What follows belongs to an exercise in optimizing a design on an open flow for small area and a short achievable clock period; a production flow would make more cautious choices.
The RTL was checked by simulation tests, not by an equivalence proof against the original design.
The series may have gaps, and a smaller design here may also do less where the tests do not look.

<file path="flow/config.mk">
export PLATFORM = sky130hd
export DESIGN_NAME = fma
export DESIGN_NICKNAME = fma
export VERILOG_FILES = /design/flow/design.v
export SDC_FILE = /design/flow/constraint.sdc
export NUM_CORES = 4
export LEC_CHECK = 0
export ABC_AREA = 1
export CAP_MARGIN = 20
export CORE_MARGIN = 2
export CORE_UTILIZATION = 40
export SLEW_MARGIN = 20
export SYNTH_HIERARCHICAL = 1
</file>
<file path="flow/constraint.sdc">
create_clock -name core_clock -period 22.0 [get_ports {clk_I}]
set_input_delay 4.4000 -clock core_clock [delete_from_list [all_inputs] [get_ports {clk_I}]]
set_output_delay 4.4000 -clock core_clock [all_outputs]
set_load 0.01 [all_outputs]
</file>
<file path="flow/design.v">
`timescale 1ns/1ns
module VAR_LZC
#(
   parameter C_WIDTH          = 51,
   parameter C_LEADONE_WIDTH  = 6
)
  (
   input   [C_WIDTH-1:0]                data_I,
   output  [C_LEADONE_WIDTH-1:0]        leading_one_O,
   output                               no_one_O
   );
  wire z0_0 = ~(data_I[50] | data_I[49]);
  wire c0_0 = ~data_I[50];
  wire z0_1 = ~(data_I[48] | data_I[47]);
  wire c0_1 = ~data_I[48];
  wire z0_2 = ~(data_I[46] | data_I[45]);
  wire c0_2 = ~data_I[46];
  wire z0_3 = ~(data_I[44] | data_I[43]);
  wire c0_3 = ~data_I[44];
  wire z0_4 = ~(data_I[42] | data_I[41]);
  wire c0_4 = ~data_I[42];
  wire z0_5 = ~(data_I[40] | data_I[39]);
  wire c0_5 = ~data_I[40];
  wire z0_6 = ~(data_I[38] | data_I[37]);
  wire c0_6 = ~data_I[38];
  wire z0_7 = ~(data_I[36] | data_I[35]);
  wire c0_7 = ~data_I[36];
  wire z0_8 = ~(data_I[34] | data_I[33]);
  wire c0_8 = ~data_I[34];
  wire z0_9 = ~(data_I[32] | data_I[31]);
  wire c0_9 = ~data_I[32];
  wire z0_10 = ~(data_I[30] | data_I[29]);
  wire c0_10 = ~data_I[30];
  wire z0_11 = ~(data_I[28] | data_I[27]);
  wire c0_11 = ~data_I[28];
  wire z0_12 = ~(data_I[26] | data_I[25]);
  wire c0_12 = ~data_I[26];
  wire z0_13 = ~(data_I[24] | data_I[23]);
  wire c0_13 = ~data_I[24];
  wire z0_14 = ~(data_I[22] | data_I[21]);
  wire c0_14 = ~data_I[22];
  wire z0_15 = ~(data_I[20] | data_I[19]);
  wire c0_15 = ~data_I[20];
  wire z0_16 = ~(data_I[18] | data_I[17]);
  wire c0_16 = ~data_I[18];
  wire z0_17 = ~(data_I[16] | data_I[15]);
  wire c0_17 = ~data_I[16];
  wire z0_18 = ~(data_I[14] | data_I[13]);
  wire c0_18 = ~data_I[14];
  wire z0_19 = ~(data_I[12] | data_I[11]);
  wire c0_19 = ~data_I[12];
  wire z0_20 = ~(data_I[10] | data_I[9]);
  wire c0_20 = ~data_I[10];
  wire z0_21 = ~(data_I[8] | data_I[7]);
  wire c0_21 = ~data_I[8];
  wire z0_22 = ~(data_I[6] | data_I[5]);
  wire c0_22 = ~data_I[6];
  wire z0_23 = ~(data_I[4] | data_I[3]);
  wire c0_23 = ~data_I[4];
  wire z0_24 = ~(data_I[2] | data_I[1]);
  wire c0_24 = ~data_I[2];
  wire z0_25 = ~(data_I[0] | 1'b0);
  wire c0_25 = ~data_I[0];
  wire z1_0 = z0_0 & z0_1;
  wire c1_0_0 = z0_0 ? c0_1 : c0_0;
  wire z1_1 = z0_2 & z0_3;
  wire c1_1_0 = z0_2 ? c0_3 : c0_2;
  wire z1_2 = z0_4 & z0_5;
  wire c1_2_0 = z0_4 ? c0_5 : c0_4;
  wire z1_3 = z0_6 & z0_7;
  wire c1_3_0 = z0_6 ? c0_7 : c0_6;
  wire z1_4 = z0_8 & z0_9;
  wire c1_4_0 = z0_8 ? c0_9 : c0_8;
  wire z1_5 = z0_10 & z0_11;
  wire c1_5_0 = z0_10 ? c0_11 : c0_10;
  wire z1_6 = z0_12 & z0_13;
  wire c1_6_0 = z0_12 ? c0_13 : c0_12;
  wire z1_7 = z0_14 & z0_15;
  wire c1_7_0 = z0_14 ? c0_15 : c0_14;
  wire z1_8 = z0_16 & z0_17;
  wire c1_8_0 = z0_16 ? c0_17 : c0_16;
  wire z1_9 = z0_18 & z0_19;
  wire c1_9_0 = z0_18 ? c0_19 : c0_18;
  wire z1_10 = z0_20 & z0_21;
  wire c1_10_0 = z0_20 ? c0_21 : c0_20;
  wire z1_11 = z0_22 & z0_23;
  wire c1_11_0 = z0_22 ? c0_23 : c0_22;
  wire z1_12 = z0_24 & z0_25;
  wire c1_12_0 = z0_24 ? c0_25 : c0_24;
  wire z2_0 = z1_0 & z1_1;
  wire c2_0_0 = z1_0 ? z0_2 : z0_0;
  wire c2_0_1 = z1_0 ? c1_1_0 : c1_0_0;
  wire z2_1 = z1_2 & z1_3;
  wire c2_1_0 = z1_2 ? z0_6 : z0_4;
  wire c2_1_1 = z1_2 ? c1_3_0 : c1_2_0;
  wire z2_2 = z1_4 & z1_5;
  wire c2_2_0 = z1_4 ? z0_10 : z0_8;
  wire c2_2_1 = z1_4 ? c1_5_0 : c1_4_0;
  wire z2_3 = z1_6 & z1_7;
  wire c2_3_0 = z1_6 ? z0_14 : z0_12;
  wire c2_3_1 = z1_6 ? c1_7_0 : c1_6_0;
  wire z2_4 = z1_8 & z1_9;
  wire c2_4_0 = z1_8 ? z0_18 : z0_16;
  wire c2_4_1 = z1_8 ? c1_9_0 : c1_8_0;
  wire z2_5 = z1_10 & z1_11;
  wire c2_5_0 = z1_10 ? z0_22 : z0_20;
  wire c2_5_1 = z1_10 ? c1_11_0 : c1_10_0;
  wire z3_0 = z2_0 & z2_1;
  wire c3_0_0 = z2_0 ? z1_2 : z1_0;
  wire c3_0_1 = z2_0 ? c2_1_0 : c2_0_0;
  wire c3_0_2 = z2_0 ? c2_1_1 : c2_0_1;
  wire z3_1 = z2_2 & z2_3;
  wire c3_1_0 = z2_2 ? z1_6 : z1_4;
  wire c3_1_1 = z2_2 ? c2_3_0 : c2_2_0;
  wire c3_1_2 = z2_2 ? c2_3_1 : c2_2_1;
  wire z3_2 = z2_4 & z2_5;
  wire c3_2_0 = z2_4 ? z1_10 : z1_8;
  wire c3_2_1 = z2_4 ? c2_5_0 : c2_4_0;
  wire c3_2_2 = z2_4 ? c2_5_1 : c2_4_1;
  wire z4_0 = z3_0 & z3_1;
  wire c4_0_0 = z3_0 ? z2_2 : z2_0;
  wire c4_0_1 = z3_0 ? c3_1_0 : c3_0_0;
  wire c4_0_2 = z3_0 ? c3_1_1 : c3_0_1;
  wire c4_0_3 = z3_0 ? c3_1_2 : c3_0_2;
  wire z4_1 = z3_2 & z1_12;
  wire c4_1_0 = z3_2 ? 1'b0 : z2_4;
  wire c4_1_1 = z3_2 ? 1'b0 : c3_2_0;
  wire c4_1_2 = z3_2 ? z0_24 : c3_2_1;
  wire c4_1_3 = z3_2 ? c1_12_0 : c3_2_2;
  wire z5_0 = z4_0 & z4_1;
  wire c5_0_0 = z4_0 ? z3_2 : z3_0;
  wire c5_0_1 = z4_0 ? c4_1_0 : c4_0_0;
  wire c5_0_2 = z4_0 ? c4_1_1 : c4_0_1;
  wire c5_0_3 = z4_0 ? c4_1_2 : c4_0_2;
  wire c5_0_4 = z4_0 ? c4_1_3 : c4_0_3;
  assign leading_one_O = {z4_0, c5_0_0, c5_0_1, c5_0_2, c5_0_3, c5_0_4};
  assign no_one_O = ~|data_I;
endmodule
`timescale 1ns/1ns
module fma #(
    parameter       WORDWIDTH = 32,
    parameter       EXPONENTWIDTH = 8,
    parameter       MANTISSAWIDTH = 23
)(
    input wire                   clk_I,
    input wire                   rst_n_I,
    input wire [WORDWIDTH-1:0]   operand_a_I,
    input wire [WORDWIDTH-1:0]   operand_b_I,
    input wire [WORDWIDTH-1:0]   operand_c_I,
    input wire [2:0]             rnd_mode,
    input                        gate,
    output wire [WORDWIDTH-1:0]  result_O,
    output wire                  flag_overflow_O,
    output wire                  flag_underflow_O,
    output wire                  done_valid_O
);
wire [45:0] pp_s_nc;
reg  [45:0] r1_s_nc;
wire [45:0] pp_t_nc;
reg  [45:0] r1_t_nc;
wire [45:0] pp_u_nc;
reg  [45:0] r1_u_nc;
wire [76:0] q_hi;
wire [1:0]  sw_lo;
wire        st_align, eff_sub, sgn_p, sgn_c, nan_any;
wire [9:0]  sw_raw, ep;
wire [7:0]  ec1;
fma_s0 u_s0 (
  .operand_a_I(operand_a_I), .operand_b_I(operand_b_I), .operand_c_I(operand_c_I),
  .pp_s_nc(pp_s_nc), .pp_t_nc(pp_t_nc), .pp_u_nc(pp_u_nc),
  .q_hi(q_hi), .sw_lo(sw_lo), .st_align(st_align), .eff_sub(eff_sub),
  .sgn_p(sgn_p), .sgn_c(sgn_c), .nan_any(nan_any), .sw_raw(sw_raw), .ep(ep), .ec1(ec1)
);
reg [76:0] r1_q;
reg [1:0]  r1_sw_lo;
reg        r1_st, r1_eff_sub, r1_sgn_p, r1_sgn_c, r1_nan;
reg [9:0]  r1_sw, r1_ep;
reg [7:0]  r1_ec1;
reg [2:0]  r1_rnd;
reg        r1_valid, r1_rst;
always @(posedge clk_I) begin
  r1_s_nc <= pp_s_nc; r1_t_nc <= pp_t_nc; r1_u_nc <= pp_u_nc; r1_q <= q_hi;
  r1_sw_lo <= sw_lo;
  r1_st <= st_align; r1_eff_sub <= eff_sub; r1_sgn_p <= sgn_p; r1_sgn_c <= sgn_c;
  r1_nan <= nan_any; r1_sw <= sw_raw; r1_ep <= ep; r1_ec1 <= ec1;
  r1_rnd <= rnd_mode;
end
always @(posedge clk_I or negedge rst_n_I) begin
  if (~rst_n_I) begin
    r1_valid <= 1'b0;
    r1_rst   <= 1'b1;
  end else begin
    r1_valid <= ~gate;
    r1_rst   <= 1'b0;
  end
end
wire [30:0] em_i;
wire [2:0]  ab_i;
wire        rs_i, ovf_i, sgn_r;
fma_s1 u_s1 (
  .r1_s_nc(r1_s_nc), .r1_t_nc(r1_t_nc), .r1_u_nc(r1_u_nc), .r1_q(r1_q), .r1_sw_lo(r1_sw_lo),
  .r1_st(r1_st), .r1_eff_sub(r1_eff_sub), .r1_sgn_p(r1_sgn_p), .r1_sgn_c(r1_sgn_c),
  .r1_sw(r1_sw), .r1_ep(r1_ep), .r1_ec1(r1_ec1), .r1_rnd(r1_rnd),
  .em_i(em_i), .ab_i(ab_i), .rs_i(rs_i), .ovf_i(ovf_i), .sgn_r(sgn_r)
);
reg [30:0] r2_em;
reg [2:0]  r2_ab;    
reg        r2_rs, r2_ovf, r2_sgn, r2_zero, r2_valid;
always @(posedge clk_I or negedge rst_n_I) begin
  if (~rst_n_I) begin
    r2_em <= {8'd1, 23'd0}; r2_ab <= 3'd0; r2_rs <= 1'b0; r2_ovf <= 1'b0;
    r2_sgn <= 1'b0; r2_zero <= 1'b1;
  end else if (r1_rst) begin
    r2_em <= 31'd0; r2_ab <= 3'd0; r2_rs <= 1'b0; r2_ovf <= 1'b0;
    r2_sgn <= 1'b0; r2_zero <= 1'b0;
  end else if (r1_valid) begin
    r2_em <= em_i; r2_ab <= ab_i; r2_rs <= rs_i; r2_ovf <= ovf_i;
    r2_sgn <= sgn_r; r2_zero <= r1_nan;
  end
end
always @(posedge clk_I or negedge rst_n_I) begin
  if (~rst_n_I) r2_valid <= 1'b0;
  else          r2_valid <= r1_valid;
end
fma_s2 u_s2 (
  .r2_em(r2_em), .r2_ab(r2_ab), .r2_rs(r2_rs), .r2_ovf(r2_ovf), .r2_sgn(r2_sgn), .r2_zero(r2_zero),
  .result_O(result_O), .flag_overflow_O(flag_overflow_O), .flag_underflow_O(flag_underflow_O)
);
assign done_valid_O = r2_valid;
endmodule
module fma_s0 (
    input wire [31:0] operand_a_I,
    input wire [31:0] operand_b_I,
    input wire [31:0] operand_c_I,
    output wire [45:0] pp_s_nc,
    output wire [45:0] pp_t_nc,
    output wire [45:0] pp_u_nc,
    output wire [76:0] q_hi,
    output wire [1:0]  sw_lo,
    output wire        st_align,
    output wire        eff_sub,
    output wire        sgn_p,
    output wire        sgn_c,
    output wire        nan_any,
    output wire [9:0]  sw_raw,
    output wire [9:0]  ep,
    output wire [7:0]  ec1
);
wire        sgn_a = operand_a_I[31];
wire        sgn_b = operand_b_I[31];
assign sgn_c =operand_c_I[31];
wire [7:0]  ea = operand_a_I[30:23];
wire [7:0]  eb = operand_b_I[30:23];
wire [7:0]  ec = operand_c_I[30:23];
wire [22:0] ma = operand_a_I[22:0];
wire [22:0] mb = operand_b_I[22:0];
wire [22:0] mc = operand_c_I[22:0];
wire hid_a = |ea;
wire hid_b = |eb;
wire hid_c = |ec;
wire mnz_a = |ma;
wire mnz_b = |mb;
wire mnz_c = |mc;
wire zero_ab = (~hid_a & ~mnz_a) | (~hid_b & ~mnz_b);
assign nan_any = ((&ea) & mnz_a) | ((&eb) & mnz_b) | ((&ec) & mnz_c);
wire [7:0]  ea1 = {ea[7:1], ea[0] | (~hid_a & mnz_a)};
wire [7:0]  eb1 = {eb[7:1], eb[0] | (~hid_b & mnz_b)};
assign ec1 = {ec[7:1], ec[0] | (~hid_c & mnz_c)};
wire signed [9:0] ep_n   = $signed({2'b0, ea1}) + $signed({2'b0, eb1}) - 10'sd127;
assign ep = zero_ab ? -10'sd125 : ep_n;
wire signed [9:0] sw_n   = $signed({2'b0, ea1}) + $signed({2'b0, eb1}) - $signed({2'b0, ec1}) - 10'sd100;
wire signed [9:0] sw_z   = -10'sd98 - $signed({2'b0, ec1});
assign sw_raw = zero_ab ? sw_z : sw_n;
wire [7:0]  ea2 = {ea[7:1], ea[0] | ~hid_a};
wire [7:0]  eb2 = {eb[7:1], eb[0] | ~hid_b};
wire [7:0]  ec2 = {ec[7:1], ec[0] | ~hid_c};
wire [9:0]  swa  = {2'b0, ea2};
wire [9:0]  swb  = {2'b0, eb2};
wire [9:0]  swc  = ~{2'b0, ec2};
wire [9:0]  swk  = 10'd925;   
wire [9:0]  sw_s1 = swa ^ swb ^ swc;
wire [9:0]  sw_c1 = {(swa[8:0] & swb[8:0]) | (swa[8:0] & swc[8:0]) | (swb[8:0] & swc[8:0]), 1'b0};
wire [9:0]  sw_s2 = sw_s1 ^ sw_c1 ^ swk;
wire [9:0]  sw_c2 = {(sw_s1[8:0] & sw_c1[8:0]) | (sw_s1[8:0] & swk[8:0]) | (sw_c1[8:0] & swk[8:0]), 1'b0};
wire signed [9:0] sw_f = sw_s2 + sw_c2;
assign eff_sub = sgn_a ^ sgn_b ^ sgn_c;
assign sgn_p = sgn_a ^ sgn_b;
wire        sh_none = zero_ab | (sw_f < 10'sd1);      
wire        sh_big  = ~zero_ab & (sw_f >= 10'sd128);  
wire [23:0] sig_a = {hid_a, ma};
wire [23:0] sig_b = {hid_b, mb};
wire [23:0] sig_c = {hid_c, mc};
wire [23:0] lost_mask;
genvar gk;
generate for (gk = 0; gk < 24; gk = gk + 1) begin : g_lost
  assign lost_mask[gk] = sw_f > $signed(10'd52 + gk);
end endgenerate
assign st_align = ~zero_ab & |(sig_c & lost_mask);
wire [24:0]  c_op  = eff_sub ? (~{1'b0, sig_c} + 25'd1) : {1'b0, sig_c};
wire [4:0]   sw_hi = sh_none ? 5'd0 : (sw_f[6:2] | {5{sh_big}});
assign sw_lo = sh_none ? 2'd0 : (sw_f[1:0] | {2{sh_big}});
wire [100:0] c_sh  = $signed({c_op, 76'b0}) >>> {sw_hi, 2'b00};
assign q_hi = c_sh[100:24];
wire [77:0] pp_s, pp_t, pp_u;
  wire [26:0] m_bx = {2'b00, sig_b, 1'b0};
  wire [12:0] m_one, m_two, m_neg;
  wire [25:0] m_ax = {1'b0, sig_a, 1'b0};
  genvar m_gi;
  generate for (m_gi = 0; m_gi < 13; m_gi = m_gi + 1) begin : m_g_enc
    wire m_b_hi = m_bx[2*m_gi+2], m_b_md = m_bx[2*m_gi+1], m_b_lo = m_bx[2*m_gi];
    assign m_one[m_gi] = m_b_md ^ m_b_lo;
    assign m_two[m_gi] = (m_b_hi & ~m_b_md & ~m_b_lo) | (~m_b_hi & m_b_md & m_b_lo);
    assign m_neg[m_gi] = m_b_hi;
  end endgenerate
  wire [24:0] m_r0 = ((m_ax[24:0] & {25{m_two[0]}}) | ({1'b0, sig_a} & {25{m_one[0]}})) ^ {25{m_neg[0]}};
  wire [24:0] m_r1 = ((m_ax[24:0] & {25{m_two[1]}}) | ({1'b0, sig_a} & {25{m_one[1]}})) ^ {25{m_neg[1]}};
  wire [24:0] m_r2 = ((m_ax[24:0] & {25{m_two[2]}}) | ({1'b0, sig_a} & {25{m_one[2]}})) ^ {25{m_neg[2]}};
  wire [24:0] m_r3 = ((m_ax[24:0] & {25{m_two[3]}}) | ({1'b0, sig_a} & {25{m_one[3]}})) ^ {25{m_neg[3]}};
  wire [24:0] m_r4 = ((m_ax[24:0] & {25{m_two[4]}}) | ({1'b0, sig_a} & {25{m_one[4]}})) ^ {25{m_neg[4]}};
  wire [24:0] m_r5 = ((m_ax[24:0] & {25{m_two[5]}}) | ({1'b0, sig_a} & {25{m_one[5]}})) ^ {25{m_neg[5]}};
  wire [24:0] m_r6 = ((m_ax[24:0] & {25{m_two[6]}}) | ({1'b0, sig_a} & {25{m_one[6]}})) ^ {25{m_neg[6]}};
  wire [24:0] m_r7 = ((m_ax[24:0] & {25{m_two[7]}}) | ({1'b0, sig_a} & {25{m_one[7]}})) ^ {25{m_neg[7]}};
  wire [24:0] m_r8 = ((m_ax[24:0] & {25{m_two[8]}}) | ({1'b0, sig_a} & {25{m_one[8]}})) ^ {25{m_neg[8]}};
  wire [24:0] m_r9 = ((m_ax[24:0] & {25{m_two[9]}}) | ({1'b0, sig_a} & {25{m_one[9]}})) ^ {25{m_neg[9]}};
  wire [24:0] m_r10 = ((m_ax[24:0] & {25{m_two[10]}}) | ({1'b0, sig_a} & {25{m_one[10]}})) ^ {25{m_neg[10]}};
  wire [24:0] m_r11 = ((m_ax[24:0] & {25{m_two[11]}}) | ({1'b0, sig_a} & {25{m_one[11]}})) ^ {25{m_neg[11]}};
  wire [23:0] m_r12 = sig_a & {24{m_one[12]}};
  wire m_n1, m_n2, m_n3, m_n4, m_n5, m_n6, m_n7, m_n8, m_n9, m_n10, m_n11, m_n12, m_n13, m_n14, m_n15, m_n16, m_n17, m_n18, m_n19, m_n20, m_n21, m_n22, m_n23, m_n24, m_n25, m_n26, m_n27, m_n28, m_n29, m_n30, m_n31, m_n32, m_n33, m_n34, m_n35, m_n36, m_n37, m_n38, m_n39, m_n40, m_n41, m_n42, m_n43, m_n44, m_n45, m_n46, m_n47, m_n48, m_n49, m_n50, m_n51, m_n52, m_n53, m_n54, m_n55, m_n56, m_n57, m_n58, m_n59, m_n60, m_n61, m_n62, m_n63, m_n64, m_n65, m_n66, m_n67, m_n68, m_n69, m_n70, m_n71, m_n72, m_n73, m_n74, m_n75, m_n76, m_n77, m_n78, m_n79, m_n80, m_n81, m_n82, m_n83, m_n84, m_n85, m_n86, m_n87, m_n88, m_n89, m_n90, m_n91, m_n92, m_n93, m_n94, m_n95, m_n96, m_n97, m_n98, m_n99, m_n100, m_n101, m_n102, m_n103, m_n104, m_n105, m_n106, m_n107, m_n108, m_n109, m_n110, m_n111, m_n112, m_n113, m_n114, m_n115, m_n116, m_n117, m_n118, m_n119, m_n120, m_n121, m_n122, m_n123, m_n124, m_n125, m_n126, m_n127, m_n128, m_n129, m_n130, m_n131, m_n132, m_n133, m_n134, m_n135, m_n136, m_n137, m_n138, m_n139, m_n140, m_n141, m_n142, m_n143, m_n144, m_n145, m_n146, m_n147, m_n148, m_n149, m_n150, m_n151, m_n152, m_n153, m_n154, m_n155, m_n156, m_n157, m_n158, m_n159, m_n160, m_n161, m_n162, m_n163, m_n164, m_n165, m_n166, m_n167, m_n168, m_n169, m_n170, m_n171, m_n172, m_n173, m_n174, m_n175, m_n176, m_n177, m_n178, m_n179, m_n180, m_n181, m_n182, m_n183, m_n184, m_n185, m_n186, m_n187, m_n188, m_n189, m_n190, m_n191, m_n192, m_n193, m_n194, m_n195, m_n196, m_n197, m_n198, m_n199, m_n200, m_n201, m_n202, m_n203, m_n204, m_n205, m_n206, m_n207, m_n208, m_n209, m_n210, m_n211, m_n212, m_n213, m_n214, m_n215, m_n216, m_n217, m_n218, m_n219, m_n220, m_n221, m_n222, m_n223, m_n224, m_n225, m_n226, m_n227, m_n228, m_n229, m_n230, m_n231, m_n232, m_n233, m_n234, m_n235, m_n236, m_n237, m_n238, m_n239, m_n240, m_n241, m_n242, m_n243, m_n244, m_n245, m_n246, m_n247, m_n248, m_n249, m_n250, m_n251, m_n252, m_n253, m_n254, m_n255, m_n256, m_n257, m_n258, m_n259, m_n260, m_n261, m_n262, m_n263, m_n264, m_n265, m_n266, m_n267, m_n268, m_n269, m_n270, m_n271, m_n272, m_n273, m_n274, m_n275, m_n276, m_n277, m_n278, m_n279, m_n280, m_n281, m_n282, m_n283, m_n284, m_n285, m_n286, m_n287, m_n288, m_n289, m_n290, m_n291, m_n292, m_n293, m_n294, m_n295, m_n296, m_n297, m_n298, m_n299, m_n300, m_n301, m_n302, m_n303, m_n304, m_n305, m_n306, m_n307, m_n308, m_n309, m_n310, m_n311, m_n312, m_n313, m_n314, m_n315, m_n316, m_n317, m_n318, m_n319, m_n320, m_n321, m_n322, m_n323, m_n324, m_n325, m_n326, m_n327, m_n328, m_n329, m_n330, m_n331, m_n332, m_n333, m_n334, m_n335, m_n336, m_n337, m_n338, m_n339, m_n340, m_n341, m_n342, m_n343, m_n344, m_n345, m_n346, m_n347, m_n348, m_n349, m_n350, m_n351, m_n352, m_n353, m_n354, m_n355, m_n356, m_n357, m_n358, m_n359, m_n360, m_n361, m_n362, m_n363, m_n364, m_n365, m_n366, m_n367, m_n368, m_n369, m_n370, m_n371, m_n372, m_n373, m_n374, m_n375, m_n376, m_n377, m_n378, m_n379, m_n380, m_n381, m_n382, m_n383, m_n384, m_n385, m_n386, m_n387, m_n388, m_n389, m_n390, m_n391, m_n392, m_n393, m_n394, m_n395, m_n396, m_n397, m_n398, m_n399, m_n400, m_n401, m_n402, m_n403, m_n404, m_n405, m_n406, m_n407, m_n408, m_n409, m_n410, m_n411, m_n412, m_n413, m_n414, m_n415, m_n416, m_n417, m_n418, m_n419, m_n420, m_n421, m_n422, m_n423, m_n424, m_n425, m_n426, m_n427, m_n428, m_n429, m_n430, m_n431, m_n432, m_n433, m_n434, m_n435, m_n436, m_n437, m_n438, m_n439, m_n440, m_n441, m_n442, m_n443, m_n444, m_n445, m_n446, m_n447, m_n448, m_n449, m_n450, m_n451, m_n452, m_n453, m_n454, m_n455, m_n456, m_n457, m_n458, m_n459, m_n460, m_n461, m_n462, m_n463, m_n464, m_n465, m_n466, m_n467, m_n468, m_n469, m_n470, m_n471, m_n472, m_n473, m_n474, m_n475, m_n476, m_n477, m_n478, m_n479, m_n480, m_n481, m_n482, m_n483, m_n484, m_n485, m_n486, m_n487, m_n488, m_n489, m_n490, m_n491, m_n492, m_n493, m_n494, m_n495, m_n496, m_n497, m_n498, m_n499, m_n500, m_n501, m_n502, m_n503, m_n504, m_n505, m_n506, m_n507, m_n508, m_n509, m_n510, m_n511, m_n512, m_n513, m_n514, m_n515, m_n516, m_n517, m_n518, m_n519, m_n520, m_n521, m_n522, m_n523, m_n524, m_n525, m_n526, m_n527, m_n528, m_n529, m_n530, m_n531, m_n532, m_n533, m_n534, m_n535, m_n536, m_n537, m_n538, m_n539, m_n540, m_n541, m_n542, m_n543, m_n544, m_n545, m_n546, m_n547, m_n548, m_n549, m_n550;
  assign m_n1 = m_r0[22] ^ m_r1[20];
  assign m_n2 = m_r0[22] & m_r1[20];
  assign m_n3 = m_r0[23] ^ m_r1[21];
  assign m_n4 = m_r0[23] & m_r1[21];
  assign m_n5 = m_r0[24] ^ m_r1[22] ^ m_r2[20];
  assign m_n6 = (m_r0[24] & m_r1[22]) | (m_r0[24] & m_r2[20]) | (m_r1[22] & m_r2[20]);
  assign m_n7 = ~m_neg[0] ^ m_r1[23];
  assign m_n8 = ~m_neg[0] & m_r1[23];
  assign m_n9 = m_r1[24] ^ m_r2[22];
  assign m_n10 = m_r1[24] & m_r2[22];
  assign m_n11 = m_r0[14] ^ m_r1[12];
  assign m_n12 = m_r0[14] & m_r1[12];
  assign m_n13 = m_r0[15] ^ m_r1[13];
  assign m_n14 = m_r0[15] & m_r1[13];
  assign m_n15 = m_r0[16] ^ m_r1[14] ^ m_r2[12];
  assign m_n16 = (m_r0[16] & m_r1[14]) | (m_r0[16] & m_r2[12]) | (m_r1[14] & m_r2[12]);
  assign m_n17 = m_r3[10] ^ m_r4[8];
  assign m_n18 = m_r3[10] & m_r4[8];
  assign m_n19 = m_r0[17] ^ m_r1[15] ^ m_r2[13];
  assign m_n20 = (m_r0[17] & m_r1[15]) | (m_r0[17] & m_r2[13]) | (m_r1[15] & m_r2[13]);
  assign m_n21 = m_r3[11] ^ m_r4[9];
  assign m_n22 = m_r3[11] & m_r4[9];
  assign m_n23 = m_r0[18] ^ m_r1[16] ^ m_r2[14];
  assign m_n24 = (m_r0[18] & m_r1[16]) | (m_r0[18] & m_r2[14]) | (m_r1[16] & m_r2[14]);
  assign m_n25 = m_r3[12] ^ m_r4[10] ^ m_r5[8];
  assign m_n26 = (m_r3[12] & m_r4[10]) | (m_r3[12] & m_r5[8]) | (m_r4[10] & m_r5[8]);
  assign m_n27 = m_r6[6] ^ m_r7[4];
  assign m_n28 = m_r6[6] & m_r7[4];
  assign m_n29 = m_r0[19] ^ m_r1[17] ^ m_r2[15];
  assign m_n30 = (m_r0[19] & m_r1[17]) | (m_r0[19] & m_r2[15]) | (m_r1[17] & m_r2[15]);
  assign m_n31 = m_r3[13] ^ m_r4[11] ^ m_r5[9];
  assign m_n32 = (m_r3[13] & m_r4[11]) | (m_r3[13] & m_r5[9]) | (m_r4[11] & m_r5[9]);
  assign m_n33 = m_r6[7] ^ m_r7[5];
  assign m_n34 = m_r6[7] & m_r7[5];
  assign m_n35 = m_r0[20] ^ m_r1[18] ^ m_r2[16];
  assign m_n36 = (m_r0[20] & m_r1[18]) | (m_r0[20] & m_r2[16]) | (m_r1[18] & m_r2[16]);
  assign m_n37 = m_r3[14] ^ m_r4[12] ^ m_r5[10];
  assign m_n38 = (m_r3[14] & m_r4[12]) | (m_r3[14] & m_r5[10]) | (m_r4[12] & m_r5[10]);
  assign m_n39 = m_r6[8] ^ m_r7[6] ^ m_r8[4];
  assign m_n40 = (m_r6[8] & m_r7[6]) | (m_r6[8] & m_r8[4]) | (m_r7[6] & m_r8[4]);
  assign m_n41 = m_r9[2] ^ m_r10[0];
  assign m_n42 = m_r9[2] & m_r10[0];
  assign m_n43 = m_r0[21] ^ m_r1[19] ^ m_r2[17];
  assign m_n44 = (m_r0[21] & m_r1[19]) | (m_r0[21] & m_r2[17]) | (m_r1[19] & m_r2[17]);
  assign m_n45 = m_r3[15] ^ m_r4[13] ^ m_r5[11];
  assign m_n46 = (m_r3[15] & m_r4[13]) | (m_r3[15] & m_r5[11]) | (m_r4[13] & m_r5[11]);
  assign m_n47 = m_r6[9] ^ m_r7[7] ^ m_r8[5];
  assign m_n48 = (m_r6[9] & m_r7[7]) | (m_r6[9] & m_r8[5]) | (m_r7[7] & m_r8[5]);
  assign m_n49 = m_r9[3] ^ m_r10[1];
  assign m_n50 = m_r9[3] & m_r10[1];
  assign m_n51 = m_r2[18] ^ m_r3[16] ^ m_r4[14];
  assign m_n52 = (m_r2[18] & m_r3[16]) | (m_r2[18] & m_r4[14]) | (m_r3[16] & m_r4[14]);
  assign m_n53 = m_r5[12] ^ m_r6[10] ^ m_r7[8];
  assign m_n54 = (m_r5[12] & m_r6[10]) | (m_r5[12] & m_r7[8]) | (m_r6[10] & m_r7[8]);
  assign m_n55 = m_r8[6] ^ m_r9[4] ^ m_r10[2];
  assign m_n56 = (m_r8[6] & m_r9[4]) | (m_r8[6] & m_r10[2]) | (m_r9[4] & m_r10[2]);
  assign m_n57 = m_r11[0] ^ m_neg[11] ^ 1'b1;
  assign m_n58 = (m_r11[0] & m_neg[11]) | (m_r11[0] & 1'b1) | (m_neg[11] & 1'b1);
  assign m_n59 = m_r2[19] ^ m_r3[17] ^ m_r4[15];
  assign m_n60 = (m_r2[19] & m_r3[17]) | (m_r2[19] & m_r4[15]) | (m_r3[17] & m_r4[15]);
  assign m_n61 = m_r5[13] ^ m_r6[11] ^ m_r7[9];
  assign m_n62 = (m_r5[13] & m_r6[11]) | (m_r5[13] & m_r7[9]) | (m_r6[11] & m_r7[9]);
  assign m_n63 = m_r8[7] ^ m_r9[5] ^ m_r10[3];
  assign m_n64 = (m_r8[7] & m_r9[5]) | (m_r8[7] & m_r10[3]) | (m_r9[5] & m_r10[3]);
  assign m_n65 = m_r11[1] ^ 1'b1 ^ m_n3;
  assign m_n66 = (m_r11[1] & 1'b1) | (m_r11[1] & m_n3) | (1'b1 & m_n3);
  assign m_n67 = m_r3[18] ^ m_r4[16] ^ m_r5[14];
  assign m_n68 = (m_r3[18] & m_r4[16]) | (m_r3[18] & m_r5[14]) | (m_r4[16] & m_r5[14]);
  assign m_n69 = m_r6[12] ^ m_r7[10] ^ m_r8[8];
  assign m_n70 = (m_r6[12] & m_r7[10]) | (m_r6[12] & m_r8[8]) | (m_r7[10] & m_r8[8]);
  assign m_n71 = m_r9[6] ^ m_r10[4] ^ m_r11[2];
  assign m_n72 = (m_r9[6] & m_r10[4]) | (m_r9[6] & m_r11[2]) | (m_r10[4] & m_r11[2]);
  assign m_n73 = m_r12[0] ^ 1'b1 ^ m_n5;
  assign m_n74 = (m_r12[0] & 1'b1) | (m_r12[0] & m_n5) | (1'b1 & m_n5);
  assign m_n75 = m_r2[21] ^ m_r3[19] ^ m_r4[17];
  assign m_n76 = (m_r2[21] & m_r3[19]) | (m_r2[21] & m_r4[17]) | (m_r3[19] & m_r4[17]);
  assign m_n77 = m_r5[15] ^ m_r6[13] ^ m_r7[11];
  assign m_n78 = (m_r5[15] & m_r6[13]) | (m_r5[15] & m_r7[11]) | (m_r6[13] & m_r7[11]);
  assign m_n79 = m_r8[9] ^ m_r9[7] ^ m_r10[5];
  assign m_n80 = (m_r8[9] & m_r9[7]) | (m_r8[9] & m_r10[5]) | (m_r9[7] & m_r10[5]);
  assign m_n81 = m_r11[3] ^ m_r12[1] ^ m_n7;
  assign m_n82 = (m_r11[3] & m_r12[1]) | (m_r11[3] & m_n7) | (m_r12[1] & m_n7);
  assign m_n83 = m_r3[20] ^ m_r4[18] ^ m_r5[16];
  assign m_n84 = (m_r3[20] & m_r4[18]) | (m_r3[20] & m_r5[16]) | (m_r4[18] & m_r5[16]);
  assign m_n85 = m_r6[14] ^ m_r7[12] ^ m_r8[10];
  assign m_n86 = (m_r6[14] & m_r7[12]) | (m_r6[14] & m_r8[10]) | (m_r7[12] & m_r8[10]);
  assign m_n87 = m_r9[8] ^ m_r10[6] ^ m_r11[4];
  assign m_n88 = (m_r9[8] & m_r10[6]) | (m_r9[8] & m_r11[4]) | (m_r10[6] & m_r11[4]);
  assign m_n89 = m_r12[2] ^ 1'b1 ^ m_n9;
  assign m_n90 = (m_r12[2] & 1'b1) | (m_r12[2] & m_n9) | (1'b1 & m_n9);
  assign m_n91 = ~m_neg[1] ^ m_r2[23] ^ m_r3[21];
  assign m_n92 = (~m_neg[1] & m_r2[23]) | (~m_neg[1] & m_r3[21]) | (m_r2[23] & m_r3[21]);
  assign m_n93 = m_r4[19] ^ m_r5[17] ^ m_r6[15];
  assign m_n94 = (m_r4[19] & m_r5[17]) | (m_r4[19] & m_r6[15]) | (m_r5[17] & m_r6[15]);
  assign m_n95 = m_r7[13] ^ m_r8[11] ^ m_r9[9];
  assign m_n96 = (m_r7[13] & m_r8[11]) | (m_r7[13] & m_r9[9]) | (m_r8[11] & m_r9[9]);
  assign m_n97 = m_r10[7] ^ m_r11[5] ^ m_r12[3];
  assign m_n98 = (m_r10[7] & m_r11[5]) | (m_r10[7] & m_r12[3]) | (m_r11[5] & m_r12[3]);
  assign m_n99 = m_r2[24] ^ m_r3[22] ^ m_r4[20];
  assign m_n100 = (m_r2[24] & m_r3[22]) | (m_r2[24] & m_r4[20]) | (m_r3[22] & m_r4[20]);
  assign m_n101 = m_r5[18] ^ m_r6[16] ^ m_r7[14];
  assign m_n102 = (m_r5[18] & m_r6[16]) | (m_r5[18] & m_r7[14]) | (m_r6[16] & m_r7[14]);
  assign m_n103 = m_r8[12] ^ m_r9[10] ^ m_r10[8];
  assign m_n104 = (m_r8[12] & m_r9[10]) | (m_r8[12] & m_r10[8]) | (m_r9[10] & m_r10[8]);
  assign m_n105 = m_r11[6] ^ m_r12[4];
  assign m_n106 = m_r11[6] & m_r12[4];
  assign m_n107 = ~m_neg[2] ^ m_r3[23] ^ m_r4[21];
  assign m_n108 = (~m_neg[2] & m_r3[23]) | (~m_neg[2] & m_r4[21]) | (m_r3[23] & m_r4[21]);
  assign m_n109 = m_r5[19] ^ m_r6[17] ^ m_r7[15];
  assign m_n110 = (m_r5[19] & m_r6[17]) | (m_r5[19] & m_r7[15]) | (m_r6[17] & m_r7[15]);
  assign m_n111 = m_r8[13] ^ m_r9[11] ^ m_r10[9];
  assign m_n112 = (m_r8[13] & m_r9[11]) | (m_r8[13] & m_r10[9]) | (m_r9[11] & m_r10[9]);
  assign m_n113 = m_r3[24] ^ m_r4[22] ^ m_r5[20];
  assign m_n114 = (m_r3[24] & m_r4[22]) | (m_r3[24] & m_r5[20]) | (m_r4[22] & m_r5[20]);
  assign m_n115 = m_r6[18] ^ m_r7[16] ^ m_r8[14];
  assign m_n116 = (m_r6[18] & m_r7[16]) | (m_r6[18] & m_r8[14]) | (m_r7[16] & m_r8[14]);
  assign m_n117 = m_r9[12] ^ m_r10[10];
  assign m_n118 = m_r9[12] & m_r10[10];
  assign m_n119 = ~m_neg[3] ^ m_r4[23] ^ m_r5[21];
  assign m_n120 = (~m_neg[3] & m_r4[23]) | (~m_neg[3] & m_r5[21]) | (m_r4[23] & m_r5[21]);
  assign m_n121 = m_r6[19] ^ m_r7[17] ^ m_r8[15];
  assign m_n122 = (m_r6[19] & m_r7[17]) | (m_r6[19] & m_r8[15]) | (m_r7[17] & m_r8[15]);
  assign m_n123 = m_r4[24] ^ m_r5[22] ^ m_r6[20];
  assign m_n124 = (m_r4[24] & m_r5[22]) | (m_r4[24] & m_r6[20]) | (m_r5[22] & m_r6[20]);
  assign m_n125 = m_r7[18] ^ m_r8[16];
  assign m_n126 = m_r7[18] & m_r8[16];
  assign m_n127 = ~m_neg[4] ^ m_r5[23] ^ m_r6[21];
  assign m_n128 = (~m_neg[4] & m_r5[23]) | (~m_neg[4] & m_r6[21]) | (m_r5[23] & m_r6[21]);
  assign m_n129 = m_r5[24] ^ m_r6[22];
  assign m_n130 = m_r5[24] & m_r6[22];
  assign m_n131 = m_r0[8] ^ m_r1[6];
  assign m_n132 = m_r0[8] & m_r1[6];
  assign m_n133 = m_r0[9] ^ m_r1[7];
  assign m_n134 = m_r0[9] & m_r1[7];
  assign m_n135 = m_r0[10] ^ m_r1[8] ^ m_r2[6];
  assign m_n136 = (m_r0[10] & m_r1[8]) | (m_r0[10] & m_r2[6]) | (m_r1[8] & m_r2[6]);
  assign m_n137 = m_r3[4] ^ m_r4[2];
  assign m_n138 = m_r3[4] & m_r4[2];
  assign m_n139 = m_r0[11] ^ m_r1[9] ^ m_r2[7];
  assign m_n140 = (m_r0[11] & m_r1[9]) | (m_r0[11] & m_r2[7]) | (m_r1[9] & m_r2[7]);
  assign m_n141 = m_r3[5] ^ m_r4[3];
  assign m_n142 = m_r3[5] & m_r4[3];
  assign m_n143 = m_r0[12] ^ m_r1[10] ^ m_r2[8];
  assign m_n144 = (m_r0[12] & m_r1[10]) | (m_r0[12] & m_r2[8]) | (m_r1[10] & m_r2[8]);
  assign m_n145 = m_r3[6] ^ m_r4[4] ^ m_r5[2];
  assign m_n146 = (m_r3[6] & m_r4[4]) | (m_r3[6] & m_r5[2]) | (m_r4[4] & m_r5[2]);
  assign m_n147 = m_r6[0] ^ m_neg[6];
  assign m_n148 = m_r6[0] & m_neg[6];
  assign m_n149 = m_r0[13] ^ m_r1[11] ^ m_r2[9];
  assign m_n150 = (m_r0[13] & m_r1[11]) | (m_r0[13] & m_r2[9]) | (m_r1[11] & m_r2[9]);
  assign m_n151 = m_r3[7] ^ m_r4[5] ^ m_r5[3];
  assign m_n152 = (m_r3[7] & m_r4[5]) | (m_r3[7] & m_r5[3]) | (m_r4[5] & m_r5[3]);
  assign m_n153 = m_r6[1] ^ 1'b1;
  assign m_n154 = m_r6[1] & 1'b1;
  assign m_n155 = m_r2[10] ^ m_r3[8] ^ m_r4[6];
  assign m_n156 = (m_r2[10] & m_r3[8]) | (m_r2[10] & m_r4[6]) | (m_r3[8] & m_r4[6]);
  assign m_n157 = m_r5[4] ^ m_r6[2] ^ m_r7[0];
  assign m_n158 = (m_r5[4] & m_r6[2]) | (m_r5[4] & m_r7[0]) | (m_r6[2] & m_r7[0]);
  assign m_n159 = m_neg[7] ^ 1'b1 ^ m_n11;
  assign m_n160 = (m_neg[7] & 1'b1) | (m_neg[7] & m_n11) | (1'b1 & m_n11);
  assign m_n161 = m_r2[11] ^ m_r3[9] ^ m_r4[7];
  assign m_n162 = (m_r2[11] & m_r3[9]) | (m_r2[11] & m_r4[7]) | (m_r3[9] & m_r4[7]);
  assign m_n163 = m_r5[5] ^ m_r6[3] ^ m_r7[1];
  assign m_n164 = (m_r5[5] & m_r6[3]) | (m_r5[5] & m_r7[1]) | (m_r6[3] & m_r7[1]);
  assign m_n165 = 1'b1 ^ m_n13 ^ m_n12;
  assign m_n166 = (1'b1 & m_n13) | (1'b1 & m_n12) | (m_n13 & m_n12);
  assign m_n167 = m_r5[6] ^ m_r6[4] ^ m_r7[2];
  assign m_n168 = (m_r5[6] & m_r6[4]) | (m_r5[6] & m_r7[2]) | (m_r6[4] & m_r7[2]);
  assign m_n169 = m_r8[0] ^ m_neg[8] ^ 1'b1;
  assign m_n170 = (m_r8[0] & m_neg[8]) | (m_r8[0] & 1'b1) | (m_neg[8] & 1'b1);
  assign m_n171 = m_n15 ^ m_n17 ^ m_n14;
  assign m_n172 = (m_n15 & m_n17) | (m_n15 & m_n14) | (m_n17 & m_n14);
  assign m_n173 = m_r5[7] ^ m_r6[5] ^ m_r7[3];
  assign m_n174 = (m_r5[7] & m_r6[5]) | (m_r5[7] & m_r7[3]) | (m_r6[5] & m_r7[3]);
  assign m_n175 = m_r8[1] ^ 1'b1 ^ m_n19;
  assign m_n176 = (m_r8[1] & 1'b1) | (m_r8[1] & m_n19) | (1'b1 & m_n19);
  assign m_n177 = m_n21 ^ m_n16 ^ m_n18;
  assign m_n178 = (m_n21 & m_n16) | (m_n21 & m_n18) | (m_n16 & m_n18);
  assign m_n179 = m_r8[2] ^ m_r9[0] ^ m_neg[9];
  assign m_n180 = (m_r8[2] & m_r9[0]) | (m_r8[2] & m_neg[9]) | (m_r9[0] & m_neg[9]);
  assign m_n181 = 1'b1 ^ m_n23 ^ m_n25;
  assign m_n182 = (1'b1 & m_n23) | (1'b1 & m_n25) | (m_n23 & m_n25);
  assign m_n183 = m_n27 ^ m_n20 ^ m_n22;
  assign m_n184 = (m_n27 & m_n20) | (m_n27 & m_n22) | (m_n20 & m_n22);
  assign m_n185 = m_r8[3] ^ m_r9[1] ^ 1'b1;
  assign m_n186 = (m_r8[3] & m_r9[1]) | (m_r8[3] & 1'b1) | (m_r9[1] & 1'b1);
  assign m_n187 = m_n29 ^ m_n31 ^ m_n33;
  assign m_n188 = (m_n29 & m_n31) | (m_n29 & m_n33) | (m_n31 & m_n33);
  assign m_n189 = m_n24 ^ m_n26 ^ m_n28;
  assign m_n190 = (m_n24 & m_n26) | (m_n24 & m_n28) | (m_n26 & m_n28);
  assign m_n191 = m_neg[10] ^ 1'b1 ^ m_n35;
  assign m_n192 = (m_neg[10] & 1'b1) | (m_neg[10] & m_n35) | (1'b1 & m_n35);
  assign m_n193 = m_n37 ^ m_n39 ^ m_n41;
  assign m_n194 = (m_n37 & m_n39) | (m_n37 & m_n41) | (m_n39 & m_n41);
  assign m_n195 = m_n30 ^ m_n32 ^ m_n34;
  assign m_n196 = (m_n30 & m_n32) | (m_n30 & m_n34) | (m_n32 & m_n34);
  assign m_n197 = 1'b1 ^ m_n43 ^ m_n45;
  assign m_n198 = (1'b1 & m_n43) | (1'b1 & m_n45) | (m_n43 & m_n45);
  assign m_n199 = m_n47 ^ m_n49 ^ m_n36;
  assign m_n200 = (m_n47 & m_n49) | (m_n47 & m_n36) | (m_n49 & m_n36);
  assign m_n201 = m_n38 ^ m_n40 ^ m_n42;
  assign m_n202 = (m_n38 & m_n40) | (m_n38 & m_n42) | (m_n40 & m_n42);
  assign m_n203 = m_n1 ^ m_n51 ^ m_n53;
  assign m_n204 = (m_n1 & m_n51) | (m_n1 & m_n53) | (m_n51 & m_n53);
  assign m_n205 = m_n55 ^ m_n57 ^ m_n44;
  assign m_n206 = (m_n55 & m_n57) | (m_n55 & m_n44) | (m_n57 & m_n44);
  assign m_n207 = m_n46 ^ m_n48 ^ m_n50;
  assign m_n208 = (m_n46 & m_n48) | (m_n46 & m_n50) | (m_n48 & m_n50);
  assign m_n209 = m_n2 ^ m_n59 ^ m_n61;
  assign m_n210 = (m_n2 & m_n59) | (m_n2 & m_n61) | (m_n59 & m_n61);
  assign m_n211 = m_n63 ^ m_n65 ^ m_n52;
  assign m_n212 = (m_n63 & m_n65) | (m_n63 & m_n52) | (m_n65 & m_n52);
  assign m_n213 = m_n54 ^ m_n56 ^ m_n58;
  assign m_n214 = (m_n54 & m_n56) | (m_n54 & m_n58) | (m_n56 & m_n58);
  assign m_n215 = m_n4 ^ m_n67 ^ m_n69;
  assign m_n216 = (m_n4 & m_n67) | (m_n4 & m_n69) | (m_n67 & m_n69);
  assign m_n217 = m_n71 ^ m_n73 ^ m_n60;
  assign m_n218 = (m_n71 & m_n73) | (m_n71 & m_n60) | (m_n73 & m_n60);
  assign m_n219 = m_n62 ^ m_n64 ^ m_n66;
  assign m_n220 = (m_n62 & m_n64) | (m_n62 & m_n66) | (m_n64 & m_n66);
  assign m_n221 = m_n6 ^ m_n75 ^ m_n77;
  assign m_n222 = (m_n6 & m_n75) | (m_n6 & m_n77) | (m_n75 & m_n77);
  assign m_n223 = m_n79 ^ m_n81 ^ m_n68;
  assign m_n224 = (m_n79 & m_n81) | (m_n79 & m_n68) | (m_n81 & m_n68);
  assign m_n225 = m_n70 ^ m_n72 ^ m_n74;
  assign m_n226 = (m_n70 & m_n72) | (m_n70 & m_n74) | (m_n72 & m_n74);
  assign m_n227 = m_n8 ^ m_n83 ^ m_n85;
  assign m_n228 = (m_n8 & m_n83) | (m_n8 & m_n85) | (m_n83 & m_n85);
  assign m_n229 = m_n87 ^ m_n89 ^ m_n76;
  assign m_n230 = (m_n87 & m_n89) | (m_n87 & m_n76) | (m_n89 & m_n76);
  assign m_n231 = m_n78 ^ m_n80 ^ m_n82;
  assign m_n232 = (m_n78 & m_n80) | (m_n78 & m_n82) | (m_n80 & m_n82);
  assign m_n233 = m_n10 ^ m_n91 ^ m_n93;
  assign m_n234 = (m_n10 & m_n91) | (m_n10 & m_n93) | (m_n91 & m_n93);
  assign m_n235 = m_n95 ^ m_n97 ^ m_n84;
  assign m_n236 = (m_n95 & m_n97) | (m_n95 & m_n84) | (m_n97 & m_n84);
  assign m_n237 = m_n86 ^ m_n88 ^ m_n90;
  assign m_n238 = (m_n86 & m_n88) | (m_n86 & m_n90) | (m_n88 & m_n90);
  assign m_n239 = 1'b1 ^ m_n99 ^ m_n101;
  assign m_n240 = (1'b1 & m_n99) | (1'b1 & m_n101) | (m_n99 & m_n101);
  assign m_n241 = m_n103 ^ m_n105 ^ m_n92;
  assign m_n242 = (m_n103 & m_n105) | (m_n103 & m_n92) | (m_n105 & m_n92);
  assign m_n243 = m_n94 ^ m_n96 ^ m_n98;
  assign m_n244 = (m_n94 & m_n96) | (m_n94 & m_n98) | (m_n96 & m_n98);
  assign m_n245 = m_r11[7] ^ m_r12[5] ^ m_n107;
  assign m_n246 = (m_r11[7] & m_r12[5]) | (m_r11[7] & m_n107) | (m_r12[5] & m_n107);
  assign m_n247 = m_n109 ^ m_n111 ^ m_n100;
  assign m_n248 = (m_n109 & m_n111) | (m_n109 & m_n100) | (m_n111 & m_n100);
  assign m_n249 = m_n102 ^ m_n104 ^ m_n106;
  assign m_n250 = (m_n102 & m_n104) | (m_n102 & m_n106) | (m_n104 & m_n106);
  assign m_n251 = m_r11[8] ^ m_r12[6] ^ 1'b1;
  assign m_n252 = (m_r11[8] & m_r12[6]) | (m_r11[8] & 1'b1) | (m_r12[6] & 1'b1);
  assign m_n253 = m_n113 ^ m_n115 ^ m_n117;
  assign m_n254 = (m_n113 & m_n115) | (m_n113 & m_n117) | (m_n115 & m_n117);
  assign m_n255 = m_n108 ^ m_n110 ^ m_n112;
  assign m_n256 = (m_n108 & m_n110) | (m_n108 & m_n112) | (m_n110 & m_n112);
  assign m_n257 = m_r9[13] ^ m_r10[11] ^ m_r11[9];
  assign m_n258 = (m_r9[13] & m_r10[11]) | (m_r9[13] & m_r11[9]) | (m_r10[11] & m_r11[9]);
  assign m_n259 = m_r12[7] ^ m_n119 ^ m_n121;
  assign m_n260 = (m_r12[7] & m_n119) | (m_r12[7] & m_n121) | (m_n119 & m_n121);
  assign m_n261 = m_n114 ^ m_n116 ^ m_n118;
  assign m_n262 = (m_n114 & m_n116) | (m_n114 & m_n118) | (m_n116 & m_n118);
  assign m_n263 = m_r9[14] ^ m_r10[12] ^ m_r11[10];
  assign m_n264 = (m_r9[14] & m_r10[12]) | (m_r9[14] & m_r11[10]) | (m_r10[12] & m_r11[10]);
  assign m_n265 = m_r12[8] ^ 1'b1 ^ m_n123;
  assign m_n266 = (m_r12[8] & 1'b1) | (m_r12[8] & m_n123) | (1'b1 & m_n123);
  assign m_n267 = m_n125 ^ m_n120 ^ m_n122;
  assign m_n268 = (m_n125 & m_n120) | (m_n125 & m_n122) | (m_n120 & m_n122);
  assign m_n269 = m_r7[19] ^ m_r8[17] ^ m_r9[15];
  assign m_n270 = (m_r7[19] & m_r8[17]) | (m_r7[19] & m_r9[15]) | (m_r8[17] & m_r9[15]);
  assign m_n271 = m_r10[13] ^ m_r11[11] ^ m_r12[9];
  assign m_n272 = (m_r10[13] & m_r11[11]) | (m_r10[13] & m_r12[9]) | (m_r11[11] & m_r12[9]);
  assign m_n273 = m_n127 ^ m_n124 ^ m_n126;
  assign m_n274 = (m_n127 & m_n124) | (m_n127 & m_n126) | (m_n124 & m_n126);
  assign m_n275 = m_r7[20] ^ m_r8[18] ^ m_r9[16];
  assign m_n276 = (m_r7[20] & m_r8[18]) | (m_r7[20] & m_r9[16]) | (m_r8[18] & m_r9[16]);
  assign m_n277 = m_r10[14] ^ m_r11[12] ^ m_r12[10];
  assign m_n278 = (m_r10[14] & m_r11[12]) | (m_r10[14] & m_r12[10]) | (m_r11[12] & m_r12[10]);
  assign m_n279 = 1'b1 ^ m_n129 ^ m_n128;
  assign m_n280 = (1'b1 & m_n129) | (1'b1 & m_n128) | (m_n129 & m_n128);
  assign m_n281 = ~m_neg[5] ^ m_r6[23] ^ m_r7[21];
  assign m_n282 = (~m_neg[5] & m_r6[23]) | (~m_neg[5] & m_r7[21]) | (m_r6[23] & m_r7[21]);
  assign m_n283 = m_r8[19] ^ m_r9[17] ^ m_r10[15];
  assign m_n284 = (m_r8[19] & m_r9[17]) | (m_r8[19] & m_r10[15]) | (m_r9[17] & m_r10[15]);
  assign m_n285 = m_r11[13] ^ m_r12[11] ^ m_n130;
  assign m_n286 = (m_r11[13] & m_r12[11]) | (m_r11[13] & m_n130) | (m_r12[11] & m_n130);
  assign m_n287 = m_r6[24] ^ m_r7[22] ^ m_r8[20];
  assign m_n288 = (m_r6[24] & m_r7[22]) | (m_r6[24] & m_r8[20]) | (m_r7[22] & m_r8[20]);
  assign m_n289 = m_r9[18] ^ m_r10[16] ^ m_r11[14];
  assign m_n290 = (m_r9[18] & m_r10[16]) | (m_r9[18] & m_r11[14]) | (m_r10[16] & m_r11[14]);
  assign m_n291 = m_r12[12] ^ 1'b1;
  assign m_n292 = m_r12[12] & 1'b1;
  assign m_n293 = ~m_neg[6] ^ m_r7[23] ^ m_r8[21];
  assign m_n294 = (~m_neg[6] & m_r7[23]) | (~m_neg[6] & m_r8[21]) | (m_r7[23] & m_r8[21]);
  assign m_n295 = m_r9[19] ^ m_r10[17] ^ m_r11[15];
  assign m_n296 = (m_r9[19] & m_r10[17]) | (m_r9[19] & m_r11[15]) | (m_r10[17] & m_r11[15]);
  assign m_n297 = m_r7[24] ^ m_r8[22] ^ m_r9[20];
  assign m_n298 = (m_r7[24] & m_r8[22]) | (m_r7[24] & m_r9[20]) | (m_r8[22] & m_r9[20]);
  assign m_n299 = m_r10[18] ^ m_r11[16];
  assign m_n300 = m_r10[18] & m_r11[16];
  assign m_n301 = ~m_neg[7] ^ m_r8[23] ^ m_r9[21];
  assign m_n302 = (~m_neg[7] & m_r8[23]) | (~m_neg[7] & m_r9[21]) | (m_r8[23] & m_r9[21]);
  assign m_n303 = m_r8[24] ^ m_r9[22];
  assign m_n304 = m_r8[24] & m_r9[22];
  assign m_n305 = m_r0[4] ^ m_r1[2];
  assign m_n306 = m_r0[4] & m_r1[2];
  assign m_n307 = m_r0[5] ^ m_r1[3];
  assign m_n308 = m_r0[5] & m_r1[3];
  assign m_n309 = m_r0[6] ^ m_r1[4] ^ m_r2[2];
  assign m_n310 = (m_r0[6] & m_r1[4]) | (m_r0[6] & m_r2[2]) | (m_r1[4] & m_r2[2]);
  assign m_n311 = m_r3[0] ^ m_neg[3];
  assign m_n312 = m_r3[0] & m_neg[3];
  assign m_n313 = m_r0[7] ^ m_r1[5] ^ m_r2[3];
  assign m_n314 = (m_r0[7] & m_r1[5]) | (m_r0[7] & m_r2[3]) | (m_r1[5] & m_r2[3]);
  assign m_n315 = m_r3[1] ^ 1'b1;
  assign m_n316 = m_r3[1] & 1'b1;
  assign m_n317 = m_r2[4] ^ m_r3[2] ^ m_r4[0];
  assign m_n318 = (m_r2[4] & m_r3[2]) | (m_r2[4] & m_r4[0]) | (m_r3[2] & m_r4[0]);
  assign m_n319 = m_neg[4] ^ 1'b1 ^ m_n131;
  assign m_n320 = (m_neg[4] & 1'b1) | (m_neg[4] & m_n131) | (1'b1 & m_n131);
  assign m_n321 = m_r2[5] ^ m_r3[3] ^ m_r4[1];
  assign m_n322 = (m_r2[5] & m_r3[3]) | (m_r2[5] & m_r4[1]) | (m_r3[3] & m_r4[1]);
  assign m_n323 = 1'b1 ^ m_n133 ^ m_n132;
  assign m_n324 = (1'b1 & m_n133) | (1'b1 & m_n132) | (m_n133 & m_n132);
  assign m_n325 = m_r5[0] ^ m_neg[5] ^ 1'b1;
  assign m_n326 = (m_r5[0] & m_neg[5]) | (m_r5[0] & 1'b1) | (m_neg[5] & 1'b1);
  assign m_n327 = m_n135 ^ m_n137 ^ m_n134;
  assign m_n328 = (m_n135 & m_n137) | (m_n135 & m_n134) | (m_n137 & m_n134);
  assign m_n329 = m_r5[1] ^ 1'b1 ^ m_n139;
  assign m_n330 = (m_r5[1] & 1'b1) | (m_r5[1] & m_n139) | (1'b1 & m_n139);
  assign m_n331 = m_n141 ^ m_n136 ^ m_n138;
  assign m_n332 = (m_n141 & m_n136) | (m_n141 & m_n138) | (m_n136 & m_n138);
  assign m_n333 = 1'b1 ^ m_n143 ^ m_n145;
  assign m_n334 = (1'b1 & m_n143) | (1'b1 & m_n145) | (m_n143 & m_n145);
  assign m_n335 = m_n147 ^ m_n140 ^ m_n142;
  assign m_n336 = (m_n147 & m_n140) | (m_n147 & m_n142) | (m_n140 & m_n142);
  assign m_n337 = m_n149 ^ m_n151 ^ m_n153;
  assign m_n338 = (m_n149 & m_n151) | (m_n149 & m_n153) | (m_n151 & m_n153);
  assign m_n339 = m_n144 ^ m_n146 ^ m_n148;
  assign m_n340 = (m_n144 & m_n146) | (m_n144 & m_n148) | (m_n146 & m_n148);
  assign m_n341 = m_n155 ^ m_n157 ^ m_n159;
  assign m_n342 = (m_n155 & m_n157) | (m_n155 & m_n159) | (m_n157 & m_n159);
  assign m_n343 = m_n150 ^ m_n152 ^ m_n154;
  assign m_n344 = (m_n150 & m_n152) | (m_n150 & m_n154) | (m_n152 & m_n154);
  assign m_n345 = m_n161 ^ m_n163 ^ m_n165;
  assign m_n346 = (m_n161 & m_n163) | (m_n161 & m_n165) | (m_n163 & m_n165);
  assign m_n347 = m_n156 ^ m_n158 ^ m_n160;
  assign m_n348 = (m_n156 & m_n158) | (m_n156 & m_n160) | (m_n158 & m_n160);
  assign m_n349 = m_n167 ^ m_n169 ^ m_n171;
  assign m_n350 = (m_n167 & m_n169) | (m_n167 & m_n171) | (m_n169 & m_n171);
  assign m_n351 = m_n162 ^ m_n164 ^ m_n166;
  assign m_n352 = (m_n162 & m_n164) | (m_n162 & m_n166) | (m_n164 & m_n166);
  assign m_n353 = m_n173 ^ m_n175 ^ m_n177;
  assign m_n354 = (m_n173 & m_n175) | (m_n173 & m_n177) | (m_n175 & m_n177);
  assign m_n355 = m_n168 ^ m_n170 ^ m_n172;
  assign m_n356 = (m_n168 & m_n170) | (m_n168 & m_n172) | (m_n170 & m_n172);
  assign m_n357 = m_n179 ^ m_n181 ^ m_n183;
  assign m_n358 = (m_n179 & m_n181) | (m_n179 & m_n183) | (m_n181 & m_n183);
  assign m_n359 = m_n174 ^ m_n176 ^ m_n178;
  assign m_n360 = (m_n174 & m_n176) | (m_n174 & m_n178) | (m_n176 & m_n178);
  assign m_n361 = m_n185 ^ m_n187 ^ m_n189;
  assign m_n362 = (m_n185 & m_n187) | (m_n185 & m_n189) | (m_n187 & m_n189);
  assign m_n363 = m_n180 ^ m_n182 ^ m_n184;
  assign m_n364 = (m_n180 & m_n182) | (m_n180 & m_n184) | (m_n182 & m_n184);
  assign m_n365 = m_n191 ^ m_n193 ^ m_n195;
  assign m_n366 = (m_n191 & m_n193) | (m_n191 & m_n195) | (m_n193 & m_n195);
  assign m_n367 = m_n186 ^ m_n188 ^ m_n190;
  assign m_n368 = (m_n186 & m_n188) | (m_n186 & m_n190) | (m_n188 & m_n190);
  assign m_n369 = m_n197 ^ m_n199 ^ m_n201;
  assign m_n370 = (m_n197 & m_n199) | (m_n197 & m_n201) | (m_n199 & m_n201);
  assign m_n371 = m_n192 ^ m_n194 ^ m_n196;
  assign m_n372 = (m_n192 & m_n194) | (m_n192 & m_n196) | (m_n194 & m_n196);
  assign m_n373 = m_n203 ^ m_n205 ^ m_n207;
  assign m_n374 = (m_n203 & m_n205) | (m_n203 & m_n207) | (m_n205 & m_n207);
  assign m_n375 = m_n198 ^ m_n200 ^ m_n202;
  assign m_n376 = (m_n198 & m_n200) | (m_n198 & m_n202) | (m_n200 & m_n202);
  assign m_n377 = m_n209 ^ m_n211 ^ m_n213;
  assign m_n378 = (m_n209 & m_n211) | (m_n209 & m_n213) | (m_n211 & m_n213);
  assign m_n379 = m_n204 ^ m_n206 ^ m_n208;
  assign m_n380 = (m_n204 & m_n206) | (m_n204 & m_n208) | (m_n206 & m_n208);
  assign m_n381 = m_n215 ^ m_n217 ^ m_n219;
  assign m_n382 = (m_n215 & m_n217) | (m_n215 & m_n219) | (m_n217 & m_n219);
  assign m_n383 = m_n210 ^ m_n212 ^ m_n214;
  assign m_n384 = (m_n210 & m_n212) | (m_n210 & m_n214) | (m_n212 & m_n214);
  assign m_n385 = m_n221 ^ m_n223 ^ m_n225;
  assign m_n386 = (m_n221 & m_n223) | (m_n221 & m_n225) | (m_n223 & m_n225);
  assign m_n387 = m_n216 ^ m_n218 ^ m_n220;
  assign m_n388 = (m_n216 & m_n218) | (m_n216 & m_n220) | (m_n218 & m_n220);
  assign m_n389 = m_n227 ^ m_n229 ^ m_n231;
  assign m_n390 = (m_n227 & m_n229) | (m_n227 & m_n231) | (m_n229 & m_n231);
  assign m_n391 = m_n222 ^ m_n224 ^ m_n226;
  assign m_n392 = (m_n222 & m_n224) | (m_n222 & m_n226) | (m_n224 & m_n226);
  assign m_n393 = m_n233 ^ m_n235 ^ m_n237;
  assign m_n394 = (m_n233 & m_n235) | (m_n233 & m_n237) | (m_n235 & m_n237);
  assign m_n395 = m_n228 ^ m_n230 ^ m_n232;
  assign m_n396 = (m_n228 & m_n230) | (m_n228 & m_n232) | (m_n230 & m_n232);
  assign m_n397 = m_n239 ^ m_n241 ^ m_n243;
  assign m_n398 = (m_n239 & m_n241) | (m_n239 & m_n243) | (m_n241 & m_n243);
  assign m_n399 = m_n234 ^ m_n236 ^ m_n238;
  assign m_n400 = (m_n234 & m_n236) | (m_n234 & m_n238) | (m_n236 & m_n238);
  assign m_n401 = m_n245 ^ m_n247 ^ m_n249;
  assign m_n402 = (m_n245 & m_n247) | (m_n245 & m_n249) | (m_n247 & m_n249);
  assign m_n403 = m_n240 ^ m_n242 ^ m_n244;
  assign m_n404 = (m_n240 & m_n242) | (m_n240 & m_n244) | (m_n242 & m_n244);
  assign m_n405 = m_n251 ^ m_n253 ^ m_n255;
  assign m_n406 = (m_n251 & m_n253) | (m_n251 & m_n255) | (m_n253 & m_n255);
  assign m_n407 = m_n246 ^ m_n248 ^ m_n250;
  assign m_n408 = (m_n246 & m_n248) | (m_n246 & m_n250) | (m_n248 & m_n250);
  assign m_n409 = m_n257 ^ m_n259 ^ m_n261;
  assign m_n410 = (m_n257 & m_n259) | (m_n257 & m_n261) | (m_n259 & m_n261);
  assign m_n411 = m_n252 ^ m_n254 ^ m_n256;
  assign m_n412 = (m_n252 & m_n254) | (m_n252 & m_n256) | (m_n254 & m_n256);
  assign m_n413 = m_n263 ^ m_n265 ^ m_n267;
  assign m_n414 = (m_n263 & m_n265) | (m_n263 & m_n267) | (m_n265 & m_n267);
  assign m_n415 = m_n258 ^ m_n260 ^ m_n262;
  assign m_n416 = (m_n258 & m_n260) | (m_n258 & m_n262) | (m_n260 & m_n262);
  assign m_n417 = m_n269 ^ m_n271 ^ m_n273;
  assign m_n418 = (m_n269 & m_n271) | (m_n269 & m_n273) | (m_n271 & m_n273);
  assign m_n419 = m_n264 ^ m_n266 ^ m_n268;
  assign m_n420 = (m_n264 & m_n266) | (m_n264 & m_n268) | (m_n266 & m_n268);
  assign m_n421 = m_n275 ^ m_n277 ^ m_n279;
  assign m_n422 = (m_n275 & m_n277) | (m_n275 & m_n279) | (m_n277 & m_n279);
  assign m_n423 = m_n270 ^ m_n272 ^ m_n274;
  assign m_n424 = (m_n270 & m_n272) | (m_n270 & m_n274) | (m_n272 & m_n274);
  assign m_n425 = m_n281 ^ m_n283 ^ m_n285;
  assign m_n426 = (m_n281 & m_n283) | (m_n281 & m_n285) | (m_n283 & m_n285);
  assign m_n427 = m_n276 ^ m_n278 ^ m_n280;
  assign m_n428 = (m_n276 & m_n278) | (m_n276 & m_n280) | (m_n278 & m_n280);
  assign m_n429 = m_n287 ^ m_n289 ^ m_n291;
  assign m_n430 = (m_n287 & m_n289) | (m_n287 & m_n291) | (m_n289 & m_n291);
  assign m_n431 = m_n282 ^ m_n284 ^ m_n286;
  assign m_n432 = (m_n282 & m_n284) | (m_n282 & m_n286) | (m_n284 & m_n286);
  assign m_n433 = m_r12[13] ^ m_n293 ^ m_n295;
  assign m_n434 = (m_r12[13] & m_n293) | (m_r12[13] & m_n295) | (m_n293 & m_n295);
  assign m_n435 = m_n288 ^ m_n290 ^ m_n292;
  assign m_n436 = (m_n288 & m_n290) | (m_n288 & m_n292) | (m_n290 & m_n292);
  assign m_n437 = m_r12[14] ^ 1'b1 ^ m_n297;
  assign m_n438 = (m_r12[14] & 1'b1) | (m_r12[14] & m_n297) | (1'b1 & m_n297);
  assign m_n439 = m_n299 ^ m_n294 ^ m_n296;
  assign m_n440 = (m_n299 & m_n294) | (m_n299 & m_n296) | (m_n294 & m_n296);
  assign m_n441 = m_r10[19] ^ m_r11[17] ^ m_r12[15];
  assign m_n442 = (m_r10[19] & m_r11[17]) | (m_r10[19] & m_r12[15]) | (m_r11[17] & m_r12[15]);
  assign m_n443 = m_n301 ^ m_n298 ^ m_n300;
  assign m_n444 = (m_n301 & m_n298) | (m_n301 & m_n300) | (m_n298 & m_n300);
  assign m_n445 = m_r10[20] ^ m_r11[18] ^ m_r12[16];
  assign m_n446 = (m_r10[20] & m_r11[18]) | (m_r10[20] & m_r12[16]) | (m_r11[18] & m_r12[16]);
  assign m_n447 = 1'b1 ^ m_n303 ^ m_n302;
  assign m_n448 = (1'b1 & m_n303) | (1'b1 & m_n302) | (m_n303 & m_n302);
  assign m_n449 = ~m_neg[8] ^ m_r9[23] ^ m_r10[21];
  assign m_n450 = (~m_neg[8] & m_r9[23]) | (~m_neg[8] & m_r10[21]) | (m_r9[23] & m_r10[21]);
  assign m_n451 = m_r11[19] ^ m_r12[17] ^ m_n304;
  assign m_n452 = (m_r11[19] & m_r12[17]) | (m_r11[19] & m_n304) | (m_r12[17] & m_n304);
  assign m_n453 = m_r9[24] ^ m_r10[22] ^ m_r11[20];
  assign m_n454 = (m_r9[24] & m_r10[22]) | (m_r9[24] & m_r11[20]) | (m_r10[22] & m_r11[20]);
  assign m_n455 = m_r12[18] ^ 1'b1;
  assign m_n456 = m_r12[18] & 1'b1;
  assign m_n457 = ~m_neg[9] ^ m_r10[23] ^ m_r11[21];
  assign m_n458 = (~m_neg[9] & m_r10[23]) | (~m_neg[9] & m_r11[21]) | (m_r10[23] & m_r11[21]);
  assign m_n459 = m_r10[24] ^ m_r11[22];
  assign m_n460 = m_r10[24] & m_r11[22];
  assign m_n461 = m_r0[2] ^ m_r1[0];
  assign m_n462 = m_r0[2] & m_r1[0];
  assign m_n463 = m_r0[3] ^ m_r1[1];
  assign m_n464 = m_r0[3] & m_r1[1];
  assign m_n465 = m_r2[0] ^ m_neg[2] ^ 1'b1;
  assign m_n466 = (m_r2[0] & m_neg[2]) | (m_r2[0] & 1'b1) | (m_neg[2] & 1'b1);
  assign m_n467 = m_r2[1] ^ 1'b1 ^ m_n307;
  assign m_n468 = (m_r2[1] & 1'b1) | (m_r2[1] & m_n307) | (1'b1 & m_n307);
  assign m_n469 = 1'b1 ^ m_n309 ^ m_n311;
  assign m_n470 = (1'b1 & m_n309) | (1'b1 & m_n311) | (m_n309 & m_n311);
  assign m_n471 = m_n313 ^ m_n315 ^ m_n310;
  assign m_n472 = (m_n313 & m_n315) | (m_n313 & m_n310) | (m_n315 & m_n310);
  assign m_n473 = m_n317 ^ m_n319 ^ m_n314;
  assign m_n474 = (m_n317 & m_n319) | (m_n317 & m_n314) | (m_n319 & m_n314);
  assign m_n475 = m_n321 ^ m_n323 ^ m_n318;
  assign m_n476 = (m_n321 & m_n323) | (m_n321 & m_n318) | (m_n323 & m_n318);
  assign m_n477 = m_n325 ^ m_n327 ^ m_n322;
  assign m_n478 = (m_n325 & m_n327) | (m_n325 & m_n322) | (m_n327 & m_n322);
  assign m_n479 = m_n329 ^ m_n331 ^ m_n326;
  assign m_n480 = (m_n329 & m_n331) | (m_n329 & m_n326) | (m_n331 & m_n326);
  assign m_n481 = m_n333 ^ m_n335 ^ m_n330;
  assign m_n482 = (m_n333 & m_n335) | (m_n333 & m_n330) | (m_n335 & m_n330);
  assign m_n483 = m_n337 ^ m_n339 ^ m_n334;
  assign m_n484 = (m_n337 & m_n339) | (m_n337 & m_n334) | (m_n339 & m_n334);
  assign m_n485 = m_n341 ^ m_n343 ^ m_n338;
  assign m_n486 = (m_n341 & m_n343) | (m_n341 & m_n338) | (m_n343 & m_n338);
  assign m_n487 = m_n345 ^ m_n347 ^ m_n342;
  assign m_n488 = (m_n345 & m_n347) | (m_n345 & m_n342) | (m_n347 & m_n342);
  assign m_n489 = m_n349 ^ m_n351 ^ m_n346;
  assign m_n490 = (m_n349 & m_n351) | (m_n349 & m_n346) | (m_n351 & m_n346);
  assign m_n491 = m_n353 ^ m_n355 ^ m_n350;
  assign m_n492 = (m_n353 & m_n355) | (m_n353 & m_n350) | (m_n355 & m_n350);
  assign m_n493 = m_n357 ^ m_n359 ^ m_n354;
  assign m_n494 = (m_n357 & m_n359) | (m_n357 & m_n354) | (m_n359 & m_n354);
  assign m_n495 = m_n361 ^ m_n363 ^ m_n358;
  assign m_n496 = (m_n361 & m_n363) | (m_n361 & m_n358) | (m_n363 & m_n358);
  assign m_n497 = m_n365 ^ m_n367 ^ m_n362;
  assign m_n498 = (m_n365 & m_n367) | (m_n365 & m_n362) | (m_n367 & m_n362);
  assign m_n499 = m_n369 ^ m_n371 ^ m_n366;
  assign m_n500 = (m_n369 & m_n371) | (m_n369 & m_n366) | (m_n371 & m_n366);
  assign m_n501 = m_n373 ^ m_n375 ^ m_n370;
  assign m_n502 = (m_n373 & m_n375) | (m_n373 & m_n370) | (m_n375 & m_n370);
  assign m_n503 = m_n377 ^ m_n379 ^ m_n374;
  assign m_n504 = (m_n377 & m_n379) | (m_n377 & m_n374) | (m_n379 & m_n374);
  assign m_n505 = m_n381 ^ m_n383 ^ m_n378;
  assign m_n506 = (m_n381 & m_n383) | (m_n381 & m_n378) | (m_n383 & m_n378);
  assign m_n507 = m_n385 ^ m_n387 ^ m_n382;
  assign m_n508 = (m_n385 & m_n387) | (m_n385 & m_n382) | (m_n387 & m_n382);
  assign m_n509 = m_n389 ^ m_n391 ^ m_n386;
  assign m_n510 = (m_n389 & m_n391) | (m_n389 & m_n386) | (m_n391 & m_n386);
  assign m_n511 = m_n393 ^ m_n395 ^ m_n390;
  assign m_n512 = (m_n393 & m_n395) | (m_n393 & m_n390) | (m_n395 & m_n390);
  assign m_n513 = m_n397 ^ m_n399 ^ m_n394;
  assign m_n514 = (m_n397 & m_n399) | (m_n397 & m_n394) | (m_n399 & m_n394);
  assign m_n515 = m_n401 ^ m_n403 ^ m_n398;
  assign m_n516 = (m_n401 & m_n403) | (m_n401 & m_n398) | (m_n403 & m_n398);
  assign m_n517 = m_n405 ^ m_n407 ^ m_n402;
  assign m_n518 = (m_n405 & m_n407) | (m_n405 & m_n402) | (m_n407 & m_n402);
  assign m_n519 = m_n409 ^ m_n411 ^ m_n406;
  assign m_n520 = (m_n409 & m_n411) | (m_n409 & m_n406) | (m_n411 & m_n406);
  assign m_n521 = m_n413 ^ m_n415 ^ m_n410;
  assign m_n522 = (m_n413 & m_n415) | (m_n413 & m_n410) | (m_n415 & m_n410);
  assign m_n523 = m_n417 ^ m_n419 ^ m_n414;
  assign m_n524 = (m_n417 & m_n419) | (m_n417 & m_n414) | (m_n419 & m_n414);
  assign m_n525 = m_n421 ^ m_n423 ^ m_n418;
  assign m_n526 = (m_n421 & m_n423) | (m_n421 & m_n418) | (m_n423 & m_n418);
  assign m_n527 = m_n425 ^ m_n427 ^ m_n422;
  assign m_n528 = (m_n425 & m_n427) | (m_n425 & m_n422) | (m_n427 & m_n422);
  assign m_n529 = m_n429 ^ m_n431 ^ m_n426;
  assign m_n530 = (m_n429 & m_n431) | (m_n429 & m_n426) | (m_n431 & m_n426);
  assign m_n531 = m_n433 ^ m_n435 ^ m_n430;
  assign m_n532 = (m_n433 & m_n435) | (m_n433 & m_n430) | (m_n435 & m_n430);
  assign m_n533 = m_n437 ^ m_n439 ^ m_n434;
  assign m_n534 = (m_n437 & m_n439) | (m_n437 & m_n434) | (m_n439 & m_n434);
  assign m_n535 = m_n441 ^ m_n443 ^ m_n438;
  assign m_n536 = (m_n441 & m_n443) | (m_n441 & m_n438) | (m_n443 & m_n438);
  assign m_n537 = m_n445 ^ m_n447 ^ m_n442;
  assign m_n538 = (m_n445 & m_n447) | (m_n445 & m_n442) | (m_n447 & m_n442);
  assign m_n539 = m_n449 ^ m_n451 ^ m_n446;
  assign m_n540 = (m_n449 & m_n451) | (m_n449 & m_n446) | (m_n451 & m_n446);
  assign m_n541 = m_n453 ^ m_n455 ^ m_n450;
  assign m_n542 = (m_n453 & m_n455) | (m_n453 & m_n450) | (m_n455 & m_n450);
  assign m_n543 = m_r12[19] ^ m_n457 ^ m_n454;
  assign m_n544 = (m_r12[19] & m_n457) | (m_r12[19] & m_n454) | (m_n457 & m_n454);
  assign m_n545 = m_r12[20] ^ 1'b1 ^ m_n459;
  assign m_n546 = (m_r12[20] & 1'b1) | (m_r12[20] & m_n459) | (1'b1 & m_n459);
  assign m_n547 = ~m_neg[10] ^ m_r11[23] ^ m_r12[21];
  assign m_n548 = (~m_neg[10] & m_r11[23]) | (~m_neg[10] & m_r12[21]) | (m_r11[23] & m_r12[21]);
  assign m_n549 = m_r11[24] ^ m_r12[22];
  assign m_n550 = m_r11[24] & m_r12[22];
  assign pp_s[0] = 1'b1;
  assign pp_t[0] = 1'b0;
  assign pp_u[0] = 1'b0;
  assign pp_s[1] = 1'b1;
  assign pp_t[1] = 1'b0;
  assign pp_u[1] = 1'b0;
  assign pp_s[2] = m_r0[0];
  assign pp_t[2] = m_neg[0];
  assign pp_u[2] = 1'b1;
  assign pp_s[3] = m_r0[1];
  assign pp_t[3] = 1'b1;
  assign pp_u[3] = 1'b0;
  assign pp_s[4] = m_neg[1];
  assign pp_t[4] = 1'b1;
  assign pp_u[4] = m_n461;
  assign pp_s[5] = 1'b1;
  assign pp_t[5] = m_n463;
  assign pp_u[5] = m_n462;
  assign pp_s[6] = m_n305;
  assign pp_t[6] = m_n465;
  assign pp_u[6] = m_n464;
  assign pp_s[7] = m_n306;
  assign pp_t[7] = m_n467;
  assign pp_u[7] = m_n466;
  assign pp_s[8] = m_n308;
  assign pp_t[8] = m_n469;
  assign pp_u[8] = m_n468;
  assign pp_s[9] = m_n312;
  assign pp_t[9] = m_n471;
  assign pp_u[9] = m_n470;
  assign pp_s[10] = m_n316;
  assign pp_t[10] = m_n473;
  assign pp_u[10] = m_n472;
  assign pp_s[11] = m_n320;
  assign pp_t[11] = m_n475;
  assign pp_u[11] = m_n474;
  assign pp_s[12] = m_n324;
  assign pp_t[12] = m_n477;
  assign pp_u[12] = m_n476;
  assign pp_s[13] = m_n328;
  assign pp_t[13] = m_n479;
  assign pp_u[13] = m_n478;
  assign pp_s[14] = m_n332;
  assign pp_t[14] = m_n481;
  assign pp_u[14] = m_n480;
  assign pp_s[15] = m_n336;
  assign pp_t[15] = m_n483;
  assign pp_u[15] = m_n482;
  assign pp_s[16] = m_n340;
  assign pp_t[16] = m_n485;
  assign pp_u[16] = m_n484;
  assign pp_s[17] = m_n344;
  assign pp_t[17] = m_n487;
  assign pp_u[17] = m_n486;
  assign pp_s[18] = m_n348;
  assign pp_t[18] = m_n489;
  assign pp_u[18] = m_n488;
  assign pp_s[19] = m_n352;
  assign pp_t[19] = m_n491;
  assign pp_u[19] = m_n490;
  assign pp_s[20] = m_n356;
  assign pp_t[20] = m_n493;
  assign pp_u[20] = m_n492;
  assign pp_s[21] = m_n360;
  assign pp_t[21] = m_n495;
  assign pp_u[21] = m_n494;
  assign pp_s[22] = m_n364;
  assign pp_t[22] = m_n497;
  assign pp_u[22] = m_n496;
  assign pp_s[23] = m_n368;
  assign pp_t[23] = m_n499;
  assign pp_u[23] = m_n498;
  assign pp_s[24] = m_n372;
  assign pp_t[24] = m_n501;
  assign pp_u[24] = m_n500;
  assign pp_s[25] = m_n376;
  assign pp_t[25] = m_n503;
  assign pp_u[25] = m_n502;
  assign pp_s[26] = m_n380;
  assign pp_t[26] = m_n505;
  assign pp_u[26] = m_n504;
  assign pp_s[27] = m_n384;
  assign pp_t[27] = m_n507;
  assign pp_u[27] = m_n506;
  assign pp_s[28] = m_n388;
  assign pp_t[28] = m_n509;
  assign pp_u[28] = m_n508;
  assign pp_s[29] = m_n392;
  assign pp_t[29] = m_n511;
  assign pp_u[29] = m_n510;
  assign pp_s[30] = m_n396;
  assign pp_t[30] = m_n513;
  assign pp_u[30] = m_n512;
  assign pp_s[31] = m_n400;
  assign pp_t[31] = m_n515;
  assign pp_u[31] = m_n514;
  assign pp_s[32] = m_n404;
  assign pp_t[32] = m_n517;
  assign pp_u[32] = m_n516;
  assign pp_s[33] = m_n408;
  assign pp_t[33] = m_n519;
  assign pp_u[33] = m_n518;
  assign pp_s[34] = m_n412;
  assign pp_t[34] = m_n521;
  assign pp_u[34] = m_n520;
  assign pp_s[35] = m_n416;
  assign pp_t[35] = m_n523;
  assign pp_u[35] = m_n522;
  assign pp_s[36] = m_n420;
  assign pp_t[36] = m_n525;
  assign pp_u[36] = m_n524;
  assign pp_s[37] = m_n424;
  assign pp_t[37] = m_n527;
  assign pp_u[37] = m_n526;
  assign pp_s[38] = m_n428;
  assign pp_t[38] = m_n529;
  assign pp_u[38] = m_n528;
  assign pp_s[39] = m_n432;
  assign pp_t[39] = m_n531;
  assign pp_u[39] = m_n530;
  assign pp_s[40] = m_n436;
  assign pp_t[40] = m_n533;
  assign pp_u[40] = m_n532;
  assign pp_s[41] = m_n440;
  assign pp_t[41] = m_n535;
  assign pp_u[41] = m_n534;
  assign pp_s[42] = m_n444;
  assign pp_t[42] = m_n537;
  assign pp_u[42] = m_n536;
  assign pp_s[43] = m_n448;
  assign pp_t[43] = m_n539;
  assign pp_u[43] = m_n538;
  assign pp_s[44] = m_n452;
  assign pp_t[44] = m_n541;
  assign pp_u[44] = m_n540;
  assign pp_s[45] = m_n456;
  assign pp_t[45] = m_n543;
  assign pp_u[45] = m_n542;
  assign pp_s[46] = m_n458;
  assign pp_t[46] = m_n545;
  assign pp_u[46] = m_n544;
  assign pp_s[47] = m_n460;
  assign pp_t[47] = m_n547;
  assign pp_u[47] = m_n546;
  assign pp_s[48] = 1'b1;
  assign pp_t[48] = m_n549;
  assign pp_u[48] = m_n548;
  assign pp_s[49] = ~m_neg[11];
  assign pp_t[49] = m_r12[23];
  assign pp_u[49] = m_n550;
  assign pp_s[50] = 1'b1;
  assign pp_t[50] = 1'b0;
  assign pp_u[50] = 1'b0;
  assign pp_s[51] = 1'b1;
  assign pp_t[51] = 1'b0;
  assign pp_u[51] = 1'b0;
  assign pp_s[52] = 1'b1;
  assign pp_t[52] = 1'b0;
  assign pp_u[52] = 1'b0;
  assign pp_s[53] = 1'b1;
  assign pp_t[53] = 1'b0;
  assign pp_u[53] = 1'b0;
  assign pp_s[54] = 1'b1;
  assign pp_t[54] = 1'b0;
  assign pp_u[54] = 1'b0;
  assign pp_s[55] = 1'b1;
  assign pp_t[55] = 1'b0;
  assign pp_u[55] = 1'b0;
  assign pp_s[56] = 1'b1;
  assign pp_t[56] = 1'b0;
  assign pp_u[56] = 1'b0;
  assign pp_s[57] = 1'b1;
  assign pp_t[57] = 1'b0;
  assign pp_u[57] = 1'b0;
  assign pp_s[58] = 1'b1;
  assign pp_t[58] = 1'b0;
  assign pp_u[58] = 1'b0;
  assign pp_s[59] = 1'b1;
  assign pp_t[59] = 1'b0;
  assign pp_u[59] = 1'b0;
  assign pp_s[60] = 1'b1;
  assign pp_t[60] = 1'b0;
  assign pp_u[60] = 1'b0;
  assign pp_s[61] = 1'b1;
  assign pp_t[61] = 1'b0;
  assign pp_u[61] = 1'b0;
  assign pp_s[62] = 1'b1;
  assign pp_t[62] = 1'b0;
  assign pp_u[62] = 1'b0;
  assign pp_s[63] = 1'b1;
  assign pp_t[63] = 1'b0;
  assign pp_u[63] = 1'b0;
  assign pp_s[64] = 1'b1;
  assign pp_t[64] = 1'b0;
  assign pp_u[64] = 1'b0;
  assign pp_s[65] = 1'b1;
  assign pp_t[65] = 1'b0;
  assign pp_u[65] = 1'b0;
  assign pp_s[66] = 1'b1;
  assign pp_t[66] = 1'b0;
  assign pp_u[66] = 1'b0;
  assign pp_s[67] = 1'b1;
  assign pp_t[67] = 1'b0;
  assign pp_u[67] = 1'b0;
  assign pp_s[68] = 1'b1;
  assign pp_t[68] = 1'b0;
  assign pp_u[68] = 1'b0;
  assign pp_s[69] = 1'b1;
  assign pp_t[69] = 1'b0;
  assign pp_u[69] = 1'b0;
  assign pp_s[70] = 1'b1;
  assign pp_t[70] = 1'b0;
  assign pp_u[70] = 1'b0;
  assign pp_s[71] = 1'b1;
  assign pp_t[71] = 1'b0;
  assign pp_u[71] = 1'b0;
  assign pp_s[72] = 1'b1;
  assign pp_t[72] = 1'b0;
  assign pp_u[72] = 1'b0;
  assign pp_s[73] = 1'b1;
  assign pp_t[73] = 1'b0;
  assign pp_u[73] = 1'b0;
  assign pp_s[74] = 1'b1;
  assign pp_t[74] = 1'b0;
  assign pp_u[74] = 1'b0;
  assign pp_s[75] = 1'b1;
  assign pp_t[75] = 1'b0;
  assign pp_u[75] = 1'b0;
  assign pp_s[76] = 1'b1;
  assign pp_t[76] = 1'b0;
  assign pp_u[76] = 1'b0;
  assign pp_s[77] = 1'b1;
  assign pp_t[77] = 1'b0;
  assign pp_u[77] = 1'b0;
assign pp_s_nc = {pp_s[49], pp_s[47], pp_s[46], pp_s[45], pp_s[44], pp_s[43], pp_s[42], pp_s[41], pp_s[40], pp_s[39], pp_s[38], pp_s[37], pp_s[36], pp_s[35], pp_s[34], pp_s[33], pp_s[32], pp_s[31], pp_s[30], pp_s[29], pp_s[28], pp_s[27], pp_s[26], pp_s[25], pp_s[24], pp_s[23], pp_s[22], pp_s[21], pp_s[20], pp_s[19], pp_s[18], pp_s[17], pp_s[16], pp_s[15], pp_s[14], pp_s[13], pp_s[12], pp_s[11], pp_s[10], pp_s[9], pp_s[8], pp_s[7], pp_s[6], pp_s[4], pp_s[3], pp_s[2]};
assign pp_t_nc = {pp_t[49], pp_t[48], pp_t[47], pp_t[46], pp_t[45], pp_t[44], pp_t[43], pp_t[42], pp_t[41], pp_t[40], pp_t[39], pp_t[38], pp_t[37], pp_t[36], pp_t[35], pp_t[34], pp_t[33], pp_t[32], pp_t[31], pp_t[30], pp_t[29], pp_t[28], pp_t[27], pp_t[26], pp_t[25], pp_t[24], pp_t[23], pp_t[22], pp_t[21], pp_t[20], pp_t[19], pp_t[18], pp_t[17], pp_t[16], pp_t[15], pp_t[14], pp_t[13], pp_t[12], pp_t[11], pp_t[10], pp_t[9], pp_t[8], pp_t[7], pp_t[6], pp_t[5], pp_t[2]};
assign pp_u_nc = {pp_u[49], pp_u[48], pp_u[47], pp_u[46], pp_u[45], pp_u[44], pp_u[43], pp_u[42], pp_u[41], pp_u[40], pp_u[39], pp_u[38], pp_u[37], pp_u[36], pp_u[35], pp_u[34], pp_u[33], pp_u[32], pp_u[31], pp_u[30], pp_u[29], pp_u[28], pp_u[27], pp_u[26], pp_u[25], pp_u[24], pp_u[23], pp_u[22], pp_u[21], pp_u[20], pp_u[19], pp_u[18], pp_u[17], pp_u[16], pp_u[15], pp_u[14], pp_u[13], pp_u[12], pp_u[11], pp_u[10], pp_u[9], pp_u[8], pp_u[7], pp_u[6], pp_u[5], pp_u[4]};
endmodule
module fma_s1 (
    input wire [45:0] r1_s_nc,
    input wire [45:0] r1_t_nc,
    input wire [45:0] r1_u_nc,
    input wire [76:0]  r1_q,
    input wire [1:0]   r1_sw_lo,
    input wire         r1_st,
    input wire         r1_eff_sub,
    input wire         r1_sgn_p,
    input wire         r1_sgn_c,
    input wire [9:0]   r1_sw,
    input wire [9:0]   r1_ep,
    input wire [7:0]   r1_ec1,
    input wire [2:0]   r1_rnd,
    output wire [30:0] em_i,
    output wire [2:0]  ab_i,
    output reg         rs_i,
    output wire        ovf_i,
    output wire        sgn_r
);
localparam RNE = 3'd0;
localparam RTZ = 3'd1;
localparam RD  = 3'd2;
localparam RU  = 3'd3;
localparam RNM = 3'd4;
genvar gk;
wire [77:0] r1_s = {1'b1, 1'b1, 1'b1, 1'b1, 1'b1, 1'b1, 1'b1, 1'b1, 1'b1, 1'b1, 1'b1, 1'b1, 1'b1, 1'b1, 1'b1, 1'b1, 1'b1, 1'b1, 1'b1, 1'b1, 1'b1, 1'b1, 1'b1, 1'b1, 1'b1, 1'b1, 1'b1, 1'b1, r1_s_nc[45], 1'b1, r1_s_nc[44], r1_s_nc[43], r1_s_nc[42], r1_s_nc[41], r1_s_nc[40], r1_s_nc[39], r1_s_nc[38], r1_s_nc[37], r1_s_nc[36], r1_s_nc[35], r1_s_nc[34], r1_s_nc[33], r1_s_nc[32], r1_s_nc[31], r1_s_nc[30], r1_s_nc[29], r1_s_nc[28], r1_s_nc[27], r1_s_nc[26], r1_s_nc[25], r1_s_nc[24], r1_s_nc[23], r1_s_nc[22], r1_s_nc[21], r1_s_nc[20], r1_s_nc[19], r1_s_nc[18], r1_s_nc[17], r1_s_nc[16], r1_s_nc[15], r1_s_nc[14], r1_s_nc[13], r1_s_nc[12], r1_s_nc[11], r1_s_nc[10], r1_s_nc[9], r1_s_nc[8], r1_s_nc[7], r1_s_nc[6], r1_s_nc[5], r1_s_nc[4], r1_s_nc[3], 1'b1, r1_s_nc[2], r1_s_nc[1], r1_s_nc[0], 1'b1, 1'b1};
wire [77:0] r1_t = {1'b0, 1'b0, 1'b0, 1'b0, 1'b0, 1'b0, 1'b0, 1'b0, 1'b0, 1'b0, 1'b0, 1'b0, 1'b0, 1'b0, 1'b0, 1'b0, 1'b0, 1'b0, 1'b0, 1'b0, 1'b0, 1'b0, 1'b0, 1'b0, 1'b0, 1'b0, 1'b0, 1'b0, r1_t_nc[45], r1_t_nc[44], r1_t_nc[43], r1_t_nc[42], r1_t_nc[41], r1_t_nc[40], r1_t_nc[39], r1_t_nc[38], r1_t_nc[37], r1_t_nc[36], r1_t_nc[35], r1_t_nc[34], r1_t_nc[33], r1_t_nc[32], r1_t_nc[31], r1_t_nc[30], r1_t_nc[29], r1_t_nc[28], r1_t_nc[27], r1_t_nc[26], r1_t_nc[25], r1_t_nc[24], r1_t_nc[23], r1_t_nc[22], r1_t_nc[21], r1_t_nc[20], r1_t_nc[19], r1_t_nc[18], r1_t_nc[17], r1_t_nc[16], r1_t_nc[15], r1_t_nc[14], r1_t_nc[13], r1_t_nc[12], r1_t_nc[11], r1_t_nc[10], r1_t_nc[9], r1_t_nc[8], r1_t_nc[7], r1_t_nc[6], r1_t_nc[5], r1_t_nc[4], r1_t_nc[3], r1_t_nc[2], r1_t_nc[1], 1'b1, 1'b1, r1_t_nc[0], 1'b0, 1'b0};
wire [77:0] r1_u = {1'b0, 1'b0, 1'b0, 1'b0, 1'b0, 1'b0, 1'b0, 1'b0, 1'b0, 1'b0, 1'b0, 1'b0, 1'b0, 1'b0, 1'b0, 1'b0, 1'b0, 1'b0, 1'b0, 1'b0, 1'b0, 1'b0, 1'b0, 1'b0, 1'b0, 1'b0, 1'b0, 1'b0, r1_u_nc[45], r1_u_nc[44], r1_u_nc[43], r1_u_nc[42], r1_u_nc[41], r1_u_nc[40], r1_u_nc[39], r1_u_nc[38], r1_u_nc[37], r1_u_nc[36], r1_u_nc[35], r1_u_nc[34], r1_u_nc[33], r1_u_nc[32], r1_u_nc[31], r1_u_nc[30], r1_u_nc[29], r1_u_nc[28], r1_u_nc[27], r1_u_nc[26], r1_u_nc[25], r1_u_nc[24], r1_u_nc[23], r1_u_nc[22], r1_u_nc[21], r1_u_nc[20], r1_u_nc[19], r1_u_nc[18], r1_u_nc[17], r1_u_nc[16], r1_u_nc[15], r1_u_nc[14], r1_u_nc[13], r1_u_nc[12], r1_u_nc[11], r1_u_nc[10], r1_u_nc[9], r1_u_nc[8], r1_u_nc[7], r1_u_nc[6], r1_u_nc[5], r1_u_nc[4], r1_u_nc[3], r1_u_nc[2], r1_u_nc[1], r1_u_nc[0], 1'b0, 1'b1, 1'b0, 1'b0};
wire signed [9:0] sw1 = r1_sw;
wire signed [9:0] ep1 = r1_ep;
wire        cond_a  = (sw1 >= 10'sd27) | (r1_eff_sub & (sw1 >= 10'sd25));
wire        sh_none1 = sw1 < 10'sd1;
wire [9:0]  e_alt   = cond_a ? r1_ep : {2'b0, r1_ec1};
wire [6:0]  sh_alt  = cond_a ? (7'd53 - r1_sw[6:0]) : (sh_none1 ? 7'd0 : r1_sw[6:0]);
wire [50:0] lim_mask;
genvar gm;
generate for (gm = 0; gm < 51; gm = gm + 1) begin : g_lim
  assign lim_mask[gm] = ep1 >= $signed(10'd49 - gm);
end endgenerate
wire [76:0] q_sh  = $signed(r1_q) >>> r1_sw_lo;
wire [77:0] q_add = {q_sh[76], q_sh};
wire [77:0] c1_u = r1_s ^ r1_t ^ r1_u;
wire [77:0] c1_v = {(r1_s[76:0] & r1_t[76:0]) | (r1_s[76:0] & r1_u[76:0]) | (r1_t[76:0] & r1_u[76:0]), 1'b0};
wire [77:0] csa_u = c1_u ^ c1_v ^ q_add;
wire [77:0] csa_v = {(c1_u[76:0] & c1_v[76:0]) | (c1_u[76:0] & q_add[76:0]) | (c1_v[76:0] & q_add[76:0]), 1'b0};
wire [77:0] x_m1, x_0;
  wire [77:0] a_g = csa_u & csa_v;
  wire [77:0] a_p = csa_u ^ csa_v;
  wire a_G1 = a_g[1] | (a_p[1] & a_g[0]);
  wire a_P1 = a_p[1] & a_p[0];
  wire a_G2 = a_g[3] | (a_p[3] & a_g[2]);
  wire a_P2 = a_p[3] & a_p[2];
  wire a_G3 = a_g[5] | (a_p[5] & a_g[4]);
  wire a_P3 = a_p[5] & a_p[4];
  wire a_G4 = a_g[7] | (a_p[7] & a_g[6]);
  wire a_P4 = a_p[7] & a_p[6];
  wire a_G5 = a_g[9] | (a_p[9] & a_g[8]);
  wire a_P5 = a_p[9] & a_p[8];
  wire a_G6 = a_g[11] | (a_p[11] & a_g[10]);
  wire a_P6 = a_p[11] & a_p[10];
  wire a_G7 = a_g[13] | (a_p[13] & a_g[12]);
  wire a_P7 = a_p[13] & a_p[12];
  wire a_G8 = a_g[15] | (a_p[15] & a_g[14]);
  wire a_P8 = a_p[15] & a_p[14];
  wire a_G9 = a_g[17] | (a_p[17] & a_g[16]);
  wire a_P9 = a_p[17] & a_p[16];
  wire a_G10 = a_g[19] | (a_p[19] & a_g[18]);
  wire a_P10 = a_p[19] & a_p[18];
  wire a_G11 = a_g[21] | (a_p[21] & a_g[20]);
  wire a_P11 = a_p[21] & a_p[20];
  wire a_G12 = a_g[23] | (a_p[23] & a_g[22]);
  wire a_P12 = a_p[23] & a_p[22];
  wire a_G13 = a_g[25] | (a_p[25] & a_g[24]);
  wire a_P13 = a_p[25] & a_p[24];
  wire a_G14 = a_g[27] | (a_p[27] & a_g[26]);
  wire a_P14 = a_p[27] & a_p[26];
  wire a_G15 = a_g[29] | (a_p[29] & a_g[28]);
  wire a_P15 = a_p[29] & a_p[28];
  wire a_G16 = a_g[31] | (a_p[31] & a_g[30]);
  wire a_P16 = a_p[31] & a_p[30];
  wire a_G17 = a_g[33] | (a_p[33] & a_g[32]);
  wire a_P17 = a_p[33] & a_p[32];
  wire a_G18 = a_g[35] | (a_p[35] & a_g[34]);
  wire a_P18 = a_p[35] & a_p[34];
  wire a_G19 = a_g[37] | (a_p[37] & a_g[36]);
  wire a_P19 = a_p[37] & a_p[36];
  wire a_G20 = a_g[39] | (a_p[39] & a_g[38]);
  wire a_P20 = a_p[39] & a_p[38];
  wire a_G21 = a_g[41] | (a_p[41] & a_g[40]);
  wire a_P21 = a_p[41] & a_p[40];
  wire a_G22 = a_g[43] | (a_p[43] & a_g[42]);
  wire a_P22 = a_p[43] & a_p[42];
  wire a_G23 = a_g[45] | (a_p[45] & a_g[44]);
  wire a_P23 = a_p[45] & a_p[44];
  wire a_G24 = a_g[47] | (a_p[47] & a_g[46]);
  wire a_P24 = a_p[47] & a_p[46];
  wire a_G25 = a_g[49] | (a_p[49] & a_g[48]);
  wire a_P25 = a_p[49] & a_p[48];
  wire a_G26 = a_g[51] | (a_p[51] & a_g[50]);
  wire a_P26 = a_p[51] & a_p[50];
  wire a_G27 = a_g[53] | (a_p[53] & a_g[52]);
  wire a_P27 = a_p[53] & a_p[52];
  wire a_G28 = a_g[55] | (a_p[55] & a_g[54]);
  wire a_P28 = a_p[55] & a_p[54];
  wire a_G29 = a_g[57] | (a_p[57] & a_g[56]);
  wire a_P29 = a_p[57] & a_p[56];
  wire a_G30 = a_g[59] | (a_p[59] & a_g[58]);
  wire a_P30 = a_p[59] & a_p[58];
  wire a_G31 = a_g[61] | (a_p[61] & a_g[60]);
  wire a_P31 = a_p[61] & a_p[60];
  wire a_G32 = a_g[63] | (a_p[63] & a_g[62]);
  wire a_P32 = a_p[63] & a_p[62];
  wire a_G33 = a_g[65] | (a_p[65] & a_g[64]);
  wire a_P33 = a_p[65] & a_p[64];
  wire a_G34 = a_g[67] | (a_p[67] & a_g[66]);
  wire a_P34 = a_p[67] & a_p[66];
  wire a_G35 = a_g[69] | (a_p[69] & a_g[68]);
  wire a_P35 = a_p[69] & a_p[68];
  wire a_G36 = a_g[71] | (a_p[71] & a_g[70]);
  wire a_P36 = a_p[71] & a_p[70];
  wire a_G37 = a_g[73] | (a_p[73] & a_g[72]);
  wire a_P37 = a_p[73] & a_p[72];
  wire a_G38 = a_g[75] | (a_p[75] & a_g[74]);
  wire a_P38 = a_p[75] & a_p[74];
  wire a_G39 = a_g[77] | (a_p[77] & a_g[76]);
  wire a_P39 = a_p[77] & a_p[76];
  wire a_G40 = a_G2 | (a_P2 & a_G1);
  wire a_P40 = a_P2 & a_P1;
  wire a_G41 = a_G3 | (a_P3 & a_G2);
  wire a_P41 = a_P3 & a_P2;
  wire a_G42 = a_G4 | (a_P4 & a_G3);
  wire a_P42 = a_P4 & a_P3;
  wire a_G43 = a_G5 | (a_P5 & a_G4);
  wire a_P43 = a_P5 & a_P4;
  wire a_G44 = a_G6 | (a_P6 & a_G5);
  wire a_P44 = a_P6 & a_P5;
  wire a_G45 = a_G7 | (a_P7 & a_G6);
  wire a_P45 = a_P7 & a_P6;
  wire a_G46 = a_G8 | (a_P8 & a_G7);
  wire a_P46 = a_P8 & a_P7;
  wire a_G47 = a_G9 | (a_P9 & a_G8);
  wire a_P47 = a_P9 & a_P8;
  wire a_G48 = a_G10 | (a_P10 & a_G9);
  wire a_P48 = a_P10 & a_P9;
  wire a_G49 = a_G11 | (a_P11 & a_G10);
  wire a_P49 = a_P11 & a_P10;
  wire a_G50 = a_G12 | (a_P12 & a_G11);
  wire a_P50 = a_P12 & a_P11;
  wire a_G51 = a_G13 | (a_P13 & a_G12);
  wire a_P51 = a_P13 & a_P12;
  wire a_G52 = a_G14 | (a_P14 & a_G13);
  wire a_P52 = a_P14 & a_P13;
  wire a_G53 = a_G15 | (a_P15 & a_G14);
  wire a_P53 = a_P15 & a_P14;
  wire a_G54 = a_G16 | (a_P16 & a_G15);
  wire a_P54 = a_P16 & a_P15;
  wire a_G55 = a_G17 | (a_P17 & a_G16);
  wire a_P55 = a_P17 & a_P16;
  wire a_G56 = a_G18 | (a_P18 & a_G17);
  wire a_P56 = a_P18 & a_P17;
  wire a_G57 = a_G19 | (a_P19 & a_G18);
  wire a_P57 = a_P19 & a_P18;
  wire a_G58 = a_G20 | (a_P20 & a_G19);
  wire a_P58 = a_P20 & a_P19;
  wire a_G59 = a_G21 | (a_P21 & a_G20);
  wire a_P59 = a_P21 & a_P20;
  wire a_G60 = a_G22 | (a_P22 & a_G21);
  wire a_P60 = a_P22 & a_P21;
  wire a_G61 = a_G23 | (a_P23 & a_G22);
  wire a_P61 = a_P23 & a_P22;
  wire a_G62 = a_G24 | (a_P24 & a_G23);
  wire a_P62 = a_P24 & a_P23;
  wire a_G63 = a_G25 | (a_P25 & a_G24);
  wire a_P63 = a_P25 & a_P24;
  wire a_G64 = a_G26 | (a_P26 & a_G25);
  wire a_P64 = a_P26 & a_P25;
  wire a_G65 = a_G27 | (a_P27 & a_G26);
  wire a_P65 = a_P27 & a_P26;
  wire a_G66 = a_G28 | (a_P28 & a_G27);
  wire a_P66 = a_P28 & a_P27;
  wire a_G67 = a_G29 | (a_P29 & a_G28);
  wire a_P67 = a_P29 & a_P28;
  wire a_G68 = a_G30 | (a_P30 & a_G29);
  wire a_P68 = a_P30 & a_P29;
  wire a_G69 = a_G31 | (a_P31 & a_G30);
  wire a_P69 = a_P31 & a_P30;
  wire a_G70 = a_G32 | (a_P32 & a_G31);
  wire a_P70 = a_P32 & a_P31;
  wire a_G71 = a_G33 | (a_P33 & a_G32);
  wire a_P71 = a_P33 & a_P32;
  wire a_G72 = a_G34 | (a_P34 & a_G33);
  wire a_P72 = a_P34 & a_P33;
  wire a_G73 = a_G35 | (a_P35 & a_G34);
  wire a_P73 = a_P35 & a_P34;
  wire a_G74 = a_G36 | (a_P36 & a_G35);
  wire a_P74 = a_P36 & a_P35;
  wire a_G75 = a_G37 | (a_P37 & a_G36);
  wire a_P75 = a_P37 & a_P36;
  wire a_G76 = a_G38 | (a_P38 & a_G37);
  wire a_P76 = a_P38 & a_P37;
  wire a_G77 = a_G39 | (a_P39 & a_G38);
  wire a_P77 = a_P39 & a_P38;
  wire a_G78 = a_G41 | (a_P41 & a_G1);
  wire a_P78 = a_P41 & a_P1;
  wire a_G79 = a_G42 | (a_P42 & a_G40);
  wire a_P79 = a_P42 & a_P40;
  wire a_G80 = a_G43 | (a_P43 & a_G41);
  wire a_P80 = a_P43 & a_P41;
  wire a_G81 = a_G44 | (a_P44 & a_G42);
  wire a_P81 = a_P44 & a_P42;
  wire a_G82 = a_G45 | (a_P45 & a_G43);
  wire a_P82 = a_P45 & a_P43;
  wire a_G83 = a_G46 | (a_P46 & a_G44);
  wire a_P83 = a_P46 & a_P44;
  wire a_G84 = a_G47 | (a_P47 & a_G45);
  wire a_P84 = a_P47 & a_P45;
  wire a_G85 = a_G48 | (a_P48 & a_G46);
  wire a_P85 = a_P48 & a_P46;
  wire a_G86 = a_G49 | (a_P49 & a_G47);
  wire a_P86 = a_P49 & a_P47;
  wire a_G87 = a_G50 | (a_P50 & a_G48);
  wire a_P87 = a_P50 & a_P48;
  wire a_G88 = a_G51 | (a_P51 & a_G49);
  wire a_P88 = a_P51 & a_P49;
  wire a_G89 = a_G52 | (a_P52 & a_G50);
  wire a_P89 = a_P52 & a_P50;
  wire a_G90 = a_G53 | (a_P53 & a_G51);
  wire a_P90 = a_P53 & a_P51;
  wire a_G91 = a_G54 | (a_P54 & a_G52);
  wire a_P91 = a_P54 & a_P52;
  wire a_G92 = a_G55 | (a_P55 & a_G53);
  wire a_P92 = a_P55 & a_P53;
  wire a_G93 = a_G56 | (a_P56 & a_G54);
  wire a_P93 = a_P56 & a_P54;
  wire a_G94 = a_G57 | (a_P57 & a_G55);
  wire a_P94 = a_P57 & a_P55;
  wire a_G95 = a_G58 | (a_P58 & a_G56);
  wire a_P95 = a_P58 & a_P56;
  wire a_G96 = a_G59 | (a_P59 & a_G57);
  wire a_P96 = a_P59 & a_P57;
  wire a_G97 = a_G60 | (a_P60 & a_G58);
  wire a_P97 = a_P60 & a_P58;
  wire a_G98 = a_G61 | (a_P61 & a_G59);
  wire a_P98 = a_P61 & a_P59;
  wire a_G99 = a_G62 | (a_P62 & a_G60);
  wire a_P99 = a_P62 & a_P60;
  wire a_G100 = a_G63 | (a_P63 & a_G61);
  wire a_P100 = a_P63 & a_P61;
  wire a_G101 = a_G64 | (a_P64 & a_G62);
  wire a_P101 = a_P64 & a_P62;
  wire a_G102 = a_G65 | (a_P65 & a_G63);
  wire a_P102 = a_P65 & a_P63;
  wire a_G103 = a_G66 | (a_P66 & a_G64);
  wire a_P103 = a_P66 & a_P64;
  wire a_G104 = a_G67 | (a_P67 & a_G65);
  wire a_P104 = a_P67 & a_P65;
  wire a_G105 = a_G68 | (a_P68 & a_G66);
  wire a_P105 = a_P68 & a_P66;
  wire a_G106 = a_G69 | (a_P69 & a_G67);
  wire a_P106 = a_P69 & a_P67;
  wire a_G107 = a_G70 | (a_P70 & a_G68);
  wire a_P107 = a_P70 & a_P68;
  wire a_G108 = a_G71 | (a_P71 & a_G69);
  wire a_P108 = a_P71 & a_P69;
  wire a_G109 = a_G72 | (a_P72 & a_G70);
  wire a_P109 = a_P72 & a_P70;
  wire a_G110 = a_G73 | (a_P73 & a_G71);
  wire a_P110 = a_P73 & a_P71;
  wire a_G111 = a_G74 | (a_P74 & a_G72);
  wire a_P111 = a_P74 & a_P72;
  wire a_G112 = a_G75 | (a_P75 & a_G73);
  wire a_P112 = a_P75 & a_P73;
  wire a_G113 = a_G76 | (a_P76 & a_G74);
  wire a_P113 = a_P76 & a_P74;
  wire a_G114 = a_G77 | (a_P77 & a_G75);
  wire a_P114 = a_P77 & a_P75;
  wire a_G115 = a_G80 | (a_P80 & a_G1);
  wire a_P115 = a_P80 & a_P1;
  wire a_G116 = a_G81 | (a_P81 & a_G40);
  wire a_P116 = a_P81 & a_P40;
  wire a_G117 = a_G82 | (a_P82 & a_G78);
  wire a_P117 = a_P82 & a_P78;
  wire a_G118 = a_G83 | (a_P83 & a_G79);
  wire a_P118 = a_P83 & a_P79;
  wire a_G119 = a_G84 | (a_P84 & a_G80);
  wire a_P119 = a_P84 & a_P80;
  wire a_G120 = a_G85 | (a_P85 & a_G81);
  wire a_P120 = a_P85 & a_P81;
  wire a_G121 = a_G86 | (a_P86 & a_G82);
  wire a_P121 = a_P86 & a_P82;
  wire a_G122 = a_G87 | (a_P87 & a_G83);
  wire a_P122 = a_P87 & a_P83;
  wire a_G123 = a_G88 | (a_P88 & a_G84);
  wire a_P123 = a_P88 & a_P84;
  wire a_G124 = a_G89 | (a_P89 & a_G85);
  wire a_P124 = a_P89 & a_P85;
  wire a_G125 = a_G90 | (a_P90 & a_G86);
  wire a_P125 = a_P90 & a_P86;
  wire a_G126 = a_G91 | (a_P91 & a_G87);
  wire a_P126 = a_P91 & a_P87;
  wire a_G127 = a_G92 | (a_P92 & a_G88);
  wire a_P127 = a_P92 & a_P88;
  wire a_G128 = a_G93 | (a_P93 & a_G89);
  wire a_P128 = a_P93 & a_P89;
  wire a_G129 = a_G94 | (a_P94 & a_G90);
  wire a_P129 = a_P94 & a_P90;
  wire a_G130 = a_G95 | (a_P95 & a_G91);
  wire a_P130 = a_P95 & a_P91;
  wire a_G131 = a_G96 | (a_P96 & a_G92);
  wire a_P131 = a_P96 & a_P92;
  wire a_G132 = a_G97 | (a_P97 & a_G93);
  wire a_P132 = a_P97 & a_P93;
  wire a_G133 = a_G98 | (a_P98 & a_G94);
  wire a_P133 = a_P98 & a_P94;
  wire a_G134 = a_G99 | (a_P99 & a_G95);
  wire a_P134 = a_P99 & a_P95;
  wire a_G135 = a_G100 | (a_P100 & a_G96);
  wire a_P135 = a_P100 & a_P96;
  wire a_G136 = a_G101 | (a_P101 & a_G97);
  wire a_P136 = a_P101 & a_P97;
  wire a_G137 = a_G102 | (a_P102 & a_G98);
  wire a_P137 = a_P102 & a_P98;
  wire a_G138 = a_G103 | (a_P103 & a_G99);
  wire a_P138 = a_P103 & a_P99;
  wire a_G139 = a_G104 | (a_P104 & a_G100);
  wire a_P139 = a_P104 & a_P100;
  wire a_G140 = a_G105 | (a_P105 & a_G101);
  wire a_P140 = a_P105 & a_P101;
  wire a_G141 = a_G106 | (a_P106 & a_G102);
  wire a_P141 = a_P106 & a_P102;
  wire a_G142 = a_G107 | (a_P107 & a_G103);
  wire a_P142 = a_P107 & a_P103;
  wire a_G143 = a_G108 | (a_P108 & a_G104);
  wire a_P143 = a_P108 & a_P104;
  wire a_G144 = a_G109 | (a_P109 & a_G105);
  wire a_P144 = a_P109 & a_P105;
  wire a_G145 = a_G110 | (a_P110 & a_G106);
  wire a_P145 = a_P110 & a_P106;
  wire a_G146 = a_G111 | (a_P111 & a_G107);
  wire a_P146 = a_P111 & a_P107;
  wire a_G147 = a_G112 | (a_P112 & a_G108);
  wire a_P147 = a_P112 & a_P108;
  wire a_G148 = a_G113 | (a_P113 & a_G109);
  wire a_P148 = a_P113 & a_P109;
  wire a_G149 = a_G114 | (a_P114 & a_G110);
  wire a_P149 = a_P114 & a_P110;
  wire a_G150 = a_G119 | (a_P119 & a_G1);
  wire a_P150 = a_P119 & a_P1;
  wire a_G151 = a_G120 | (a_P120 & a_G40);
  wire a_P151 = a_P120 & a_P40;
  wire a_G152 = a_G121 | (a_P121 & a_G78);
  wire a_P152 = a_P121 & a_P78;
  wire a_G153 = a_G122 | (a_P122 & a_G79);
  wire a_P153 = a_P122 & a_P79;
  wire a_G154 = a_G123 | (a_P123 & a_G115);
  wire a_P154 = a_P123 & a_P115;
  wire a_G155 = a_G124 | (a_P124 & a_G116);
  wire a_P155 = a_P124 & a_P116;
  wire a_G156 = a_G125 | (a_P125 & a_G117);
  wire a_P156 = a_P125 & a_P117;
  wire a_G157 = a_G126 | (a_P126 & a_G118);
  wire a_P157 = a_P126 & a_P118;
  wire a_G158 = a_G127 | (a_P127 & a_G119);
  wire a_P158 = a_P127 & a_P119;
  wire a_G159 = a_G128 | (a_P128 & a_G120);
  wire a_P159 = a_P128 & a_P120;
  wire a_G160 = a_G129 | (a_P129 & a_G121);
  wire a_P160 = a_P129 & a_P121;
  wire a_G161 = a_G130 | (a_P130 & a_G122);
  wire a_P161 = a_P130 & a_P122;
  wire a_G162 = a_G131 | (a_P131 & a_G123);
  wire a_P162 = a_P131 & a_P123;
  wire a_G163 = a_G132 | (a_P132 & a_G124);
  wire a_P163 = a_P132 & a_P124;
  wire a_G164 = a_G133 | (a_P133 & a_G125);
  wire a_P164 = a_P133 & a_P125;
  wire a_G165 = a_G134 | (a_P134 & a_G126);
  wire a_P165 = a_P134 & a_P126;
  wire a_G166 = a_G135 | (a_P135 & a_G127);
  wire a_P166 = a_P135 & a_P127;
  wire a_G167 = a_G136 | (a_P136 & a_G128);
  wire a_P167 = a_P136 & a_P128;
  wire a_G168 = a_G137 | (a_P137 & a_G129);
  wire a_P168 = a_P137 & a_P129;
  wire a_G169 = a_G138 | (a_P138 & a_G130);
  wire a_P169 = a_P138 & a_P130;
  wire a_G170 = a_G139 | (a_P139 & a_G131);
  wire a_P170 = a_P139 & a_P131;
  wire a_G171 = a_G140 | (a_P140 & a_G132);
  wire a_P171 = a_P140 & a_P132;
  wire a_G172 = a_G141 | (a_P141 & a_G133);
  wire a_P172 = a_P141 & a_P133;
  wire a_G173 = a_G142 | (a_P142 & a_G134);
  wire a_P173 = a_P142 & a_P134;
  wire a_G174 = a_G143 | (a_P143 & a_G135);
  wire a_P174 = a_P143 & a_P135;
  wire a_G175 = a_G144 | (a_P144 & a_G136);
  wire a_P175 = a_P144 & a_P136;
  wire a_G176 = a_G145 | (a_P145 & a_G137);
  wire a_P176 = a_P145 & a_P137;
  wire a_G177 = a_G146 | (a_P146 & a_G138);
  wire a_P177 = a_P146 & a_P138;
  wire a_G178 = a_G147 | (a_P147 & a_G139);
  wire a_P178 = a_P147 & a_P139;
  wire a_G179 = a_G148 | (a_P148 & a_G140);
  wire a_P179 = a_P148 & a_P140;
  wire a_G180 = a_G149 | (a_P149 & a_G141);
  wire a_P180 = a_P149 & a_P141;
  wire a_G181 = a_G158 | (a_P158 & a_G1);
  wire a_P181 = a_P158 & a_P1;
  wire a_G182 = a_G159 | (a_P159 & a_G40);
  wire a_P182 = a_P159 & a_P40;
  wire a_G183 = a_G160 | (a_P160 & a_G78);
  wire a_P183 = a_P160 & a_P78;
  wire a_G184 = a_G161 | (a_P161 & a_G79);
  wire a_P184 = a_P161 & a_P79;
  wire a_G185 = a_G162 | (a_P162 & a_G115);
  wire a_P185 = a_P162 & a_P115;
  wire a_G186 = a_G163 | (a_P163 & a_G116);
  wire a_P186 = a_P163 & a_P116;
  wire a_G187 = a_G164 | (a_P164 & a_G117);
  wire a_P187 = a_P164 & a_P117;
  wire a_G188 = a_G165 | (a_P165 & a_G118);
  wire a_P188 = a_P165 & a_P118;
  wire a_G189 = a_G166 | (a_P166 & a_G150);
  wire a_P189 = a_P166 & a_P150;
  wire a_G190 = a_G167 | (a_P167 & a_G151);
  wire a_P190 = a_P167 & a_P151;
  wire a_G191 = a_G168 | (a_P168 & a_G152);
  wire a_P191 = a_P168 & a_P152;
  wire a_G192 = a_G169 | (a_P169 & a_G153);
  wire a_P192 = a_P169 & a_P153;
  wire a_G193 = a_G170 | (a_P170 & a_G154);
  wire a_P193 = a_P170 & a_P154;
  wire a_G194 = a_G171 | (a_P171 & a_G155);
  wire a_P194 = a_P171 & a_P155;
  wire a_G195 = a_G172 | (a_P172 & a_G156);
  wire a_P195 = a_P172 & a_P156;
  wire a_G196 = a_G173 | (a_P173 & a_G157);
  wire a_P196 = a_P173 & a_P157;
  wire a_G197 = a_G174 | (a_P174 & a_G158);
  wire a_P197 = a_P174 & a_P158;
  wire a_G198 = a_G175 | (a_P175 & a_G159);
  wire a_P198 = a_P175 & a_P159;
  wire a_G199 = a_G176 | (a_P176 & a_G160);
  wire a_P199 = a_P176 & a_P160;
  wire a_G200 = a_G177 | (a_P177 & a_G161);
  wire a_P200 = a_P177 & a_P161;
  wire a_G201 = a_G178 | (a_P178 & a_G162);
  wire a_P201 = a_P178 & a_P162;
  wire a_G202 = a_G179 | (a_P179 & a_G163);
  wire a_P202 = a_P179 & a_P163;
  wire a_G203 = a_G180 | (a_P180 & a_G164);
  wire a_P203 = a_P180 & a_P164;
  wire a_G204 = a_G197 | (a_P197 & a_G1);
  wire a_P204 = a_P197 & a_P1;
  wire a_G205 = a_G198 | (a_P198 & a_G40);
  wire a_P205 = a_P198 & a_P40;
  wire a_G206 = a_G199 | (a_P199 & a_G78);
  wire a_P206 = a_P199 & a_P78;
  wire a_G207 = a_G200 | (a_P200 & a_G79);
  wire a_P207 = a_P200 & a_P79;
  wire a_G208 = a_G201 | (a_P201 & a_G115);
  wire a_P208 = a_P201 & a_P115;
  wire a_G209 = a_G202 | (a_P202 & a_G116);
  wire a_P209 = a_P202 & a_P116;
  wire a_G210 = a_G203 | (a_P203 & a_G117);
  wire a_P210 = a_P203 & a_P117;
  wire a_G211 = a_g[2] | (a_p[2] & a_G1);
  wire a_P211 = a_p[2] & a_P1;
  wire a_G212 = a_g[4] | (a_p[4] & a_G40);
  wire a_P212 = a_p[4] & a_P40;
  wire a_G213 = a_g[6] | (a_p[6] & a_G78);
  wire a_P213 = a_p[6] & a_P78;
  wire a_G214 = a_g[8] | (a_p[8] & a_G79);
  wire a_P214 = a_p[8] & a_P79;
  wire a_G215 = a_g[10] | (a_p[10] & a_G115);
  wire a_P215 = a_p[10] & a_P115;
  wire a_G216 = a_g[12] | (a_p[12] & a_G116);
  wire a_P216 = a_p[12] & a_P116;
  wire a_G217 = a_g[14] | (a_p[14] & a_G117);
  wire a_P217 = a_p[14] & a_P117;
  wire a_G218 = a_g[16] | (a_p[16] & a_G118);
  wire a_P218 = a_p[16] & a_P118;
  wire a_G219 = a_g[18] | (a_p[18] & a_G150);
  wire a_P219 = a_p[18] & a_P150;
  wire a_G220 = a_g[20] | (a_p[20] & a_G151);
  wire a_P220 = a_p[20] & a_P151;
  wire a_G221 = a_g[22] | (a_p[22] & a_G152);
  wire a_P221 = a_p[22] & a_P152;
  wire a_G222 = a_g[24] | (a_p[24] & a_G153);
  wire a_P222 = a_p[24] & a_P153;
  wire a_G223 = a_g[26] | (a_p[26] & a_G154);
  wire a_P223 = a_p[26] & a_P154;
  wire a_G224 = a_g[28] | (a_p[28] & a_G155);
  wire a_P224 = a_p[28] & a_P155;
  wire a_G225 = a_g[30] | (a_p[30] & a_G156);
  wire a_P225 = a_p[30] & a_P156;
  wire a_G226 = a_g[32] | (a_p[32] & a_G157);
  wire a_P226 = a_p[32] & a_P157;
  wire a_G227 = a_g[34] | (a_p[34] & a_G181);
  wire a_P227 = a_p[34] & a_P181;
  wire a_G228 = a_g[36] | (a_p[36] & a_G182);
  wire a_P228 = a_p[36] & a_P182;
  wire a_G229 = a_g[38] | (a_p[38] & a_G183);
  wire a_P229 = a_p[38] & a_P183;
  wire a_G230 = a_g[40] | (a_p[40] & a_G184);
  wire a_P230 = a_p[40] & a_P184;
  wire a_G231 = a_g[42] | (a_p[42] & a_G185);
  wire a_P231 = a_p[42] & a_P185;
  wire a_G232 = a_g[44] | (a_p[44] & a_G186);
  wire a_P232 = a_p[44] & a_P186;
  wire a_G233 = a_g[46] | (a_p[46] & a_G187);
  wire a_P233 = a_p[46] & a_P187;
  wire a_G234 = a_g[48] | (a_p[48] & a_G188);
  wire a_P234 = a_p[48] & a_P188;
  wire a_G235 = a_g[50] | (a_p[50] & a_G189);
  wire a_P235 = a_p[50] & a_P189;
  wire a_G236 = a_g[52] | (a_p[52] & a_G190);
  wire a_P236 = a_p[52] & a_P190;
  wire a_G237 = a_g[54] | (a_p[54] & a_G191);
  wire a_P237 = a_p[54] & a_P191;
  wire a_G238 = a_g[56] | (a_p[56] & a_G192);
  wire a_P238 = a_p[56] & a_P192;
  wire a_G239 = a_g[58] | (a_p[58] & a_G193);
  wire a_P239 = a_p[58] & a_P193;
  wire a_G240 = a_g[60] | (a_p[60] & a_G194);
  wire a_P240 = a_p[60] & a_P194;
  wire a_G241 = a_g[62] | (a_p[62] & a_G195);
  wire a_P241 = a_p[62] & a_P195;
  wire a_G242 = a_g[64] | (a_p[64] & a_G196);
  wire a_P242 = a_p[64] & a_P196;
  wire a_G243 = a_g[66] | (a_p[66] & a_G204);
  wire a_P243 = a_p[66] & a_P204;
  wire a_G244 = a_g[68] | (a_p[68] & a_G205);
  wire a_P244 = a_p[68] & a_P205;
  wire a_G245 = a_g[70] | (a_p[70] & a_G206);
  wire a_P245 = a_p[70] & a_P206;
  wire a_G246 = a_g[72] | (a_p[72] & a_G207);
  wire a_P246 = a_p[72] & a_P207;
  wire a_G247 = a_g[74] | (a_p[74] & a_G208);
  wire a_P247 = a_p[74] & a_P208;
  wire a_G248 = a_g[76] | (a_p[76] & a_G209);
  wire a_P248 = a_p[76] & a_P209;
  assign x_m1[0] = a_p[0];
  assign x_0[0] = ~a_p[0];
  assign x_m1[1] = a_p[1] ^ a_g[0];
  assign x_0[1] = a_p[1] ^ (a_g[0] | a_p[0]);
  assign x_m1[2] = a_p[2] ^ a_G1;
  assign x_0[2] = a_p[2] ^ (a_G1 | a_P1);
  assign x_m1[3] = a_p[3] ^ a_G211;
  assign x_0[3] = a_p[3] ^ (a_G211 | a_P211);
  assign x_m1[4] = a_p[4] ^ a_G40;
  assign x_0[4] = a_p[4] ^ (a_G40 | a_P40);
  assign x_m1[5] = a_p[5] ^ a_G212;
  assign x_0[5] = a_p[5] ^ (a_G212 | a_P212);
  assign x_m1[6] = a_p[6] ^ a_G78;
  assign x_0[6] = a_p[6] ^ (a_G78 | a_P78);
  assign x_m1[7] = a_p[7] ^ a_G213;
  assign x_0[7] = a_p[7] ^ (a_G213 | a_P213);
  assign x_m1[8] = a_p[8] ^ a_G79;
  assign x_0[8] = a_p[8] ^ (a_G79 | a_P79);
  assign x_m1[9] = a_p[9] ^ a_G214;
  assign x_0[9] = a_p[9] ^ (a_G214 | a_P214);
  assign x_m1[10] = a_p[10] ^ a_G115;
  assign x_0[10] = a_p[10] ^ (a_G115 | a_P115);
  assign x_m1[11] = a_p[11] ^ a_G215;
  assign x_0[11] = a_p[11] ^ (a_G215 | a_P215);
  assign x_m1[12] = a_p[12] ^ a_G116;
  assign x_0[12] = a_p[12] ^ (a_G116 | a_P116);
  assign x_m1[13] = a_p[13] ^ a_G216;
  assign x_0[13] = a_p[13] ^ (a_G216 | a_P216);
  assign x_m1[14] = a_p[14] ^ a_G117;
  assign x_0[14] = a_p[14] ^ (a_G117 | a_P117);
  assign x_m1[15] = a_p[15] ^ a_G217;
  assign x_0[15] = a_p[15] ^ (a_G217 | a_P217);
  assign x_m1[16] = a_p[16] ^ a_G118;
  assign x_0[16] = a_p[16] ^ (a_G118 | a_P118);
  assign x_m1[17] = a_p[17] ^ a_G218;
  assign x_0[17] = a_p[17] ^ (a_G218 | a_P218);
  assign x_m1[18] = a_p[18] ^ a_G150;
  assign x_0[18] = a_p[18] ^ (a_G150 | a_P150);
  assign x_m1[19] = a_p[19] ^ a_G219;
  assign x_0[19] = a_p[19] ^ (a_G219 | a_P219);
  assign x_m1[20] = a_p[20] ^ a_G151;
  assign x_0[20] = a_p[20] ^ (a_G151 | a_P151);
  assign x_m1[21] = a_p[21] ^ a_G220;
  assign x_0[21] = a_p[21] ^ (a_G220 | a_P220);
  assign x_m1[22] = a_p[22] ^ a_G152;
  assign x_0[22] = a_p[22] ^ (a_G152 | a_P152);
  assign x_m1[23] = a_p[23] ^ a_G221;
  assign x_0[23] = a_p[23] ^ (a_G221 | a_P221);
  assign x_m1[24] = a_p[24] ^ a_G153;
  assign x_0[24] = a_p[24] ^ (a_G153 | a_P153);
  assign x_m1[25] = a_p[25] ^ a_G222;
  assign x_0[25] = a_p[25] ^ (a_G222 | a_P222);
  assign x_m1[26] = a_p[26] ^ a_G154;
  assign x_0[26] = a_p[26] ^ (a_G154 | a_P154);
  assign x_m1[27] = a_p[27] ^ a_G223;
  assign x_0[27] = a_p[27] ^ (a_G223 | a_P223);
  assign x_m1[28] = a_p[28] ^ a_G155;
  assign x_0[28] = a_p[28] ^ (a_G155 | a_P155);
  assign x_m1[29] = a_p[29] ^ a_G224;
  assign x_0[29] = a_p[29] ^ (a_G224 | a_P224);
  assign x_m1[30] = a_p[30] ^ a_G156;
  assign x_0[30] = a_p[30] ^ (a_G156 | a_P156);
  assign x_m1[31] = a_p[31] ^ a_G225;
  assign x_0[31] = a_p[31] ^ (a_G225 | a_P225);
  assign x_m1[32] = a_p[32] ^ a_G157;
  assign x_0[32] = a_p[32] ^ (a_G157 | a_P157);
  assign x_m1[33] = a_p[33] ^ a_G226;
  assign x_0[33] = a_p[33] ^ (a_G226 | a_P226);
  assign x_m1[34] = a_p[34] ^ a_G181;
  assign x_0[34] = a_p[34] ^ (a_G181 | a_P181);
  assign x_m1[35] = a_p[35] ^ a_G227;
  assign x_0[35] = a_p[35] ^ (a_G227 | a_P227);
  assign x_m1[36] = a_p[36] ^ a_G182;
  assign x_0[36] = a_p[36] ^ (a_G182 | a_P182);
  assign x_m1[37] = a_p[37] ^ a_G228;
  assign x_0[37] = a_p[37] ^ (a_G228 | a_P228);
  assign x_m1[38] = a_p[38] ^ a_G183;
  assign x_0[38] = a_p[38] ^ (a_G183 | a_P183);
  assign x_m1[39] = a_p[39] ^ a_G229;
  assign x_0[39] = a_p[39] ^ (a_G229 | a_P229);
  assign x_m1[40] = a_p[40] ^ a_G184;
  assign x_0[40] = a_p[40] ^ (a_G184 | a_P184);
  assign x_m1[41] = a_p[41] ^ a_G230;
  assign x_0[41] = a_p[41] ^ (a_G230 | a_P230);
  assign x_m1[42] = a_p[42] ^ a_G185;
  assign x_0[42] = a_p[42] ^ (a_G185 | a_P185);
  assign x_m1[43] = a_p[43] ^ a_G231;
  assign x_0[43] = a_p[43] ^ (a_G231 | a_P231);
  assign x_m1[44] = a_p[44] ^ a_G186;
  assign x_0[44] = a_p[44] ^ (a_G186 | a_P186);
  assign x_m1[45] = a_p[45] ^ a_G232;
  assign x_0[45] = a_p[45] ^ (a_G232 | a_P232);
  assign x_m1[46] = a_p[46] ^ a_G187;
  assign x_0[46] = a_p[46] ^ (a_G187 | a_P187);
  assign x_m1[47] = a_p[47] ^ a_G233;
  assign x_0[47] = a_p[47] ^ (a_G233 | a_P233);
  assign x_m1[48] = a_p[48] ^ a_G188;
  assign x_0[48] = a_p[48] ^ (a_G188 | a_P188);
  assign x_m1[49] = a_p[49] ^ a_G234;
  assign x_0[49] = a_p[49] ^ (a_G234 | a_P234);
  assign x_m1[50] = a_p[50] ^ a_G189;
  assign x_0[50] = a_p[50] ^ (a_G189 | a_P189);
  assign x_m1[51] = a_p[51] ^ a_G235;
  assign x_0[51] = a_p[51] ^ (a_G235 | a_P235);
  assign x_m1[52] = a_p[52] ^ a_G190;
  assign x_0[52] = a_p[52] ^ (a_G190 | a_P190);
  assign x_m1[53] = a_p[53] ^ a_G236;
  assign x_0[53] = a_p[53] ^ (a_G236 | a_P236);
  assign x_m1[54] = a_p[54] ^ a_G191;
  assign x_0[54] = a_p[54] ^ (a_G191 | a_P191);
  assign x_m1[55] = a_p[55] ^ a_G237;
  assign x_0[55] = a_p[55] ^ (a_G237 | a_P237);
  assign x_m1[56] = a_p[56] ^ a_G192;
  assign x_0[56] = a_p[56] ^ (a_G192 | a_P192);
  assign x_m1[57] = a_p[57] ^ a_G238;
  assign x_0[57] = a_p[57] ^ (a_G238 | a_P238);
  assign x_m1[58] = a_p[58] ^ a_G193;
  assign x_0[58] = a_p[58] ^ (a_G193 | a_P193);
  assign x_m1[59] = a_p[59] ^ a_G239;
  assign x_0[59] = a_p[59] ^ (a_G239 | a_P239);
  assign x_m1[60] = a_p[60] ^ a_G194;
  assign x_0[60] = a_p[60] ^ (a_G194 | a_P194);
  assign x_m1[61] = a_p[61] ^ a_G240;
  assign x_0[61] = a_p[61] ^ (a_G240 | a_P240);
  assign x_m1[62] = a_p[62] ^ a_G195;
  assign x_0[62] = a_p[62] ^ (a_G195 | a_P195);
  assign x_m1[63] = a_p[63] ^ a_G241;
  assign x_0[63] = a_p[63] ^ (a_G241 | a_P241);
  assign x_m1[64] = a_p[64] ^ a_G196;
  assign x_0[64] = a_p[64] ^ (a_G196 | a_P196);
  assign x_m1[65] = a_p[65] ^ a_G242;
  assign x_0[65] = a_p[65] ^ (a_G242 | a_P242);
  assign x_m1[66] = a_p[66] ^ a_G204;
  assign x_0[66] = a_p[66] ^ (a_G204 | a_P204);
  assign x_m1[67] = a_p[67] ^ a_G243;
  assign x_0[67] = a_p[67] ^ (a_G243 | a_P243);
  assign x_m1[68] = a_p[68] ^ a_G205;
  assign x_0[68] = a_p[68] ^ (a_G205 | a_P205);
  assign x_m1[69] = a_p[69] ^ a_G244;
  assign x_0[69] = a_p[69] ^ (a_G244 | a_P244);
  assign x_m1[70] = a_p[70] ^ a_G206;
  assign x_0[70] = a_p[70] ^ (a_G206 | a_P206);
  assign x_m1[71] = a_p[71] ^ a_G245;
  assign x_0[71] = a_p[71] ^ (a_G245 | a_P245);
  assign x_m1[72] = a_p[72] ^ a_G207;
  assign x_0[72] = a_p[72] ^ (a_G207 | a_P207);
  assign x_m1[73] = a_p[73] ^ a_G246;
  assign x_0[73] = a_p[73] ^ (a_G246 | a_P246);
  assign x_m1[74] = a_p[74] ^ a_G208;
  assign x_0[74] = a_p[74] ^ (a_G208 | a_P208);
  assign x_m1[75] = a_p[75] ^ a_G247;
  assign x_0[75] = a_p[75] ^ (a_G247 | a_P247);
  assign x_m1[76] = a_p[76] ^ a_G209;
  assign x_0[76] = a_p[76] ^ (a_G209 | a_P209);
  assign x_m1[77] = a_p[77] ^ a_G248;
  assign x_0[77] = a_p[77] ^ (a_G248 | a_P248);
wire        neg  = r1_eff_sub & x_0[77];
wire [75:0] sum  = neg ? ~x_m1[75:0] : x_0[75:0];
assign sgn_r = neg ? r1_sgn_c : r1_sgn_p;
wire [5:0]  lzc_p, lzc_n;
wire        no_one_p, no_one_n;
VAR_LZC #(.C_WIDTH(51), .C_LEADONE_WIDTH(6)) u_lzc_p (.data_I(x_0[50:0]), .leading_one_O(lzc_p), .no_one_O(no_one_p));
VAR_LZC #(.C_WIDTH(51), .C_LEADONE_WIDTH(6)) u_lzc_n (.data_I(~x_m1[50:0]), .leading_one_O(lzc_n), .no_one_O(no_one_n));
wire [5:0]  lzc  = neg ? lzc_n : lzc_p;
wire        ok_p = |(x_0[50:0] & lim_mask);
wire        ok_n = |(~x_m1[50:0] & lim_mask);
wire        lz_ok = cond_a & (neg ? ok_n : ok_p);
wire [75:0] sum_rev;
generate for (gk = 0; gk < 76; gk = gk + 1) begin : g_rev
  assign sum_rev[gk] = x_0[75 - gk];
end endgenerate
wire [6:0]  tz;
wire        sum_zero;
  wire z_z0_0 = ~(sum_rev[75] | sum_rev[74]);
  wire z_c0_0 = ~sum_rev[75];
  wire z_z0_1 = ~(sum_rev[73] | sum_rev[72]);
  wire z_c0_1 = ~sum_rev[73];
  wire z_z0_2 = ~(sum_rev[71] | sum_rev[70]);
  wire z_c0_2 = ~sum_rev[71];
  wire z_z0_3 = ~(sum_rev[69] | sum_rev[68]);
  wire z_c0_3 = ~sum_rev[69];
  wire z_z0_4 = ~(sum_rev[67] | sum_rev[66]);
  wire z_c0_4 = ~sum_rev[67];
  wire z_z0_5 = ~(sum_rev[65] | sum_rev[64]);
  wire z_c0_5 = ~sum_rev[65];
  wire z_z0_6 = ~(sum_rev[63] | sum_rev[62]);
  wire z_c0_6 = ~sum_rev[63];
  wire z_z0_7 = ~(sum_rev[61] | sum_rev[60]);
  wire z_c0_7 = ~sum_rev[61];
  wire z_z0_8 = ~(sum_rev[59] | sum_rev[58]);
  wire z_c0_8 = ~sum_rev[59];
  wire z_z0_9 = ~(sum_rev[57] | sum_rev[56]);
  wire z_c0_9 = ~sum_rev[57];
  wire z_z0_10 = ~(sum_rev[55] | sum_rev[54]);
  wire z_c0_10 = ~sum_rev[55];
  wire z_z0_11 = ~(sum_rev[53] | sum_rev[52]);
  wire z_c0_11 = ~sum_rev[53];
  wire z_z0_12 = ~(sum_rev[51] | sum_rev[50]);
  wire z_c0_12 = ~sum_rev[51];
  wire z_z0_13 = ~(sum_rev[49] | sum_rev[48]);
  wire z_c0_13 = ~sum_rev[49];
  wire z_z0_14 = ~(sum_rev[47] | sum_rev[46]);
  wire z_c0_14 = ~sum_rev[47];
  wire z_z0_15 = ~(sum_rev[45] | sum_rev[44]);
  wire z_c0_15 = ~sum_rev[45];
  wire z_z0_16 = ~(sum_rev[43] | sum_rev[42]);
  wire z_c0_16 = ~sum_rev[43];
  wire z_z0_17 = ~(sum_rev[41] | sum_rev[40]);
  wire z_c0_17 = ~sum_rev[41];
  wire z_z0_18 = ~(sum_rev[39] | sum_rev[38]);
  wire z_c0_18 = ~sum_rev[39];
  wire z_z0_19 = ~(sum_rev[37] | sum_rev[36]);
  wire z_c0_19 = ~sum_rev[37];
  wire z_z0_20 = ~(sum_rev[35] | sum_rev[34]);
  wire z_c0_20 = ~sum_rev[35];
  wire z_z0_21 = ~(sum_rev[33] | sum_rev[32]);
  wire z_c0_21 = ~sum_rev[33];
  wire z_z0_22 = ~(sum_rev[31] | sum_rev[30]);
  wire z_c0_22 = ~sum_rev[31];
  wire z_z0_23 = ~(sum_rev[29] | sum_rev[28]);
  wire z_c0_23 = ~sum_rev[29];
  wire z_z0_24 = ~(sum_rev[27] | sum_rev[26]);
  wire z_c0_24 = ~sum_rev[27];
  wire z_z0_25 = ~(sum_rev[25] | sum_rev[24]);
  wire z_c0_25 = ~sum_rev[25];
  wire z_z0_26 = ~(sum_rev[23] | sum_rev[22]);
  wire z_c0_26 = ~sum_rev[23];
  wire z_z0_27 = ~(sum_rev[21] | sum_rev[20]);
  wire z_c0_27 = ~sum_rev[21];
  wire z_z0_28 = ~(sum_rev[19] | sum_rev[18]);
  wire z_c0_28 = ~sum_rev[19];
  wire z_z0_29 = ~(sum_rev[17] | sum_rev[16]);
  wire z_c0_29 = ~sum_rev[17];
  wire z_z0_30 = ~(sum_rev[15] | sum_rev[14]);
  wire z_c0_30 = ~sum_rev[15];
  wire z_z0_31 = ~(sum_rev[13] | sum_rev[12]);
  wire z_c0_31 = ~sum_rev[13];
  wire z_z0_32 = ~(sum_rev[11] | sum_rev[10]);
  wire z_c0_32 = ~sum_rev[11];
  wire z_z0_33 = ~(sum_rev[9] | sum_rev[8]);
  wire z_c0_33 = ~sum_rev[9];
  wire z_z0_34 = ~(sum_rev[7] | sum_rev[6]);
  wire z_c0_34 = ~sum_rev[7];
  wire z_z0_35 = ~(sum_rev[5] | sum_rev[4]);
  wire z_c0_35 = ~sum_rev[5];
  wire z_z0_36 = ~(sum_rev[3] | sum_rev[2]);
  wire z_c0_36 = ~sum_rev[3];
  wire z_z0_37 = ~(sum_rev[1] | sum_rev[0]);
  wire z_c0_37 = ~sum_rev[1];
  wire z_z1_0 = z_z0_0 & z_z0_1;
  wire z_c1_0_0 = z_z0_0 ? z_c0_1 : z_c0_0;
  wire z_z1_1 = z_z0_2 & z_z0_3;
  wire z_c1_1_0 = z_z0_2 ? z_c0_3 : z_c0_2;
  wire z_z1_2 = z_z0_4 & z_z0_5;
  wire z_c1_2_0 = z_z0_4 ? z_c0_5 : z_c0_4;
  wire z_z1_3 = z_z0_6 & z_z0_7;
  wire z_c1_3_0 = z_z0_6 ? z_c0_7 : z_c0_6;
  wire z_z1_4 = z_z0_8 & z_z0_9;
  wire z_c1_4_0 = z_z0_8 ? z_c0_9 : z_c0_8;
  wire z_z1_5 = z_z0_10 & z_z0_11;
  wire z_c1_5_0 = z_z0_10 ? z_c0_11 : z_c0_10;
  wire z_z1_6 = z_z0_12 & z_z0_13;
  wire z_c1_6_0 = z_z0_12 ? z_c0_13 : z_c0_12;
  wire z_z1_7 = z_z0_14 & z_z0_15;
  wire z_c1_7_0 = z_z0_14 ? z_c0_15 : z_c0_14;
  wire z_z1_8 = z_z0_16 & z_z0_17;
  wire z_c1_8_0 = z_z0_16 ? z_c0_17 : z_c0_16;
  wire z_z1_9 = z_z0_18 & z_z0_19;
  wire z_c1_9_0 = z_z0_18 ? z_c0_19 : z_c0_18;
  wire z_z1_10 = z_z0_20 & z_z0_21;
  wire z_c1_10_0 = z_z0_20 ? z_c0_21 : z_c0_20;
  wire z_z1_11 = z_z0_22 & z_z0_23;
  wire z_c1_11_0 = z_z0_22 ? z_c0_23 : z_c0_22;
  wire z_z1_12 = z_z0_24 & z_z0_25;
  wire z_c1_12_0 = z_z0_24 ? z_c0_25 : z_c0_24;
  wire z_z1_13 = z_z0_26 & z_z0_27;
  wire z_c1_13_0 = z_z0_26 ? z_c0_27 : z_c0_26;
  wire z_z1_14 = z_z0_28 & z_z0_29;
  wire z_c1_14_0 = z_z0_28 ? z_c0_29 : z_c0_28;
  wire z_z1_15 = z_z0_30 & z_z0_31;
  wire z_c1_15_0 = z_z0_30 ? z_c0_31 : z_c0_30;
  wire z_z1_16 = z_z0_32 & z_z0_33;
  wire z_c1_16_0 = z_z0_32 ? z_c0_33 : z_c0_32;
  wire z_z1_17 = z_z0_34 & z_z0_35;
  wire z_c1_17_0 = z_z0_34 ? z_c0_35 : z_c0_34;
  wire z_z1_18 = z_z0_36 & z_z0_37;
  wire z_c1_18_0 = z_z0_36 ? z_c0_37 : z_c0_36;
  wire z_z2_0 = z_z1_0 & z_z1_1;
  wire z_c2_0_0 = z_z1_0 ? z_z0_2 : z_z0_0;
  wire z_c2_0_1 = z_z1_0 ? z_c1_1_0 : z_c1_0_0;
  wire z_z2_1 = z_z1_2 & z_z1_3;
  wire z_c2_1_0 = z_z1_2 ? z_z0_6 : z_z0_4;
  wire z_c2_1_1 = z_z1_2 ? z_c1_3_0 : z_c1_2_0;
  wire z_z2_2 = z_z1_4 & z_z1_5;
  wire z_c2_2_0 = z_z1_4 ? z_z0_10 : z_z0_8;
  wire z_c2_2_1 = z_z1_4 ? z_c1_5_0 : z_c1_4_0;
  wire z_z2_3 = z_z1_6 & z_z1_7;
  wire z_c2_3_0 = z_z1_6 ? z_z0_14 : z_z0_12;
  wire z_c2_3_1 = z_z1_6 ? z_c1_7_0 : z_c1_6_0;
  wire z_z2_4 = z_z1_8 & z_z1_9;
  wire z_c2_4_0 = z_z1_8 ? z_z0_18 : z_z0_16;
  wire z_c2_4_1 = z_z1_8 ? z_c1_9_0 : z_c1_8_0;
  wire z_z2_5 = z_z1_10 & z_z1_11;
  wire z_c2_5_0 = z_z1_10 ? z_z0_22 : z_z0_20;
  wire z_c2_5_1 = z_z1_10 ? z_c1_11_0 : z_c1_10_0;
  wire z_z2_6 = z_z1_12 & z_z1_13;
  wire z_c2_6_0 = z_z1_12 ? z_z0_26 : z_z0_24;
  wire z_c2_6_1 = z_z1_12 ? z_c1_13_0 : z_c1_12_0;
  wire z_z2_7 = z_z1_14 & z_z1_15;
  wire z_c2_7_0 = z_z1_14 ? z_z0_30 : z_z0_28;
  wire z_c2_7_1 = z_z1_14 ? z_c1_15_0 : z_c1_14_0;
  wire z_z2_8 = z_z1_16 & z_z1_17;
  wire z_c2_8_0 = z_z1_16 ? z_z0_34 : z_z0_32;
  wire z_c2_8_1 = z_z1_16 ? z_c1_17_0 : z_c1_16_0;
  wire z_z3_0 = z_z2_0 & z_z2_1;
  wire z_c3_0_0 = z_z2_0 ? z_z1_2 : z_z1_0;
  wire z_c3_0_1 = z_z2_0 ? z_c2_1_0 : z_c2_0_0;
  wire z_c3_0_2 = z_z2_0 ? z_c2_1_1 : z_c2_0_1;
  wire z_z3_1 = z_z2_2 & z_z2_3;
  wire z_c3_1_0 = z_z2_2 ? z_z1_6 : z_z1_4;
  wire z_c3_1_1 = z_z2_2 ? z_c2_3_0 : z_c2_2_0;
  wire z_c3_1_2 = z_z2_2 ? z_c2_3_1 : z_c2_2_1;
  wire z_z3_2 = z_z2_4 & z_z2_5;
  wire z_c3_2_0 = z_z2_4 ? z_z1_10 : z_z1_8;
  wire z_c3_2_1 = z_z2_4 ? z_c2_5_0 : z_c2_4_0;
  wire z_c3_2_2 = z_z2_4 ? z_c2_5_1 : z_c2_4_1;
  wire z_z3_3 = z_z2_6 & z_z2_7;
  wire z_c3_3_0 = z_z2_6 ? z_z1_14 : z_z1_12;
  wire z_c3_3_1 = z_z2_6 ? z_c2_7_0 : z_c2_6_0;
  wire z_c3_3_2 = z_z2_6 ? z_c2_7_1 : z_c2_6_1;
  wire z_z3_4 = z_z2_8 & z_z1_18;
  wire z_c3_4_0 = z_z2_8 ? 1'b0 : z_z1_16;
  wire z_c3_4_1 = z_z2_8 ? z_z0_36 : z_c2_8_0;
  wire z_c3_4_2 = z_z2_8 ? z_c1_18_0 : z_c2_8_1;
  wire z_z4_0 = z_z3_0 & z_z3_1;
  wire z_c4_0_0 = z_z3_0 ? z_z2_2 : z_z2_0;
  wire z_c4_0_1 = z_z3_0 ? z_c3_1_0 : z_c3_0_0;
  wire z_c4_0_2 = z_z3_0 ? z_c3_1_1 : z_c3_0_1;
  wire z_c4_0_3 = z_z3_0 ? z_c3_1_2 : z_c3_0_2;
  wire z_z4_1 = z_z3_2 & z_z3_3;
  wire z_c4_1_0 = z_z3_2 ? z_z2_6 : z_z2_4;
  wire z_c4_1_1 = z_z3_2 ? z_c3_3_0 : z_c3_2_0;
  wire z_c4_1_2 = z_z3_2 ? z_c3_3_1 : z_c3_2_1;
  wire z_c4_1_3 = z_z3_2 ? z_c3_3_2 : z_c3_2_2;
  wire z_z5_0 = z_z4_0 & z_z4_1;
  wire z_c5_0_0 = z_z4_0 ? z_z3_2 : z_z3_0;
  wire z_c5_0_1 = z_z4_0 ? z_c4_1_0 : z_c4_0_0;
  wire z_c5_0_2 = z_z4_0 ? z_c4_1_1 : z_c4_0_1;
  wire z_c5_0_3 = z_z4_0 ? z_c4_1_2 : z_c4_0_2;
  wire z_c5_0_4 = z_z4_0 ? z_c4_1_3 : z_c4_0_3;
  wire z_z6_0 = z_z5_0 & z_z3_4;
  wire z_c6_0_0 = z_z5_0 ? 1'b0 : z_z4_0;
  wire z_c6_0_1 = z_z5_0 ? 1'b0 : z_c5_0_0;
  wire z_c6_0_2 = z_z5_0 ? z_z2_8 : z_c5_0_1;
  wire z_c6_0_3 = z_z5_0 ? z_c3_4_0 : z_c5_0_2;
  wire z_c6_0_4 = z_z5_0 ? z_c3_4_1 : z_c5_0_3;
  wire z_c6_0_5 = z_z5_0 ? z_c3_4_2 : z_c5_0_4;
  assign tz = {z_z5_0, z_c6_0_0, z_c6_0_1, z_c6_0_2, z_c6_0_3, z_c6_0_4, z_c6_0_5};
  assign sum_zero = ~|sum_rev;
reg  [6:0]  lzc26;
always @(*) begin
  case (lzc)
    6'd0: lzc26 = 7'd26;
    6'd1: lzc26 = 7'd27;
    6'd2: lzc26 = 7'd28;
    6'd3: lzc26 = 7'd29;
    6'd4: lzc26 = 7'd30;
    6'd5: lzc26 = 7'd31;
    6'd6: lzc26 = 7'd32;
    6'd7: lzc26 = 7'd33;
    6'd8: lzc26 = 7'd34;
    6'd9: lzc26 = 7'd35;
    6'd10: lzc26 = 7'd36;
    6'd11: lzc26 = 7'd37;
    6'd12: lzc26 = 7'd38;
    6'd13: lzc26 = 7'd39;
    6'd14: lzc26 = 7'd40;
    6'd15: lzc26 = 7'd41;
    6'd16: lzc26 = 7'd42;
    6'd17: lzc26 = 7'd43;
    6'd18: lzc26 = 7'd44;
    6'd19: lzc26 = 7'd45;
    6'd20: lzc26 = 7'd46;
    6'd21: lzc26 = 7'd47;
    6'd22: lzc26 = 7'd48;
    6'd23: lzc26 = 7'd49;
    6'd24: lzc26 = 7'd50;
    6'd25: lzc26 = 7'd51;
    6'd26: lzc26 = 7'd52;
    6'd27: lzc26 = 7'd53;
    6'd28: lzc26 = 7'd54;
    6'd29: lzc26 = 7'd55;
    6'd30: lzc26 = 7'd56;
    6'd31: lzc26 = 7'd57;
    6'd32: lzc26 = 7'd58;
    6'd33: lzc26 = 7'd59;
    6'd34: lzc26 = 7'd60;
    6'd35: lzc26 = 7'd61;
    6'd36: lzc26 = 7'd62;
    6'd37: lzc26 = 7'd63;
    6'd38: lzc26 = 7'd64;
    6'd39: lzc26 = 7'd65;
    6'd40: lzc26 = 7'd66;
    6'd41: lzc26 = 7'd67;
    6'd42: lzc26 = 7'd68;
    6'd43: lzc26 = 7'd69;
    6'd44: lzc26 = 7'd70;
    6'd45: lzc26 = 7'd71;
    6'd46: lzc26 = 7'd72;
    6'd47: lzc26 = 7'd73;
    6'd48: lzc26 = 7'd74;
    6'd49: lzc26 = 7'd75;
    6'd50: lzc26 = 7'd76;
    6'd51: lzc26 = 7'd77;
    6'd52: lzc26 = 7'd78;
    6'd53: lzc26 = 7'd79;
    6'd54: lzc26 = 7'd80;
    6'd55: lzc26 = 7'd81;
    6'd56: lzc26 = 7'd82;
    6'd57: lzc26 = 7'd83;
    6'd58: lzc26 = 7'd84;
    6'd59: lzc26 = 7'd85;
    6'd60: lzc26 = 7'd86;
    6'd61: lzc26 = 7'd87;
    6'd62: lzc26 = 7'd88;
    6'd63: lzc26 = 7'd89;
  endcase
end
wire [6:0]  sh_n  = lz_ok ? lzc26 : sh_alt;
wire [26:0] win;
wire [76:0] win_x = {1'b0, sum};
  wire [76:0] w_l0;
  assign w_l0[0] = sh_n[6] ? 1'b0 : win_x[0];
  assign w_l0[1] = sh_n[6] ? 1'b0 : win_x[1];
  assign w_l0[2] = sh_n[6] ? 1'b0 : win_x[2];
  assign w_l0[3] = sh_n[6] ? 1'b0 : win_x[3];
  assign w_l0[4] = sh_n[6] ? 1'b0 : win_x[4];
  assign w_l0[5] = sh_n[6] ? 1'b0 : win_x[5];
  assign w_l0[6] = sh_n[6] ? 1'b0 : win_x[6];
  assign w_l0[7] = sh_n[6] ? 1'b0 : win_x[7];
  assign w_l0[8] = sh_n[6] ? 1'b0 : win_x[8];
  assign w_l0[9] = sh_n[6] ? 1'b0 : win_x[9];
  assign w_l0[10] = sh_n[6] ? 1'b0 : win_x[10];
  assign w_l0[11] = sh_n[6] ? 1'b0 : win_x[11];
  assign w_l0[12] = sh_n[6] ? 1'b0 : win_x[12];
  assign w_l0[13] = sh_n[6] ? 1'b0 : win_x[13];
  assign w_l0[14] = sh_n[6] ? 1'b0 : win_x[14];
  assign w_l0[15] = sh_n[6] ? 1'b0 : win_x[15];
  assign w_l0[16] = sh_n[6] ? 1'b0 : win_x[16];
  assign w_l0[17] = sh_n[6] ? 1'b0 : win_x[17];
  assign w_l0[18] = sh_n[6] ? 1'b0 : win_x[18];
  assign w_l0[19] = sh_n[6] ? 1'b0 : win_x[19];
  assign w_l0[20] = sh_n[6] ? 1'b0 : win_x[20];
  assign w_l0[21] = sh_n[6] ? 1'b0 : win_x[21];
  assign w_l0[22] = sh_n[6] ? 1'b0 : win_x[22];
  assign w_l0[23] = sh_n[6] ? 1'b0 : win_x[23];
  assign w_l0[24] = sh_n[6] ? 1'b0 : win_x[24];
  assign w_l0[25] = sh_n[6] ? 1'b0 : win_x[25];
  assign w_l0[26] = sh_n[6] ? 1'b0 : win_x[26];
  assign w_l0[27] = sh_n[6] ? 1'b0 : win_x[27];
  assign w_l0[28] = sh_n[6] ? 1'b0 : win_x[28];
  assign w_l0[29] = sh_n[6] ? 1'b0 : win_x[29];
  assign w_l0[30] = sh_n[6] ? 1'b0 : win_x[30];
  assign w_l0[31] = sh_n[6] ? 1'b0 : win_x[31];
  assign w_l0[32] = sh_n[6] ? 1'b0 : win_x[32];
  assign w_l0[33] = sh_n[6] ? 1'b0 : win_x[33];
  assign w_l0[34] = sh_n[6] ? 1'b0 : win_x[34];
  assign w_l0[35] = sh_n[6] ? 1'b0 : win_x[35];
  assign w_l0[36] = sh_n[6] ? 1'b0 : win_x[36];
  assign w_l0[37] = sh_n[6] ? 1'b0 : win_x[37];
  assign w_l0[38] = sh_n[6] ? 1'b0 : win_x[38];
  assign w_l0[39] = sh_n[6] ? 1'b0 : win_x[39];
  assign w_l0[40] = sh_n[6] ? 1'b0 : win_x[40];
  assign w_l0[41] = sh_n[6] ? 1'b0 : win_x[41];
  assign w_l0[42] = sh_n[6] ? 1'b0 : win_x[42];
  assign w_l0[43] = sh_n[6] ? 1'b0 : win_x[43];
  assign w_l0[44] = sh_n[6] ? 1'b0 : win_x[44];
  assign w_l0[45] = sh_n[6] ? 1'b0 : win_x[45];
  assign w_l0[46] = sh_n[6] ? 1'b0 : win_x[46];
  assign w_l0[47] = sh_n[6] ? 1'b0 : win_x[47];
  assign w_l0[48] = sh_n[6] ? 1'b0 : win_x[48];
  assign w_l0[49] = sh_n[6] ? 1'b0 : win_x[49];
  assign w_l0[50] = sh_n[6] ? 1'b0 : win_x[50];
  assign w_l0[51] = sh_n[6] ? 1'b0 : win_x[51];
  assign w_l0[52] = sh_n[6] ? 1'b0 : win_x[52];
  assign w_l0[53] = sh_n[6] ? 1'b0 : win_x[53];
  assign w_l0[54] = sh_n[6] ? 1'b0 : win_x[54];
  assign w_l0[55] = sh_n[6] ? 1'b0 : win_x[55];
  assign w_l0[56] = sh_n[6] ? 1'b0 : win_x[56];
  assign w_l0[57] = sh_n[6] ? 1'b0 : win_x[57];
  assign w_l0[58] = sh_n[6] ? 1'b0 : win_x[58];
  assign w_l0[59] = sh_n[6] ? 1'b0 : win_x[59];
  assign w_l0[60] = sh_n[6] ? 1'b0 : win_x[60];
  assign w_l0[61] = sh_n[6] ? 1'b0 : win_x[61];
  assign w_l0[62] = sh_n[6] ? 1'b0 : win_x[62];
  assign w_l0[63] = sh_n[6] ? 1'b0 : win_x[63];
  assign w_l0[64] = sh_n[6] ? win_x[0] : win_x[64];
  assign w_l0[65] = sh_n[6] ? win_x[1] : win_x[65];
  assign w_l0[66] = sh_n[6] ? win_x[2] : win_x[66];
  assign w_l0[67] = sh_n[6] ? win_x[3] : win_x[67];
  assign w_l0[68] = sh_n[6] ? win_x[4] : win_x[68];
  assign w_l0[69] = sh_n[6] ? win_x[5] : win_x[69];
  assign w_l0[70] = sh_n[6] ? win_x[6] : win_x[70];
  assign w_l0[71] = sh_n[6] ? win_x[7] : win_x[71];
  assign w_l0[72] = sh_n[6] ? win_x[8] : win_x[72];
  assign w_l0[73] = sh_n[6] ? win_x[9] : win_x[73];
  assign w_l0[74] = sh_n[6] ? win_x[10] : win_x[74];
  assign w_l0[75] = sh_n[6] ? win_x[11] : win_x[75];
  assign w_l0[76] = sh_n[6] ? win_x[12] : win_x[76];
  wire [76:19] w_l1;
  assign w_l1[19] = sh_n[5] ? 1'b0 : w_l0[19];
  assign w_l1[20] = sh_n[5] ? 1'b0 : w_l0[20];
  assign w_l1[21] = sh_n[5] ? 1'b0 : w_l0[21];
  assign w_l1[22] = sh_n[5] ? 1'b0 : w_l0[22];
  assign w_l1[23] = sh_n[5] ? 1'b0 : w_l0[23];
  assign w_l1[24] = sh_n[5] ? 1'b0 : w_l0[24];
  assign w_l1[25] = sh_n[5] ? 1'b0 : w_l0[25];
  assign w_l1[26] = sh_n[5] ? 1'b0 : w_l0[26];
  assign w_l1[27] = sh_n[5] ? 1'b0 : w_l0[27];
  assign w_l1[28] = sh_n[5] ? 1'b0 : w_l0[28];
  assign w_l1[29] = sh_n[5] ? 1'b0 : w_l0[29];
  assign w_l1[30] = sh_n[5] ? 1'b0 : w_l0[30];
  assign w_l1[31] = sh_n[5] ? 1'b0 : w_l0[31];
  assign w_l1[32] = sh_n[5] ? w_l0[0] : w_l0[32];
  assign w_l1[33] = sh_n[5] ? w_l0[1] : w_l0[33];
  assign w_l1[34] = sh_n[5] ? w_l0[2] : w_l0[34];
  assign w_l1[35] = sh_n[5] ? w_l0[3] : w_l0[35];
  assign w_l1[36] = sh_n[5] ? w_l0[4] : w_l0[36];
  assign w_l1[37] = sh_n[5] ? w_l0[5] : w_l0[37];
  assign w_l1[38] = sh_n[5] ? w_l0[6] : w_l0[38];
  assign w_l1[39] = sh_n[5] ? w_l0[7] : w_l0[39];
  assign w_l1[40] = sh_n[5] ? w_l0[8] : w_l0[40];
  assign w_l1[41] = sh_n[5] ? w_l0[9] : w_l0[41];
  assign w_l1[42] = sh_n[5] ? w_l0[10] : w_l0[42];
  assign w_l1[43] = sh_n[5] ? w_l0[11] : w_l0[43];
  assign w_l1[44] = sh_n[5] ? w_l0[12] : w_l0[44];
  assign w_l1[45] = sh_n[5] ? w_l0[13] : w_l0[45];
  assign w_l1[46] = sh_n[5] ? w_l0[14] : w_l0[46];
  assign w_l1[47] = sh_n[5] ? w_l0[15] : w_l0[47];
  assign w_l1[48] = sh_n[5] ? w_l0[16] : w_l0[48];
  assign w_l1[49] = sh_n[5] ? w_l0[17] : w_l0[49];
  assign w_l1[50] = sh_n[5] ? w_l0[18] : w_l0[50];
  assign w_l1[51] = sh_n[5] ? w_l0[19] : w_l0[51];
  assign w_l1[52] = sh_n[5] ? w_l0[20] : w_l0[52];
  assign w_l1[53] = sh_n[5] ? w_l0[21] : w_l0[53];
  assign w_l1[54] = sh_n[5] ? w_l0[22] : w_l0[54];
  assign w_l1[55] = sh_n[5] ? w_l0[23] : w_l0[55];
  assign w_l1[56] = sh_n[5] ? w_l0[24] : w_l0[56];
  assign w_l1[57] = sh_n[5] ? w_l0[25] : w_l0[57];
  assign w_l1[58] = sh_n[5] ? w_l0[26] : w_l0[58];
  assign w_l1[59] = sh_n[5] ? w_l0[27] : w_l0[59];
  assign w_l1[60] = sh_n[5] ? w_l0[28] : w_l0[60];
  assign w_l1[61] = sh_n[5] ? w_l0[29] : w_l0[61];
  assign w_l1[62] = sh_n[5] ? w_l0[30] : w_l0[62];
  assign w_l1[63] = sh_n[5] ? w_l0[31] : w_l0[63];
  assign w_l1[64] = sh_n[5] ? w_l0[32] : w_l0[64];
  assign w_l1[65] = sh_n[5] ? w_l0[33] : w_l0[65];
  assign w_l1[66] = sh_n[5] ? w_l0[34] : w_l0[66];
  assign w_l1[67] = sh_n[5] ? w_l0[35] : w_l0[67];
  assign w_l1[68] = sh_n[5] ? w_l0[36] : w_l0[68];
  assign w_l1[69] = sh_n[5] ? w_l0[37] : w_l0[69];
  assign w_l1[70] = sh_n[5] ? w_l0[38] : w_l0[70];
  assign w_l1[71] = sh_n[5] ? w_l0[39] : w_l0[71];
  assign w_l1[72] = sh_n[5] ? w_l0[40] : w_l0[72];
  assign w_l1[73] = sh_n[5] ? w_l0[41] : w_l0[73];
  assign w_l1[74] = sh_n[5] ? w_l0[42] : w_l0[74];
  assign w_l1[75] = sh_n[5] ? w_l0[43] : w_l0[75];
  assign w_l1[76] = sh_n[5] ? w_l0[44] : w_l0[76];
  wire [76:35] w_l2;
  assign w_l2[35] = sh_n[4] ? w_l1[19] : w_l1[35];
  assign w_l2[36] = sh_n[4] ? w_l1[20] : w_l1[36];
  assign w_l2[37] = sh_n[4] ? w_l1[21] : w_l1[37];
  assign w_l2[38] = sh_n[4] ? w_l1[22] : w_l1[38];
  assign w_l2[39] = sh_n[4] ? w_l1[23] : w_l1[39];
  assign w_l2[40] = sh_n[4] ? w_l1[24] : w_l1[40];
  assign w_l2[41] = sh_n[4] ? w_l1[25] : w_l1[41];
  assign w_l2[42] = sh_n[4] ? w_l1[26] : w_l1[42];
  assign w_l2[43] = sh_n[4] ? w_l1[27] : w_l1[43];
  assign w_l2[44] = sh_n[4] ? w_l1[28] : w_l1[44];
  assign w_l2[45] = sh_n[4] ? w_l1[29] : w_l1[45];
  assign w_l2[46] = sh_n[4] ? w_l1[30] : w_l1[46];
  assign w_l2[47] = sh_n[4] ? w_l1[31] : w_l1[47];
  assign w_l2[48] = sh_n[4] ? w_l1[32] : w_l1[48];
  assign w_l2[49] = sh_n[4] ? w_l1[33] : w_l1[49];
  assign w_l2[50] = sh_n[4] ? w_l1[34] : w_l1[50];
  assign w_l2[51] = sh_n[4] ? w_l1[35] : w_l1[51];
  assign w_l2[52] = sh_n[4] ? w_l1[36] : w_l1[52];
  assign w_l2[53] = sh_n[4] ? w_l1[37] : w_l1[53];
  assign w_l2[54] = sh_n[4] ? w_l1[38] : w_l1[54];
  assign w_l2[55] = sh_n[4] ? w_l1[39] : w_l1[55];
  assign w_l2[56] = sh_n[4] ? w_l1[40] : w_l1[56];
  assign w_l2[57] = sh_n[4] ? w_l1[41] : w_l1[57];
  assign w_l2[58] = sh_n[4] ? w_l1[42] : w_l1[58];
  assign w_l2[59] = sh_n[4] ? w_l1[43] : w_l1[59];
  assign w_l2[60] = sh_n[4] ? w_l1[44] : w_l1[60];
  assign w_l2[61] = sh_n[4] ? w_l1[45] : w_l1[61];
  assign w_l2[62] = sh_n[4] ? w_l1[46] : w_l1[62];
  assign w_l2[63] = sh_n[4] ? w_l1[47] : w_l1[63];
  assign w_l2[64] = sh_n[4] ? w_l1[48] : w_l1[64];
  assign w_l2[65] = sh_n[4] ? w_l1[49] : w_l1[65];
  assign w_l2[66] = sh_n[4] ? w_l1[50] : w_l1[66];
  assign w_l2[67] = sh_n[4] ? w_l1[51] : w_l1[67];
  assign w_l2[68] = sh_n[4] ? w_l1[52] : w_l1[68];
  assign w_l2[69] = sh_n[4] ? w_l1[53] : w_l1[69];
  assign w_l2[70] = sh_n[4] ? w_l1[54] : w_l1[70];
  assign w_l2[71] = sh_n[4] ? w_l1[55] : w_l1[71];
  assign w_l2[72] = sh_n[4] ? w_l1[56] : w_l1[72];
  assign w_l2[73] = sh_n[4] ? w_l1[57] : w_l1[73];
  assign w_l2[74] = sh_n[4] ? w_l1[58] : w_l1[74];
  assign w_l2[75] = sh_n[4] ? w_l1[59] : w_l1[75];
  assign w_l2[76] = sh_n[4] ? w_l1[60] : w_l1[76];
  wire [76:43] w_l3;
  assign w_l3[43] = sh_n[3] ? w_l2[35] : w_l2[43];
  assign w_l3[44] = sh_n[3] ? w_l2[36] : w_l2[44];
  assign w_l3[45] = sh_n[3] ? w_l2[37] : w_l2[45];
  assign w_l3[46] = sh_n[3] ? w_l2[38] : w_l2[46];
  assign w_l3[47] = sh_n[3] ? w_l2[39] : w_l2[47];
  assign w_l3[48] = sh_n[3] ? w_l2[40] : w_l2[48];
  assign w_l3[49] = sh_n[3] ? w_l2[41] : w_l2[49];
  assign w_l3[50] = sh_n[3] ? w_l2[42] : w_l2[50];
  assign w_l3[51] = sh_n[3] ? w_l2[43] : w_l2[51];
  assign w_l3[52] = sh_n[3] ? w_l2[44] : w_l2[52];
  assign w_l3[53] = sh_n[3] ? w_l2[45] : w_l2[53];
  assign w_l3[54] = sh_n[3] ? w_l2[46] : w_l2[54];
  assign w_l3[55] = sh_n[3] ? w_l2[47] : w_l2[55];
  assign w_l3[56] = sh_n[3] ? w_l2[48] : w_l2[56];
  assign w_l3[57] = sh_n[3] ? w_l2[49] : w_l2[57];
  assign w_l3[58] = sh_n[3] ? w_l2[50] : w_l2[58];
  assign w_l3[59] = sh_n[3] ? w_l2[51] : w_l2[59];
  assign w_l3[60] = sh_n[3] ? w_l2[52] : w_l2[60];
  assign w_l3[61] = sh_n[3] ? w_l2[53] : w_l2[61];
  assign w_l3[62] = sh_n[3] ? w_l2[54] : w_l2[62];
  assign w_l3[63] = sh_n[3] ? w_l2[55] : w_l2[63];
  assign w_l3[64] = sh_n[3] ? w_l2[56] : w_l2[64];
  assign w_l3[65] = sh_n[3] ? w_l2[57] : w_l2[65];
  assign w_l3[66] = sh_n[3] ? w_l2[58] : w_l2[66];
  assign w_l3[67] = sh_n[3] ? w_l2[59] : w_l2[67];
  assign w_l3[68] = sh_n[3] ? w_l2[60] : w_l2[68];
  assign w_l3[69] = sh_n[3] ? w_l2[61] : w_l2[69];
  assign w_l3[70] = sh_n[3] ? w_l2[62] : w_l2[70];
  assign w_l3[71] = sh_n[3] ? w_l2[63] : w_l2[71];
  assign w_l3[72] = sh_n[3] ? w_l2[64] : w_l2[72];
  assign w_l3[73] = sh_n[3] ? w_l2[65] : w_l2[73];
  assign w_l3[74] = sh_n[3] ? w_l2[66] : w_l2[74];
  assign w_l3[75] = sh_n[3] ? w_l2[67] : w_l2[75];
  assign w_l3[76] = sh_n[3] ? w_l2[68] : w_l2[76];
  wire [76:47] w_l4;
  assign w_l4[47] = sh_n[2] ? w_l3[43] : w_l3[47];
  assign w_l4[48] = sh_n[2] ? w_l3[44] : w_l3[48];
  assign w_l4[49] = sh_n[2] ? w_l3[45] : w_l3[49];
  assign w_l4[50] = sh_n[2] ? w_l3[46] : w_l3[50];
  assign w_l4[51] = sh_n[2] ? w_l3[47] : w_l3[51];
  assign w_l4[52] = sh_n[2] ? w_l3[48] : w_l3[52];
  assign w_l4[53] = sh_n[2] ? w_l3[49] : w_l3[53];
  assign w_l4[54] = sh_n[2] ? w_l3[50] : w_l3[54];
  assign w_l4[55] = sh_n[2] ? w_l3[51] : w_l3[55];
  assign w_l4[56] = sh_n[2] ? w_l3[52] : w_l3[56];
  assign w_l4[57] = sh_n[2] ? w_l3[53] : w_l3[57];
  assign w_l4[58] = sh_n[2] ? w_l3[54] : w_l3[58];
  assign w_l4[59] = sh_n[2] ? w_l3[55] : w_l3[59];
  assign w_l4[60] = sh_n[2] ? w_l3[56] : w_l3[60];
  assign w_l4[61] = sh_n[2] ? w_l3[57] : w_l3[61];
  assign w_l4[62] = sh_n[2] ? w_l3[58] : w_l3[62];
  assign w_l4[63] = sh_n[2] ? w_l3[59] : w_l3[63];
  assign w_l4[64] = sh_n[2] ? w_l3[60] : w_l3[64];
  assign w_l4[65] = sh_n[2] ? w_l3[61] : w_l3[65];
  assign w_l4[66] = sh_n[2] ? w_l3[62] : w_l3[66];
  assign w_l4[67] = sh_n[2] ? w_l3[63] : w_l3[67];
  assign w_l4[68] = sh_n[2] ? w_l3[64] : w_l3[68];
  assign w_l4[69] = sh_n[2] ? w_l3[65] : w_l3[69];
  assign w_l4[70] = sh_n[2] ? w_l3[66] : w_l3[70];
  assign w_l4[71] = sh_n[2] ? w_l3[67] : w_l3[71];
  assign w_l4[72] = sh_n[2] ? w_l3[68] : w_l3[72];
  assign w_l4[73] = sh_n[2] ? w_l3[69] : w_l3[73];
  assign w_l4[74] = sh_n[2] ? w_l3[70] : w_l3[74];
  assign w_l4[75] = sh_n[2] ? w_l3[71] : w_l3[75];
  assign w_l4[76] = sh_n[2] ? w_l3[72] : w_l3[76];
  wire [76:49] w_l5;
  assign w_l5[49] = sh_n[1] ? w_l4[47] : w_l4[49];
  assign w_l5[50] = sh_n[1] ? w_l4[48] : w_l4[50];
  assign w_l5[51] = sh_n[1] ? w_l4[49] : w_l4[51];
  assign w_l5[52] = sh_n[1] ? w_l4[50] : w_l4[52];
  assign w_l5[53] = sh_n[1] ? w_l4[51] : w_l4[53];
  assign w_l5[54] = sh_n[1] ? w_l4[52] : w_l4[54];
  assign w_l5[55] = sh_n[1] ? w_l4[53] : w_l4[55];
  assign w_l5[56] = sh_n[1] ? w_l4[54] : w_l4[56];
  assign w_l5[57] = sh_n[1] ? w_l4[55] : w_l4[57];
  assign w_l5[58] = sh_n[1] ? w_l4[56] : w_l4[58];
  assign w_l5[59] = sh_n[1] ? w_l4[57] : w_l4[59];
  assign w_l5[60] = sh_n[1] ? w_l4[58] : w_l4[60];
  assign w_l5[61] = sh_n[1] ? w_l4[59] : w_l4[61];
  assign w_l5[62] = sh_n[1] ? w_l4[60] : w_l4[62];
  assign w_l5[63] = sh_n[1] ? w_l4[61] : w_l4[63];
  assign w_l5[64] = sh_n[1] ? w_l4[62] : w_l4[64];
  assign w_l5[65] = sh_n[1] ? w_l4[63] : w_l4[65];
  assign w_l5[66] = sh_n[1] ? w_l4[64] : w_l4[66];
  assign w_l5[67] = sh_n[1] ? w_l4[65] : w_l4[67];
  assign w_l5[68] = sh_n[1] ? w_l4[66] : w_l4[68];
  assign w_l5[69] = sh_n[1] ? w_l4[67] : w_l4[69];
  assign w_l5[70] = sh_n[1] ? w_l4[68] : w_l4[70];
  assign w_l5[71] = sh_n[1] ? w_l4[69] : w_l4[71];
  assign w_l5[72] = sh_n[1] ? w_l4[70] : w_l4[72];
  assign w_l5[73] = sh_n[1] ? w_l4[71] : w_l4[73];
  assign w_l5[74] = sh_n[1] ? w_l4[72] : w_l4[74];
  assign w_l5[75] = sh_n[1] ? w_l4[73] : w_l4[75];
  assign w_l5[76] = sh_n[1] ? w_l4[74] : w_l4[76];
  wire [76:50] w_l6;
  assign w_l6[50] = sh_n[0] ? w_l5[49] : w_l5[50];
  assign w_l6[51] = sh_n[0] ? w_l5[50] : w_l5[51];
  assign w_l6[52] = sh_n[0] ? w_l5[51] : w_l5[52];
  assign w_l6[53] = sh_n[0] ? w_l5[52] : w_l5[53];
  assign w_l6[54] = sh_n[0] ? w_l5[53] : w_l5[54];
  assign w_l6[55] = sh_n[0] ? w_l5[54] : w_l5[55];
  assign w_l6[56] = sh_n[0] ? w_l5[55] : w_l5[56];
  assign w_l6[57] = sh_n[0] ? w_l5[56] : w_l5[57];
  assign w_l6[58] = sh_n[0] ? w_l5[57] : w_l5[58];
  assign w_l6[59] = sh_n[0] ? w_l5[58] : w_l5[59];
  assign w_l6[60] = sh_n[0] ? w_l5[59] : w_l5[60];
  assign w_l6[61] = sh_n[0] ? w_l5[60] : w_l5[61];
  assign w_l6[62] = sh_n[0] ? w_l5[61] : w_l5[62];
  assign w_l6[63] = sh_n[0] ? w_l5[62] : w_l5[63];
  assign w_l6[64] = sh_n[0] ? w_l5[63] : w_l5[64];
  assign w_l6[65] = sh_n[0] ? w_l5[64] : w_l5[65];
  assign w_l6[66] = sh_n[0] ? w_l5[65] : w_l5[66];
  assign w_l6[67] = sh_n[0] ? w_l5[66] : w_l5[67];
  assign w_l6[68] = sh_n[0] ? w_l5[67] : w_l5[68];
  assign w_l6[69] = sh_n[0] ? w_l5[68] : w_l5[69];
  assign w_l6[70] = sh_n[0] ? w_l5[69] : w_l5[70];
  assign w_l6[71] = sh_n[0] ? w_l5[70] : w_l5[71];
  assign w_l6[72] = sh_n[0] ? w_l5[71] : w_l5[72];
  assign w_l6[73] = sh_n[0] ? w_l5[72] : w_l5[73];
  assign w_l6[74] = sh_n[0] ? w_l5[73] : w_l5[74];
  assign w_l6[75] = sh_n[0] ? w_l5[74] : w_l5[75];
  assign w_l6[76] = sh_n[0] ? w_l5[75] : w_l5[76];
  assign win = w_l6[76:50];
wire [7:0]  tzsh = {1'b0, tz} + {1'b0, sh_n};
wire        top2 = win[26];
wire        top1 = ~win[26] & win[25];
wire        top0 = ~win[26] & ~win[25] & win[24];
wire [24:0] sig_n = top2 ? win[26:2] : top1 ? win[25:1] : top0 ? win[24:0] : 25'd0;
wire        st_n  = ~sum_zero & ((top2 & (tzsh <= 8'd51)) | (top1 & (tzsh <= 8'd50)) | (top0 & (tzsh <= 8'd49)));
wire        sticky = st_n | r1_st;
wire [9:0]  e_b   = cond_a ? 10'd0 : r1_ec1;
wire [9:0]  ep2   = r1_ep + 10'd2;
wire [9:0]  e_lz  = ep2 - {4'b0, lzc};
wire [9:0]  e_p1  = e_b + 10'd1;
wire [9:0]  e_m1  = e_b - 10'd1;
wire        ov_lz = $signed(e_lz) >= 10'sd255;
wire        ov_p1 = $signed(e_p1) >= 10'sd255;
wire        ov_0  = $signed(e_b)  >= 10'sd255;
wire        ov_m1 = $signed(e_m1) >= 10'sd255;
wire [9:0]  e_nn  = lz_ok ? e_lz : top2 ? e_p1 : top1 ? e_b : top0 ? e_m1 : 10'd0;
assign ovf_i = lz_ok ? ov_lz : top2 ? ov_p1 : top1 ? ov_0 : top0 ? ov_m1 : 1'b0;
assign em_i  = ovf_i ? {8'd254, 23'd0} : {e_nn[7:0], sig_n[23:1]};
wire        rb_i  = ovf_i | sig_n[0];
wire        sb_i  = ovf_i | sticky;
always @(*) begin
  case (r1_rnd)
    RNE:     rs_i = rb_i & (sb_i | sig_n[1]);
    RD:      rs_i = (rb_i | sb_i) & sgn_r;
    RU:      rs_i = (rb_i | sb_i) & ~sgn_r;
    RNM:     rs_i = rb_i;
    default: rs_i = 1'b0;
  endcase
end
assign ab_i  = {&em_i[22:16], &em_i[15:8], &em_i[7:0]};
endmodule
module fma_s2 (
    input wire [30:0] r2_em,
    input wire [2:0]  r2_ab,
    input wire        r2_rs,
    input wire        r2_ovf,
    input wire        r2_sgn,
    input wire        r2_zero,
    output wire [31:0] result_O,
    output wire        flag_overflow_O,
    output wire        flag_underflow_O
);
wire [30:0] ones;
genvar gk;
generate for (gk = 0; gk < 31; gk = gk + 1) begin : g_ones
  if (gk == 0)
    assign ones[gk] = 1'b1;
  else if (gk < 8)
    assign ones[gk] = &r2_em[gk-1:0];
  else if (gk == 8)
    assign ones[gk] = r2_ab[0];
  else if (gk < 16)
    assign ones[gk] = r2_ab[0] & (&r2_em[gk-1:8]);
  else if (gk == 16)
    assign ones[gk] = r2_ab[0] & r2_ab[1];
  else if (gk < 23)
    assign ones[gk] = r2_ab[0] & r2_ab[1] & (&r2_em[gk-1:16]);
  else if (gk == 23)
    assign ones[gk] = &r2_ab;
  else
    assign ones[gk] = (&r2_ab) & (&r2_em[gk-1:23]);
end endgenerate
wire [30:0] em_o  = r2_em ^ (ones & {31{r2_rs}});
wire [7:0]  ex    = r2_em[30:23];
wire        cy_e  = r2_rs & ones[23];
wire        unf_o = cy_e ? (&ex) : ~|ex;
wire        ovf_o = cy_e ? (ex == 8'd254) : (&ex);
assign result_O         = (r2_zero | unf_o) ? 32'b0 : {r2_sgn, em_o};
assign flag_overflow_O  = r2_ovf | ovf_o;
assign flag_underflow_O = unf_o;
endmodule
</file>
<file path="flow/flow/run.sh">
#!/bin/bash
# Layout: the standard flow, with timing repair aiming for a setup slack
# of MARGIN ns at the design's clock period (the default aims for 0, which
# this design meets without any repair).
set -euo pipefail
MARGIN=$(cat flow/margin.txt)
bash standard.sh SETUP_SLACK_MARGIN="$MARGIN" finish > standard_flow.log 2>&1
</file>
<file path="flow/flow/margin.txt">
13
</file>
<file path="flow/standard.sh">
#!/bin/bash
# synth_recipe.tcl (not shown) runs the flow's synth.tcl, then flattens the netlist and writes it again
# the make line also repeats each setting of config.mk as NAME=value (left out here)
make -C /OpenROAD-flow-scripts/flow DESIGN_CONFIG=/design/flow/config.mk WORK_HOME=/design/flow/orfs CLKGATE_MAP_FILE= SYNTH_SCRIPT=/design/flow/synth_recipe.tcl "${@:-finish}"
</file>
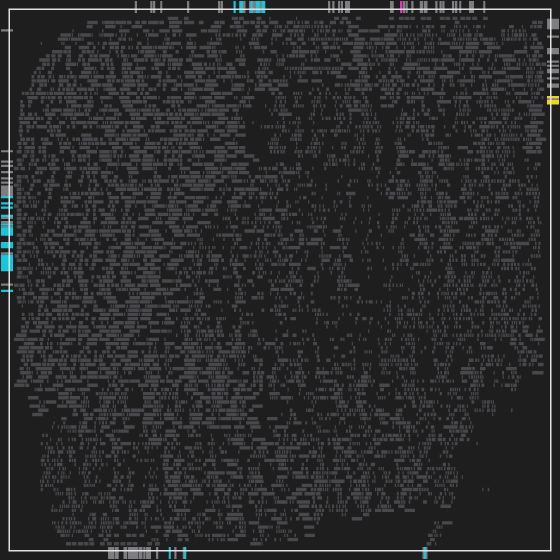
*Pin map, run 1*
Pins as bars across the die edge, other pins in gray.
- yellow: `rnd_mode` (pins 3; direction input; edge east)
- magenta: `flag_underflow_O` (pins 1; direction output; edge north)
- cyan: `operand_b_I` (pins 32; direction input; edge 21 west, 8 north, 3 south)
Die X: 352 µm
Die H: 352 µm
Port Buffer Count: 136

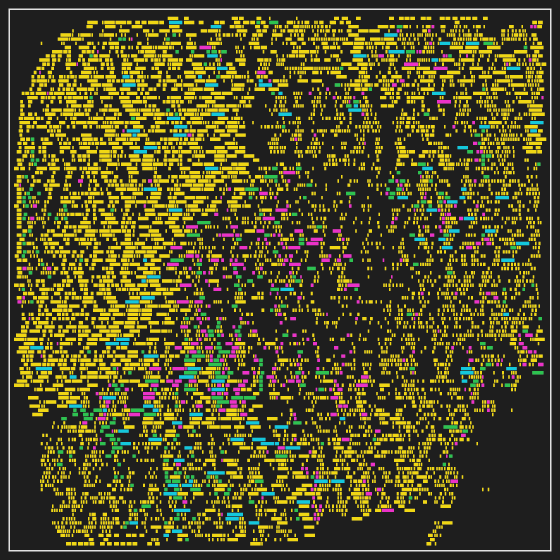
*Cell sizes after repair, run 1*
- yellow: drive 1 or less (cells 6733)
- cyan: drive 6 and up (cells 110)
- magenta: drive 2 (cells 359)
- green: drive 3 to 4 (cells 290)
P&R area growth vs syn: 11.1%
post-route cell area: 53900 µm²

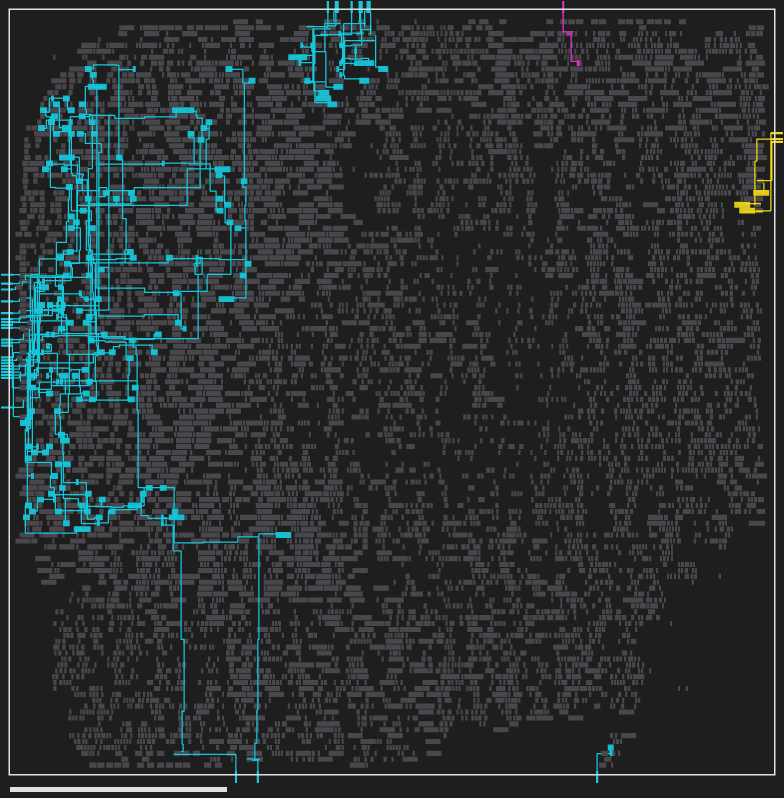
*I/O nets highlighted, run 1*
Scale bar: 100 µm.
- cyan: `operand_b_I` (bits 32; direction input; end cells 206; buffers 42; wire 5030 µm)
- magenta: `flag_underflow_O` (bits 1; direction output; end cells 1; buffers 1; wire 32.4 µm)
- yellow: `rnd_mode` (bits 3; direction input; end cells 3; buffers 3; wire 136 µm)
number of top-level pins: 137

==> summary.txt, run 1 <==
Clock network
  – TritonCTS sink count: slightly below 300
  – Number of H-tree levels: 2
  – Clock root buffer master: clkbuf_16
  – Clock-pin slew on the worst setup and hold paths: 0.06 ns
  – Worst-skew pair later-pin latency: 0.65 ns
  – CTS tree: yes
  – Post-CTS Setup Bufs: 33
  – CTS Buffer Depth: 3
  – CTS Hold Buffers Added: 0
  – Total CTS buffers: 39
  – # resized after CTS: 152

Timing
  – Final hold violations: 0
  – Relative slew slack: 21.8%
  – Post-route minimum period: 8.83 ns
  – Worst setup margin: 13.17 ns
  – Final Hold Slack: 0.461 ns
  – Fin crit share: about two fifths
  – Max Slew Vio Count: 0
  – Worst slew pin tran: approximately 1.2 ns
  – Fin Setup TNS: 0 ns
  – Clock skew: 0.0825 ns
  – Final setup fails: 0
  – RSZ-0062 raised after global routing: false
  – Achievable frequency: between 100 and 150 MHz

Layout
  – Logic inverters: 1284
  – Commonest non-fill, non-tap cell in the layout: nand2_1
  – Leading cell kind: multi-input combinational cells
  – Num sequential: 294
  – Repair and plain buffers: around 310
  – Max FFs per register: 77
  – Non-filler cells, final: 9105
  – # nets final: slightly above 8000
  – Multi-input gates: approximately 5500
  – Clock buffers: 49
  – Fraction of area in multi-input gates: 67.4%
  – Largest Register: r1_q
  – Fill cells: 12756
  – Layout cells sized above 1: 10.1%
  – Fin util: 44.9%
  – Sequential cell area share: 11.3%
  – Fraction of area in clock buffers and inverters: 2.51%
  – Commonest non-fill, non-tap cells in the layout: 1837 x nand2_1, 1200 x inv_1, 717 x nand3_1
  – Seq. cell area: 6100 µm²
  – N_diodes: 1
  – Final-layout non-clock buffer area share: 5.89%
  – Multi-input gate area: 36300 µm²

Global routing
  – Grt ovf: 0
  – First-pass GRT wire length: 321000 µm
  – Initial antenna violation count: 9
  – Most Crowded Layer GR: met2
  – Vias in the first global route: 47996
  – GRT met1 Usage: between 40% and 50%
  – Met3 usage in global routing: 6.16%
  – Met2 Usage GRT: 55.3%
  – Total GRT Usage: 34.4%
  – Largest net degree at the start of global routing: between 70 and 80

Detailed routing
  – WL met1: 90500 µm
  – Post-DRT Antenna Nets: 0
  – Router iterations before antenna repair: 6
  – Routed length on met3: 18300 µm
  – Vias post-DR: 50830
  – Routed len/inst: approximately 25 µm
  – Residual DRC: 0
  – Met2 routed WL: about 100000 µm
  – Top Metal Used: met5
  – Final wirelength: 223000 µm
  – Vias per cell: 5.58
  – DR iter-0 viols: 5398

Critical path
  – CP dominant cell by count: fa_1
  – Setup crit start: operand_b_I[3]
  – Crit path cell chain: clkdlybuf4s50_1 -> buf_4 -> nor2_1 -> nor2_1 -> inv_1 -> o22ai_1 -> xor2_1 -> fa_1 -> inv_1 -> ha_1 -> fa_1 -> inv_1 -> fa_1 -> fa_1
  – Critical Path Sink Type: flop
  – Crit path required time: 22.47 ns
  – Origin of the critical flop-to-flop path: r1_sw_lo[0]
  – CP Class: input pin to flop
  – Worst path bufs/invs: 5
  – Crit-path max FO: 23
  – CP endpoint: r1_t_nc[22]
  – R2R Setup Slk: 13.38 ns
  – Critical path's largest stage delay: around 0.56 ns
  – Worst reg2reg path depth: 49
  – Crit path max-delay family: adder cells
  – Number of cells on the critical path: 14
  – Slowest CP cell: inv_1
  – Worst Setup Start Kind: input pin
  – FF-to-FF End: r2_rs
  – Critical Path AT: 9.30 ns

Placed design
  – Dpl cells: 8922
  – Placed Area: between 40000 and 50000 µm²
  – Place WS: 10.44 ns
  – Final RePlAce weighted congestion: 1.08
  – Detailed placement HPWL: between 150000 and 200000 µm

Min path
  – Hold Startpoint: r2_zero
  – Hold Crit Depth: 2
  – Hold Path End: r2_zero
  – Worst min path class: flop to flop

Status
  – Outcome: no timing/DRC/antenna violations

Logic synthesis
  – Avg Cell Area, Syn: 6.42 µm²
  – Gate Count Post-Synth: around 7600
  – Yosys Warn Count: 8
  – Post-Syn Area: a little under 50000 µm²
  – Syn Nets: between 8000 and 9000

Floorplanning
  – Starting Density: 40.4%
  – Core area: 120000 µm²
  – Num tapcells: 1612
  – Die area: 124000 µm²
  – Std-Cell Rows: 127

Run
  – MaxCap Viol Count: 0
--- run 2: outline of the changes from run 1 ---
flow/design.v: 2468 -> 2471 lines; modules unchanged: 2
  fma: edited, 91 -> 86 lines
  fma_s0: edited, 886 -> 900 lines
  fma_s1: edited, 1312 -> 1306 lines
==> module fma as of run 2 <==
module fma #(
    parameter       WORDWIDTH = 32,
    parameter       EXPONENTWIDTH = 8,
    parameter       MANTISSAWIDTH = 23
)(
    input wire                   clk_I,
    input wire                   rst_n_I,
    input wire [WORDWIDTH-1:0]   operand_a_I,
    input wire [WORDWIDTH-1:0]   operand_b_I,
    input wire [WORDWIDTH-1:0]   operand_c_I,
    input wire [2:0]             rnd_mode,
    input                        gate,
    output wire [WORDWIDTH-1:0]  result_O,
    output wire                  flag_overflow_O,
    output wire                  flag_underflow_O,
    output wire                  done_valid_O
);
wire [46:0] pp_s_nc;
reg  [46:0] r1_s_nc;
wire [48:0] pp_t_nc;
reg  [48:0] r1_t_nc;
wire [76:0] q_hi;
wire        st_align, eff_sub, sgn_p, sgn_c, nan_any;
wire [9:0]  sw_raw, ep;
wire [7:0]  ec1;
fma_s0 u_s0 (
  .operand_a_I(operand_a_I), .operand_b_I(operand_b_I), .operand_c_I(operand_c_I),
  .pp_s_nc(pp_s_nc), .pp_t_nc(pp_t_nc),
  .q_hi(q_hi), .st_align(st_align), .eff_sub(eff_sub),
  .sgn_p(sgn_p), .sgn_c(sgn_c), .nan_any(nan_any), .sw_raw(sw_raw), .ep(ep), .ec1(ec1)
);
reg [76:0] r1_q;
reg        r1_st, r1_eff_sub, r1_sgn_p, r1_sgn_c, r1_nan;
reg [9:0]  r1_sw, r1_ep;
reg [7:0]  r1_ec1;
reg [2:0]  r1_rnd;
reg        r1_valid, r1_rst;
always @(posedge clk_I) begin
  r1_s_nc <= pp_s_nc; r1_t_nc <= pp_t_nc; r1_q <= q_hi;
  r1_st <= st_align; r1_eff_sub <= eff_sub; r1_sgn_p <= sgn_p; r1_sgn_c <= sgn_c;
  r1_nan <= nan_any; r1_sw <= sw_raw; r1_ep <= ep; r1_ec1 <= ec1;
  r1_rnd <= rnd_mode;
end
always @(posedge clk_I or negedge rst_n_I) begin
  if (~rst_n_I) begin
    r1_valid <= 1'b0;
    r1_rst   <= 1'b1;
  end else begin
    r1_valid <= ~gate;
    r1_rst   <= 1'b0;
  end
end
wire [30:0] em_i;
wire [2:0]  ab_i;
wire        rs_i, ovf_i, sgn_r;
fma_s1 u_s1 (
  .r1_s_nc(r1_s_nc), .r1_t_nc(r1_t_nc), .r1_q(r1_q),
  .r1_st(r1_st), .r1_eff_sub(r1_eff_sub), .r1_sgn_p(r1_sgn_p), .r1_sgn_c(r1_sgn_c),
  .r1_sw(r1_sw), .r1_ep(r1_ep), .r1_ec1(r1_ec1), .r1_rnd(r1_rnd),
  .em_i(em_i), .ab_i(ab_i), .rs_i(rs_i), .ovf_i(ovf_i), .sgn_r(sgn_r)
);
reg [30:0] r2_em;
reg [2:0]  r2_ab;    
reg        r2_rs, r2_ovf, r2_sgn, r2_zero, r2_valid;
always @(posedge clk_I or negedge rst_n_I) begin
  if (~rst_n_I) begin
    r2_em <= {8'd1, 23'd0}; r2_ab <= 3'd0; r2_rs <= 1'b0; r2_ovf <= 1'b0;
    r2_sgn <= 1'b0; r2_zero <= 1'b1;
  end else if (r1_rst) begin
    r2_em <= 31'd0; r2_ab <= 3'd0; r2_rs <= 1'b0; r2_ovf <= 1'b0;
    r2_sgn <= 1'b0; r2_zero <= 1'b0;
  end else if (r1_valid) begin
    r2_em <= em_i; r2_ab <= ab_i; r2_rs <= rs_i; r2_ovf <= ovf_i;
    r2_sgn <= sgn_r; r2_zero <= r1_nan;
  end
end
always @(posedge clk_I or negedge rst_n_I) begin
  if (~rst_n_I) r2_valid <= 1'b0;
  else          r2_valid <= r1_valid;
end
fma_s2 u_s2 (
  .r2_em(r2_em), .r2_ab(r2_ab), .r2_rs(r2_rs), .r2_ovf(r2_ovf), .r2_sgn(r2_sgn), .r2_zero(r2_zero),
  .result_O(result_O), .flag_overflow_O(flag_overflow_O), .flag_underflow_O(flag_underflow_O)
);
assign done_valid_O = r2_valid;
endmodule
--- a/flow/config.mk
+++ b/flow/config.mk
@@ -11,3 +11,2 @@
 export CORE_UTILIZATION = 40
 export SLEW_MARGIN = 20
-export SYNTH_HIERARCHICAL = 1
==> run 2 against run 1 <==
Effect of this change:
- design area shrank 10%
- die area shrank 11%
- largest cell class unchanged
- highest routed layer is now met4
==> summary.txt, run 2 <==
Status
  – Outcome: no timing/DRC/antenna violations

Min path
  – Worst min path class: flop to flop
  – Hold Startpoint: r1_valid
  – Hold Path End: r2_valid
  – Hold Crit Depth: 0 (-2)

Logic synthesis
  – Compound-Gate Fraction of Synth Area: 14.5%
  – Syn Nets: 7292 (-11%)
  – Yosys Warn Count: 2 (-6)
  – Largest family of logic cells by synthesized area: simple AND/OR/NAND/NOR gates
  – Avg Cell Area, Syn: 6.49 µm² (+1.1%)
  – Synth top area cells: fa_1 16%, nand2_1 14%, dfxtp_1 9.7%
  – Post-Syn Area: 42900 µm² (-12%)
  – XOR/XNOR share of the synthesized area: 8.35%
  – Area share of the largest cell type after synthesis: 16.4%
  – Seq/Total Area, Yosys: 12.1%
  – Gate Count Post-Synth: 6617 (-12%)
  – Synth unique cells: 72
  – Seq cells post-synth: 250
  – Mux share of post-synthesis cell area: 0.329%
  – Post-synthesis simple-gate area fraction: between 20 and 30%
  – Post-synth EDFFs: 0
  – Count leader, synth: nand2_1
  – Async set-or-reset flop fraction in the synthesized netlist: 16.4%

Detailed routing
  – Routed length on met3: 16000 µm (-12%)
  – DR iter-0 viols: 5829 (+8.0%)
  – Router iterations before antenna repair: 10 (+4)
  – Final wirelength: 194000 µm (-13%)
  – Top Metal Used: met4
  – WL met1: 83100 µm (-8.2%)
  – Met2 routed WL: 83600 µm (-16%)
  – Vias per cell: 5.72 (+2.4%)
  – Residual DRC: 0 (unchanged)
  – Vias post-DR: 46310 (-8.9%)
  – Post-DRT Antenna Nets: 0 (unchanged)
  – Routed len/inst: 24.0 µm (-2.2%)

Critical path
  – Worst reg2reg path depth: 50 (+2.0%)
  – CP dominant cell by count: fa_1
  – Worst path bufs/invs: 3 (-2)
  – Origin of the critical flop-to-flop path: r1_q[11]
  – CP Class: input pin to flop
  – Critical Path AT: 9.39 ns (+0.09 ns)
  – FF-to-FF End: r2_rs
  – R2R Setup Slk: 13.38 ns (about the same)
  – Critical Path Sink Type: flop
  – Critical path's largest stage delay: 0.98 ns (+0.42 ns)
  – Crit path cell chain: clkdlybuf4s50_1 -> clkinvlp_2 -> o22ai_1 -> xor2_1 -> fa_1 -> ha_1 -> fa_1 -> fa_1 -> inv_1 -> fa_1
  – CP endpoint: r1_s_nc[27]
  – Crit-path max FO: 12 (-48%)
  – Worst Setup Start Kind: input pin
  – Slowest CP cell: clkinvlp_2
  – Crit path required time: 22.45 ns (-0.02 ns)
  – Number of cells on the critical path: 10 (-4)
  – Crit path max-delay family: adder cells
  – Setup crit start: operand_a_I[20]

Clock network
  – Post-CTS Setup Bufs: 31 (-6.1%)
  – Number of H-tree levels: 1 (-1)
  – # resized after CTS: 150 (-1.3%)
  – CTS tree: yes
  – TritonCTS sink count: 250 (-15%)
  – CTS Hold Buffers Added: 0 (unchanged)
  – Worst-skew pair later-pin latency: 0.60 ns (-0.05 ns)
  – CTS Buffer Depth: 3 (unchanged)
  – Clock-pin slew on the worst setup and hold paths: 0.06 ns (about the same)
  – Total CTS buffers: 30 (-23%)
  – Clock root buffer master: clkbuf_16

Floorplanning
  – Num tapcells: 1403 (-13%)
  – Starting Density: 40.2% (-0.18 points)
  – Number of top-level pins: 137 (unchanged)
  – Die X: 332 µm (-5.9%)
  – Std-Cell Rows: 120 (-5.5%)
  – Die area: 110000 µm² (-11%)
  – Die H: 332 µm (-5.9%)

Global routing
  – Met2 Usage GRT: 52.7% (-2.6 points)
  – Initial antenna violation count: 2 (-7)
  – Total GRT Usage: 33.9% (-0.44 points)
  – Largest net degree at the start of global routing: 81 (+11%)
  – Most Crowded Layer GR: met2
  – First-pass GRT wire length: 283000 µm (-12%)
  – Met3 usage in global routing: 4.74% (-1.4 points)
  – Grt ovf: 0 (unchanged)
  – GRT met1 Usage: 46.5% (+2.8 points)
  – Vias in the first global route: 43225 (-9.9%)

Timing
  – Relative slew slack: 18.0% (-3.8 points)
  – RSZ-0062 raised after global routing: true
  – Clock skew: 0.0160 ns (-0.0665 ns)
  – Post-route minimum period: 8.94 ns (+0.112 ns)
  – Final hold violations: 0 (unchanged)
  – Achievable frequency: 112 MHz (-1.3%)
  – Max Slew Vio Count: 0 (unchanged)
  – Worst slew pin tran: 1.22 ns (+0.0460 ns)
  – Final setup fails: 0 (unchanged)
  – Fin Setup TNS: 0 ns (unchanged)
  – Final Hold Slack: 0.390 ns (-0.0710 ns)
  – Fin crit share: 40.7% (+0.51 points)

Layout
  – # nets final: 7345 (-9.7%)
  – Final-layout non-clock buffer area share: 5.28% (-0.61 points)
  – Leading cell kind: multi-input combinational cells
  – Repair and plain buffers: 282 (-10%)
  – Max FFs per register: 77 (unchanged)
  – Largest regs: r1_q: 77 flops, r1_t_nc: 49 flops, r1_s_nc: 47 flops
  – Layout cells sized above 1: 9.16% (-0.97 points)
  – N_diodes: 1 (unchanged)
  – Fraction of area in clock buffers and inverters: 2.24% (-0.26 points)
  – Multi-input gate area: 33400 µm² (-8.1%)
  – Commonest non-fill, non-tap cell in the layout: nand2_1
  – Multi-input gates: 5005 (-9.5%)
  – Largest Register: r1_q
  – Commonest non-fill, non-tap cells in the layout: 1556 x nand2_1, 998 x inv_1, 494 x nor2_1
  – Logic inverters: 1101 (-14%)
  – Clock buffers: 42 (-14%)
  – Fraction of area in multi-input gates: 69.1% (+1.6 points)
  – Post-route cell area: 48400 µm² (-10%)

Run
  – MaxCap Viol Count: 0 (unchanged)

Placed design
  – Port Buffer Count: 136 (unchanged)
  – Dpl cells: 7954 (-11%)
  – Placed Area: 45600 µm² (-8.6%)
  – Place WS: 9.80 ns (-0.638 ns)
  – Detailed placement HPWL: 153000 µm (-14%)
  – Final RePlAce weighted congestion: 1.10 (+2.1%)
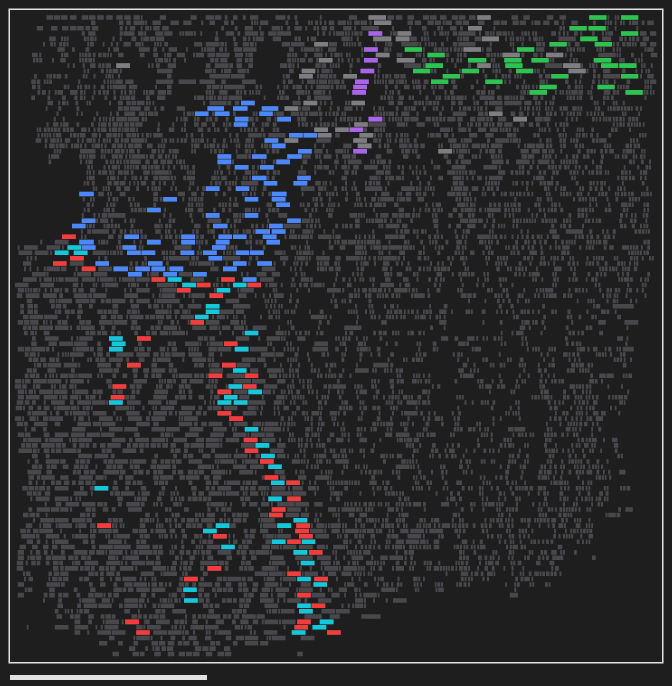
*Sequential cells colored by netlist name, run 2*
Scale bar: 100 µm. Other sequential cells in the stronger gray, the rest of the logic in the fainter gray.
- purple: `r1_sw` (flops 10; where north)
- green: `r2_em` (flops 31; where north-east)
- cyan: `r1_s_nc` (flops 47)
- blue: `r1_q` (flops 77)
- red: `r1_t_nc` (flops 49)
- not colored: 36
Seq. cell area: 5240 µm²
sequential cell area share: 10.8%
fin util: 45.3%

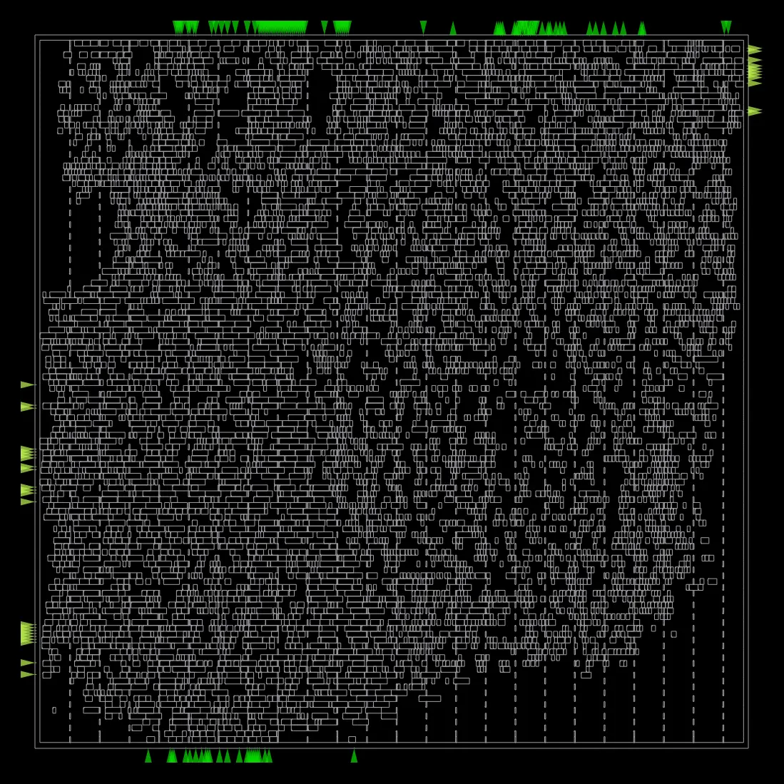
*Placement view, run 2*
non-filler cells, final: 8097
num sequential: 250
core area: 107000 µm²
Fill cells: 11199

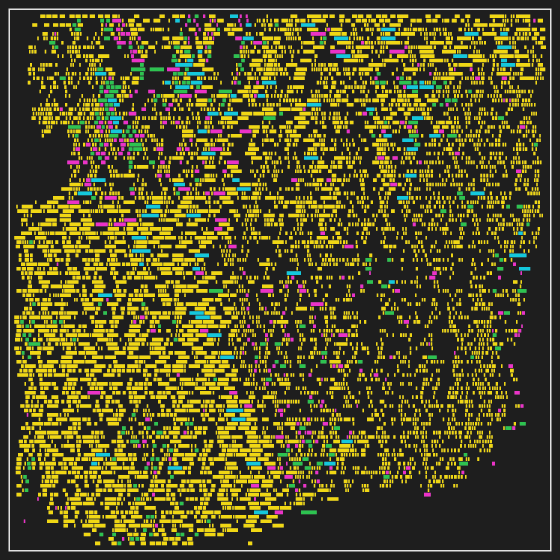
*Cell sizes after repair, run 2*
- green: drive 3 to 4 (cells 243)
- cyan: drive 6 and up (cells 81)
- yellow: drive 1 or less (cells 6080)
- magenta: drive 2 (cells 289)
P&R area growth vs syn: 12.7%
worst setup margin: 13.06 ns

==> run 3: changes to the inputs <==
--- a/flow/config.mk
+++ b/flow/config.mk
@@ -8,5 +8,5 @@
 export ABC_AREA = 1
 export CAP_MARGIN = 20
 export CORE_MARGIN = 2
-export CORE_UTILIZATION = 40
+export CORE_UTILIZATION = 55
 export SLEW_MARGIN = 20
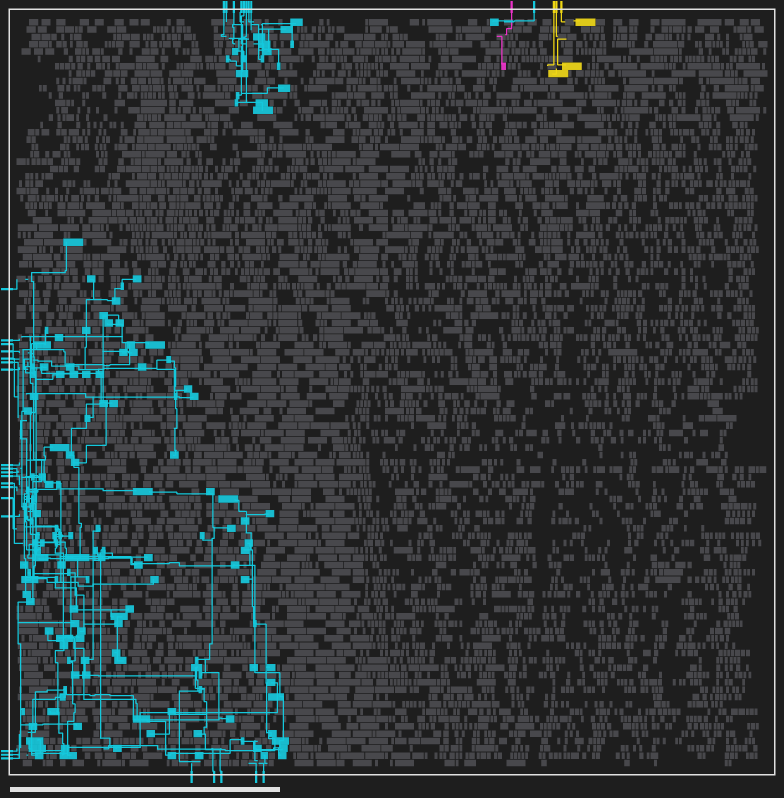
*I/O nets highlighted, run 3*
Scale bar: 100 µm.
- yellow: `rnd_mode` (bits 3; direction input; end cells 3; buffers 3; wire 59.7 µm)
- cyan: `operand_b_I` (bits 32; direction input; end cells 177; buffers 39; wire 3710 µm)
- magenta: `flag_underflow_O` (bits 1; direction output; end cells 1; buffers 1; wire 24.6 µm)

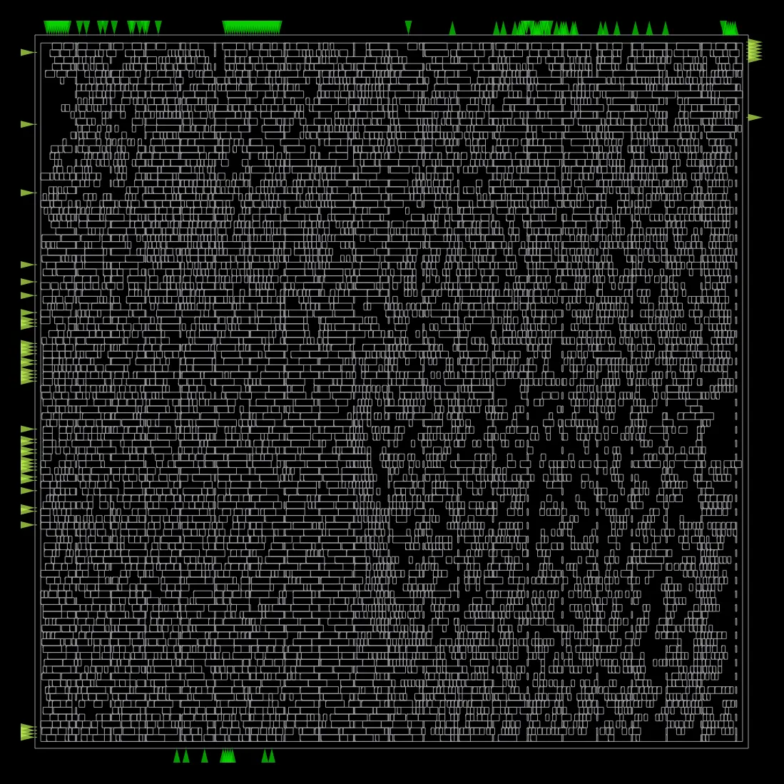
*Placement view, run 3*
non-filler cells, final: 7755
num tapcells: 1040
fin util: 61.9%

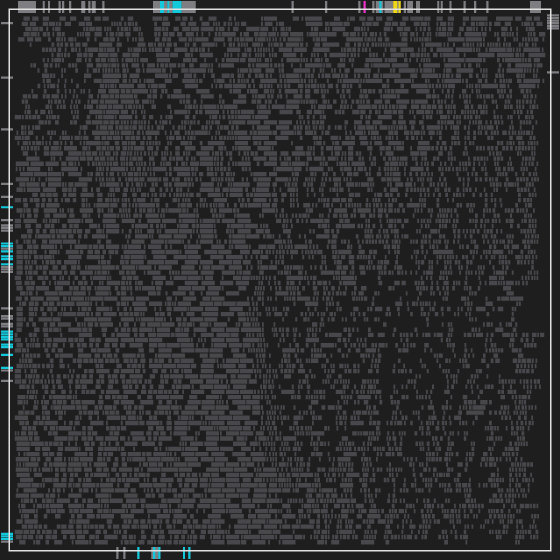
*Pin map, run 3*
Pins as bars across the die edge, other pins in gray.
- yellow: `rnd_mode` (pins 3; direction input; edge north)
- cyan: `operand_b_I` (pins 32; direction input; edge 18 west, 9 north, 5 south)
- magenta: `flag_underflow_O` (pins 1; direction output; edge north)
- all pins by edge: 81 north, 39 west, 10 south, 7 east

==> run 3 against run 2 <==
Effect of this change:
- still clean
- non-clock buffer count rose by 23
- maximum frequency is essentially flat
- setup slack lost 0.0012 ns
- hold slack got worse by 0.0047 ns
- critical path type unchanged
- highest routed layer is now met5
==> summary.txt, run 3 <==
Clock network
  – CTS Hold Buffers Added: 0 (unchanged)
  – Clock root buffer master: clkbuf_16
  – Number of H-tree levels: 1 (unchanged)
  – # resized after CTS: 165 (+10%)
  – CTS Buffer Depth: 3 (unchanged)
  – TritonCTS sink count: 250 (unchanged)
  – Worst-skew pair later-pin latency: 0.60 ns (about the same)
  – Clock-pin slew on the worst setup and hold paths: 0.07 ns (about the same)
  – Post-CTS Setup Bufs: 46 (+48%)
  – Total CTS buffers: 28 (-6.7%)
  – CTS tree: yes

Logic synthesis
  – Post-Synth Adder-Cell Area: 22.9%
  – Synth top area cells: fa_1 16%, nand2_1 14%, dfxtp_1 9.7%
  – Post-Syn Area: 42900 µm² (unchanged)
  – XOR/XNOR share of the synthesized area: 8.35% (unchanged)
  – Top_reg_cell synth: dfxtp_1
  – Syn Nets: 7292 (unchanged)
  – Area share of the largest cell type after synthesis: 16.4% (unchanged)
  – Count leader, synth: nand2_1
  – Post-synthesis simple-gate area fraction: 29.5% (unchanged)
  – Area leader, netlist: fa_1
  – Gate Count Post-Synth: 6617 (unchanged)
  – Synth unique cells: 72 (unchanged)
  – Yosys Warn Count: 2 (unchanged)
  – Largest family of logic cells by synthesized area: simple AND/OR/NAND/NOR gates
  – Seq/Total Area, Yosys: 12.1% (unchanged)
  – Mux share of post-synthesis cell area: 0.329% (unchanged)
  – Avg Cell Area, Syn: 6.49 µm² (unchanged)
  – Seq cells post-synth: 250 (unchanged)
  – Async set-or-reset flop fraction in the synthesized netlist: 16.4% (unchanged)
  – Commonest cells post-synth: 1575 x nand2_1, 1028 x inv_1, 524 x nor2_1, 478 x nand3_1, 392 x o21ai_0
  – Post-synth EDFFs: 0 (unchanged)
  – Compound-Gate Fraction of Synth Area: 14.5% (unchanged)

Layout
  – Sequential cell area share: 10.9% (+0.072 points)
  – P&R area growth vs syn: 11.5%
  – Largest regs: r1_q: 77 flops, r1_t_nc: 49 flops, r1_s_nc: 47 flops
  – Commonest non-fill, non-tap cell in the layout: nand2_1
  – Post-route cell area: 47900 µm² (-1.0%)
  – Multi-input gate area: 33200 µm² (-0.48%)
  – # nets final: 7366 (+0.29%)
  – Fill cells: 7479 (-33%)
  – Seq. cell area: 5220 µm² (-0.36%)
  – Fraction of area in multi-input gates: 69.5% (+0.37 points)
  – Logic inverters: 1107 (+0.54%)
  – Commonest non-fill, non-tap cells in the layout: 1564 x nand2_1, 993 x inv_1, 494 x nor2_1
  – Max FFs per register: 77 (unchanged)
  – Layout cells sized above 1: 8.91% (-0.25 points)
  – Leading cell kind: multi-input combinational cells
  – Clock buffers: 38 (-9.5%)
  – N_diodes: 2 (+1)
  – Num sequential: 250 (unchanged)
  – Multi-input gates: 4999 (-0.12%)
  – Final-layout non-clock buffer area share: 5.83% (+0.55 points)
  – Fraction of area in clock buffers and inverters: 2.00% (-0.24 points)
  – Largest Register: r1_q
  – Repair and plain buffers: 305 (+8.2%)

Placed design
  – Final RePlAce weighted congestion: 1.17 (+5.9%)
  – Placed Area: 45100 µm² (-1.1%)
  – Dpl cells: 7583 (-4.7%)
  – Detailed placement HPWL: 140000 µm (-8.7%)
  – Port Buffer Count: 136 (unchanged)
  – Place WS: 9.99 ns (+0.188 ns)

Min path
  – Hold Crit Depth: 0 (unchanged)
  – Hold Path End: r2_valid
  – Hold Startpoint: r1_valid
  – Worst min path class: flop to flop

Global routing
  – First-pass GRT wire length: 264000 µm (-6.6%)
  – Met3 usage in global routing: 7.49% (+2.7 points)
  – Met2 Usage GRT: 66.2% (+14 points)
  – Vias in the first global route: 43064 (-0.37%)
  – Total GRT Usage: 42.6% (+8.7 points)
  – Largest net degree at the start of global routing: 70 (-14%)
  – Most Crowded Layer GR: met2
  – Initial antenna violation count: 1 (-1)
  – Grt ovf: 0 (unchanged)
  – GRT met1 Usage: 55.5% (+9.0 points)

Timing
  – Final hold violations: 0 (unchanged)
  – Max Slew Vio Count: 0 (unchanged)
  – Fin Setup TNS: 0 ns (unchanged)
  – Relative slew slack: 21.9% (+4.0 points)
  – Achievable frequency: 112 MHz (about the same)
  – RSZ-0062 raised after global routing: true
  – Final setup fails: 0 (unchanged)
  – Fin crit share: 40.7% (about the same)
  – Post-route minimum period: 8.94 ns (+0.00120 ns)
  – Clock skew: 0.0417 ns (+0.0257 ns)
  – Final Hold Slack: 0.385 ns (-0.00471 ns)
  – Worst setup margin: 13.06 ns (-0.00120 ns)
  – Worst slew pin tran: 1.16 ns (-0.0586 ns)

Floorplanning
  – Die H: 283 µm (-15%)
  – Die X: 283 µm (-15%)
  – Starting Density: 55.5% (+15 points)
  – Core area: 77300 µm² (-28%)
  – Die area: 80300 µm² (-27%)
  – Std-Cell Rows: 102 (-15%)
  – Number of top-level pins: 137 (unchanged)

Detailed routing
  – Router iterations before antenna repair: 8 (-2)
  – Routed length on met3: 18600 µm (+16%)
  – Met2 routed WL: 76500 µm (-8.5%)
  – Vias post-DR: 46742 (+0.93%)
  – DR iter-0 viols: 5714 (-2.0%)
  – Residual DRC: 0 (unchanged)
  – Final wirelength: 178000 µm (-8.1%)
  – Post-DRT Antenna Nets: 0 (unchanged)
  – Vias per cell: 6.03 (+5.4%)
  – Top Metal Used: met5
  – WL met1: 69200 µm (-17%)
  – Routed len/inst: 23.0 µm (-4.1%)

Critical path
  – R2R Setup Slk: 13.30 ns (-0.08 ns)
  – Crit path required time: 22.48 ns (+0.03 ns)
  – Worst Setup Start Kind: input pin
  – Crit path max-delay family: simple AND/OR/NAND/NOR gates
  – Critical path's largest stage delay: 0.38 ns (-0.60 ns)
  – FF-to-FF End: r2_rs
  – CP dominant cell by count: nand2_1
  – Worst reg2reg path depth: 45 (-10%)
  – Crit-path max FO: 8 (-4)
  – Critical Path Sink Type: flop
  – CP endpoint: r1_q[40]
  – Slowest CP cell: fa_2
  – Setup crit start: operand_c_I[23]
  – Worst path bufs/invs: 9 (+6)
  – Origin of the critical flop-to-flop path: r1_q[11]
  – Critical Path AT: 9.42 ns (+0.03 ns)
  – CP Class: input pin to flop
  – Number of cells on the critical path: 38 (+28)

Run
  – MaxCap Viol Count: 0 (unchanged)

Status
  – Outcome: no timing/DRC/antenna violations
### Cell sizes after repair, run 3

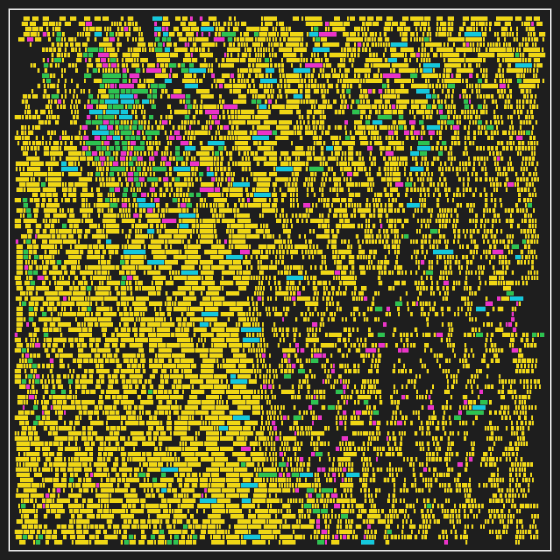

==> run 4: changes to the inputs <==
==> flow/flow/run.sh (replaced) <==
#!/bin/bash
set -euo pipefail
MARGIN=$(cat flow/margin.txt)
bash standard.sh SETUP_SLACK_MARGIN="$MARGIN" \
  BUFFER_PORTS_ARGS="-buffer_cell sky130_fd_sc_hd__buf_2" finish > standard_flow.log 2>&1
--- a/flow/config.mk
+++ b/flow/config.mk
@@ -8,5 +8,5 @@
 export ABC_AREA = 1
 export CAP_MARGIN = 20
 export CORE_MARGIN = 2
-export CORE_UTILIZATION = 55
+export CORE_UTILIZATION = 40
 export SLEW_MARGIN = 20
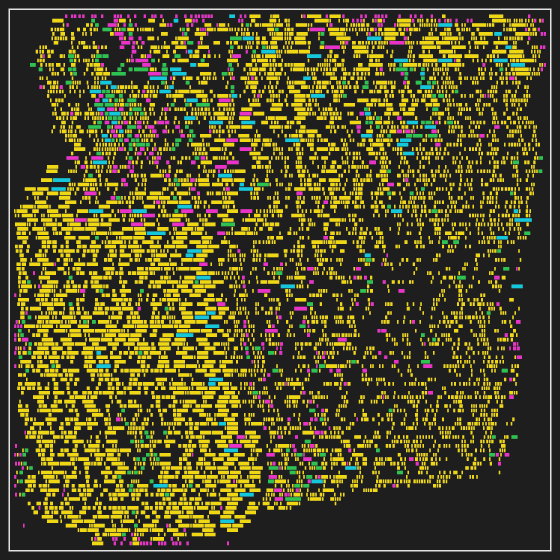
*Cell sizes after repair, run 4*
- magenta: drive 2 (cells 410)
- green: drive 3 to 4 (cells 236)
- yellow: drive 1 or less (cells 5962)
- cyan: drive 6 and up (cells 82)
P&R area growth vs syn: 11.0%
post-route cell area: 47600 µm²

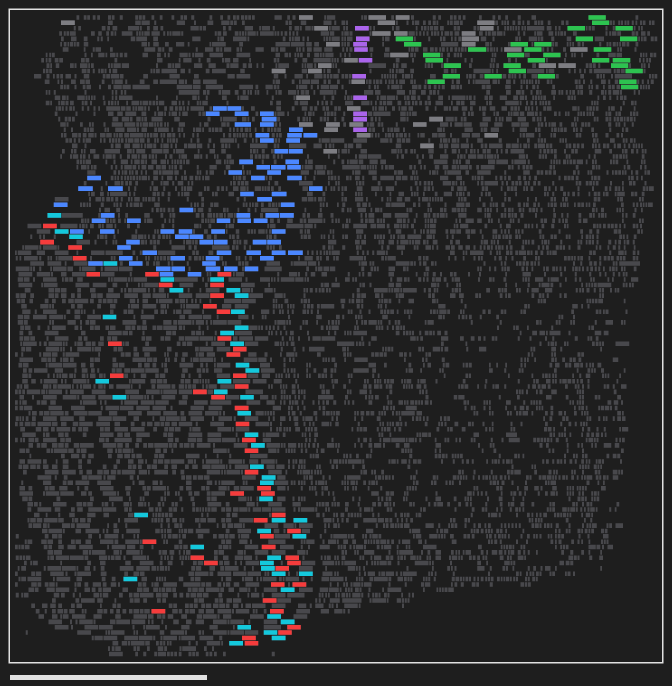
*Sequential cells colored by netlist name, run 4*
Scale bar: 100 µm. Other sequential cells in the stronger gray, the rest of the logic in the fainter gray.
- purple: `r1_sw` (flops 10; where north)
- red: `r1_t_nc` (flops 49)
- blue: `r1_q` (flops 77)
- cyan: `r1_s_nc` (flops 47)
- green: `r2_em` (flops 31; where north-east)
- not colored: 36
fin util: 44.6%

==> run 4 against run 3 <==
Effect of this change:
- largest cell class unchanged
- still clean on timing, DRC and antenna
- synthesized cell count did not move
- sequential share of layout area up 0.087 points
- sequential cell count stayed put
- final cell count up 4.4%
- core utilization is 17 points lower
- critical endpoint is now r1_s_nc[29]
==> summary.txt, run 4 <==
Critical path
  – Setup crit start: operand_b_I[13]
  – Critical Path AT: 9.29 ns (-0.13 ns)
  – Origin of the critical flop-to-flop path: r1_q[3]
  – Worst path bufs/invs: 6 (-3)
  – CP Class: input pin to flop
  – Crit path cell chain: buf_2 -> nor2_1 -> nor2_1 -> clkinvlp_4 -> buf_4 -> o22ai_1 -> xor2_1 -> fa_1 -> fa_1 -> inv_1 -> fa_1 -> inv_1 -> fa_1 -> inv_1 -> fa_1
  – Crit path required time: 22.43 ns (-0.05 ns)
  – Critical Path Sink Type: flop
  – Critical path's largest stage delay: 0.65 ns (+0.27 ns)
  – CP endpoint: r1_s_nc[29]
  – Crit-path max FO: 14 (+6)
  – CP dominant cell by count: fa_1
  – R2R Setup Slk: 13.30 ns (about the same)
  – FF-to-FF End: r2_em[26]
  – Worst Setup Start Kind: input pin
  – Slowest CP cell: nor2_1
  – Number of cells on the critical path: 15 (-61%)
  – Worst reg2reg path depth: 51 (+13%)
  – Crit path max-delay family: adder cells

Placed design
  – Place WS: 10.52 ns (+0.537 ns)
  – Placed Area: 44900 µm² (-0.44%)
  – Detailed placement HPWL: 154000 µm (+10%)
  – Dpl cells: 7949 (+4.8%)
  – Port Buffer Count: 136 (unchanged)
  – Final RePlAce weighted congestion: 1.07 (-8.6%)

Logic synthesis
  – Count leader, synth: nand2_1
  – Largest family of logic cells by synthesized area: simple AND/OR/NAND/NOR gates
  – Seq/Total Area, Yosys: 12.1% (unchanged)
  – Synth top area cells: fa_1 16%, nand2_1 14%, dfxtp_1 9.7%
  – Post-Synth Adder-Cell Area: 22.9% (unchanged)
  – Top_reg_cell synth: dfxtp_1
  – Yosys Warn Count: 2 (unchanged)
  – Commonest cells post-synth: 1575 x nand2_1, 1028 x inv_1, 524 x nor2_1, 478 x nand3_1, 392 x o21ai_0
  – Area share of the largest cell type after synthesis: 16.4% (unchanged)
  – Post-synth EDFFs: 0 (unchanged)
  – Synth unique cells: 72 (unchanged)
  – Compound-Gate Fraction of Synth Area: 14.5% (unchanged)
  – Syn Nets: 7292 (unchanged)
  – Seq cells post-synth: 250 (unchanged)
  – XOR/XNOR share of the synthesized area: 8.35% (unchanged)
  – Post-Syn Area: 42900 µm² (unchanged)
  – Avg Cell Area, Syn: 6.49 µm² (unchanged)
  – Area leader, netlist: fa_1
  – Async set-or-reset flop fraction in the synthesized netlist: 16.4% (unchanged)
  – Gate Count Post-Synth: 6617 (unchanged)
  – Post-synthesis simple-gate area fraction: 29.5% (unchanged)
  – Mux share of post-synthesis cell area: 0.329% (unchanged)

Layout
  – Fraction of area in multi-input gates: 70.0% (+0.55 points)
  – Fraction of area in clock buffers and inverters: 2.17% (+0.17 points)
  – Clock buffers: 37 (-2.6%)
  – Num sequential: 250 (unchanged)
  – Commonest non-fill, non-tap cell in the layout: nand2_1
  – Layout cells sized above 1: 10.9% (+2.0 points)
  – N_diodes: 0 (-2)
  – Logic inverters: 1101 (-0.54%)
  – Max FFs per register: 77 (unchanged)
  – Largest Register: r1_q
  – Commonest non-fill, non-tap cells in the layout: 1554 x nand2_1, 999 x inv_1, 495 x nor2_1
  – Final-layout non-clock buffer area share: 4.12% (-1.7 points)
  – Multi-input gates: 5002 (+0.060%)
  – Non-filler cells, final: 8093 (+4.4%)
  – Repair and plain buffers: 282 (-7.5%)
  – Seq. cell area: 5240 µm² (+0.34%)
  – Multi-input gate area: 33300 µm² (+0.33%)
  – Leading cell kind: multi-input combinational cells
  – Largest regs: r1_q: 77 flops, r1_t_nc: 49 flops, r1_s_nc: 47 flops
  – # nets final: 7342 (-0.33%)
  – Sequential cell area share: 11.0% (+0.087 points)
  – Fill cells: 11235 (+50%)

Timing
  – Final hold violations: 0 (unchanged)
  – Clock skew: 0.0276 ns (-0.0141 ns)
  – Fin Setup TNS: 0 ns (unchanged)
  – RSZ-0062 raised after global routing: true
  – Worst slew pin tran: 1.17 ns (+0.0123 ns)
  – Fin crit share: 40.3% (-0.40 points)
  – Post-route minimum period: 8.86 ns (-0.0870 ns)
  – Final Hold Slack: 0.383 ns (-0.00201 ns)
  – Max Slew Vio Count: 0 (unchanged)
  – Worst setup margin: 13.14 ns (+0.0870 ns)
  – Relative slew slack: 21.1% (-0.83 points)
  – Achievable frequency: 113 MHz (+0.98%)
  – Final setup fails: 0 (unchanged)

Global routing
  – Vias in the first global route: 43385 (+0.75%)
  – Met3 usage in global routing: 4.50% (-3.0 points)
  – Largest net degree at the start of global routing: 65 (-7.1%)
  – Grt ovf: 0 (unchanged)
  – Most Crowded Layer GR: met2
  – Initial antenna violation count: 3 (+2)
  – Total GRT Usage: 34.1% (-8.5 points)
  – Met2 Usage GRT: 53.0% (-13 points)
  – GRT met1 Usage: 46.0% (-9.4 points)
  – First-pass GRT wire length: 283000 µm (+7.4%)

Min path
  – Hold Path End: r2_valid
  – Hold Crit Depth: 0 (unchanged)
  – Hold Startpoint: r1_valid
  – Worst min path class: flop to flop

Floorplanning
  – Num tapcells: 1403 (+35%)
  – Number of top-level pins: 137 (unchanged)
  – Std-Cell Rows: 120 (+18%)
  – Die X: 332 µm (+17%)
  – Core area: 107000 µm² (+38%)
  – Starting Density: 40.2% (-15 points)
  – Die H: 332 µm (+17%)
  – Die area: 110000 µm² (+37%)

Clock network
  – Post-CTS Setup Bufs: 19 (-59%)
  – CTS Hold Buffers Added: 0 (unchanged)
  – # resized after CTS: 105 (-36%)
  – Worst-skew pair later-pin latency: 0.61 ns (about the same)
  – Clock root buffer master: clkbuf_16
  – CTS Buffer Depth: 3 (unchanged)
  – CTS tree: yes
  – Total CTS buffers: 30 (+7.1%)
  – Clock-pin slew on the worst setup and hold paths: 0.06 ns (about the same)
  – Number of H-tree levels: 1 (unchanged)
  – TritonCTS sink count: 250 (unchanged)

Run
  – MaxCap Viol Count: 0 (unchanged)

Detailed routing
  – Router iterations before antenna repair: 6 (-2)
  – Top Metal Used: met4
  – WL met1: 81900 µm (+18%)
  – Vias post-DR: 46008 (-1.6%)
  – Residual DRC: 0 (unchanged)
  – Met2 routed WL: 83900 µm (+9.7%)
  – Routed length on met3: 15200 µm (-18%)
  – Final wirelength: 194000 µm (+8.6%)
  – Post-DRT Antenna Nets: 0 (unchanged)
  – DR iter-0 viols: 5388 (-5.7%)
  – Vias per cell: 5.68 (-5.7%)
  – Routed len/inst: 23.9 µm (+4.1%)

Status
  – Outcome: no timing/DRC/antenna violations
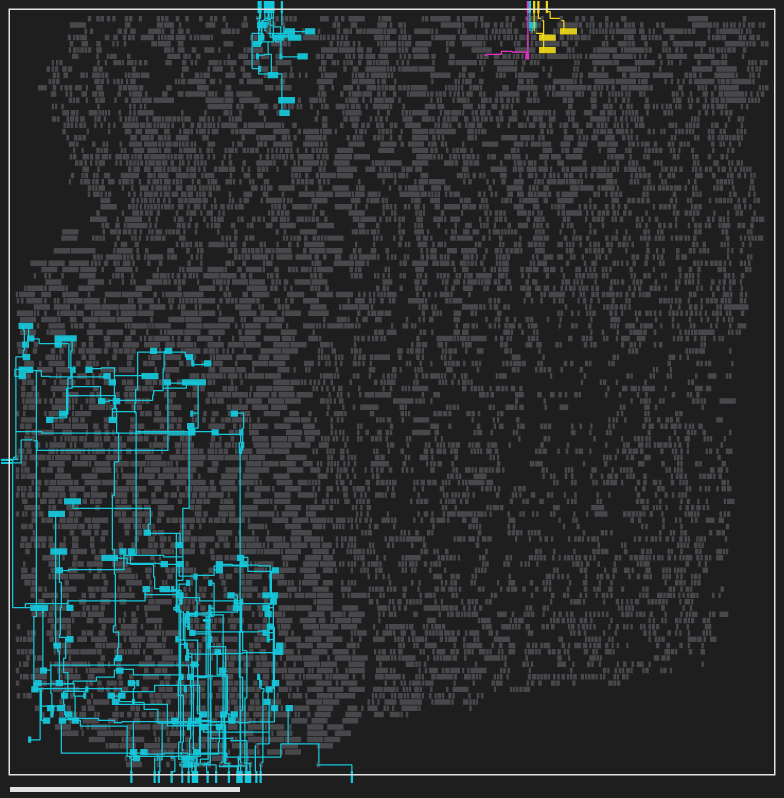
*I/O nets highlighted, run 4*
Scale bar: 100 µm.
- magenta: `flag_underflow_O` (bits 1; direction output; end cells 1; buffers 1; wire 41.9 µm)
- cyan: `operand_b_I` (bits 32; direction input; end cells 177; buffers 32; wire 4900 µm)
- yellow: `rnd_mode` (bits 3; direction input; end cells 3; buffers 3; wire 46.5 µm)

==> run 5: changes to the inputs <==
==> flow/flow/margin.txt (replaced) <==
13.5
==> run 5 against run 4 <==
Effect of this change:
- the layout now fails its checks (max-capacitance violations, max-slew violations)
- design area rose by 6.6%
- clock-buffer cell count rose by 5
- maximum frequency barely moved
- core utilization rose by 2.9 points
- synthesized area did not move
- sequential cell count did not move
- critical path type unchanged
==> summary.txt, run 5 <==
Status
  – Outcome: failed layout checks
  – Fail Reasons: max-capacitance violations, max-slew violations

Detailed routing
  – Vias post-DR: 47471 (+3.2%)
  – Router iterations before antenna repair: 7 (+1)
  – Routed len/inst: 23.9 µm (-0.19%)
  – Routed length on met3: 18900 µm (+24%)
  – Final wirelength: 197000 µm (+1.5%)
  – Met2 routed WL: 84200 µm (+0.36%)
  – Post-DRT Antenna Nets: 0 (unchanged)
  – Residual DRC: 0 (unchanged)
  – DR iter-0 viols: 5871 (+9.0%)

Floorplanning
  – Num tapcells: 1403 (unchanged)
  – Starting Density: 40.2% (unchanged)
  – Die X: 332 µm (unchanged)
  – Die H: 332 µm (unchanged)
  – Core area: 107000 µm² (unchanged)

Placed design
  – Final RePlAce weighted congestion: 1.08 (+0.77%)
  – Port Buffer Count: 136 (unchanged)
  – Detailed placement HPWL: 150000 µm (-2.7%)

Clock network
  – CTS tree: yes
  – Clock root buffer master: clkbuf_16
  – Number of H-tree levels: 1 (unchanged)
  – TritonCTS sink count: 250 (unchanged)
  – Worst-skew pair later-pin latency: 0.59 ns (-0.02 ns)
  – CTS Buffer Depth: 3 (unchanged)

Timing
  – Relative slew slack: -4.62% (-26 points)
  – Max Slew Vio Count: 7 (+7)
  – Worst slew pin tran: 1.56 ns (+0.388 ns)
  – Clock skew: 0.0134 ns (-0.0142 ns)
  – Final setup fails: 0 (unchanged)
  – Final hold violations: 0 (unchanged)
  – RSZ-0062 raised after global routing: true

Layout
  – Multi-input gate area: 35000 µm² (+4.9%)
  – Fraction of area in multi-input gates: 68.9% (-1.1 points)
  – Fraction of area in clock buffers and inverters: 1.77% (-0.40 points)
  – Fill cells: 10860 (-3.3%)
  – Layout cells sized above 1: 16.5% (+5.6 points)
  – Commonest non-fill, non-tap cells in the layout: 1493 x nand2_1, 973 x inv_1, 466 x nor2_1
  – # nets final: 7485 (+1.9%)
  – Largest regs: r1_q: 77 flops, r1_t_nc: 49 flops, r1_s_nc: 47 flops
  – Clock buffers: 42 (+14%)
  – N_diodes: 1 (+1)
  – Commonest non-fill, non-tap cell in the layout: nand2_1
  – Multi-input gates: 5007 (+0.10%)

Global routing
  – Grt ovf: 0 (unchanged)
  – Most Crowded Layer GR: met2
  – Total GRT Usage: 33.7% (-0.33 points)
  – GRT met1 Usage: 45.7% (-0.31 points)
  – Largest net degree at the start of global routing: 65 (unchanged)

Critical path
  – Origin of the critical flop-to-flop path: r1_t_nc[32]
  – Number of cells on the critical path: 39 (+24)
  – Critical path's largest stage delay: 0.37 ns (-0.28 ns)
  – CP Class: input pin to flop
  – Crit path required time: 22.53 ns (+0.10 ns)
  – Worst path bufs/invs: 10 (+4)
  – Slowest CP cell: fa_2
  – Worst reg2reg path depth: 50 (-2.0%)
  – Critical Path AT: 9.40 ns (+0.11 ns)

Logic synthesis
  – Mux share of post-synthesis cell area: 0.329% (unchanged)
  – Gate Count Post-Synth: 6617 (unchanged)
  – Largest family of logic cells by synthesized area: simple AND/OR/NAND/NOR gates
  – Post-synthesis simple-gate area fraction: 29.5% (unchanged)
  – Area share of the largest cell type after synthesis: 16.4% (unchanged)

Min path
  – Hold Startpoint: r1_valid
  – Hold Path End: r2_valid

Run
  – MaxCap Viol Count: 1 (+1)
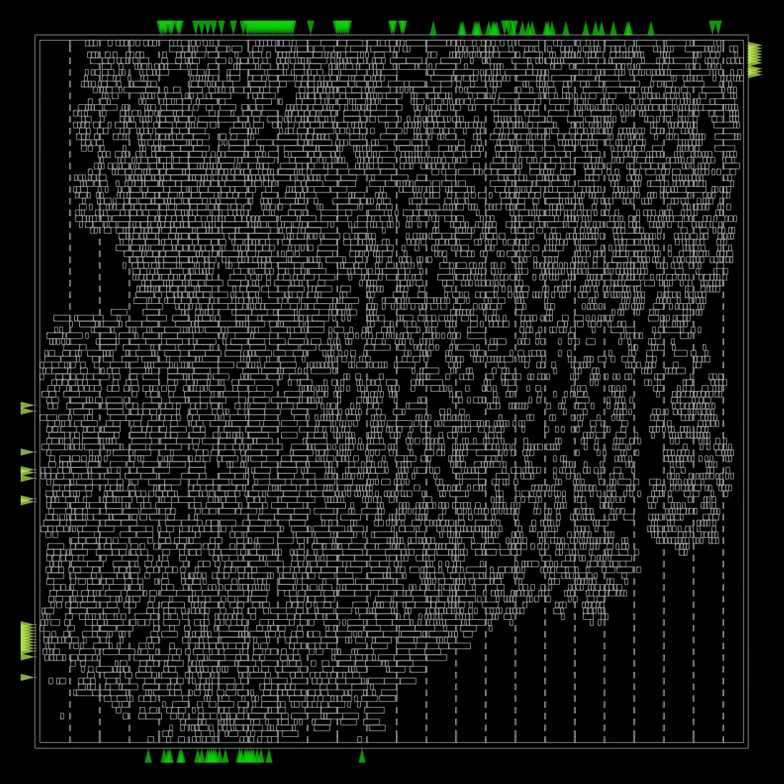
*Placement view, run 5*
sequential cell area share: 10.3%
fin util: 47.6%
non-filler cells, final: 8232

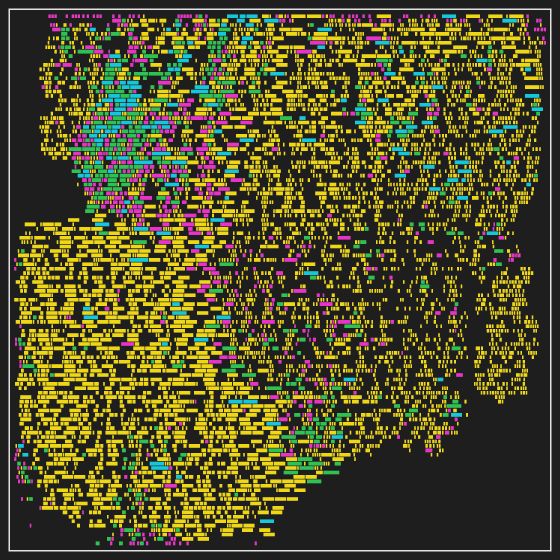
*Cell sizes after repair, run 5*
- cyan: drive 6 and up (cells 140)
- yellow: drive 1 or less (cells 5701)
- green: drive 3 to 4 (cells 431)
- magenta: drive 2 (cells 556)
post-route cell area: 50800 µm²
P&R area growth vs syn: 18.3%
Repair and plain buffers: 415

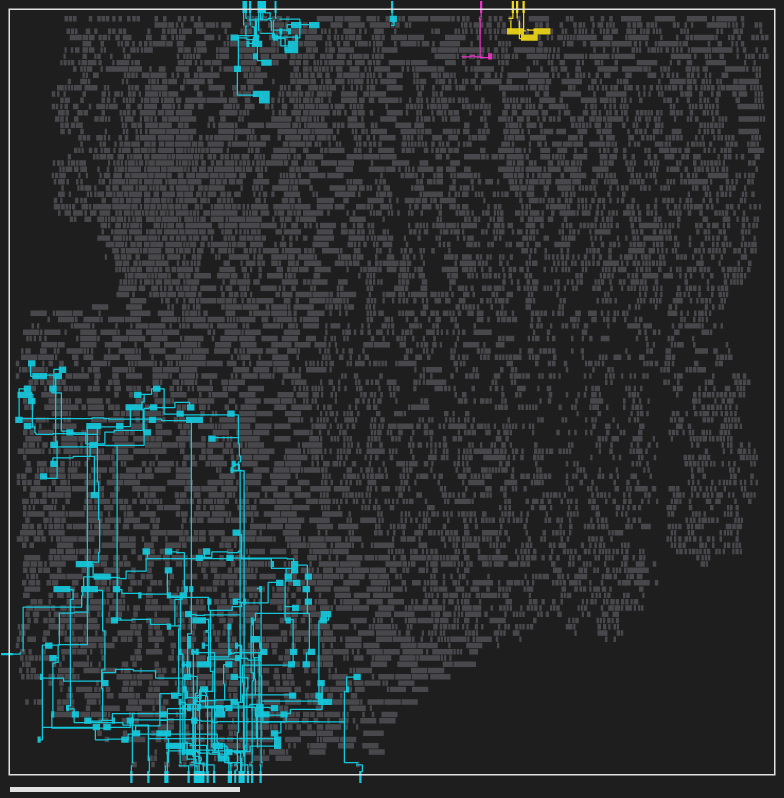
*I/O nets highlighted, run 5*
Scale bar: 100 µm.
- cyan: `operand_b_I` (bits 32; direction input; end cells 178; buffers 32; wire 4600 µm)
- magenta: `flag_underflow_O` (bits 1; direction output; end cells 1; buffers 1; wire 34.4 µm)
- yellow: `rnd_mode` (bits 3; direction input; end cells 3; buffers 3; wire 37.1 µm)

==> run 6: changes to the inputs <==
==> flow/flow/margin.txt (replaced) <==
13
--- a/flow/config.mk
+++ b/flow/config.mk
@@ -9,4 +9,5 @@
 export CAP_MARGIN = 20
 export CORE_MARGIN = 2
 export CORE_UTILIZATION = 40
+export CTS_BUF_LIST = sky130_fd_sc_hd__clkbuf_4 sky130_fd_sc_hd__clkbuf_8
 export SLEW_MARGIN = 20
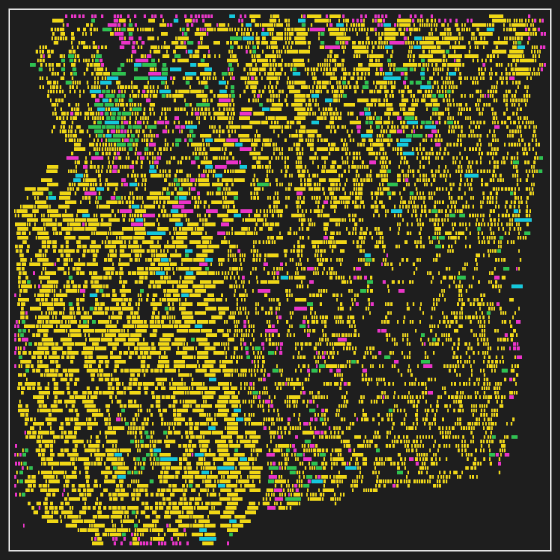
*Cell sizes after repair, run 6*
- yellow: drive 1 or less (cells 5982)
- magenta: drive 2 (cells 385)
- green: drive 3 to 4 (cells 250)
- cyan: drive 6 and up (cells 102)

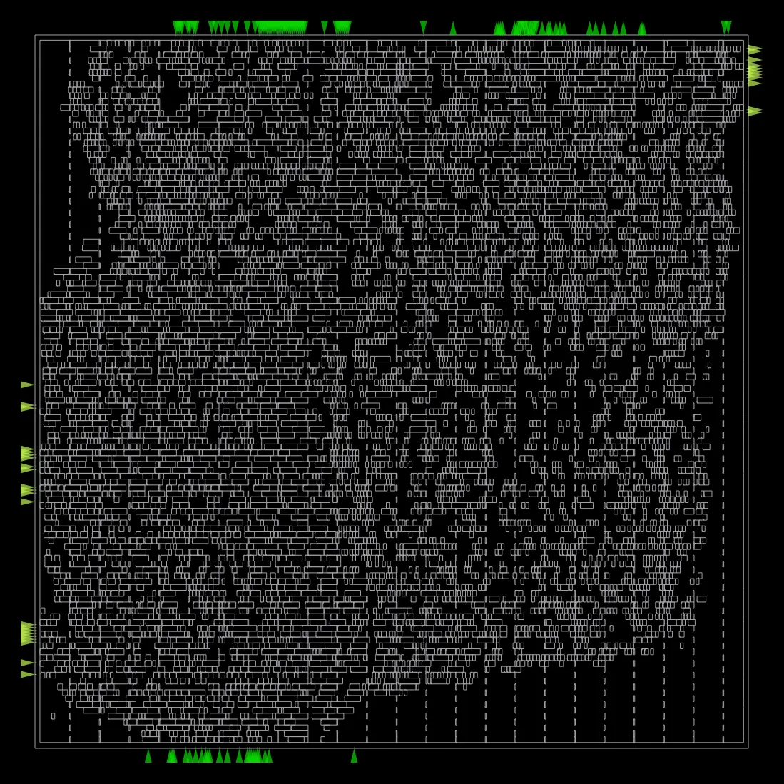
*Placement view, run 6*
num tapcells: 1403
fin util: 44.7%

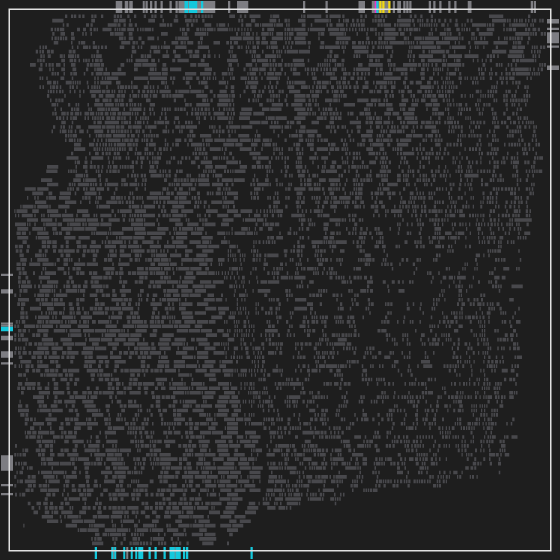
*Pin map, run 6*
Pins as bars across the die edge, other pins in gray.
- yellow: `rnd_mode` (pins 3; direction input; edge north)
- cyan: `operand_b_I` (pins 32; direction input; edge 21 south, 9 north, 2 west)
- magenta: `flag_underflow_O` (pins 1; direction output; edge north)

==> run 6 against run 5 <==
Effect of this change:
- now clean on timing, DRC and antenna
- sequential share of layout area grew 0.64 points
- register-to-register slack lost 0.50 ns
- die area is the same
- non-clock buffer count shrank 135
- maximum frequency shrank 0.58%
- design area shrank 6.0%
- critical path type unchanged
- critical endpoint is now r1_q[54]
==> summary.txt, run 6 <==
Status
  – Outcome: no timing/DRC/antenna violations

Logic synthesis
  – Gate Count Post-Synth: 6617 (unchanged)
  – Area share of the largest cell type after synthesis: 16.4% (unchanged)
  – Largest family of logic cells by synthesized area: simple AND/OR/NAND/NOR gates
  – Post-Syn Area: between 40000 and 50000 µm²
  – Mux share of post-synthesis cell area: 0.329% (unchanged)
  – Post-synthesis simple-gate area fraction: 29.5% (unchanged)
  – Commonest cells post-synth: 1575 x nand2_1, 1028 x inv_1, 524 x nor2_1, 478 x nand3_1, 392 x o21ai_0

Layout
  – Multi-input gate area: 33300 µm² (-4.7%)
  – Post-route cell area: 47700 µm² (-6.0%)
  – Commonest non-fill, non-tap cells in the layout: 1556 x nand2_1, 1002 x inv_1, 501 x nor2_1
  – Fill cells: 11237 (+3.5%)
  – Largest regs: r1_q: 77 flops, r1_t_nc: 49 flops, r1_s_nc: 47 flops
  – Non-filler cells, final: 8123 (-1.3%)
  – Layout cells sized above 1: 11.0% (-5.5 points)
  – # nets final: 7356 (-1.7%)
  – Sequential cell area share: 11.0% (+0.64 points)
  – Fraction of area in clock buffers and inverters: 2.33% (+0.56 points)
  – Repair and plain buffers: 280 (-33%)
  – Clock buffers: 70 (+67%)
  – N_diodes: 1 (unchanged)
  – Multi-input gates: 5003 (-0.080%)
  – P&R area growth vs syn: 11.1%
  – Seq. cell area: 5240 µm²
  – Fraction of area in multi-input gates: 69.9% (+0.96 points)
  – Commonest non-fill, non-tap cell in the layout: nand2_1

Floorplanning
  – Die X: 332 µm (unchanged)
  – Core area: 107000 µm² (unchanged)
  – Die H: 332 µm (unchanged)
  – Starting Density: 40.2% (unchanged)

Critical path
  – Crit-path max FO: 7
  – CP Class: input pin to flop
  – Origin of the critical flop-to-flop path: r1_q[3]
  – Worst path bufs/invs: 7 (-3)
  – Number of cells on the critical path: 36 (-7.7%)
  – Crit path required time: 22.60 ns (+0.07 ns)
  – Critical Path AT: 9.52 ns (+0.12 ns)
  – Slowest CP cell: fa_2
  – Worst reg2reg path depth: 50 (unchanged)
  – Crit path max-delay family: compound AO/OA/AOI/OAI gates

Global routing
  – Largest net degree at the start of global routing: 65 (unchanged)
  – GRT met1 Usage: 45.9% (+0.15 points)
  – Total GRT Usage: 34.1% (+0.38 points)
  – Most Crowded Layer GR: met2
  – First-pass GRT wire length: 283000 µm
  – Grt ovf: 0 (unchanged)

Detailed routing
  – Met2 routed WL: 84200 µm (about the same)
  – Routed length on met3: 15600 µm (-17%)
  – Post-DRT Antenna Nets: 0 (unchanged)
  – Final wirelength: 195000 µm (-1.1%)
  – Residual DRC: 0 (unchanged)
  – Router iterations before antenna repair: 6 (-1)
  – Vias post-DR: 45955 (-3.2%)
  – Routed len/inst: 24.0 µm (+0.23%)
  – DR iter-0 viols: 5556 (-5.4%)

Timing
  – Worst slew pin tran: 1.19 ns (-0.373 ns)
  – Final hold violations: 0 (unchanged)
  – Clock skew: 0.0676 ns (+0.0541 ns)
  – Achievable frequency: 112 MHz
  – Relative slew slack: 20.1% (+25 points)
  – Max Slew Vio Count: 0 (-7)
  – RSZ-0062 raised after global routing: true
  – Final setup fails: 0 (unchanged)

Placed design
  – Detailed placement HPWL: 154000 µm (+2.8%)
  – Placed Area: 44900 µm²
  – Final RePlAce weighted congestion: 1.07 (-0.76%)
  – Port Buffer Count: 136 (unchanged)

Min path
  – Hold Path End: r2_valid
  – Hold Crit Depth: 0
  – Hold Startpoint: r1_valid

Clock network
  – Worst-skew pair later-pin latency: 0.70 ns (+0.11 ns)
  – Number of H-tree levels: 2 (+1)
  – CTS Buffer Depth: 3 (unchanged)
  – CTS tree: yes
  – Clock root buffer master: clkbuf_8

Run
  – MaxCap Viol Count: 0 (-1)
==> run 7: changes to the inputs <==
--- a/flow/design.v
+++ b/flow/design.v
@@ -1821,14 +1821,10 @@
 wire        neg  = r1_eff_sub & x_0[77];
 wire [75:0] sum  = neg ? ~x_m1[75:0] : x_0[75:0];
 assign sgn_r = neg ? r1_sgn_c : r1_sgn_p;
-wire [5:0]  lzc_p, lzc_n;
-wire        no_one_p, no_one_n;
-VAR_LZC #(.C_WIDTH(51), .C_LEADONE_WIDTH(6)) u_lzc_p (.data_I(x_0[50:0]), .leading_one_O(lzc_p), .no_one_O(no_one_p));
-VAR_LZC #(.C_WIDTH(51), .C_LEADONE_WIDTH(6)) u_lzc_n (.data_I(~x_m1[50:0]), .leading_one_O(lzc_n), .no_one_O(no_one_n));
-wire [5:0]  lzc  = neg ? lzc_n : lzc_p;
-wire        ok_p = |(x_0[50:0] & lim_mask);
-wire        ok_n = |(~x_m1[50:0] & lim_mask);
-wire        lz_ok = cond_a & (neg ? ok_n : ok_p);
+wire [5:0]  lzc;
+wire        no_one;
+VAR_LZC #(.C_WIDTH(51), .C_LEADONE_WIDTH(6)) u_lzc (.data_I(sum[50:0]), .leading_one_O(lzc), .no_one_O(no_one));
+wire        lz_ok = cond_a & |(sum[50:0] & lim_mask);
 wire [75:0] sum_rev;
 generate for (gk = 0; gk < 76; gk = gk + 1) begin : g_rev
   assign sum_rev[gk] = x_0[75 - gk];
--- a/flow/config.mk
+++ b/flow/config.mk
@@ -9,5 +9,4 @@
 export CAP_MARGIN = 20
 export CORE_MARGIN = 2
 export CORE_UTILIZATION = 40
-export CTS_BUF_LIST = sky130_fd_sc_hd__clkbuf_4 sky130_fd_sc_hd__clkbuf_8
 export SLEW_MARGIN = 20
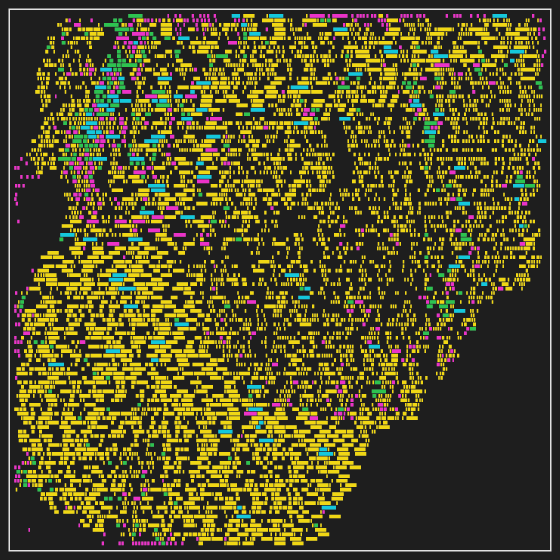
*Cell sizes after repair, run 7*
- magenta: drive 2 (cells 415)
- cyan: drive 6 and up (cells 94)
- yellow: drive 1 or less (cells 5662)
- green: drive 3 to 4 (cells 217)
worst setup margin: 13.10 ns
Repair and plain buffers: 298
P&R area growth vs syn: 11.1%
post-route cell area: 46900 µm²

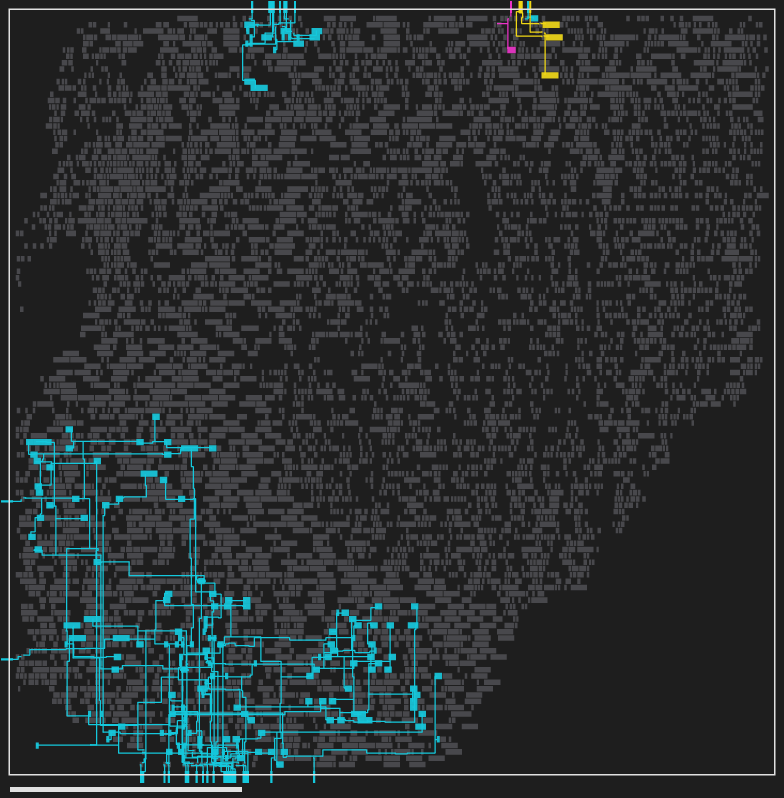
*I/O nets highlighted, run 7*
Scale bar: 100 µm.
- magenta: `flag_underflow_O` (bits 1; direction output; end cells 1; buffers 1; wire 20.5 µm)
- yellow: `rnd_mode` (bits 3; direction input; end cells 3; buffers 3; wire 77.7 µm)
- cyan: `operand_b_I` (bits 32; direction input; end cells 177; buffers 33; wire 4250 µm)

==> run 7 against run 6 <==
Effect of this change:
- still clean
- clock skew decreased by 0.040 ns
- final cell count decreased by 4.2%
- non-clock buffer count increased by 18
- critical path depth decreased by 3
==> summary.txt, run 7 <==
Placed design
  – Detailed placement HPWL: 138000 µm (-10%)
  – Port Buffer Count: 136 (unchanged)
  – Place WS: 10.34 ns
  – Final RePlAce weighted congestion: 1.05 (-1.2%)
  – Placed Area: 43700 µm² (-2.6%)

Timing
  – Achievable frequency: 112 MHz (+0.21%)
  – Final setup fails: 0 (unchanged)
  – Final hold violations: 0 (unchanged)
  – Post-route minimum period: 8.90 ns
  – RSZ-0062 raised after global routing: true
  – Max Slew Vio Count: 0 (unchanged)
  – Final Hold Slack: 0.371 ns
  – Relative slew slack: 24.2% (+4.1 points)
  – Worst slew pin tran: 1.14 ns (-0.0492 ns)
  – Clock skew: 0.0280 ns (-0.0396 ns)

Logic synthesis
  – Top_reg_cell synth: dfxtp_1
  – Seq cells post-synth: 250
  – Async set-or-reset flop fraction in the synthesized netlist: between 10% and 20%
  – Area share of the largest cell type after synthesis: 16.7% (+0.30 points)
  – Post-Syn Area: 42200 µm² (-1.8%)
  – Synth top area cells: fa_1 17%, nand2_1 12%, dfxtp_1 9.9%
  – Post-synthesis simple-gate area fraction: 27.3% (-2.2 points)
  – Mux share of post-synthesis cell area: 0.288% (-0.042 points)
  – Gate Count Post-Synth: 6309 (-4.7%)
  – Largest family of logic cells by synthesized area: simple AND/OR/NAND/NOR gates
  – Commonest cells post-synth: 1300 x nand2_1, 955 x inv_1, 524 x nand3_1, 483 x nor2_1, 402 x xor2_1
  – Area leader, netlist: fa_1
  – Post-synth EDFFs: 0
  – XOR/XNOR share of the synthesized area: 9.49%
  – Post-Synth Adder-Cell Area: 23.3%
  – Syn Nets: 6984

Clock network
  – CTS Buffer Depth: 3 (unchanged)
  – Clock-pin slew on the worst setup and hold paths: 0.06 ns
  – # resized after CTS: 85
  – TritonCTS sink count: 250
  – CTS tree: yes
  – Worst-skew pair later-pin latency: 0.58 ns (-0.12 ns)
  – Number of H-tree levels: 2 (unchanged)
  – Clock root buffer master: clkbuf_16

Critical path
  – Critical path's largest stage delay: 0.35 ns
  – Slowest CP cell: fa_2
  – CP Class: input pin to flop
  – CP endpoint: r1_q[51]
  – Worst Setup Start Kind: input pin
  – Crit path max-delay family: compound AO/OA/AOI/OAI gates
  – Worst path bufs/invs: 8 (+1)
  – Crit path required time: 22.49 ns (-0.11 ns)
  – CP dominant cell by count: nand2_1
  – Worst reg2reg path depth: 43 (-14%)
  – Critical Path AT: 9.39 ns (-0.13 ns)
  – Origin of the critical flop-to-flop path: r1_q[8]
  – Crit-path max FO: 7 (unchanged)
  – Number of cells on the critical path: 33 (-8.3%)

Min path
  – Hold Path End: r2_valid
  – Hold Crit Depth: 0 (unchanged)
  – Hold Startpoint: r1_valid

Floorplanning
  – Die X: 329 µm (-0.88%)
  – Starting Density: 40.2% (-0.041 points)
  – Num tapcells: 1391 (-0.86%)
  – Number of top-level pins: between 100 and 150
  – Core area: 105000 µm² (-1.7%)
  – Die H: 329 µm (-0.88%)

Layout
  – Largest regs: r1_q: 77 flops, r1_t_nc: 49 flops, r1_s_nc: 47 flops
  – Fraction of area in multi-input gates: 69.5% (-0.38 points)
  – N_diodes: 1 (unchanged)
  – Fin util: 44.6% (about the same)
  – Seq. cell area: 5240 µm² (unchanged)
  – Commonest non-fill, non-tap cell in the layout: nand2_1
  – Clock buffers: 42 (-40%)
  – Sequential cell area share: 11.2% (+0.20 points)
  – # nets final: 7038 (-4.3%)
  – Commonest non-fill, non-tap cells in the layout: 1284 x nand2_1, 930 x inv_1, 519 x nand3_1
  – Fill cells: 11039 (-1.8%)
  – Final-layout non-clock buffer area share: 4.68%
  – Layout cells sized above 1: 11.4% (+0.40 points)
  – Multi-input gates: 4761 (-4.8%)
  – Multi-input gate area: 32600 µm² (-2.3%)
  – Fraction of area in clock buffers and inverters: 2.49% (+0.16 points)
  – Non-filler cells, final: 7780 (-4.2%)
  – Leading cell kind: multi-input combinational cells

Global routing
  – Met2 Usage GRT: 49.6%
  – GRT met1 Usage: 42.4% (-3.4 points)
  – Largest net degree at the start of global routing: 74 (+14%)
  – First-pass GRT wire length: 259000 µm (-8.4%)
  – Grt ovf: 0 (unchanged)
  – Total GRT Usage: 31.7% (-2.4 points)
  – Most Crowded Layer GR: met2

Detailed routing
  – Routed length on met3: 15800 µm (+0.81%)
  – Routed len/inst: 22.9 µm (-4.3%)
  – Final wirelength: 178000 µm (-8.4%)
  – Met2 routed WL: 78400 µm (-6.9%)
  – DR iter-0 viols: 5009 (-9.8%)
  – Post-DRT Antenna Nets: 0 (unchanged)
  – Router iterations before antenna repair: 8 (+2)
  – Residual DRC: 0 (unchanged)
  – Vias post-DR: 44268 (-3.7%)

Run
  – MaxCap Viol Count: 0 (unchanged)

Status
  – Outcome: no timing/DRC/antenna violations
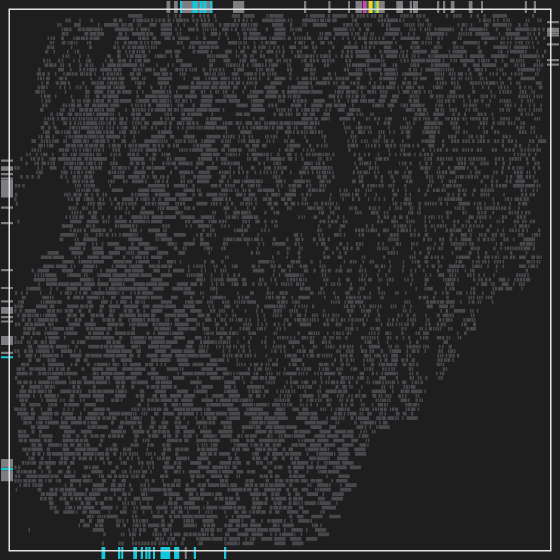
*Pin map, run 7*
Pins as bars across the die edge, other pins in gray.
- yellow: `rnd_mode` (pins 3; direction input; edge north)
- magenta: `flag_underflow_O` (pins 1; direction output; edge north)
- cyan: `operand_b_I` (pins 32; direction input; edge 21 south, 9 north, 2 west)
- all pins by edge: 68 north, 39 west, 22 south, 8 east

==> run 8: too many edits to list; what changed since run 7 <==
flow/design.v: 2467 -> 2485 lines; modules unchanged: 1
  fma: edited, 86 -> 92 lines
  fma_s0: edited, 900 -> 902 lines
  fma_s1: edited, 1302 -> 1290 lines
  fma_s2: edited, 40 -> 62 lines
==> module fma_s2 as of run 8 <==
module fma_s2 (
    input wire [30:0] r2_em,
    input wire [1:0]  r2_e_hi,
    input wire [2:0]  r2_ab,
    input wire        r2_rb,
    input wire        r2_st,
    input wire [2:0]  r2_rnd,
    input wire        r2_sgn,
    input wire        r2_zero,
    output wire [31:0] result_O,
    output wire        flag_overflow_O,
    output wire        flag_underflow_O
);
localparam RNE = 3'd0;
localparam RTZ = 3'd1;
localparam RD  = 3'd2;
localparam RU  = 3'd3;
localparam RNM = 3'd4;
wire        ovf_i = ~r2_e_hi[1] & (r2_e_hi[0] | (&r2_em[30:23]));
wire [30:0] em    = ovf_i ? {8'd254, 23'd0} : r2_em;
wire [2:0]  ab    = ovf_i ? 3'd0 : r2_ab;
wire        rb    = ovf_i | r2_rb;
wire        sb    = ovf_i | r2_st;
reg         rs;
always @(*) begin
  case (r2_rnd)
    RNE:     rs = rb & (sb | r2_em[0]);
    RD:      rs = (rb | sb) & r2_sgn;
    RU:      rs = (rb | sb) & ~r2_sgn;
    RNM:     rs = rb;
    default: rs = 1'b0;
  endcase
end
wire [30:0] ones;
genvar gk;
generate for (gk = 0; gk < 31; gk = gk + 1) begin : g_ones
  if (gk == 0)
    assign ones[gk] = 1'b1;
  else if (gk < 8)
    assign ones[gk] = &em[gk-1:0];
  else if (gk == 8)
    assign ones[gk] = ab[0];
  else if (gk < 16)
    assign ones[gk] = ab[0] & (&em[gk-1:8]);
  else if (gk == 16)
    assign ones[gk] = ab[0] & ab[1];
  else if (gk < 23)
    assign ones[gk] = ab[0] & ab[1] & (&em[gk-1:16]);
  else if (gk == 23)
    assign ones[gk] = &ab;
  else
    assign ones[gk] = (&ab) & (&em[gk-1:23]);
end endgenerate
wire [30:0] em_o  = em ^ (ones & {31{rs}});
wire [7:0]  ex    = em[30:23];
wire        cy_e  = rs & ones[23];
wire        unf_o = cy_e ? (&ex) : ~|ex;
wire        ovf_o = cy_e ? (ex == 8'd254) : (&ex);
assign result_O         = (r2_zero | unf_o) ? 32'b0 : {r2_sgn, em_o};
assign flag_overflow_O  = ovf_i | ovf_o;
assign flag_underflow_O = unf_o;
endmodule
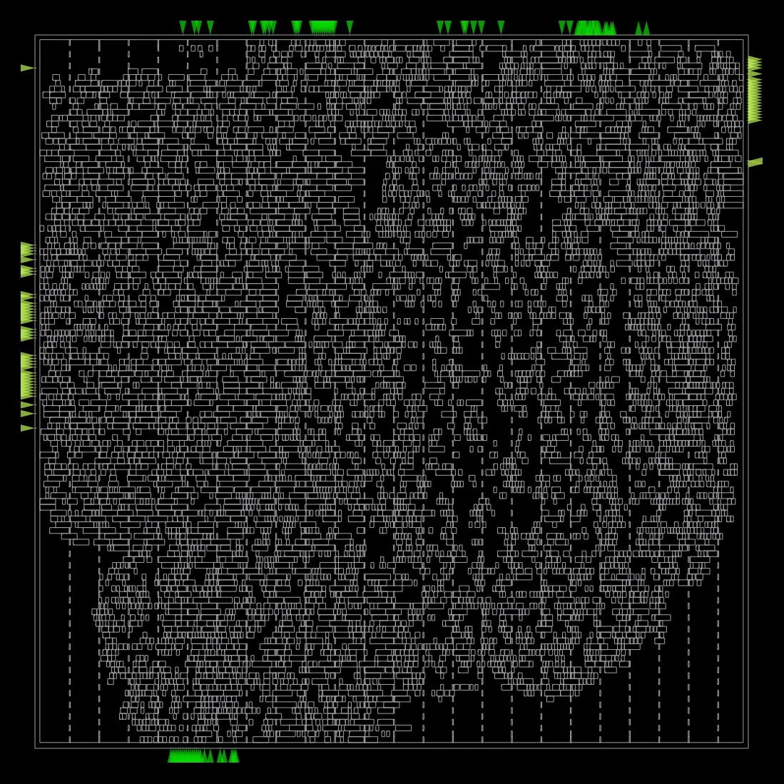
*Placement view, run 8*
non-filler cells, final: 8237
sequential cell area share: 10.8%
num sequential: 256
core area: 108000 µm²
fin util: 45.9%

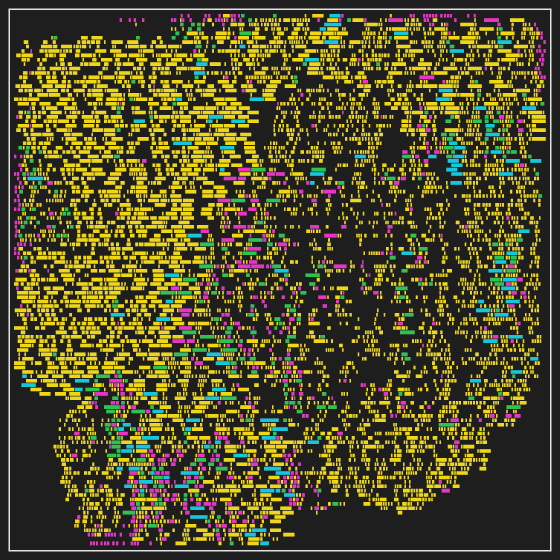
*Cell sizes after repair, run 8*
- yellow: drive 1 or less (cells 5921)
- cyan: drive 6 and up (cells 109)
- magenta: drive 2 (cells 518)
- green: drive 3 to 4 (cells 274)
P&R area growth vs syn: 14.2%
Repair and plain buffers: 314
post-route cell area: 49700 µm²
worst setup margin: 13.10 ns

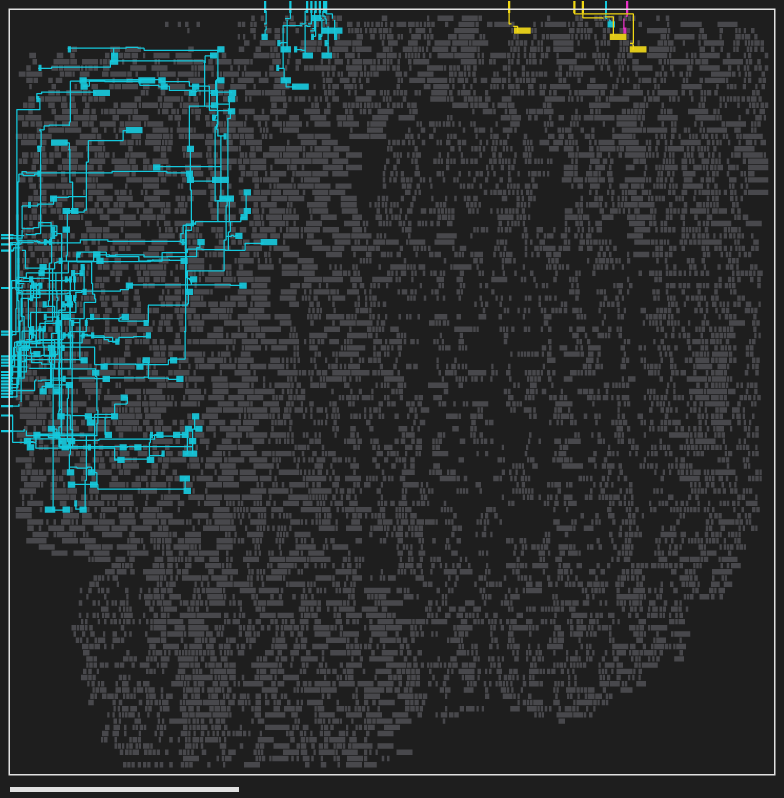
*I/O nets highlighted, run 8*
Scale bar: 100 µm.
- yellow: `rnd_mode` (bits 3; direction input; end cells 3; buffers 3; wire 78.9 µm)
- magenta: `flag_underflow_O` (bits 1; direction output; end cells 1; buffers 1; wire 7.80 µm)
- cyan: `operand_b_I` (bits 32; direction input; end cells 178; buffers 32; wire 4650 µm)

==> run 8 against run 7 <==
Effect of this change:
- still clean on timing, DRC and antenna
- sequential cell count is 6 higher
- synthesized cell count is 7.0% higher
- hold slack better by 0.040 ns
- non-clock buffer count is 16 higher
- setup slack worse by 0.0055 ns
- highest routed layer unchanged
- first-iteration DRC count is 6.3% higher
- wire length is 18% higher
- core utilization is 1.2 points higher
- clock-buffer cell count is 4 lower
- largest cell class unchanged
- via count is 8.4% higher
- sequential share of layout area is 0.40 points lower
- critical endpoint is now r1_q[48]
==> summary.txt, run 8 <==
Logic synthesis
  – Top_reg_cell synth: dfxtp_1
  – XOR/XNOR share of the synthesized area: 7.72% (-1.8 points)
  – Async set-or-reset flop fraction in the synthesized netlist: 18.0% (+1.6 points)
  – Synth top area cells: fa_1 16%, nand2_1 14%, dfxtp_1 9.6%
  – Area share of the largest cell type after synthesis: 16.2% (-0.54 points)
  – Post-Syn Area: 43600 µm² (+3.4%)
  – Avg Cell Area, Syn: 6.46 µm²
  – Commonest cells post-synth: 1583 x nand2_1, 996 x inv_1, 571 x nand3_1, 495 x nor2_1, 413 x o21ai_0
  – Syn Nets: 7423 (+6.3%)
  – Seq cells post-synth: 256 (+2.4%)
  – Gate Count Post-Synth: 6750 (+7.0%)
  – Post-Synth Adder-Cell Area: 22.5% (-0.81 points)
  – Largest family of logic cells by synthesized area: simple AND/OR/NAND/NOR gates
  – Compound-Gate Fraction of Synth Area: 15.0%
  – Post-synth EDFFs: 0 (unchanged)
  – Area leader, netlist: fa_1
  – Mux share of post-synthesis cell area: 0.368% (+0.080 points)
  – Post-synthesis simple-gate area fraction: 29.8% (+2.6 points)

Critical path
  – Slowest CP cell: fa_2
  – Origin of the critical flop-to-flop path: r1_sw_lo
  – Crit path max-delay family: compound AO/OA/AOI/OAI gates
  – Number of cells on the critical path: 38 (+15%)
  – CP Class: input pin to flop
  – Crit-path max FO: 23 (+16)
  – CP endpoint: r1_q[48]
  – Worst path bufs/invs: 12 (+4)
  – Worst reg2reg path depth: 47 (+9.3%)
  – Crit path required time: 22.55 ns (+0.06 ns)
  – Critical path's largest stage delay: 0.40 ns (+0.05 ns)
  – Critical Path AT: 9.45 ns (+0.06 ns)
  – Worst Setup Start Kind: input pin

Global routing
  – Most Crowded Layer GR: met2
  – Met2 Usage GRT: 58.3% (+8.7 points)
  – First-pass GRT wire length: 298000 µm (+15%)
  – Vias in the first global route: 44498
  – Met3 usage in global routing: under 10%
  – Grt ovf: 0 (unchanged)
  – GRT met1 Usage: 46.0% (+3.5 points)
  – Largest net degree at the start of global routing: 148 (+100%)

Floorplanning
  – Starting Density: 40.2% (about the same)
  – Die X: 334 µm (+1.6%)
  – Die H: 334 µm (+1.6%)
  – Num tapcells: 1414 (+1.7%)
  – Number of top-level pins: 137 (unchanged)
  – Die area: 112000 µm²

Timing
  – RSZ-0062 raised after global routing: true
  – Relative slew slack: 17.8% (-6.4 points)
  – Achievable frequency: 112 MHz (about the same)
  – Post-route minimum period: 8.90 ns (+0.00550 ns)
  – Final hold violations: 0 (unchanged)
  – Max Slew Vio Count: 0 (unchanged)
  – Final setup fails: 0 (unchanged)
  – Clock skew: 0.0154 ns (-0.0126 ns)
  – Final Hold Slack: 0.411 ns (+0.0395 ns)

Layout
  – Fraction of area in clock buffers and inverters: 2.21% (-0.28 points)
  – Final-layout non-clock buffer area share: 5.49% (+0.80 points)
  – Largest regs: r1_q: 77 flops, r1_t_nc: 49 flops, r1_s_nc: 47 flops
  – Commonest non-fill, non-tap cell in the layout: nand2_1
  – Fraction of area in multi-input gates: 69.6% (about the same)
  – # nets final: 7470 (+6.1%)
  – Leading cell kind: multi-input combinational cells
  – Clock buffers: 38 (-9.5%)
  – N_diodes: 1 (unchanged)
  – Multi-input gates: 5117 (+7.5%)
  – Fill cells: 11442 (+3.7%)
  – Layout cells sized above 1: 13.2% (+1.8 points)
  – Multi-input gate area: 34600 µm² (+6.2%)
  – Commonest non-fill, non-tap cells in the layout: 1508 x nand2_1, 972 x inv_1, 550 x nand3_1

Run
  – MaxCap Viol Count: 0 (unchanged)

Placed design
  – Placed Area: 45400 µm² (+3.8%)
  – Port Buffer Count: 136 (unchanged)
  – Place WS: 10.67 ns (+0.331 ns)
  – Final RePlAce weighted congestion: 1.08 (+2.8%)
  – Detailed placement HPWL: 165000 µm (+19%)

Min path
  – Hold Path End: r2_valid
  – Hold Startpoint: r1_valid
  – Hold Crit Depth: 0 (unchanged)

Clock network
  – Clock-pin slew on the worst setup and hold paths: 0.06 ns (about the same)
  – Worst-skew pair later-pin latency: 0.62 ns (+0.04 ns)
  – Clock root buffer master: clkbuf_16
  – Number of H-tree levels: 1 (-1)
  – CTS tree: yes
  – Total CTS buffers: 31
  – CTS Buffer Depth: 3 (unchanged)
  – TritonCTS sink count: 256 (+2.4%)

Status
  – Outcome: no timing/DRC/antenna violations

Detailed routing
  – Routed len/inst: 25.5 µm (+11%)
  – Met2 routed WL: 93900 µm (+20%)
  – DR iter-0 viols: 5324 (+6.3%)
  – Routed length on met3: 18300 µm (+16%)
  – Residual DRC: 0 (unchanged)
  – Router iterations before antenna repair: 7 (-1)
  – Post-DRT Antenna Nets: 0 (unchanged)
  – Final wirelength: 210000 µm (+18%)
  – Vias post-DR: 47999 (+8.4%)

==> screenshots <==
Sequential cells colored by netlist name.
Scale bar: 100 µm. Other sequential cells in the stronger gray, the rest of the logic in the fainter gray.
picture 1
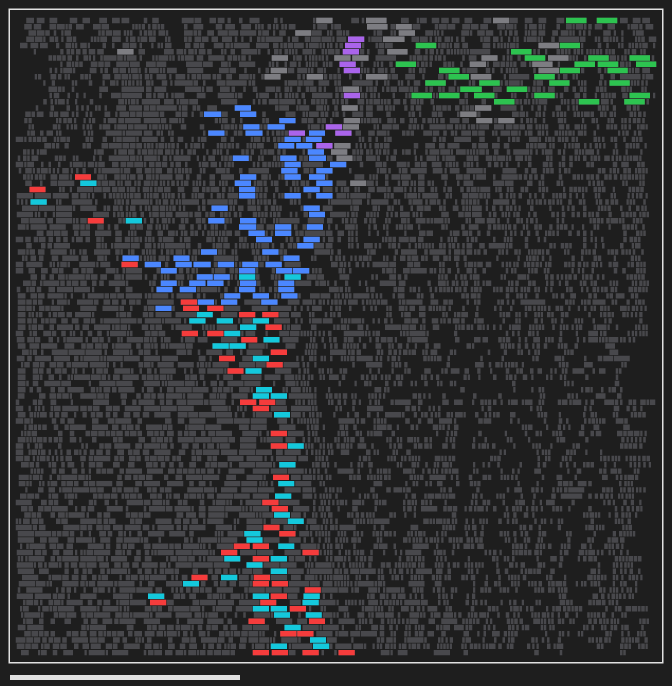
picture 2
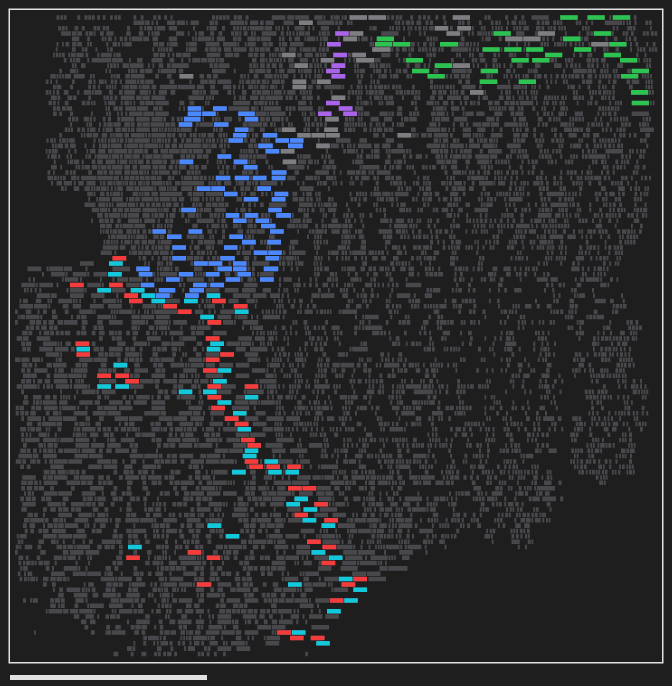
picture 3
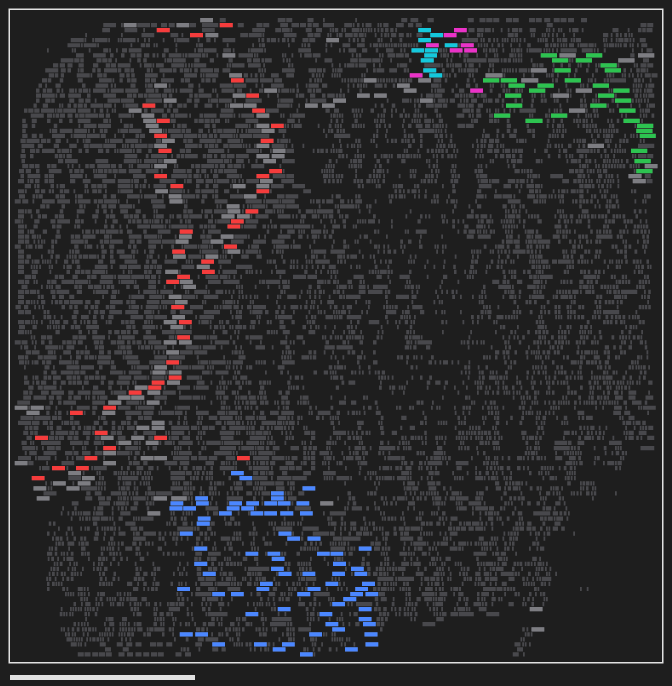
The one with the smallest die is picture 1.
The one with the most sequential cells is picture 3.
| from | picture |
|---|---|
| run 5 | picture 2 |
| run 1 | picture 3 |
| run 3 | picture 1 |

## what the ideal ports hide
The results above use ideal ports. As a check the final layouts listed here were re-extracted and re-timed, cells and wires unchanged. Step 1 assumes that a clkbuf_16 drives the clock port and a buf_2 every other input. Step 2 moves the port delays by t, midway between the first and last clock arrival at a register: inputs arrive t later, outputs are due t later. That takes back most of the time a late clock gives input paths. a / b / c = ideal / step 1 / step 2; a / b = the first two.
| run | shift t [ns] | setup slack, ns | hold WS [ns] | slew at the worst register clock pin (ns) |
|---|---|---|---|---|
| run 1 | 0.692 | 13.169 / 13.227 / 12.535 | 0.461 / 0.461 / 0.461 | 0.09 / 0.09 |
| run 2 | 0.667 | 13.057 / 13.094 / 12.428 | 0.390 / 0.390 / 0.390 | 0.07 / 0.07 |
| run 3 | 0.651 | 13.056 / 13.084 / 12.433 | 0.385 / 0.385 / 0.385 | 0.07 / 0.07 |
| run 4 | 0.676 | 13.143 / 13.192 / 12.516 | 0.383 / 0.383 / 0.383 | 0.07 / 0.07 |
| run 5 | 0.651 | 13.134 / 13.151 / 12.500 | 0.383 / 0.383 / 0.383 | 0.07 / 0.07 |
| run 6 | 0.746 | 13.082 / 13.108 / 12.362 | 0.379 / 0.379 / 0.379 | 0.08 / 0.08 |
| run 7 | 0.655 | 13.101 / 13.132 / 12.477 | 0.371 / 0.371 / 0.371 | 0.07 / 0.07 |
| run 8 | 0.683 | 13.096 / 13.136 / 12.452 | 0.411 / 0.411 / 0.411 | 0.07 / 0.07 |
The setup slack of run 6, which loses most, moves by +0.026 ns with the drivers and by -0.720 ns with both steps.
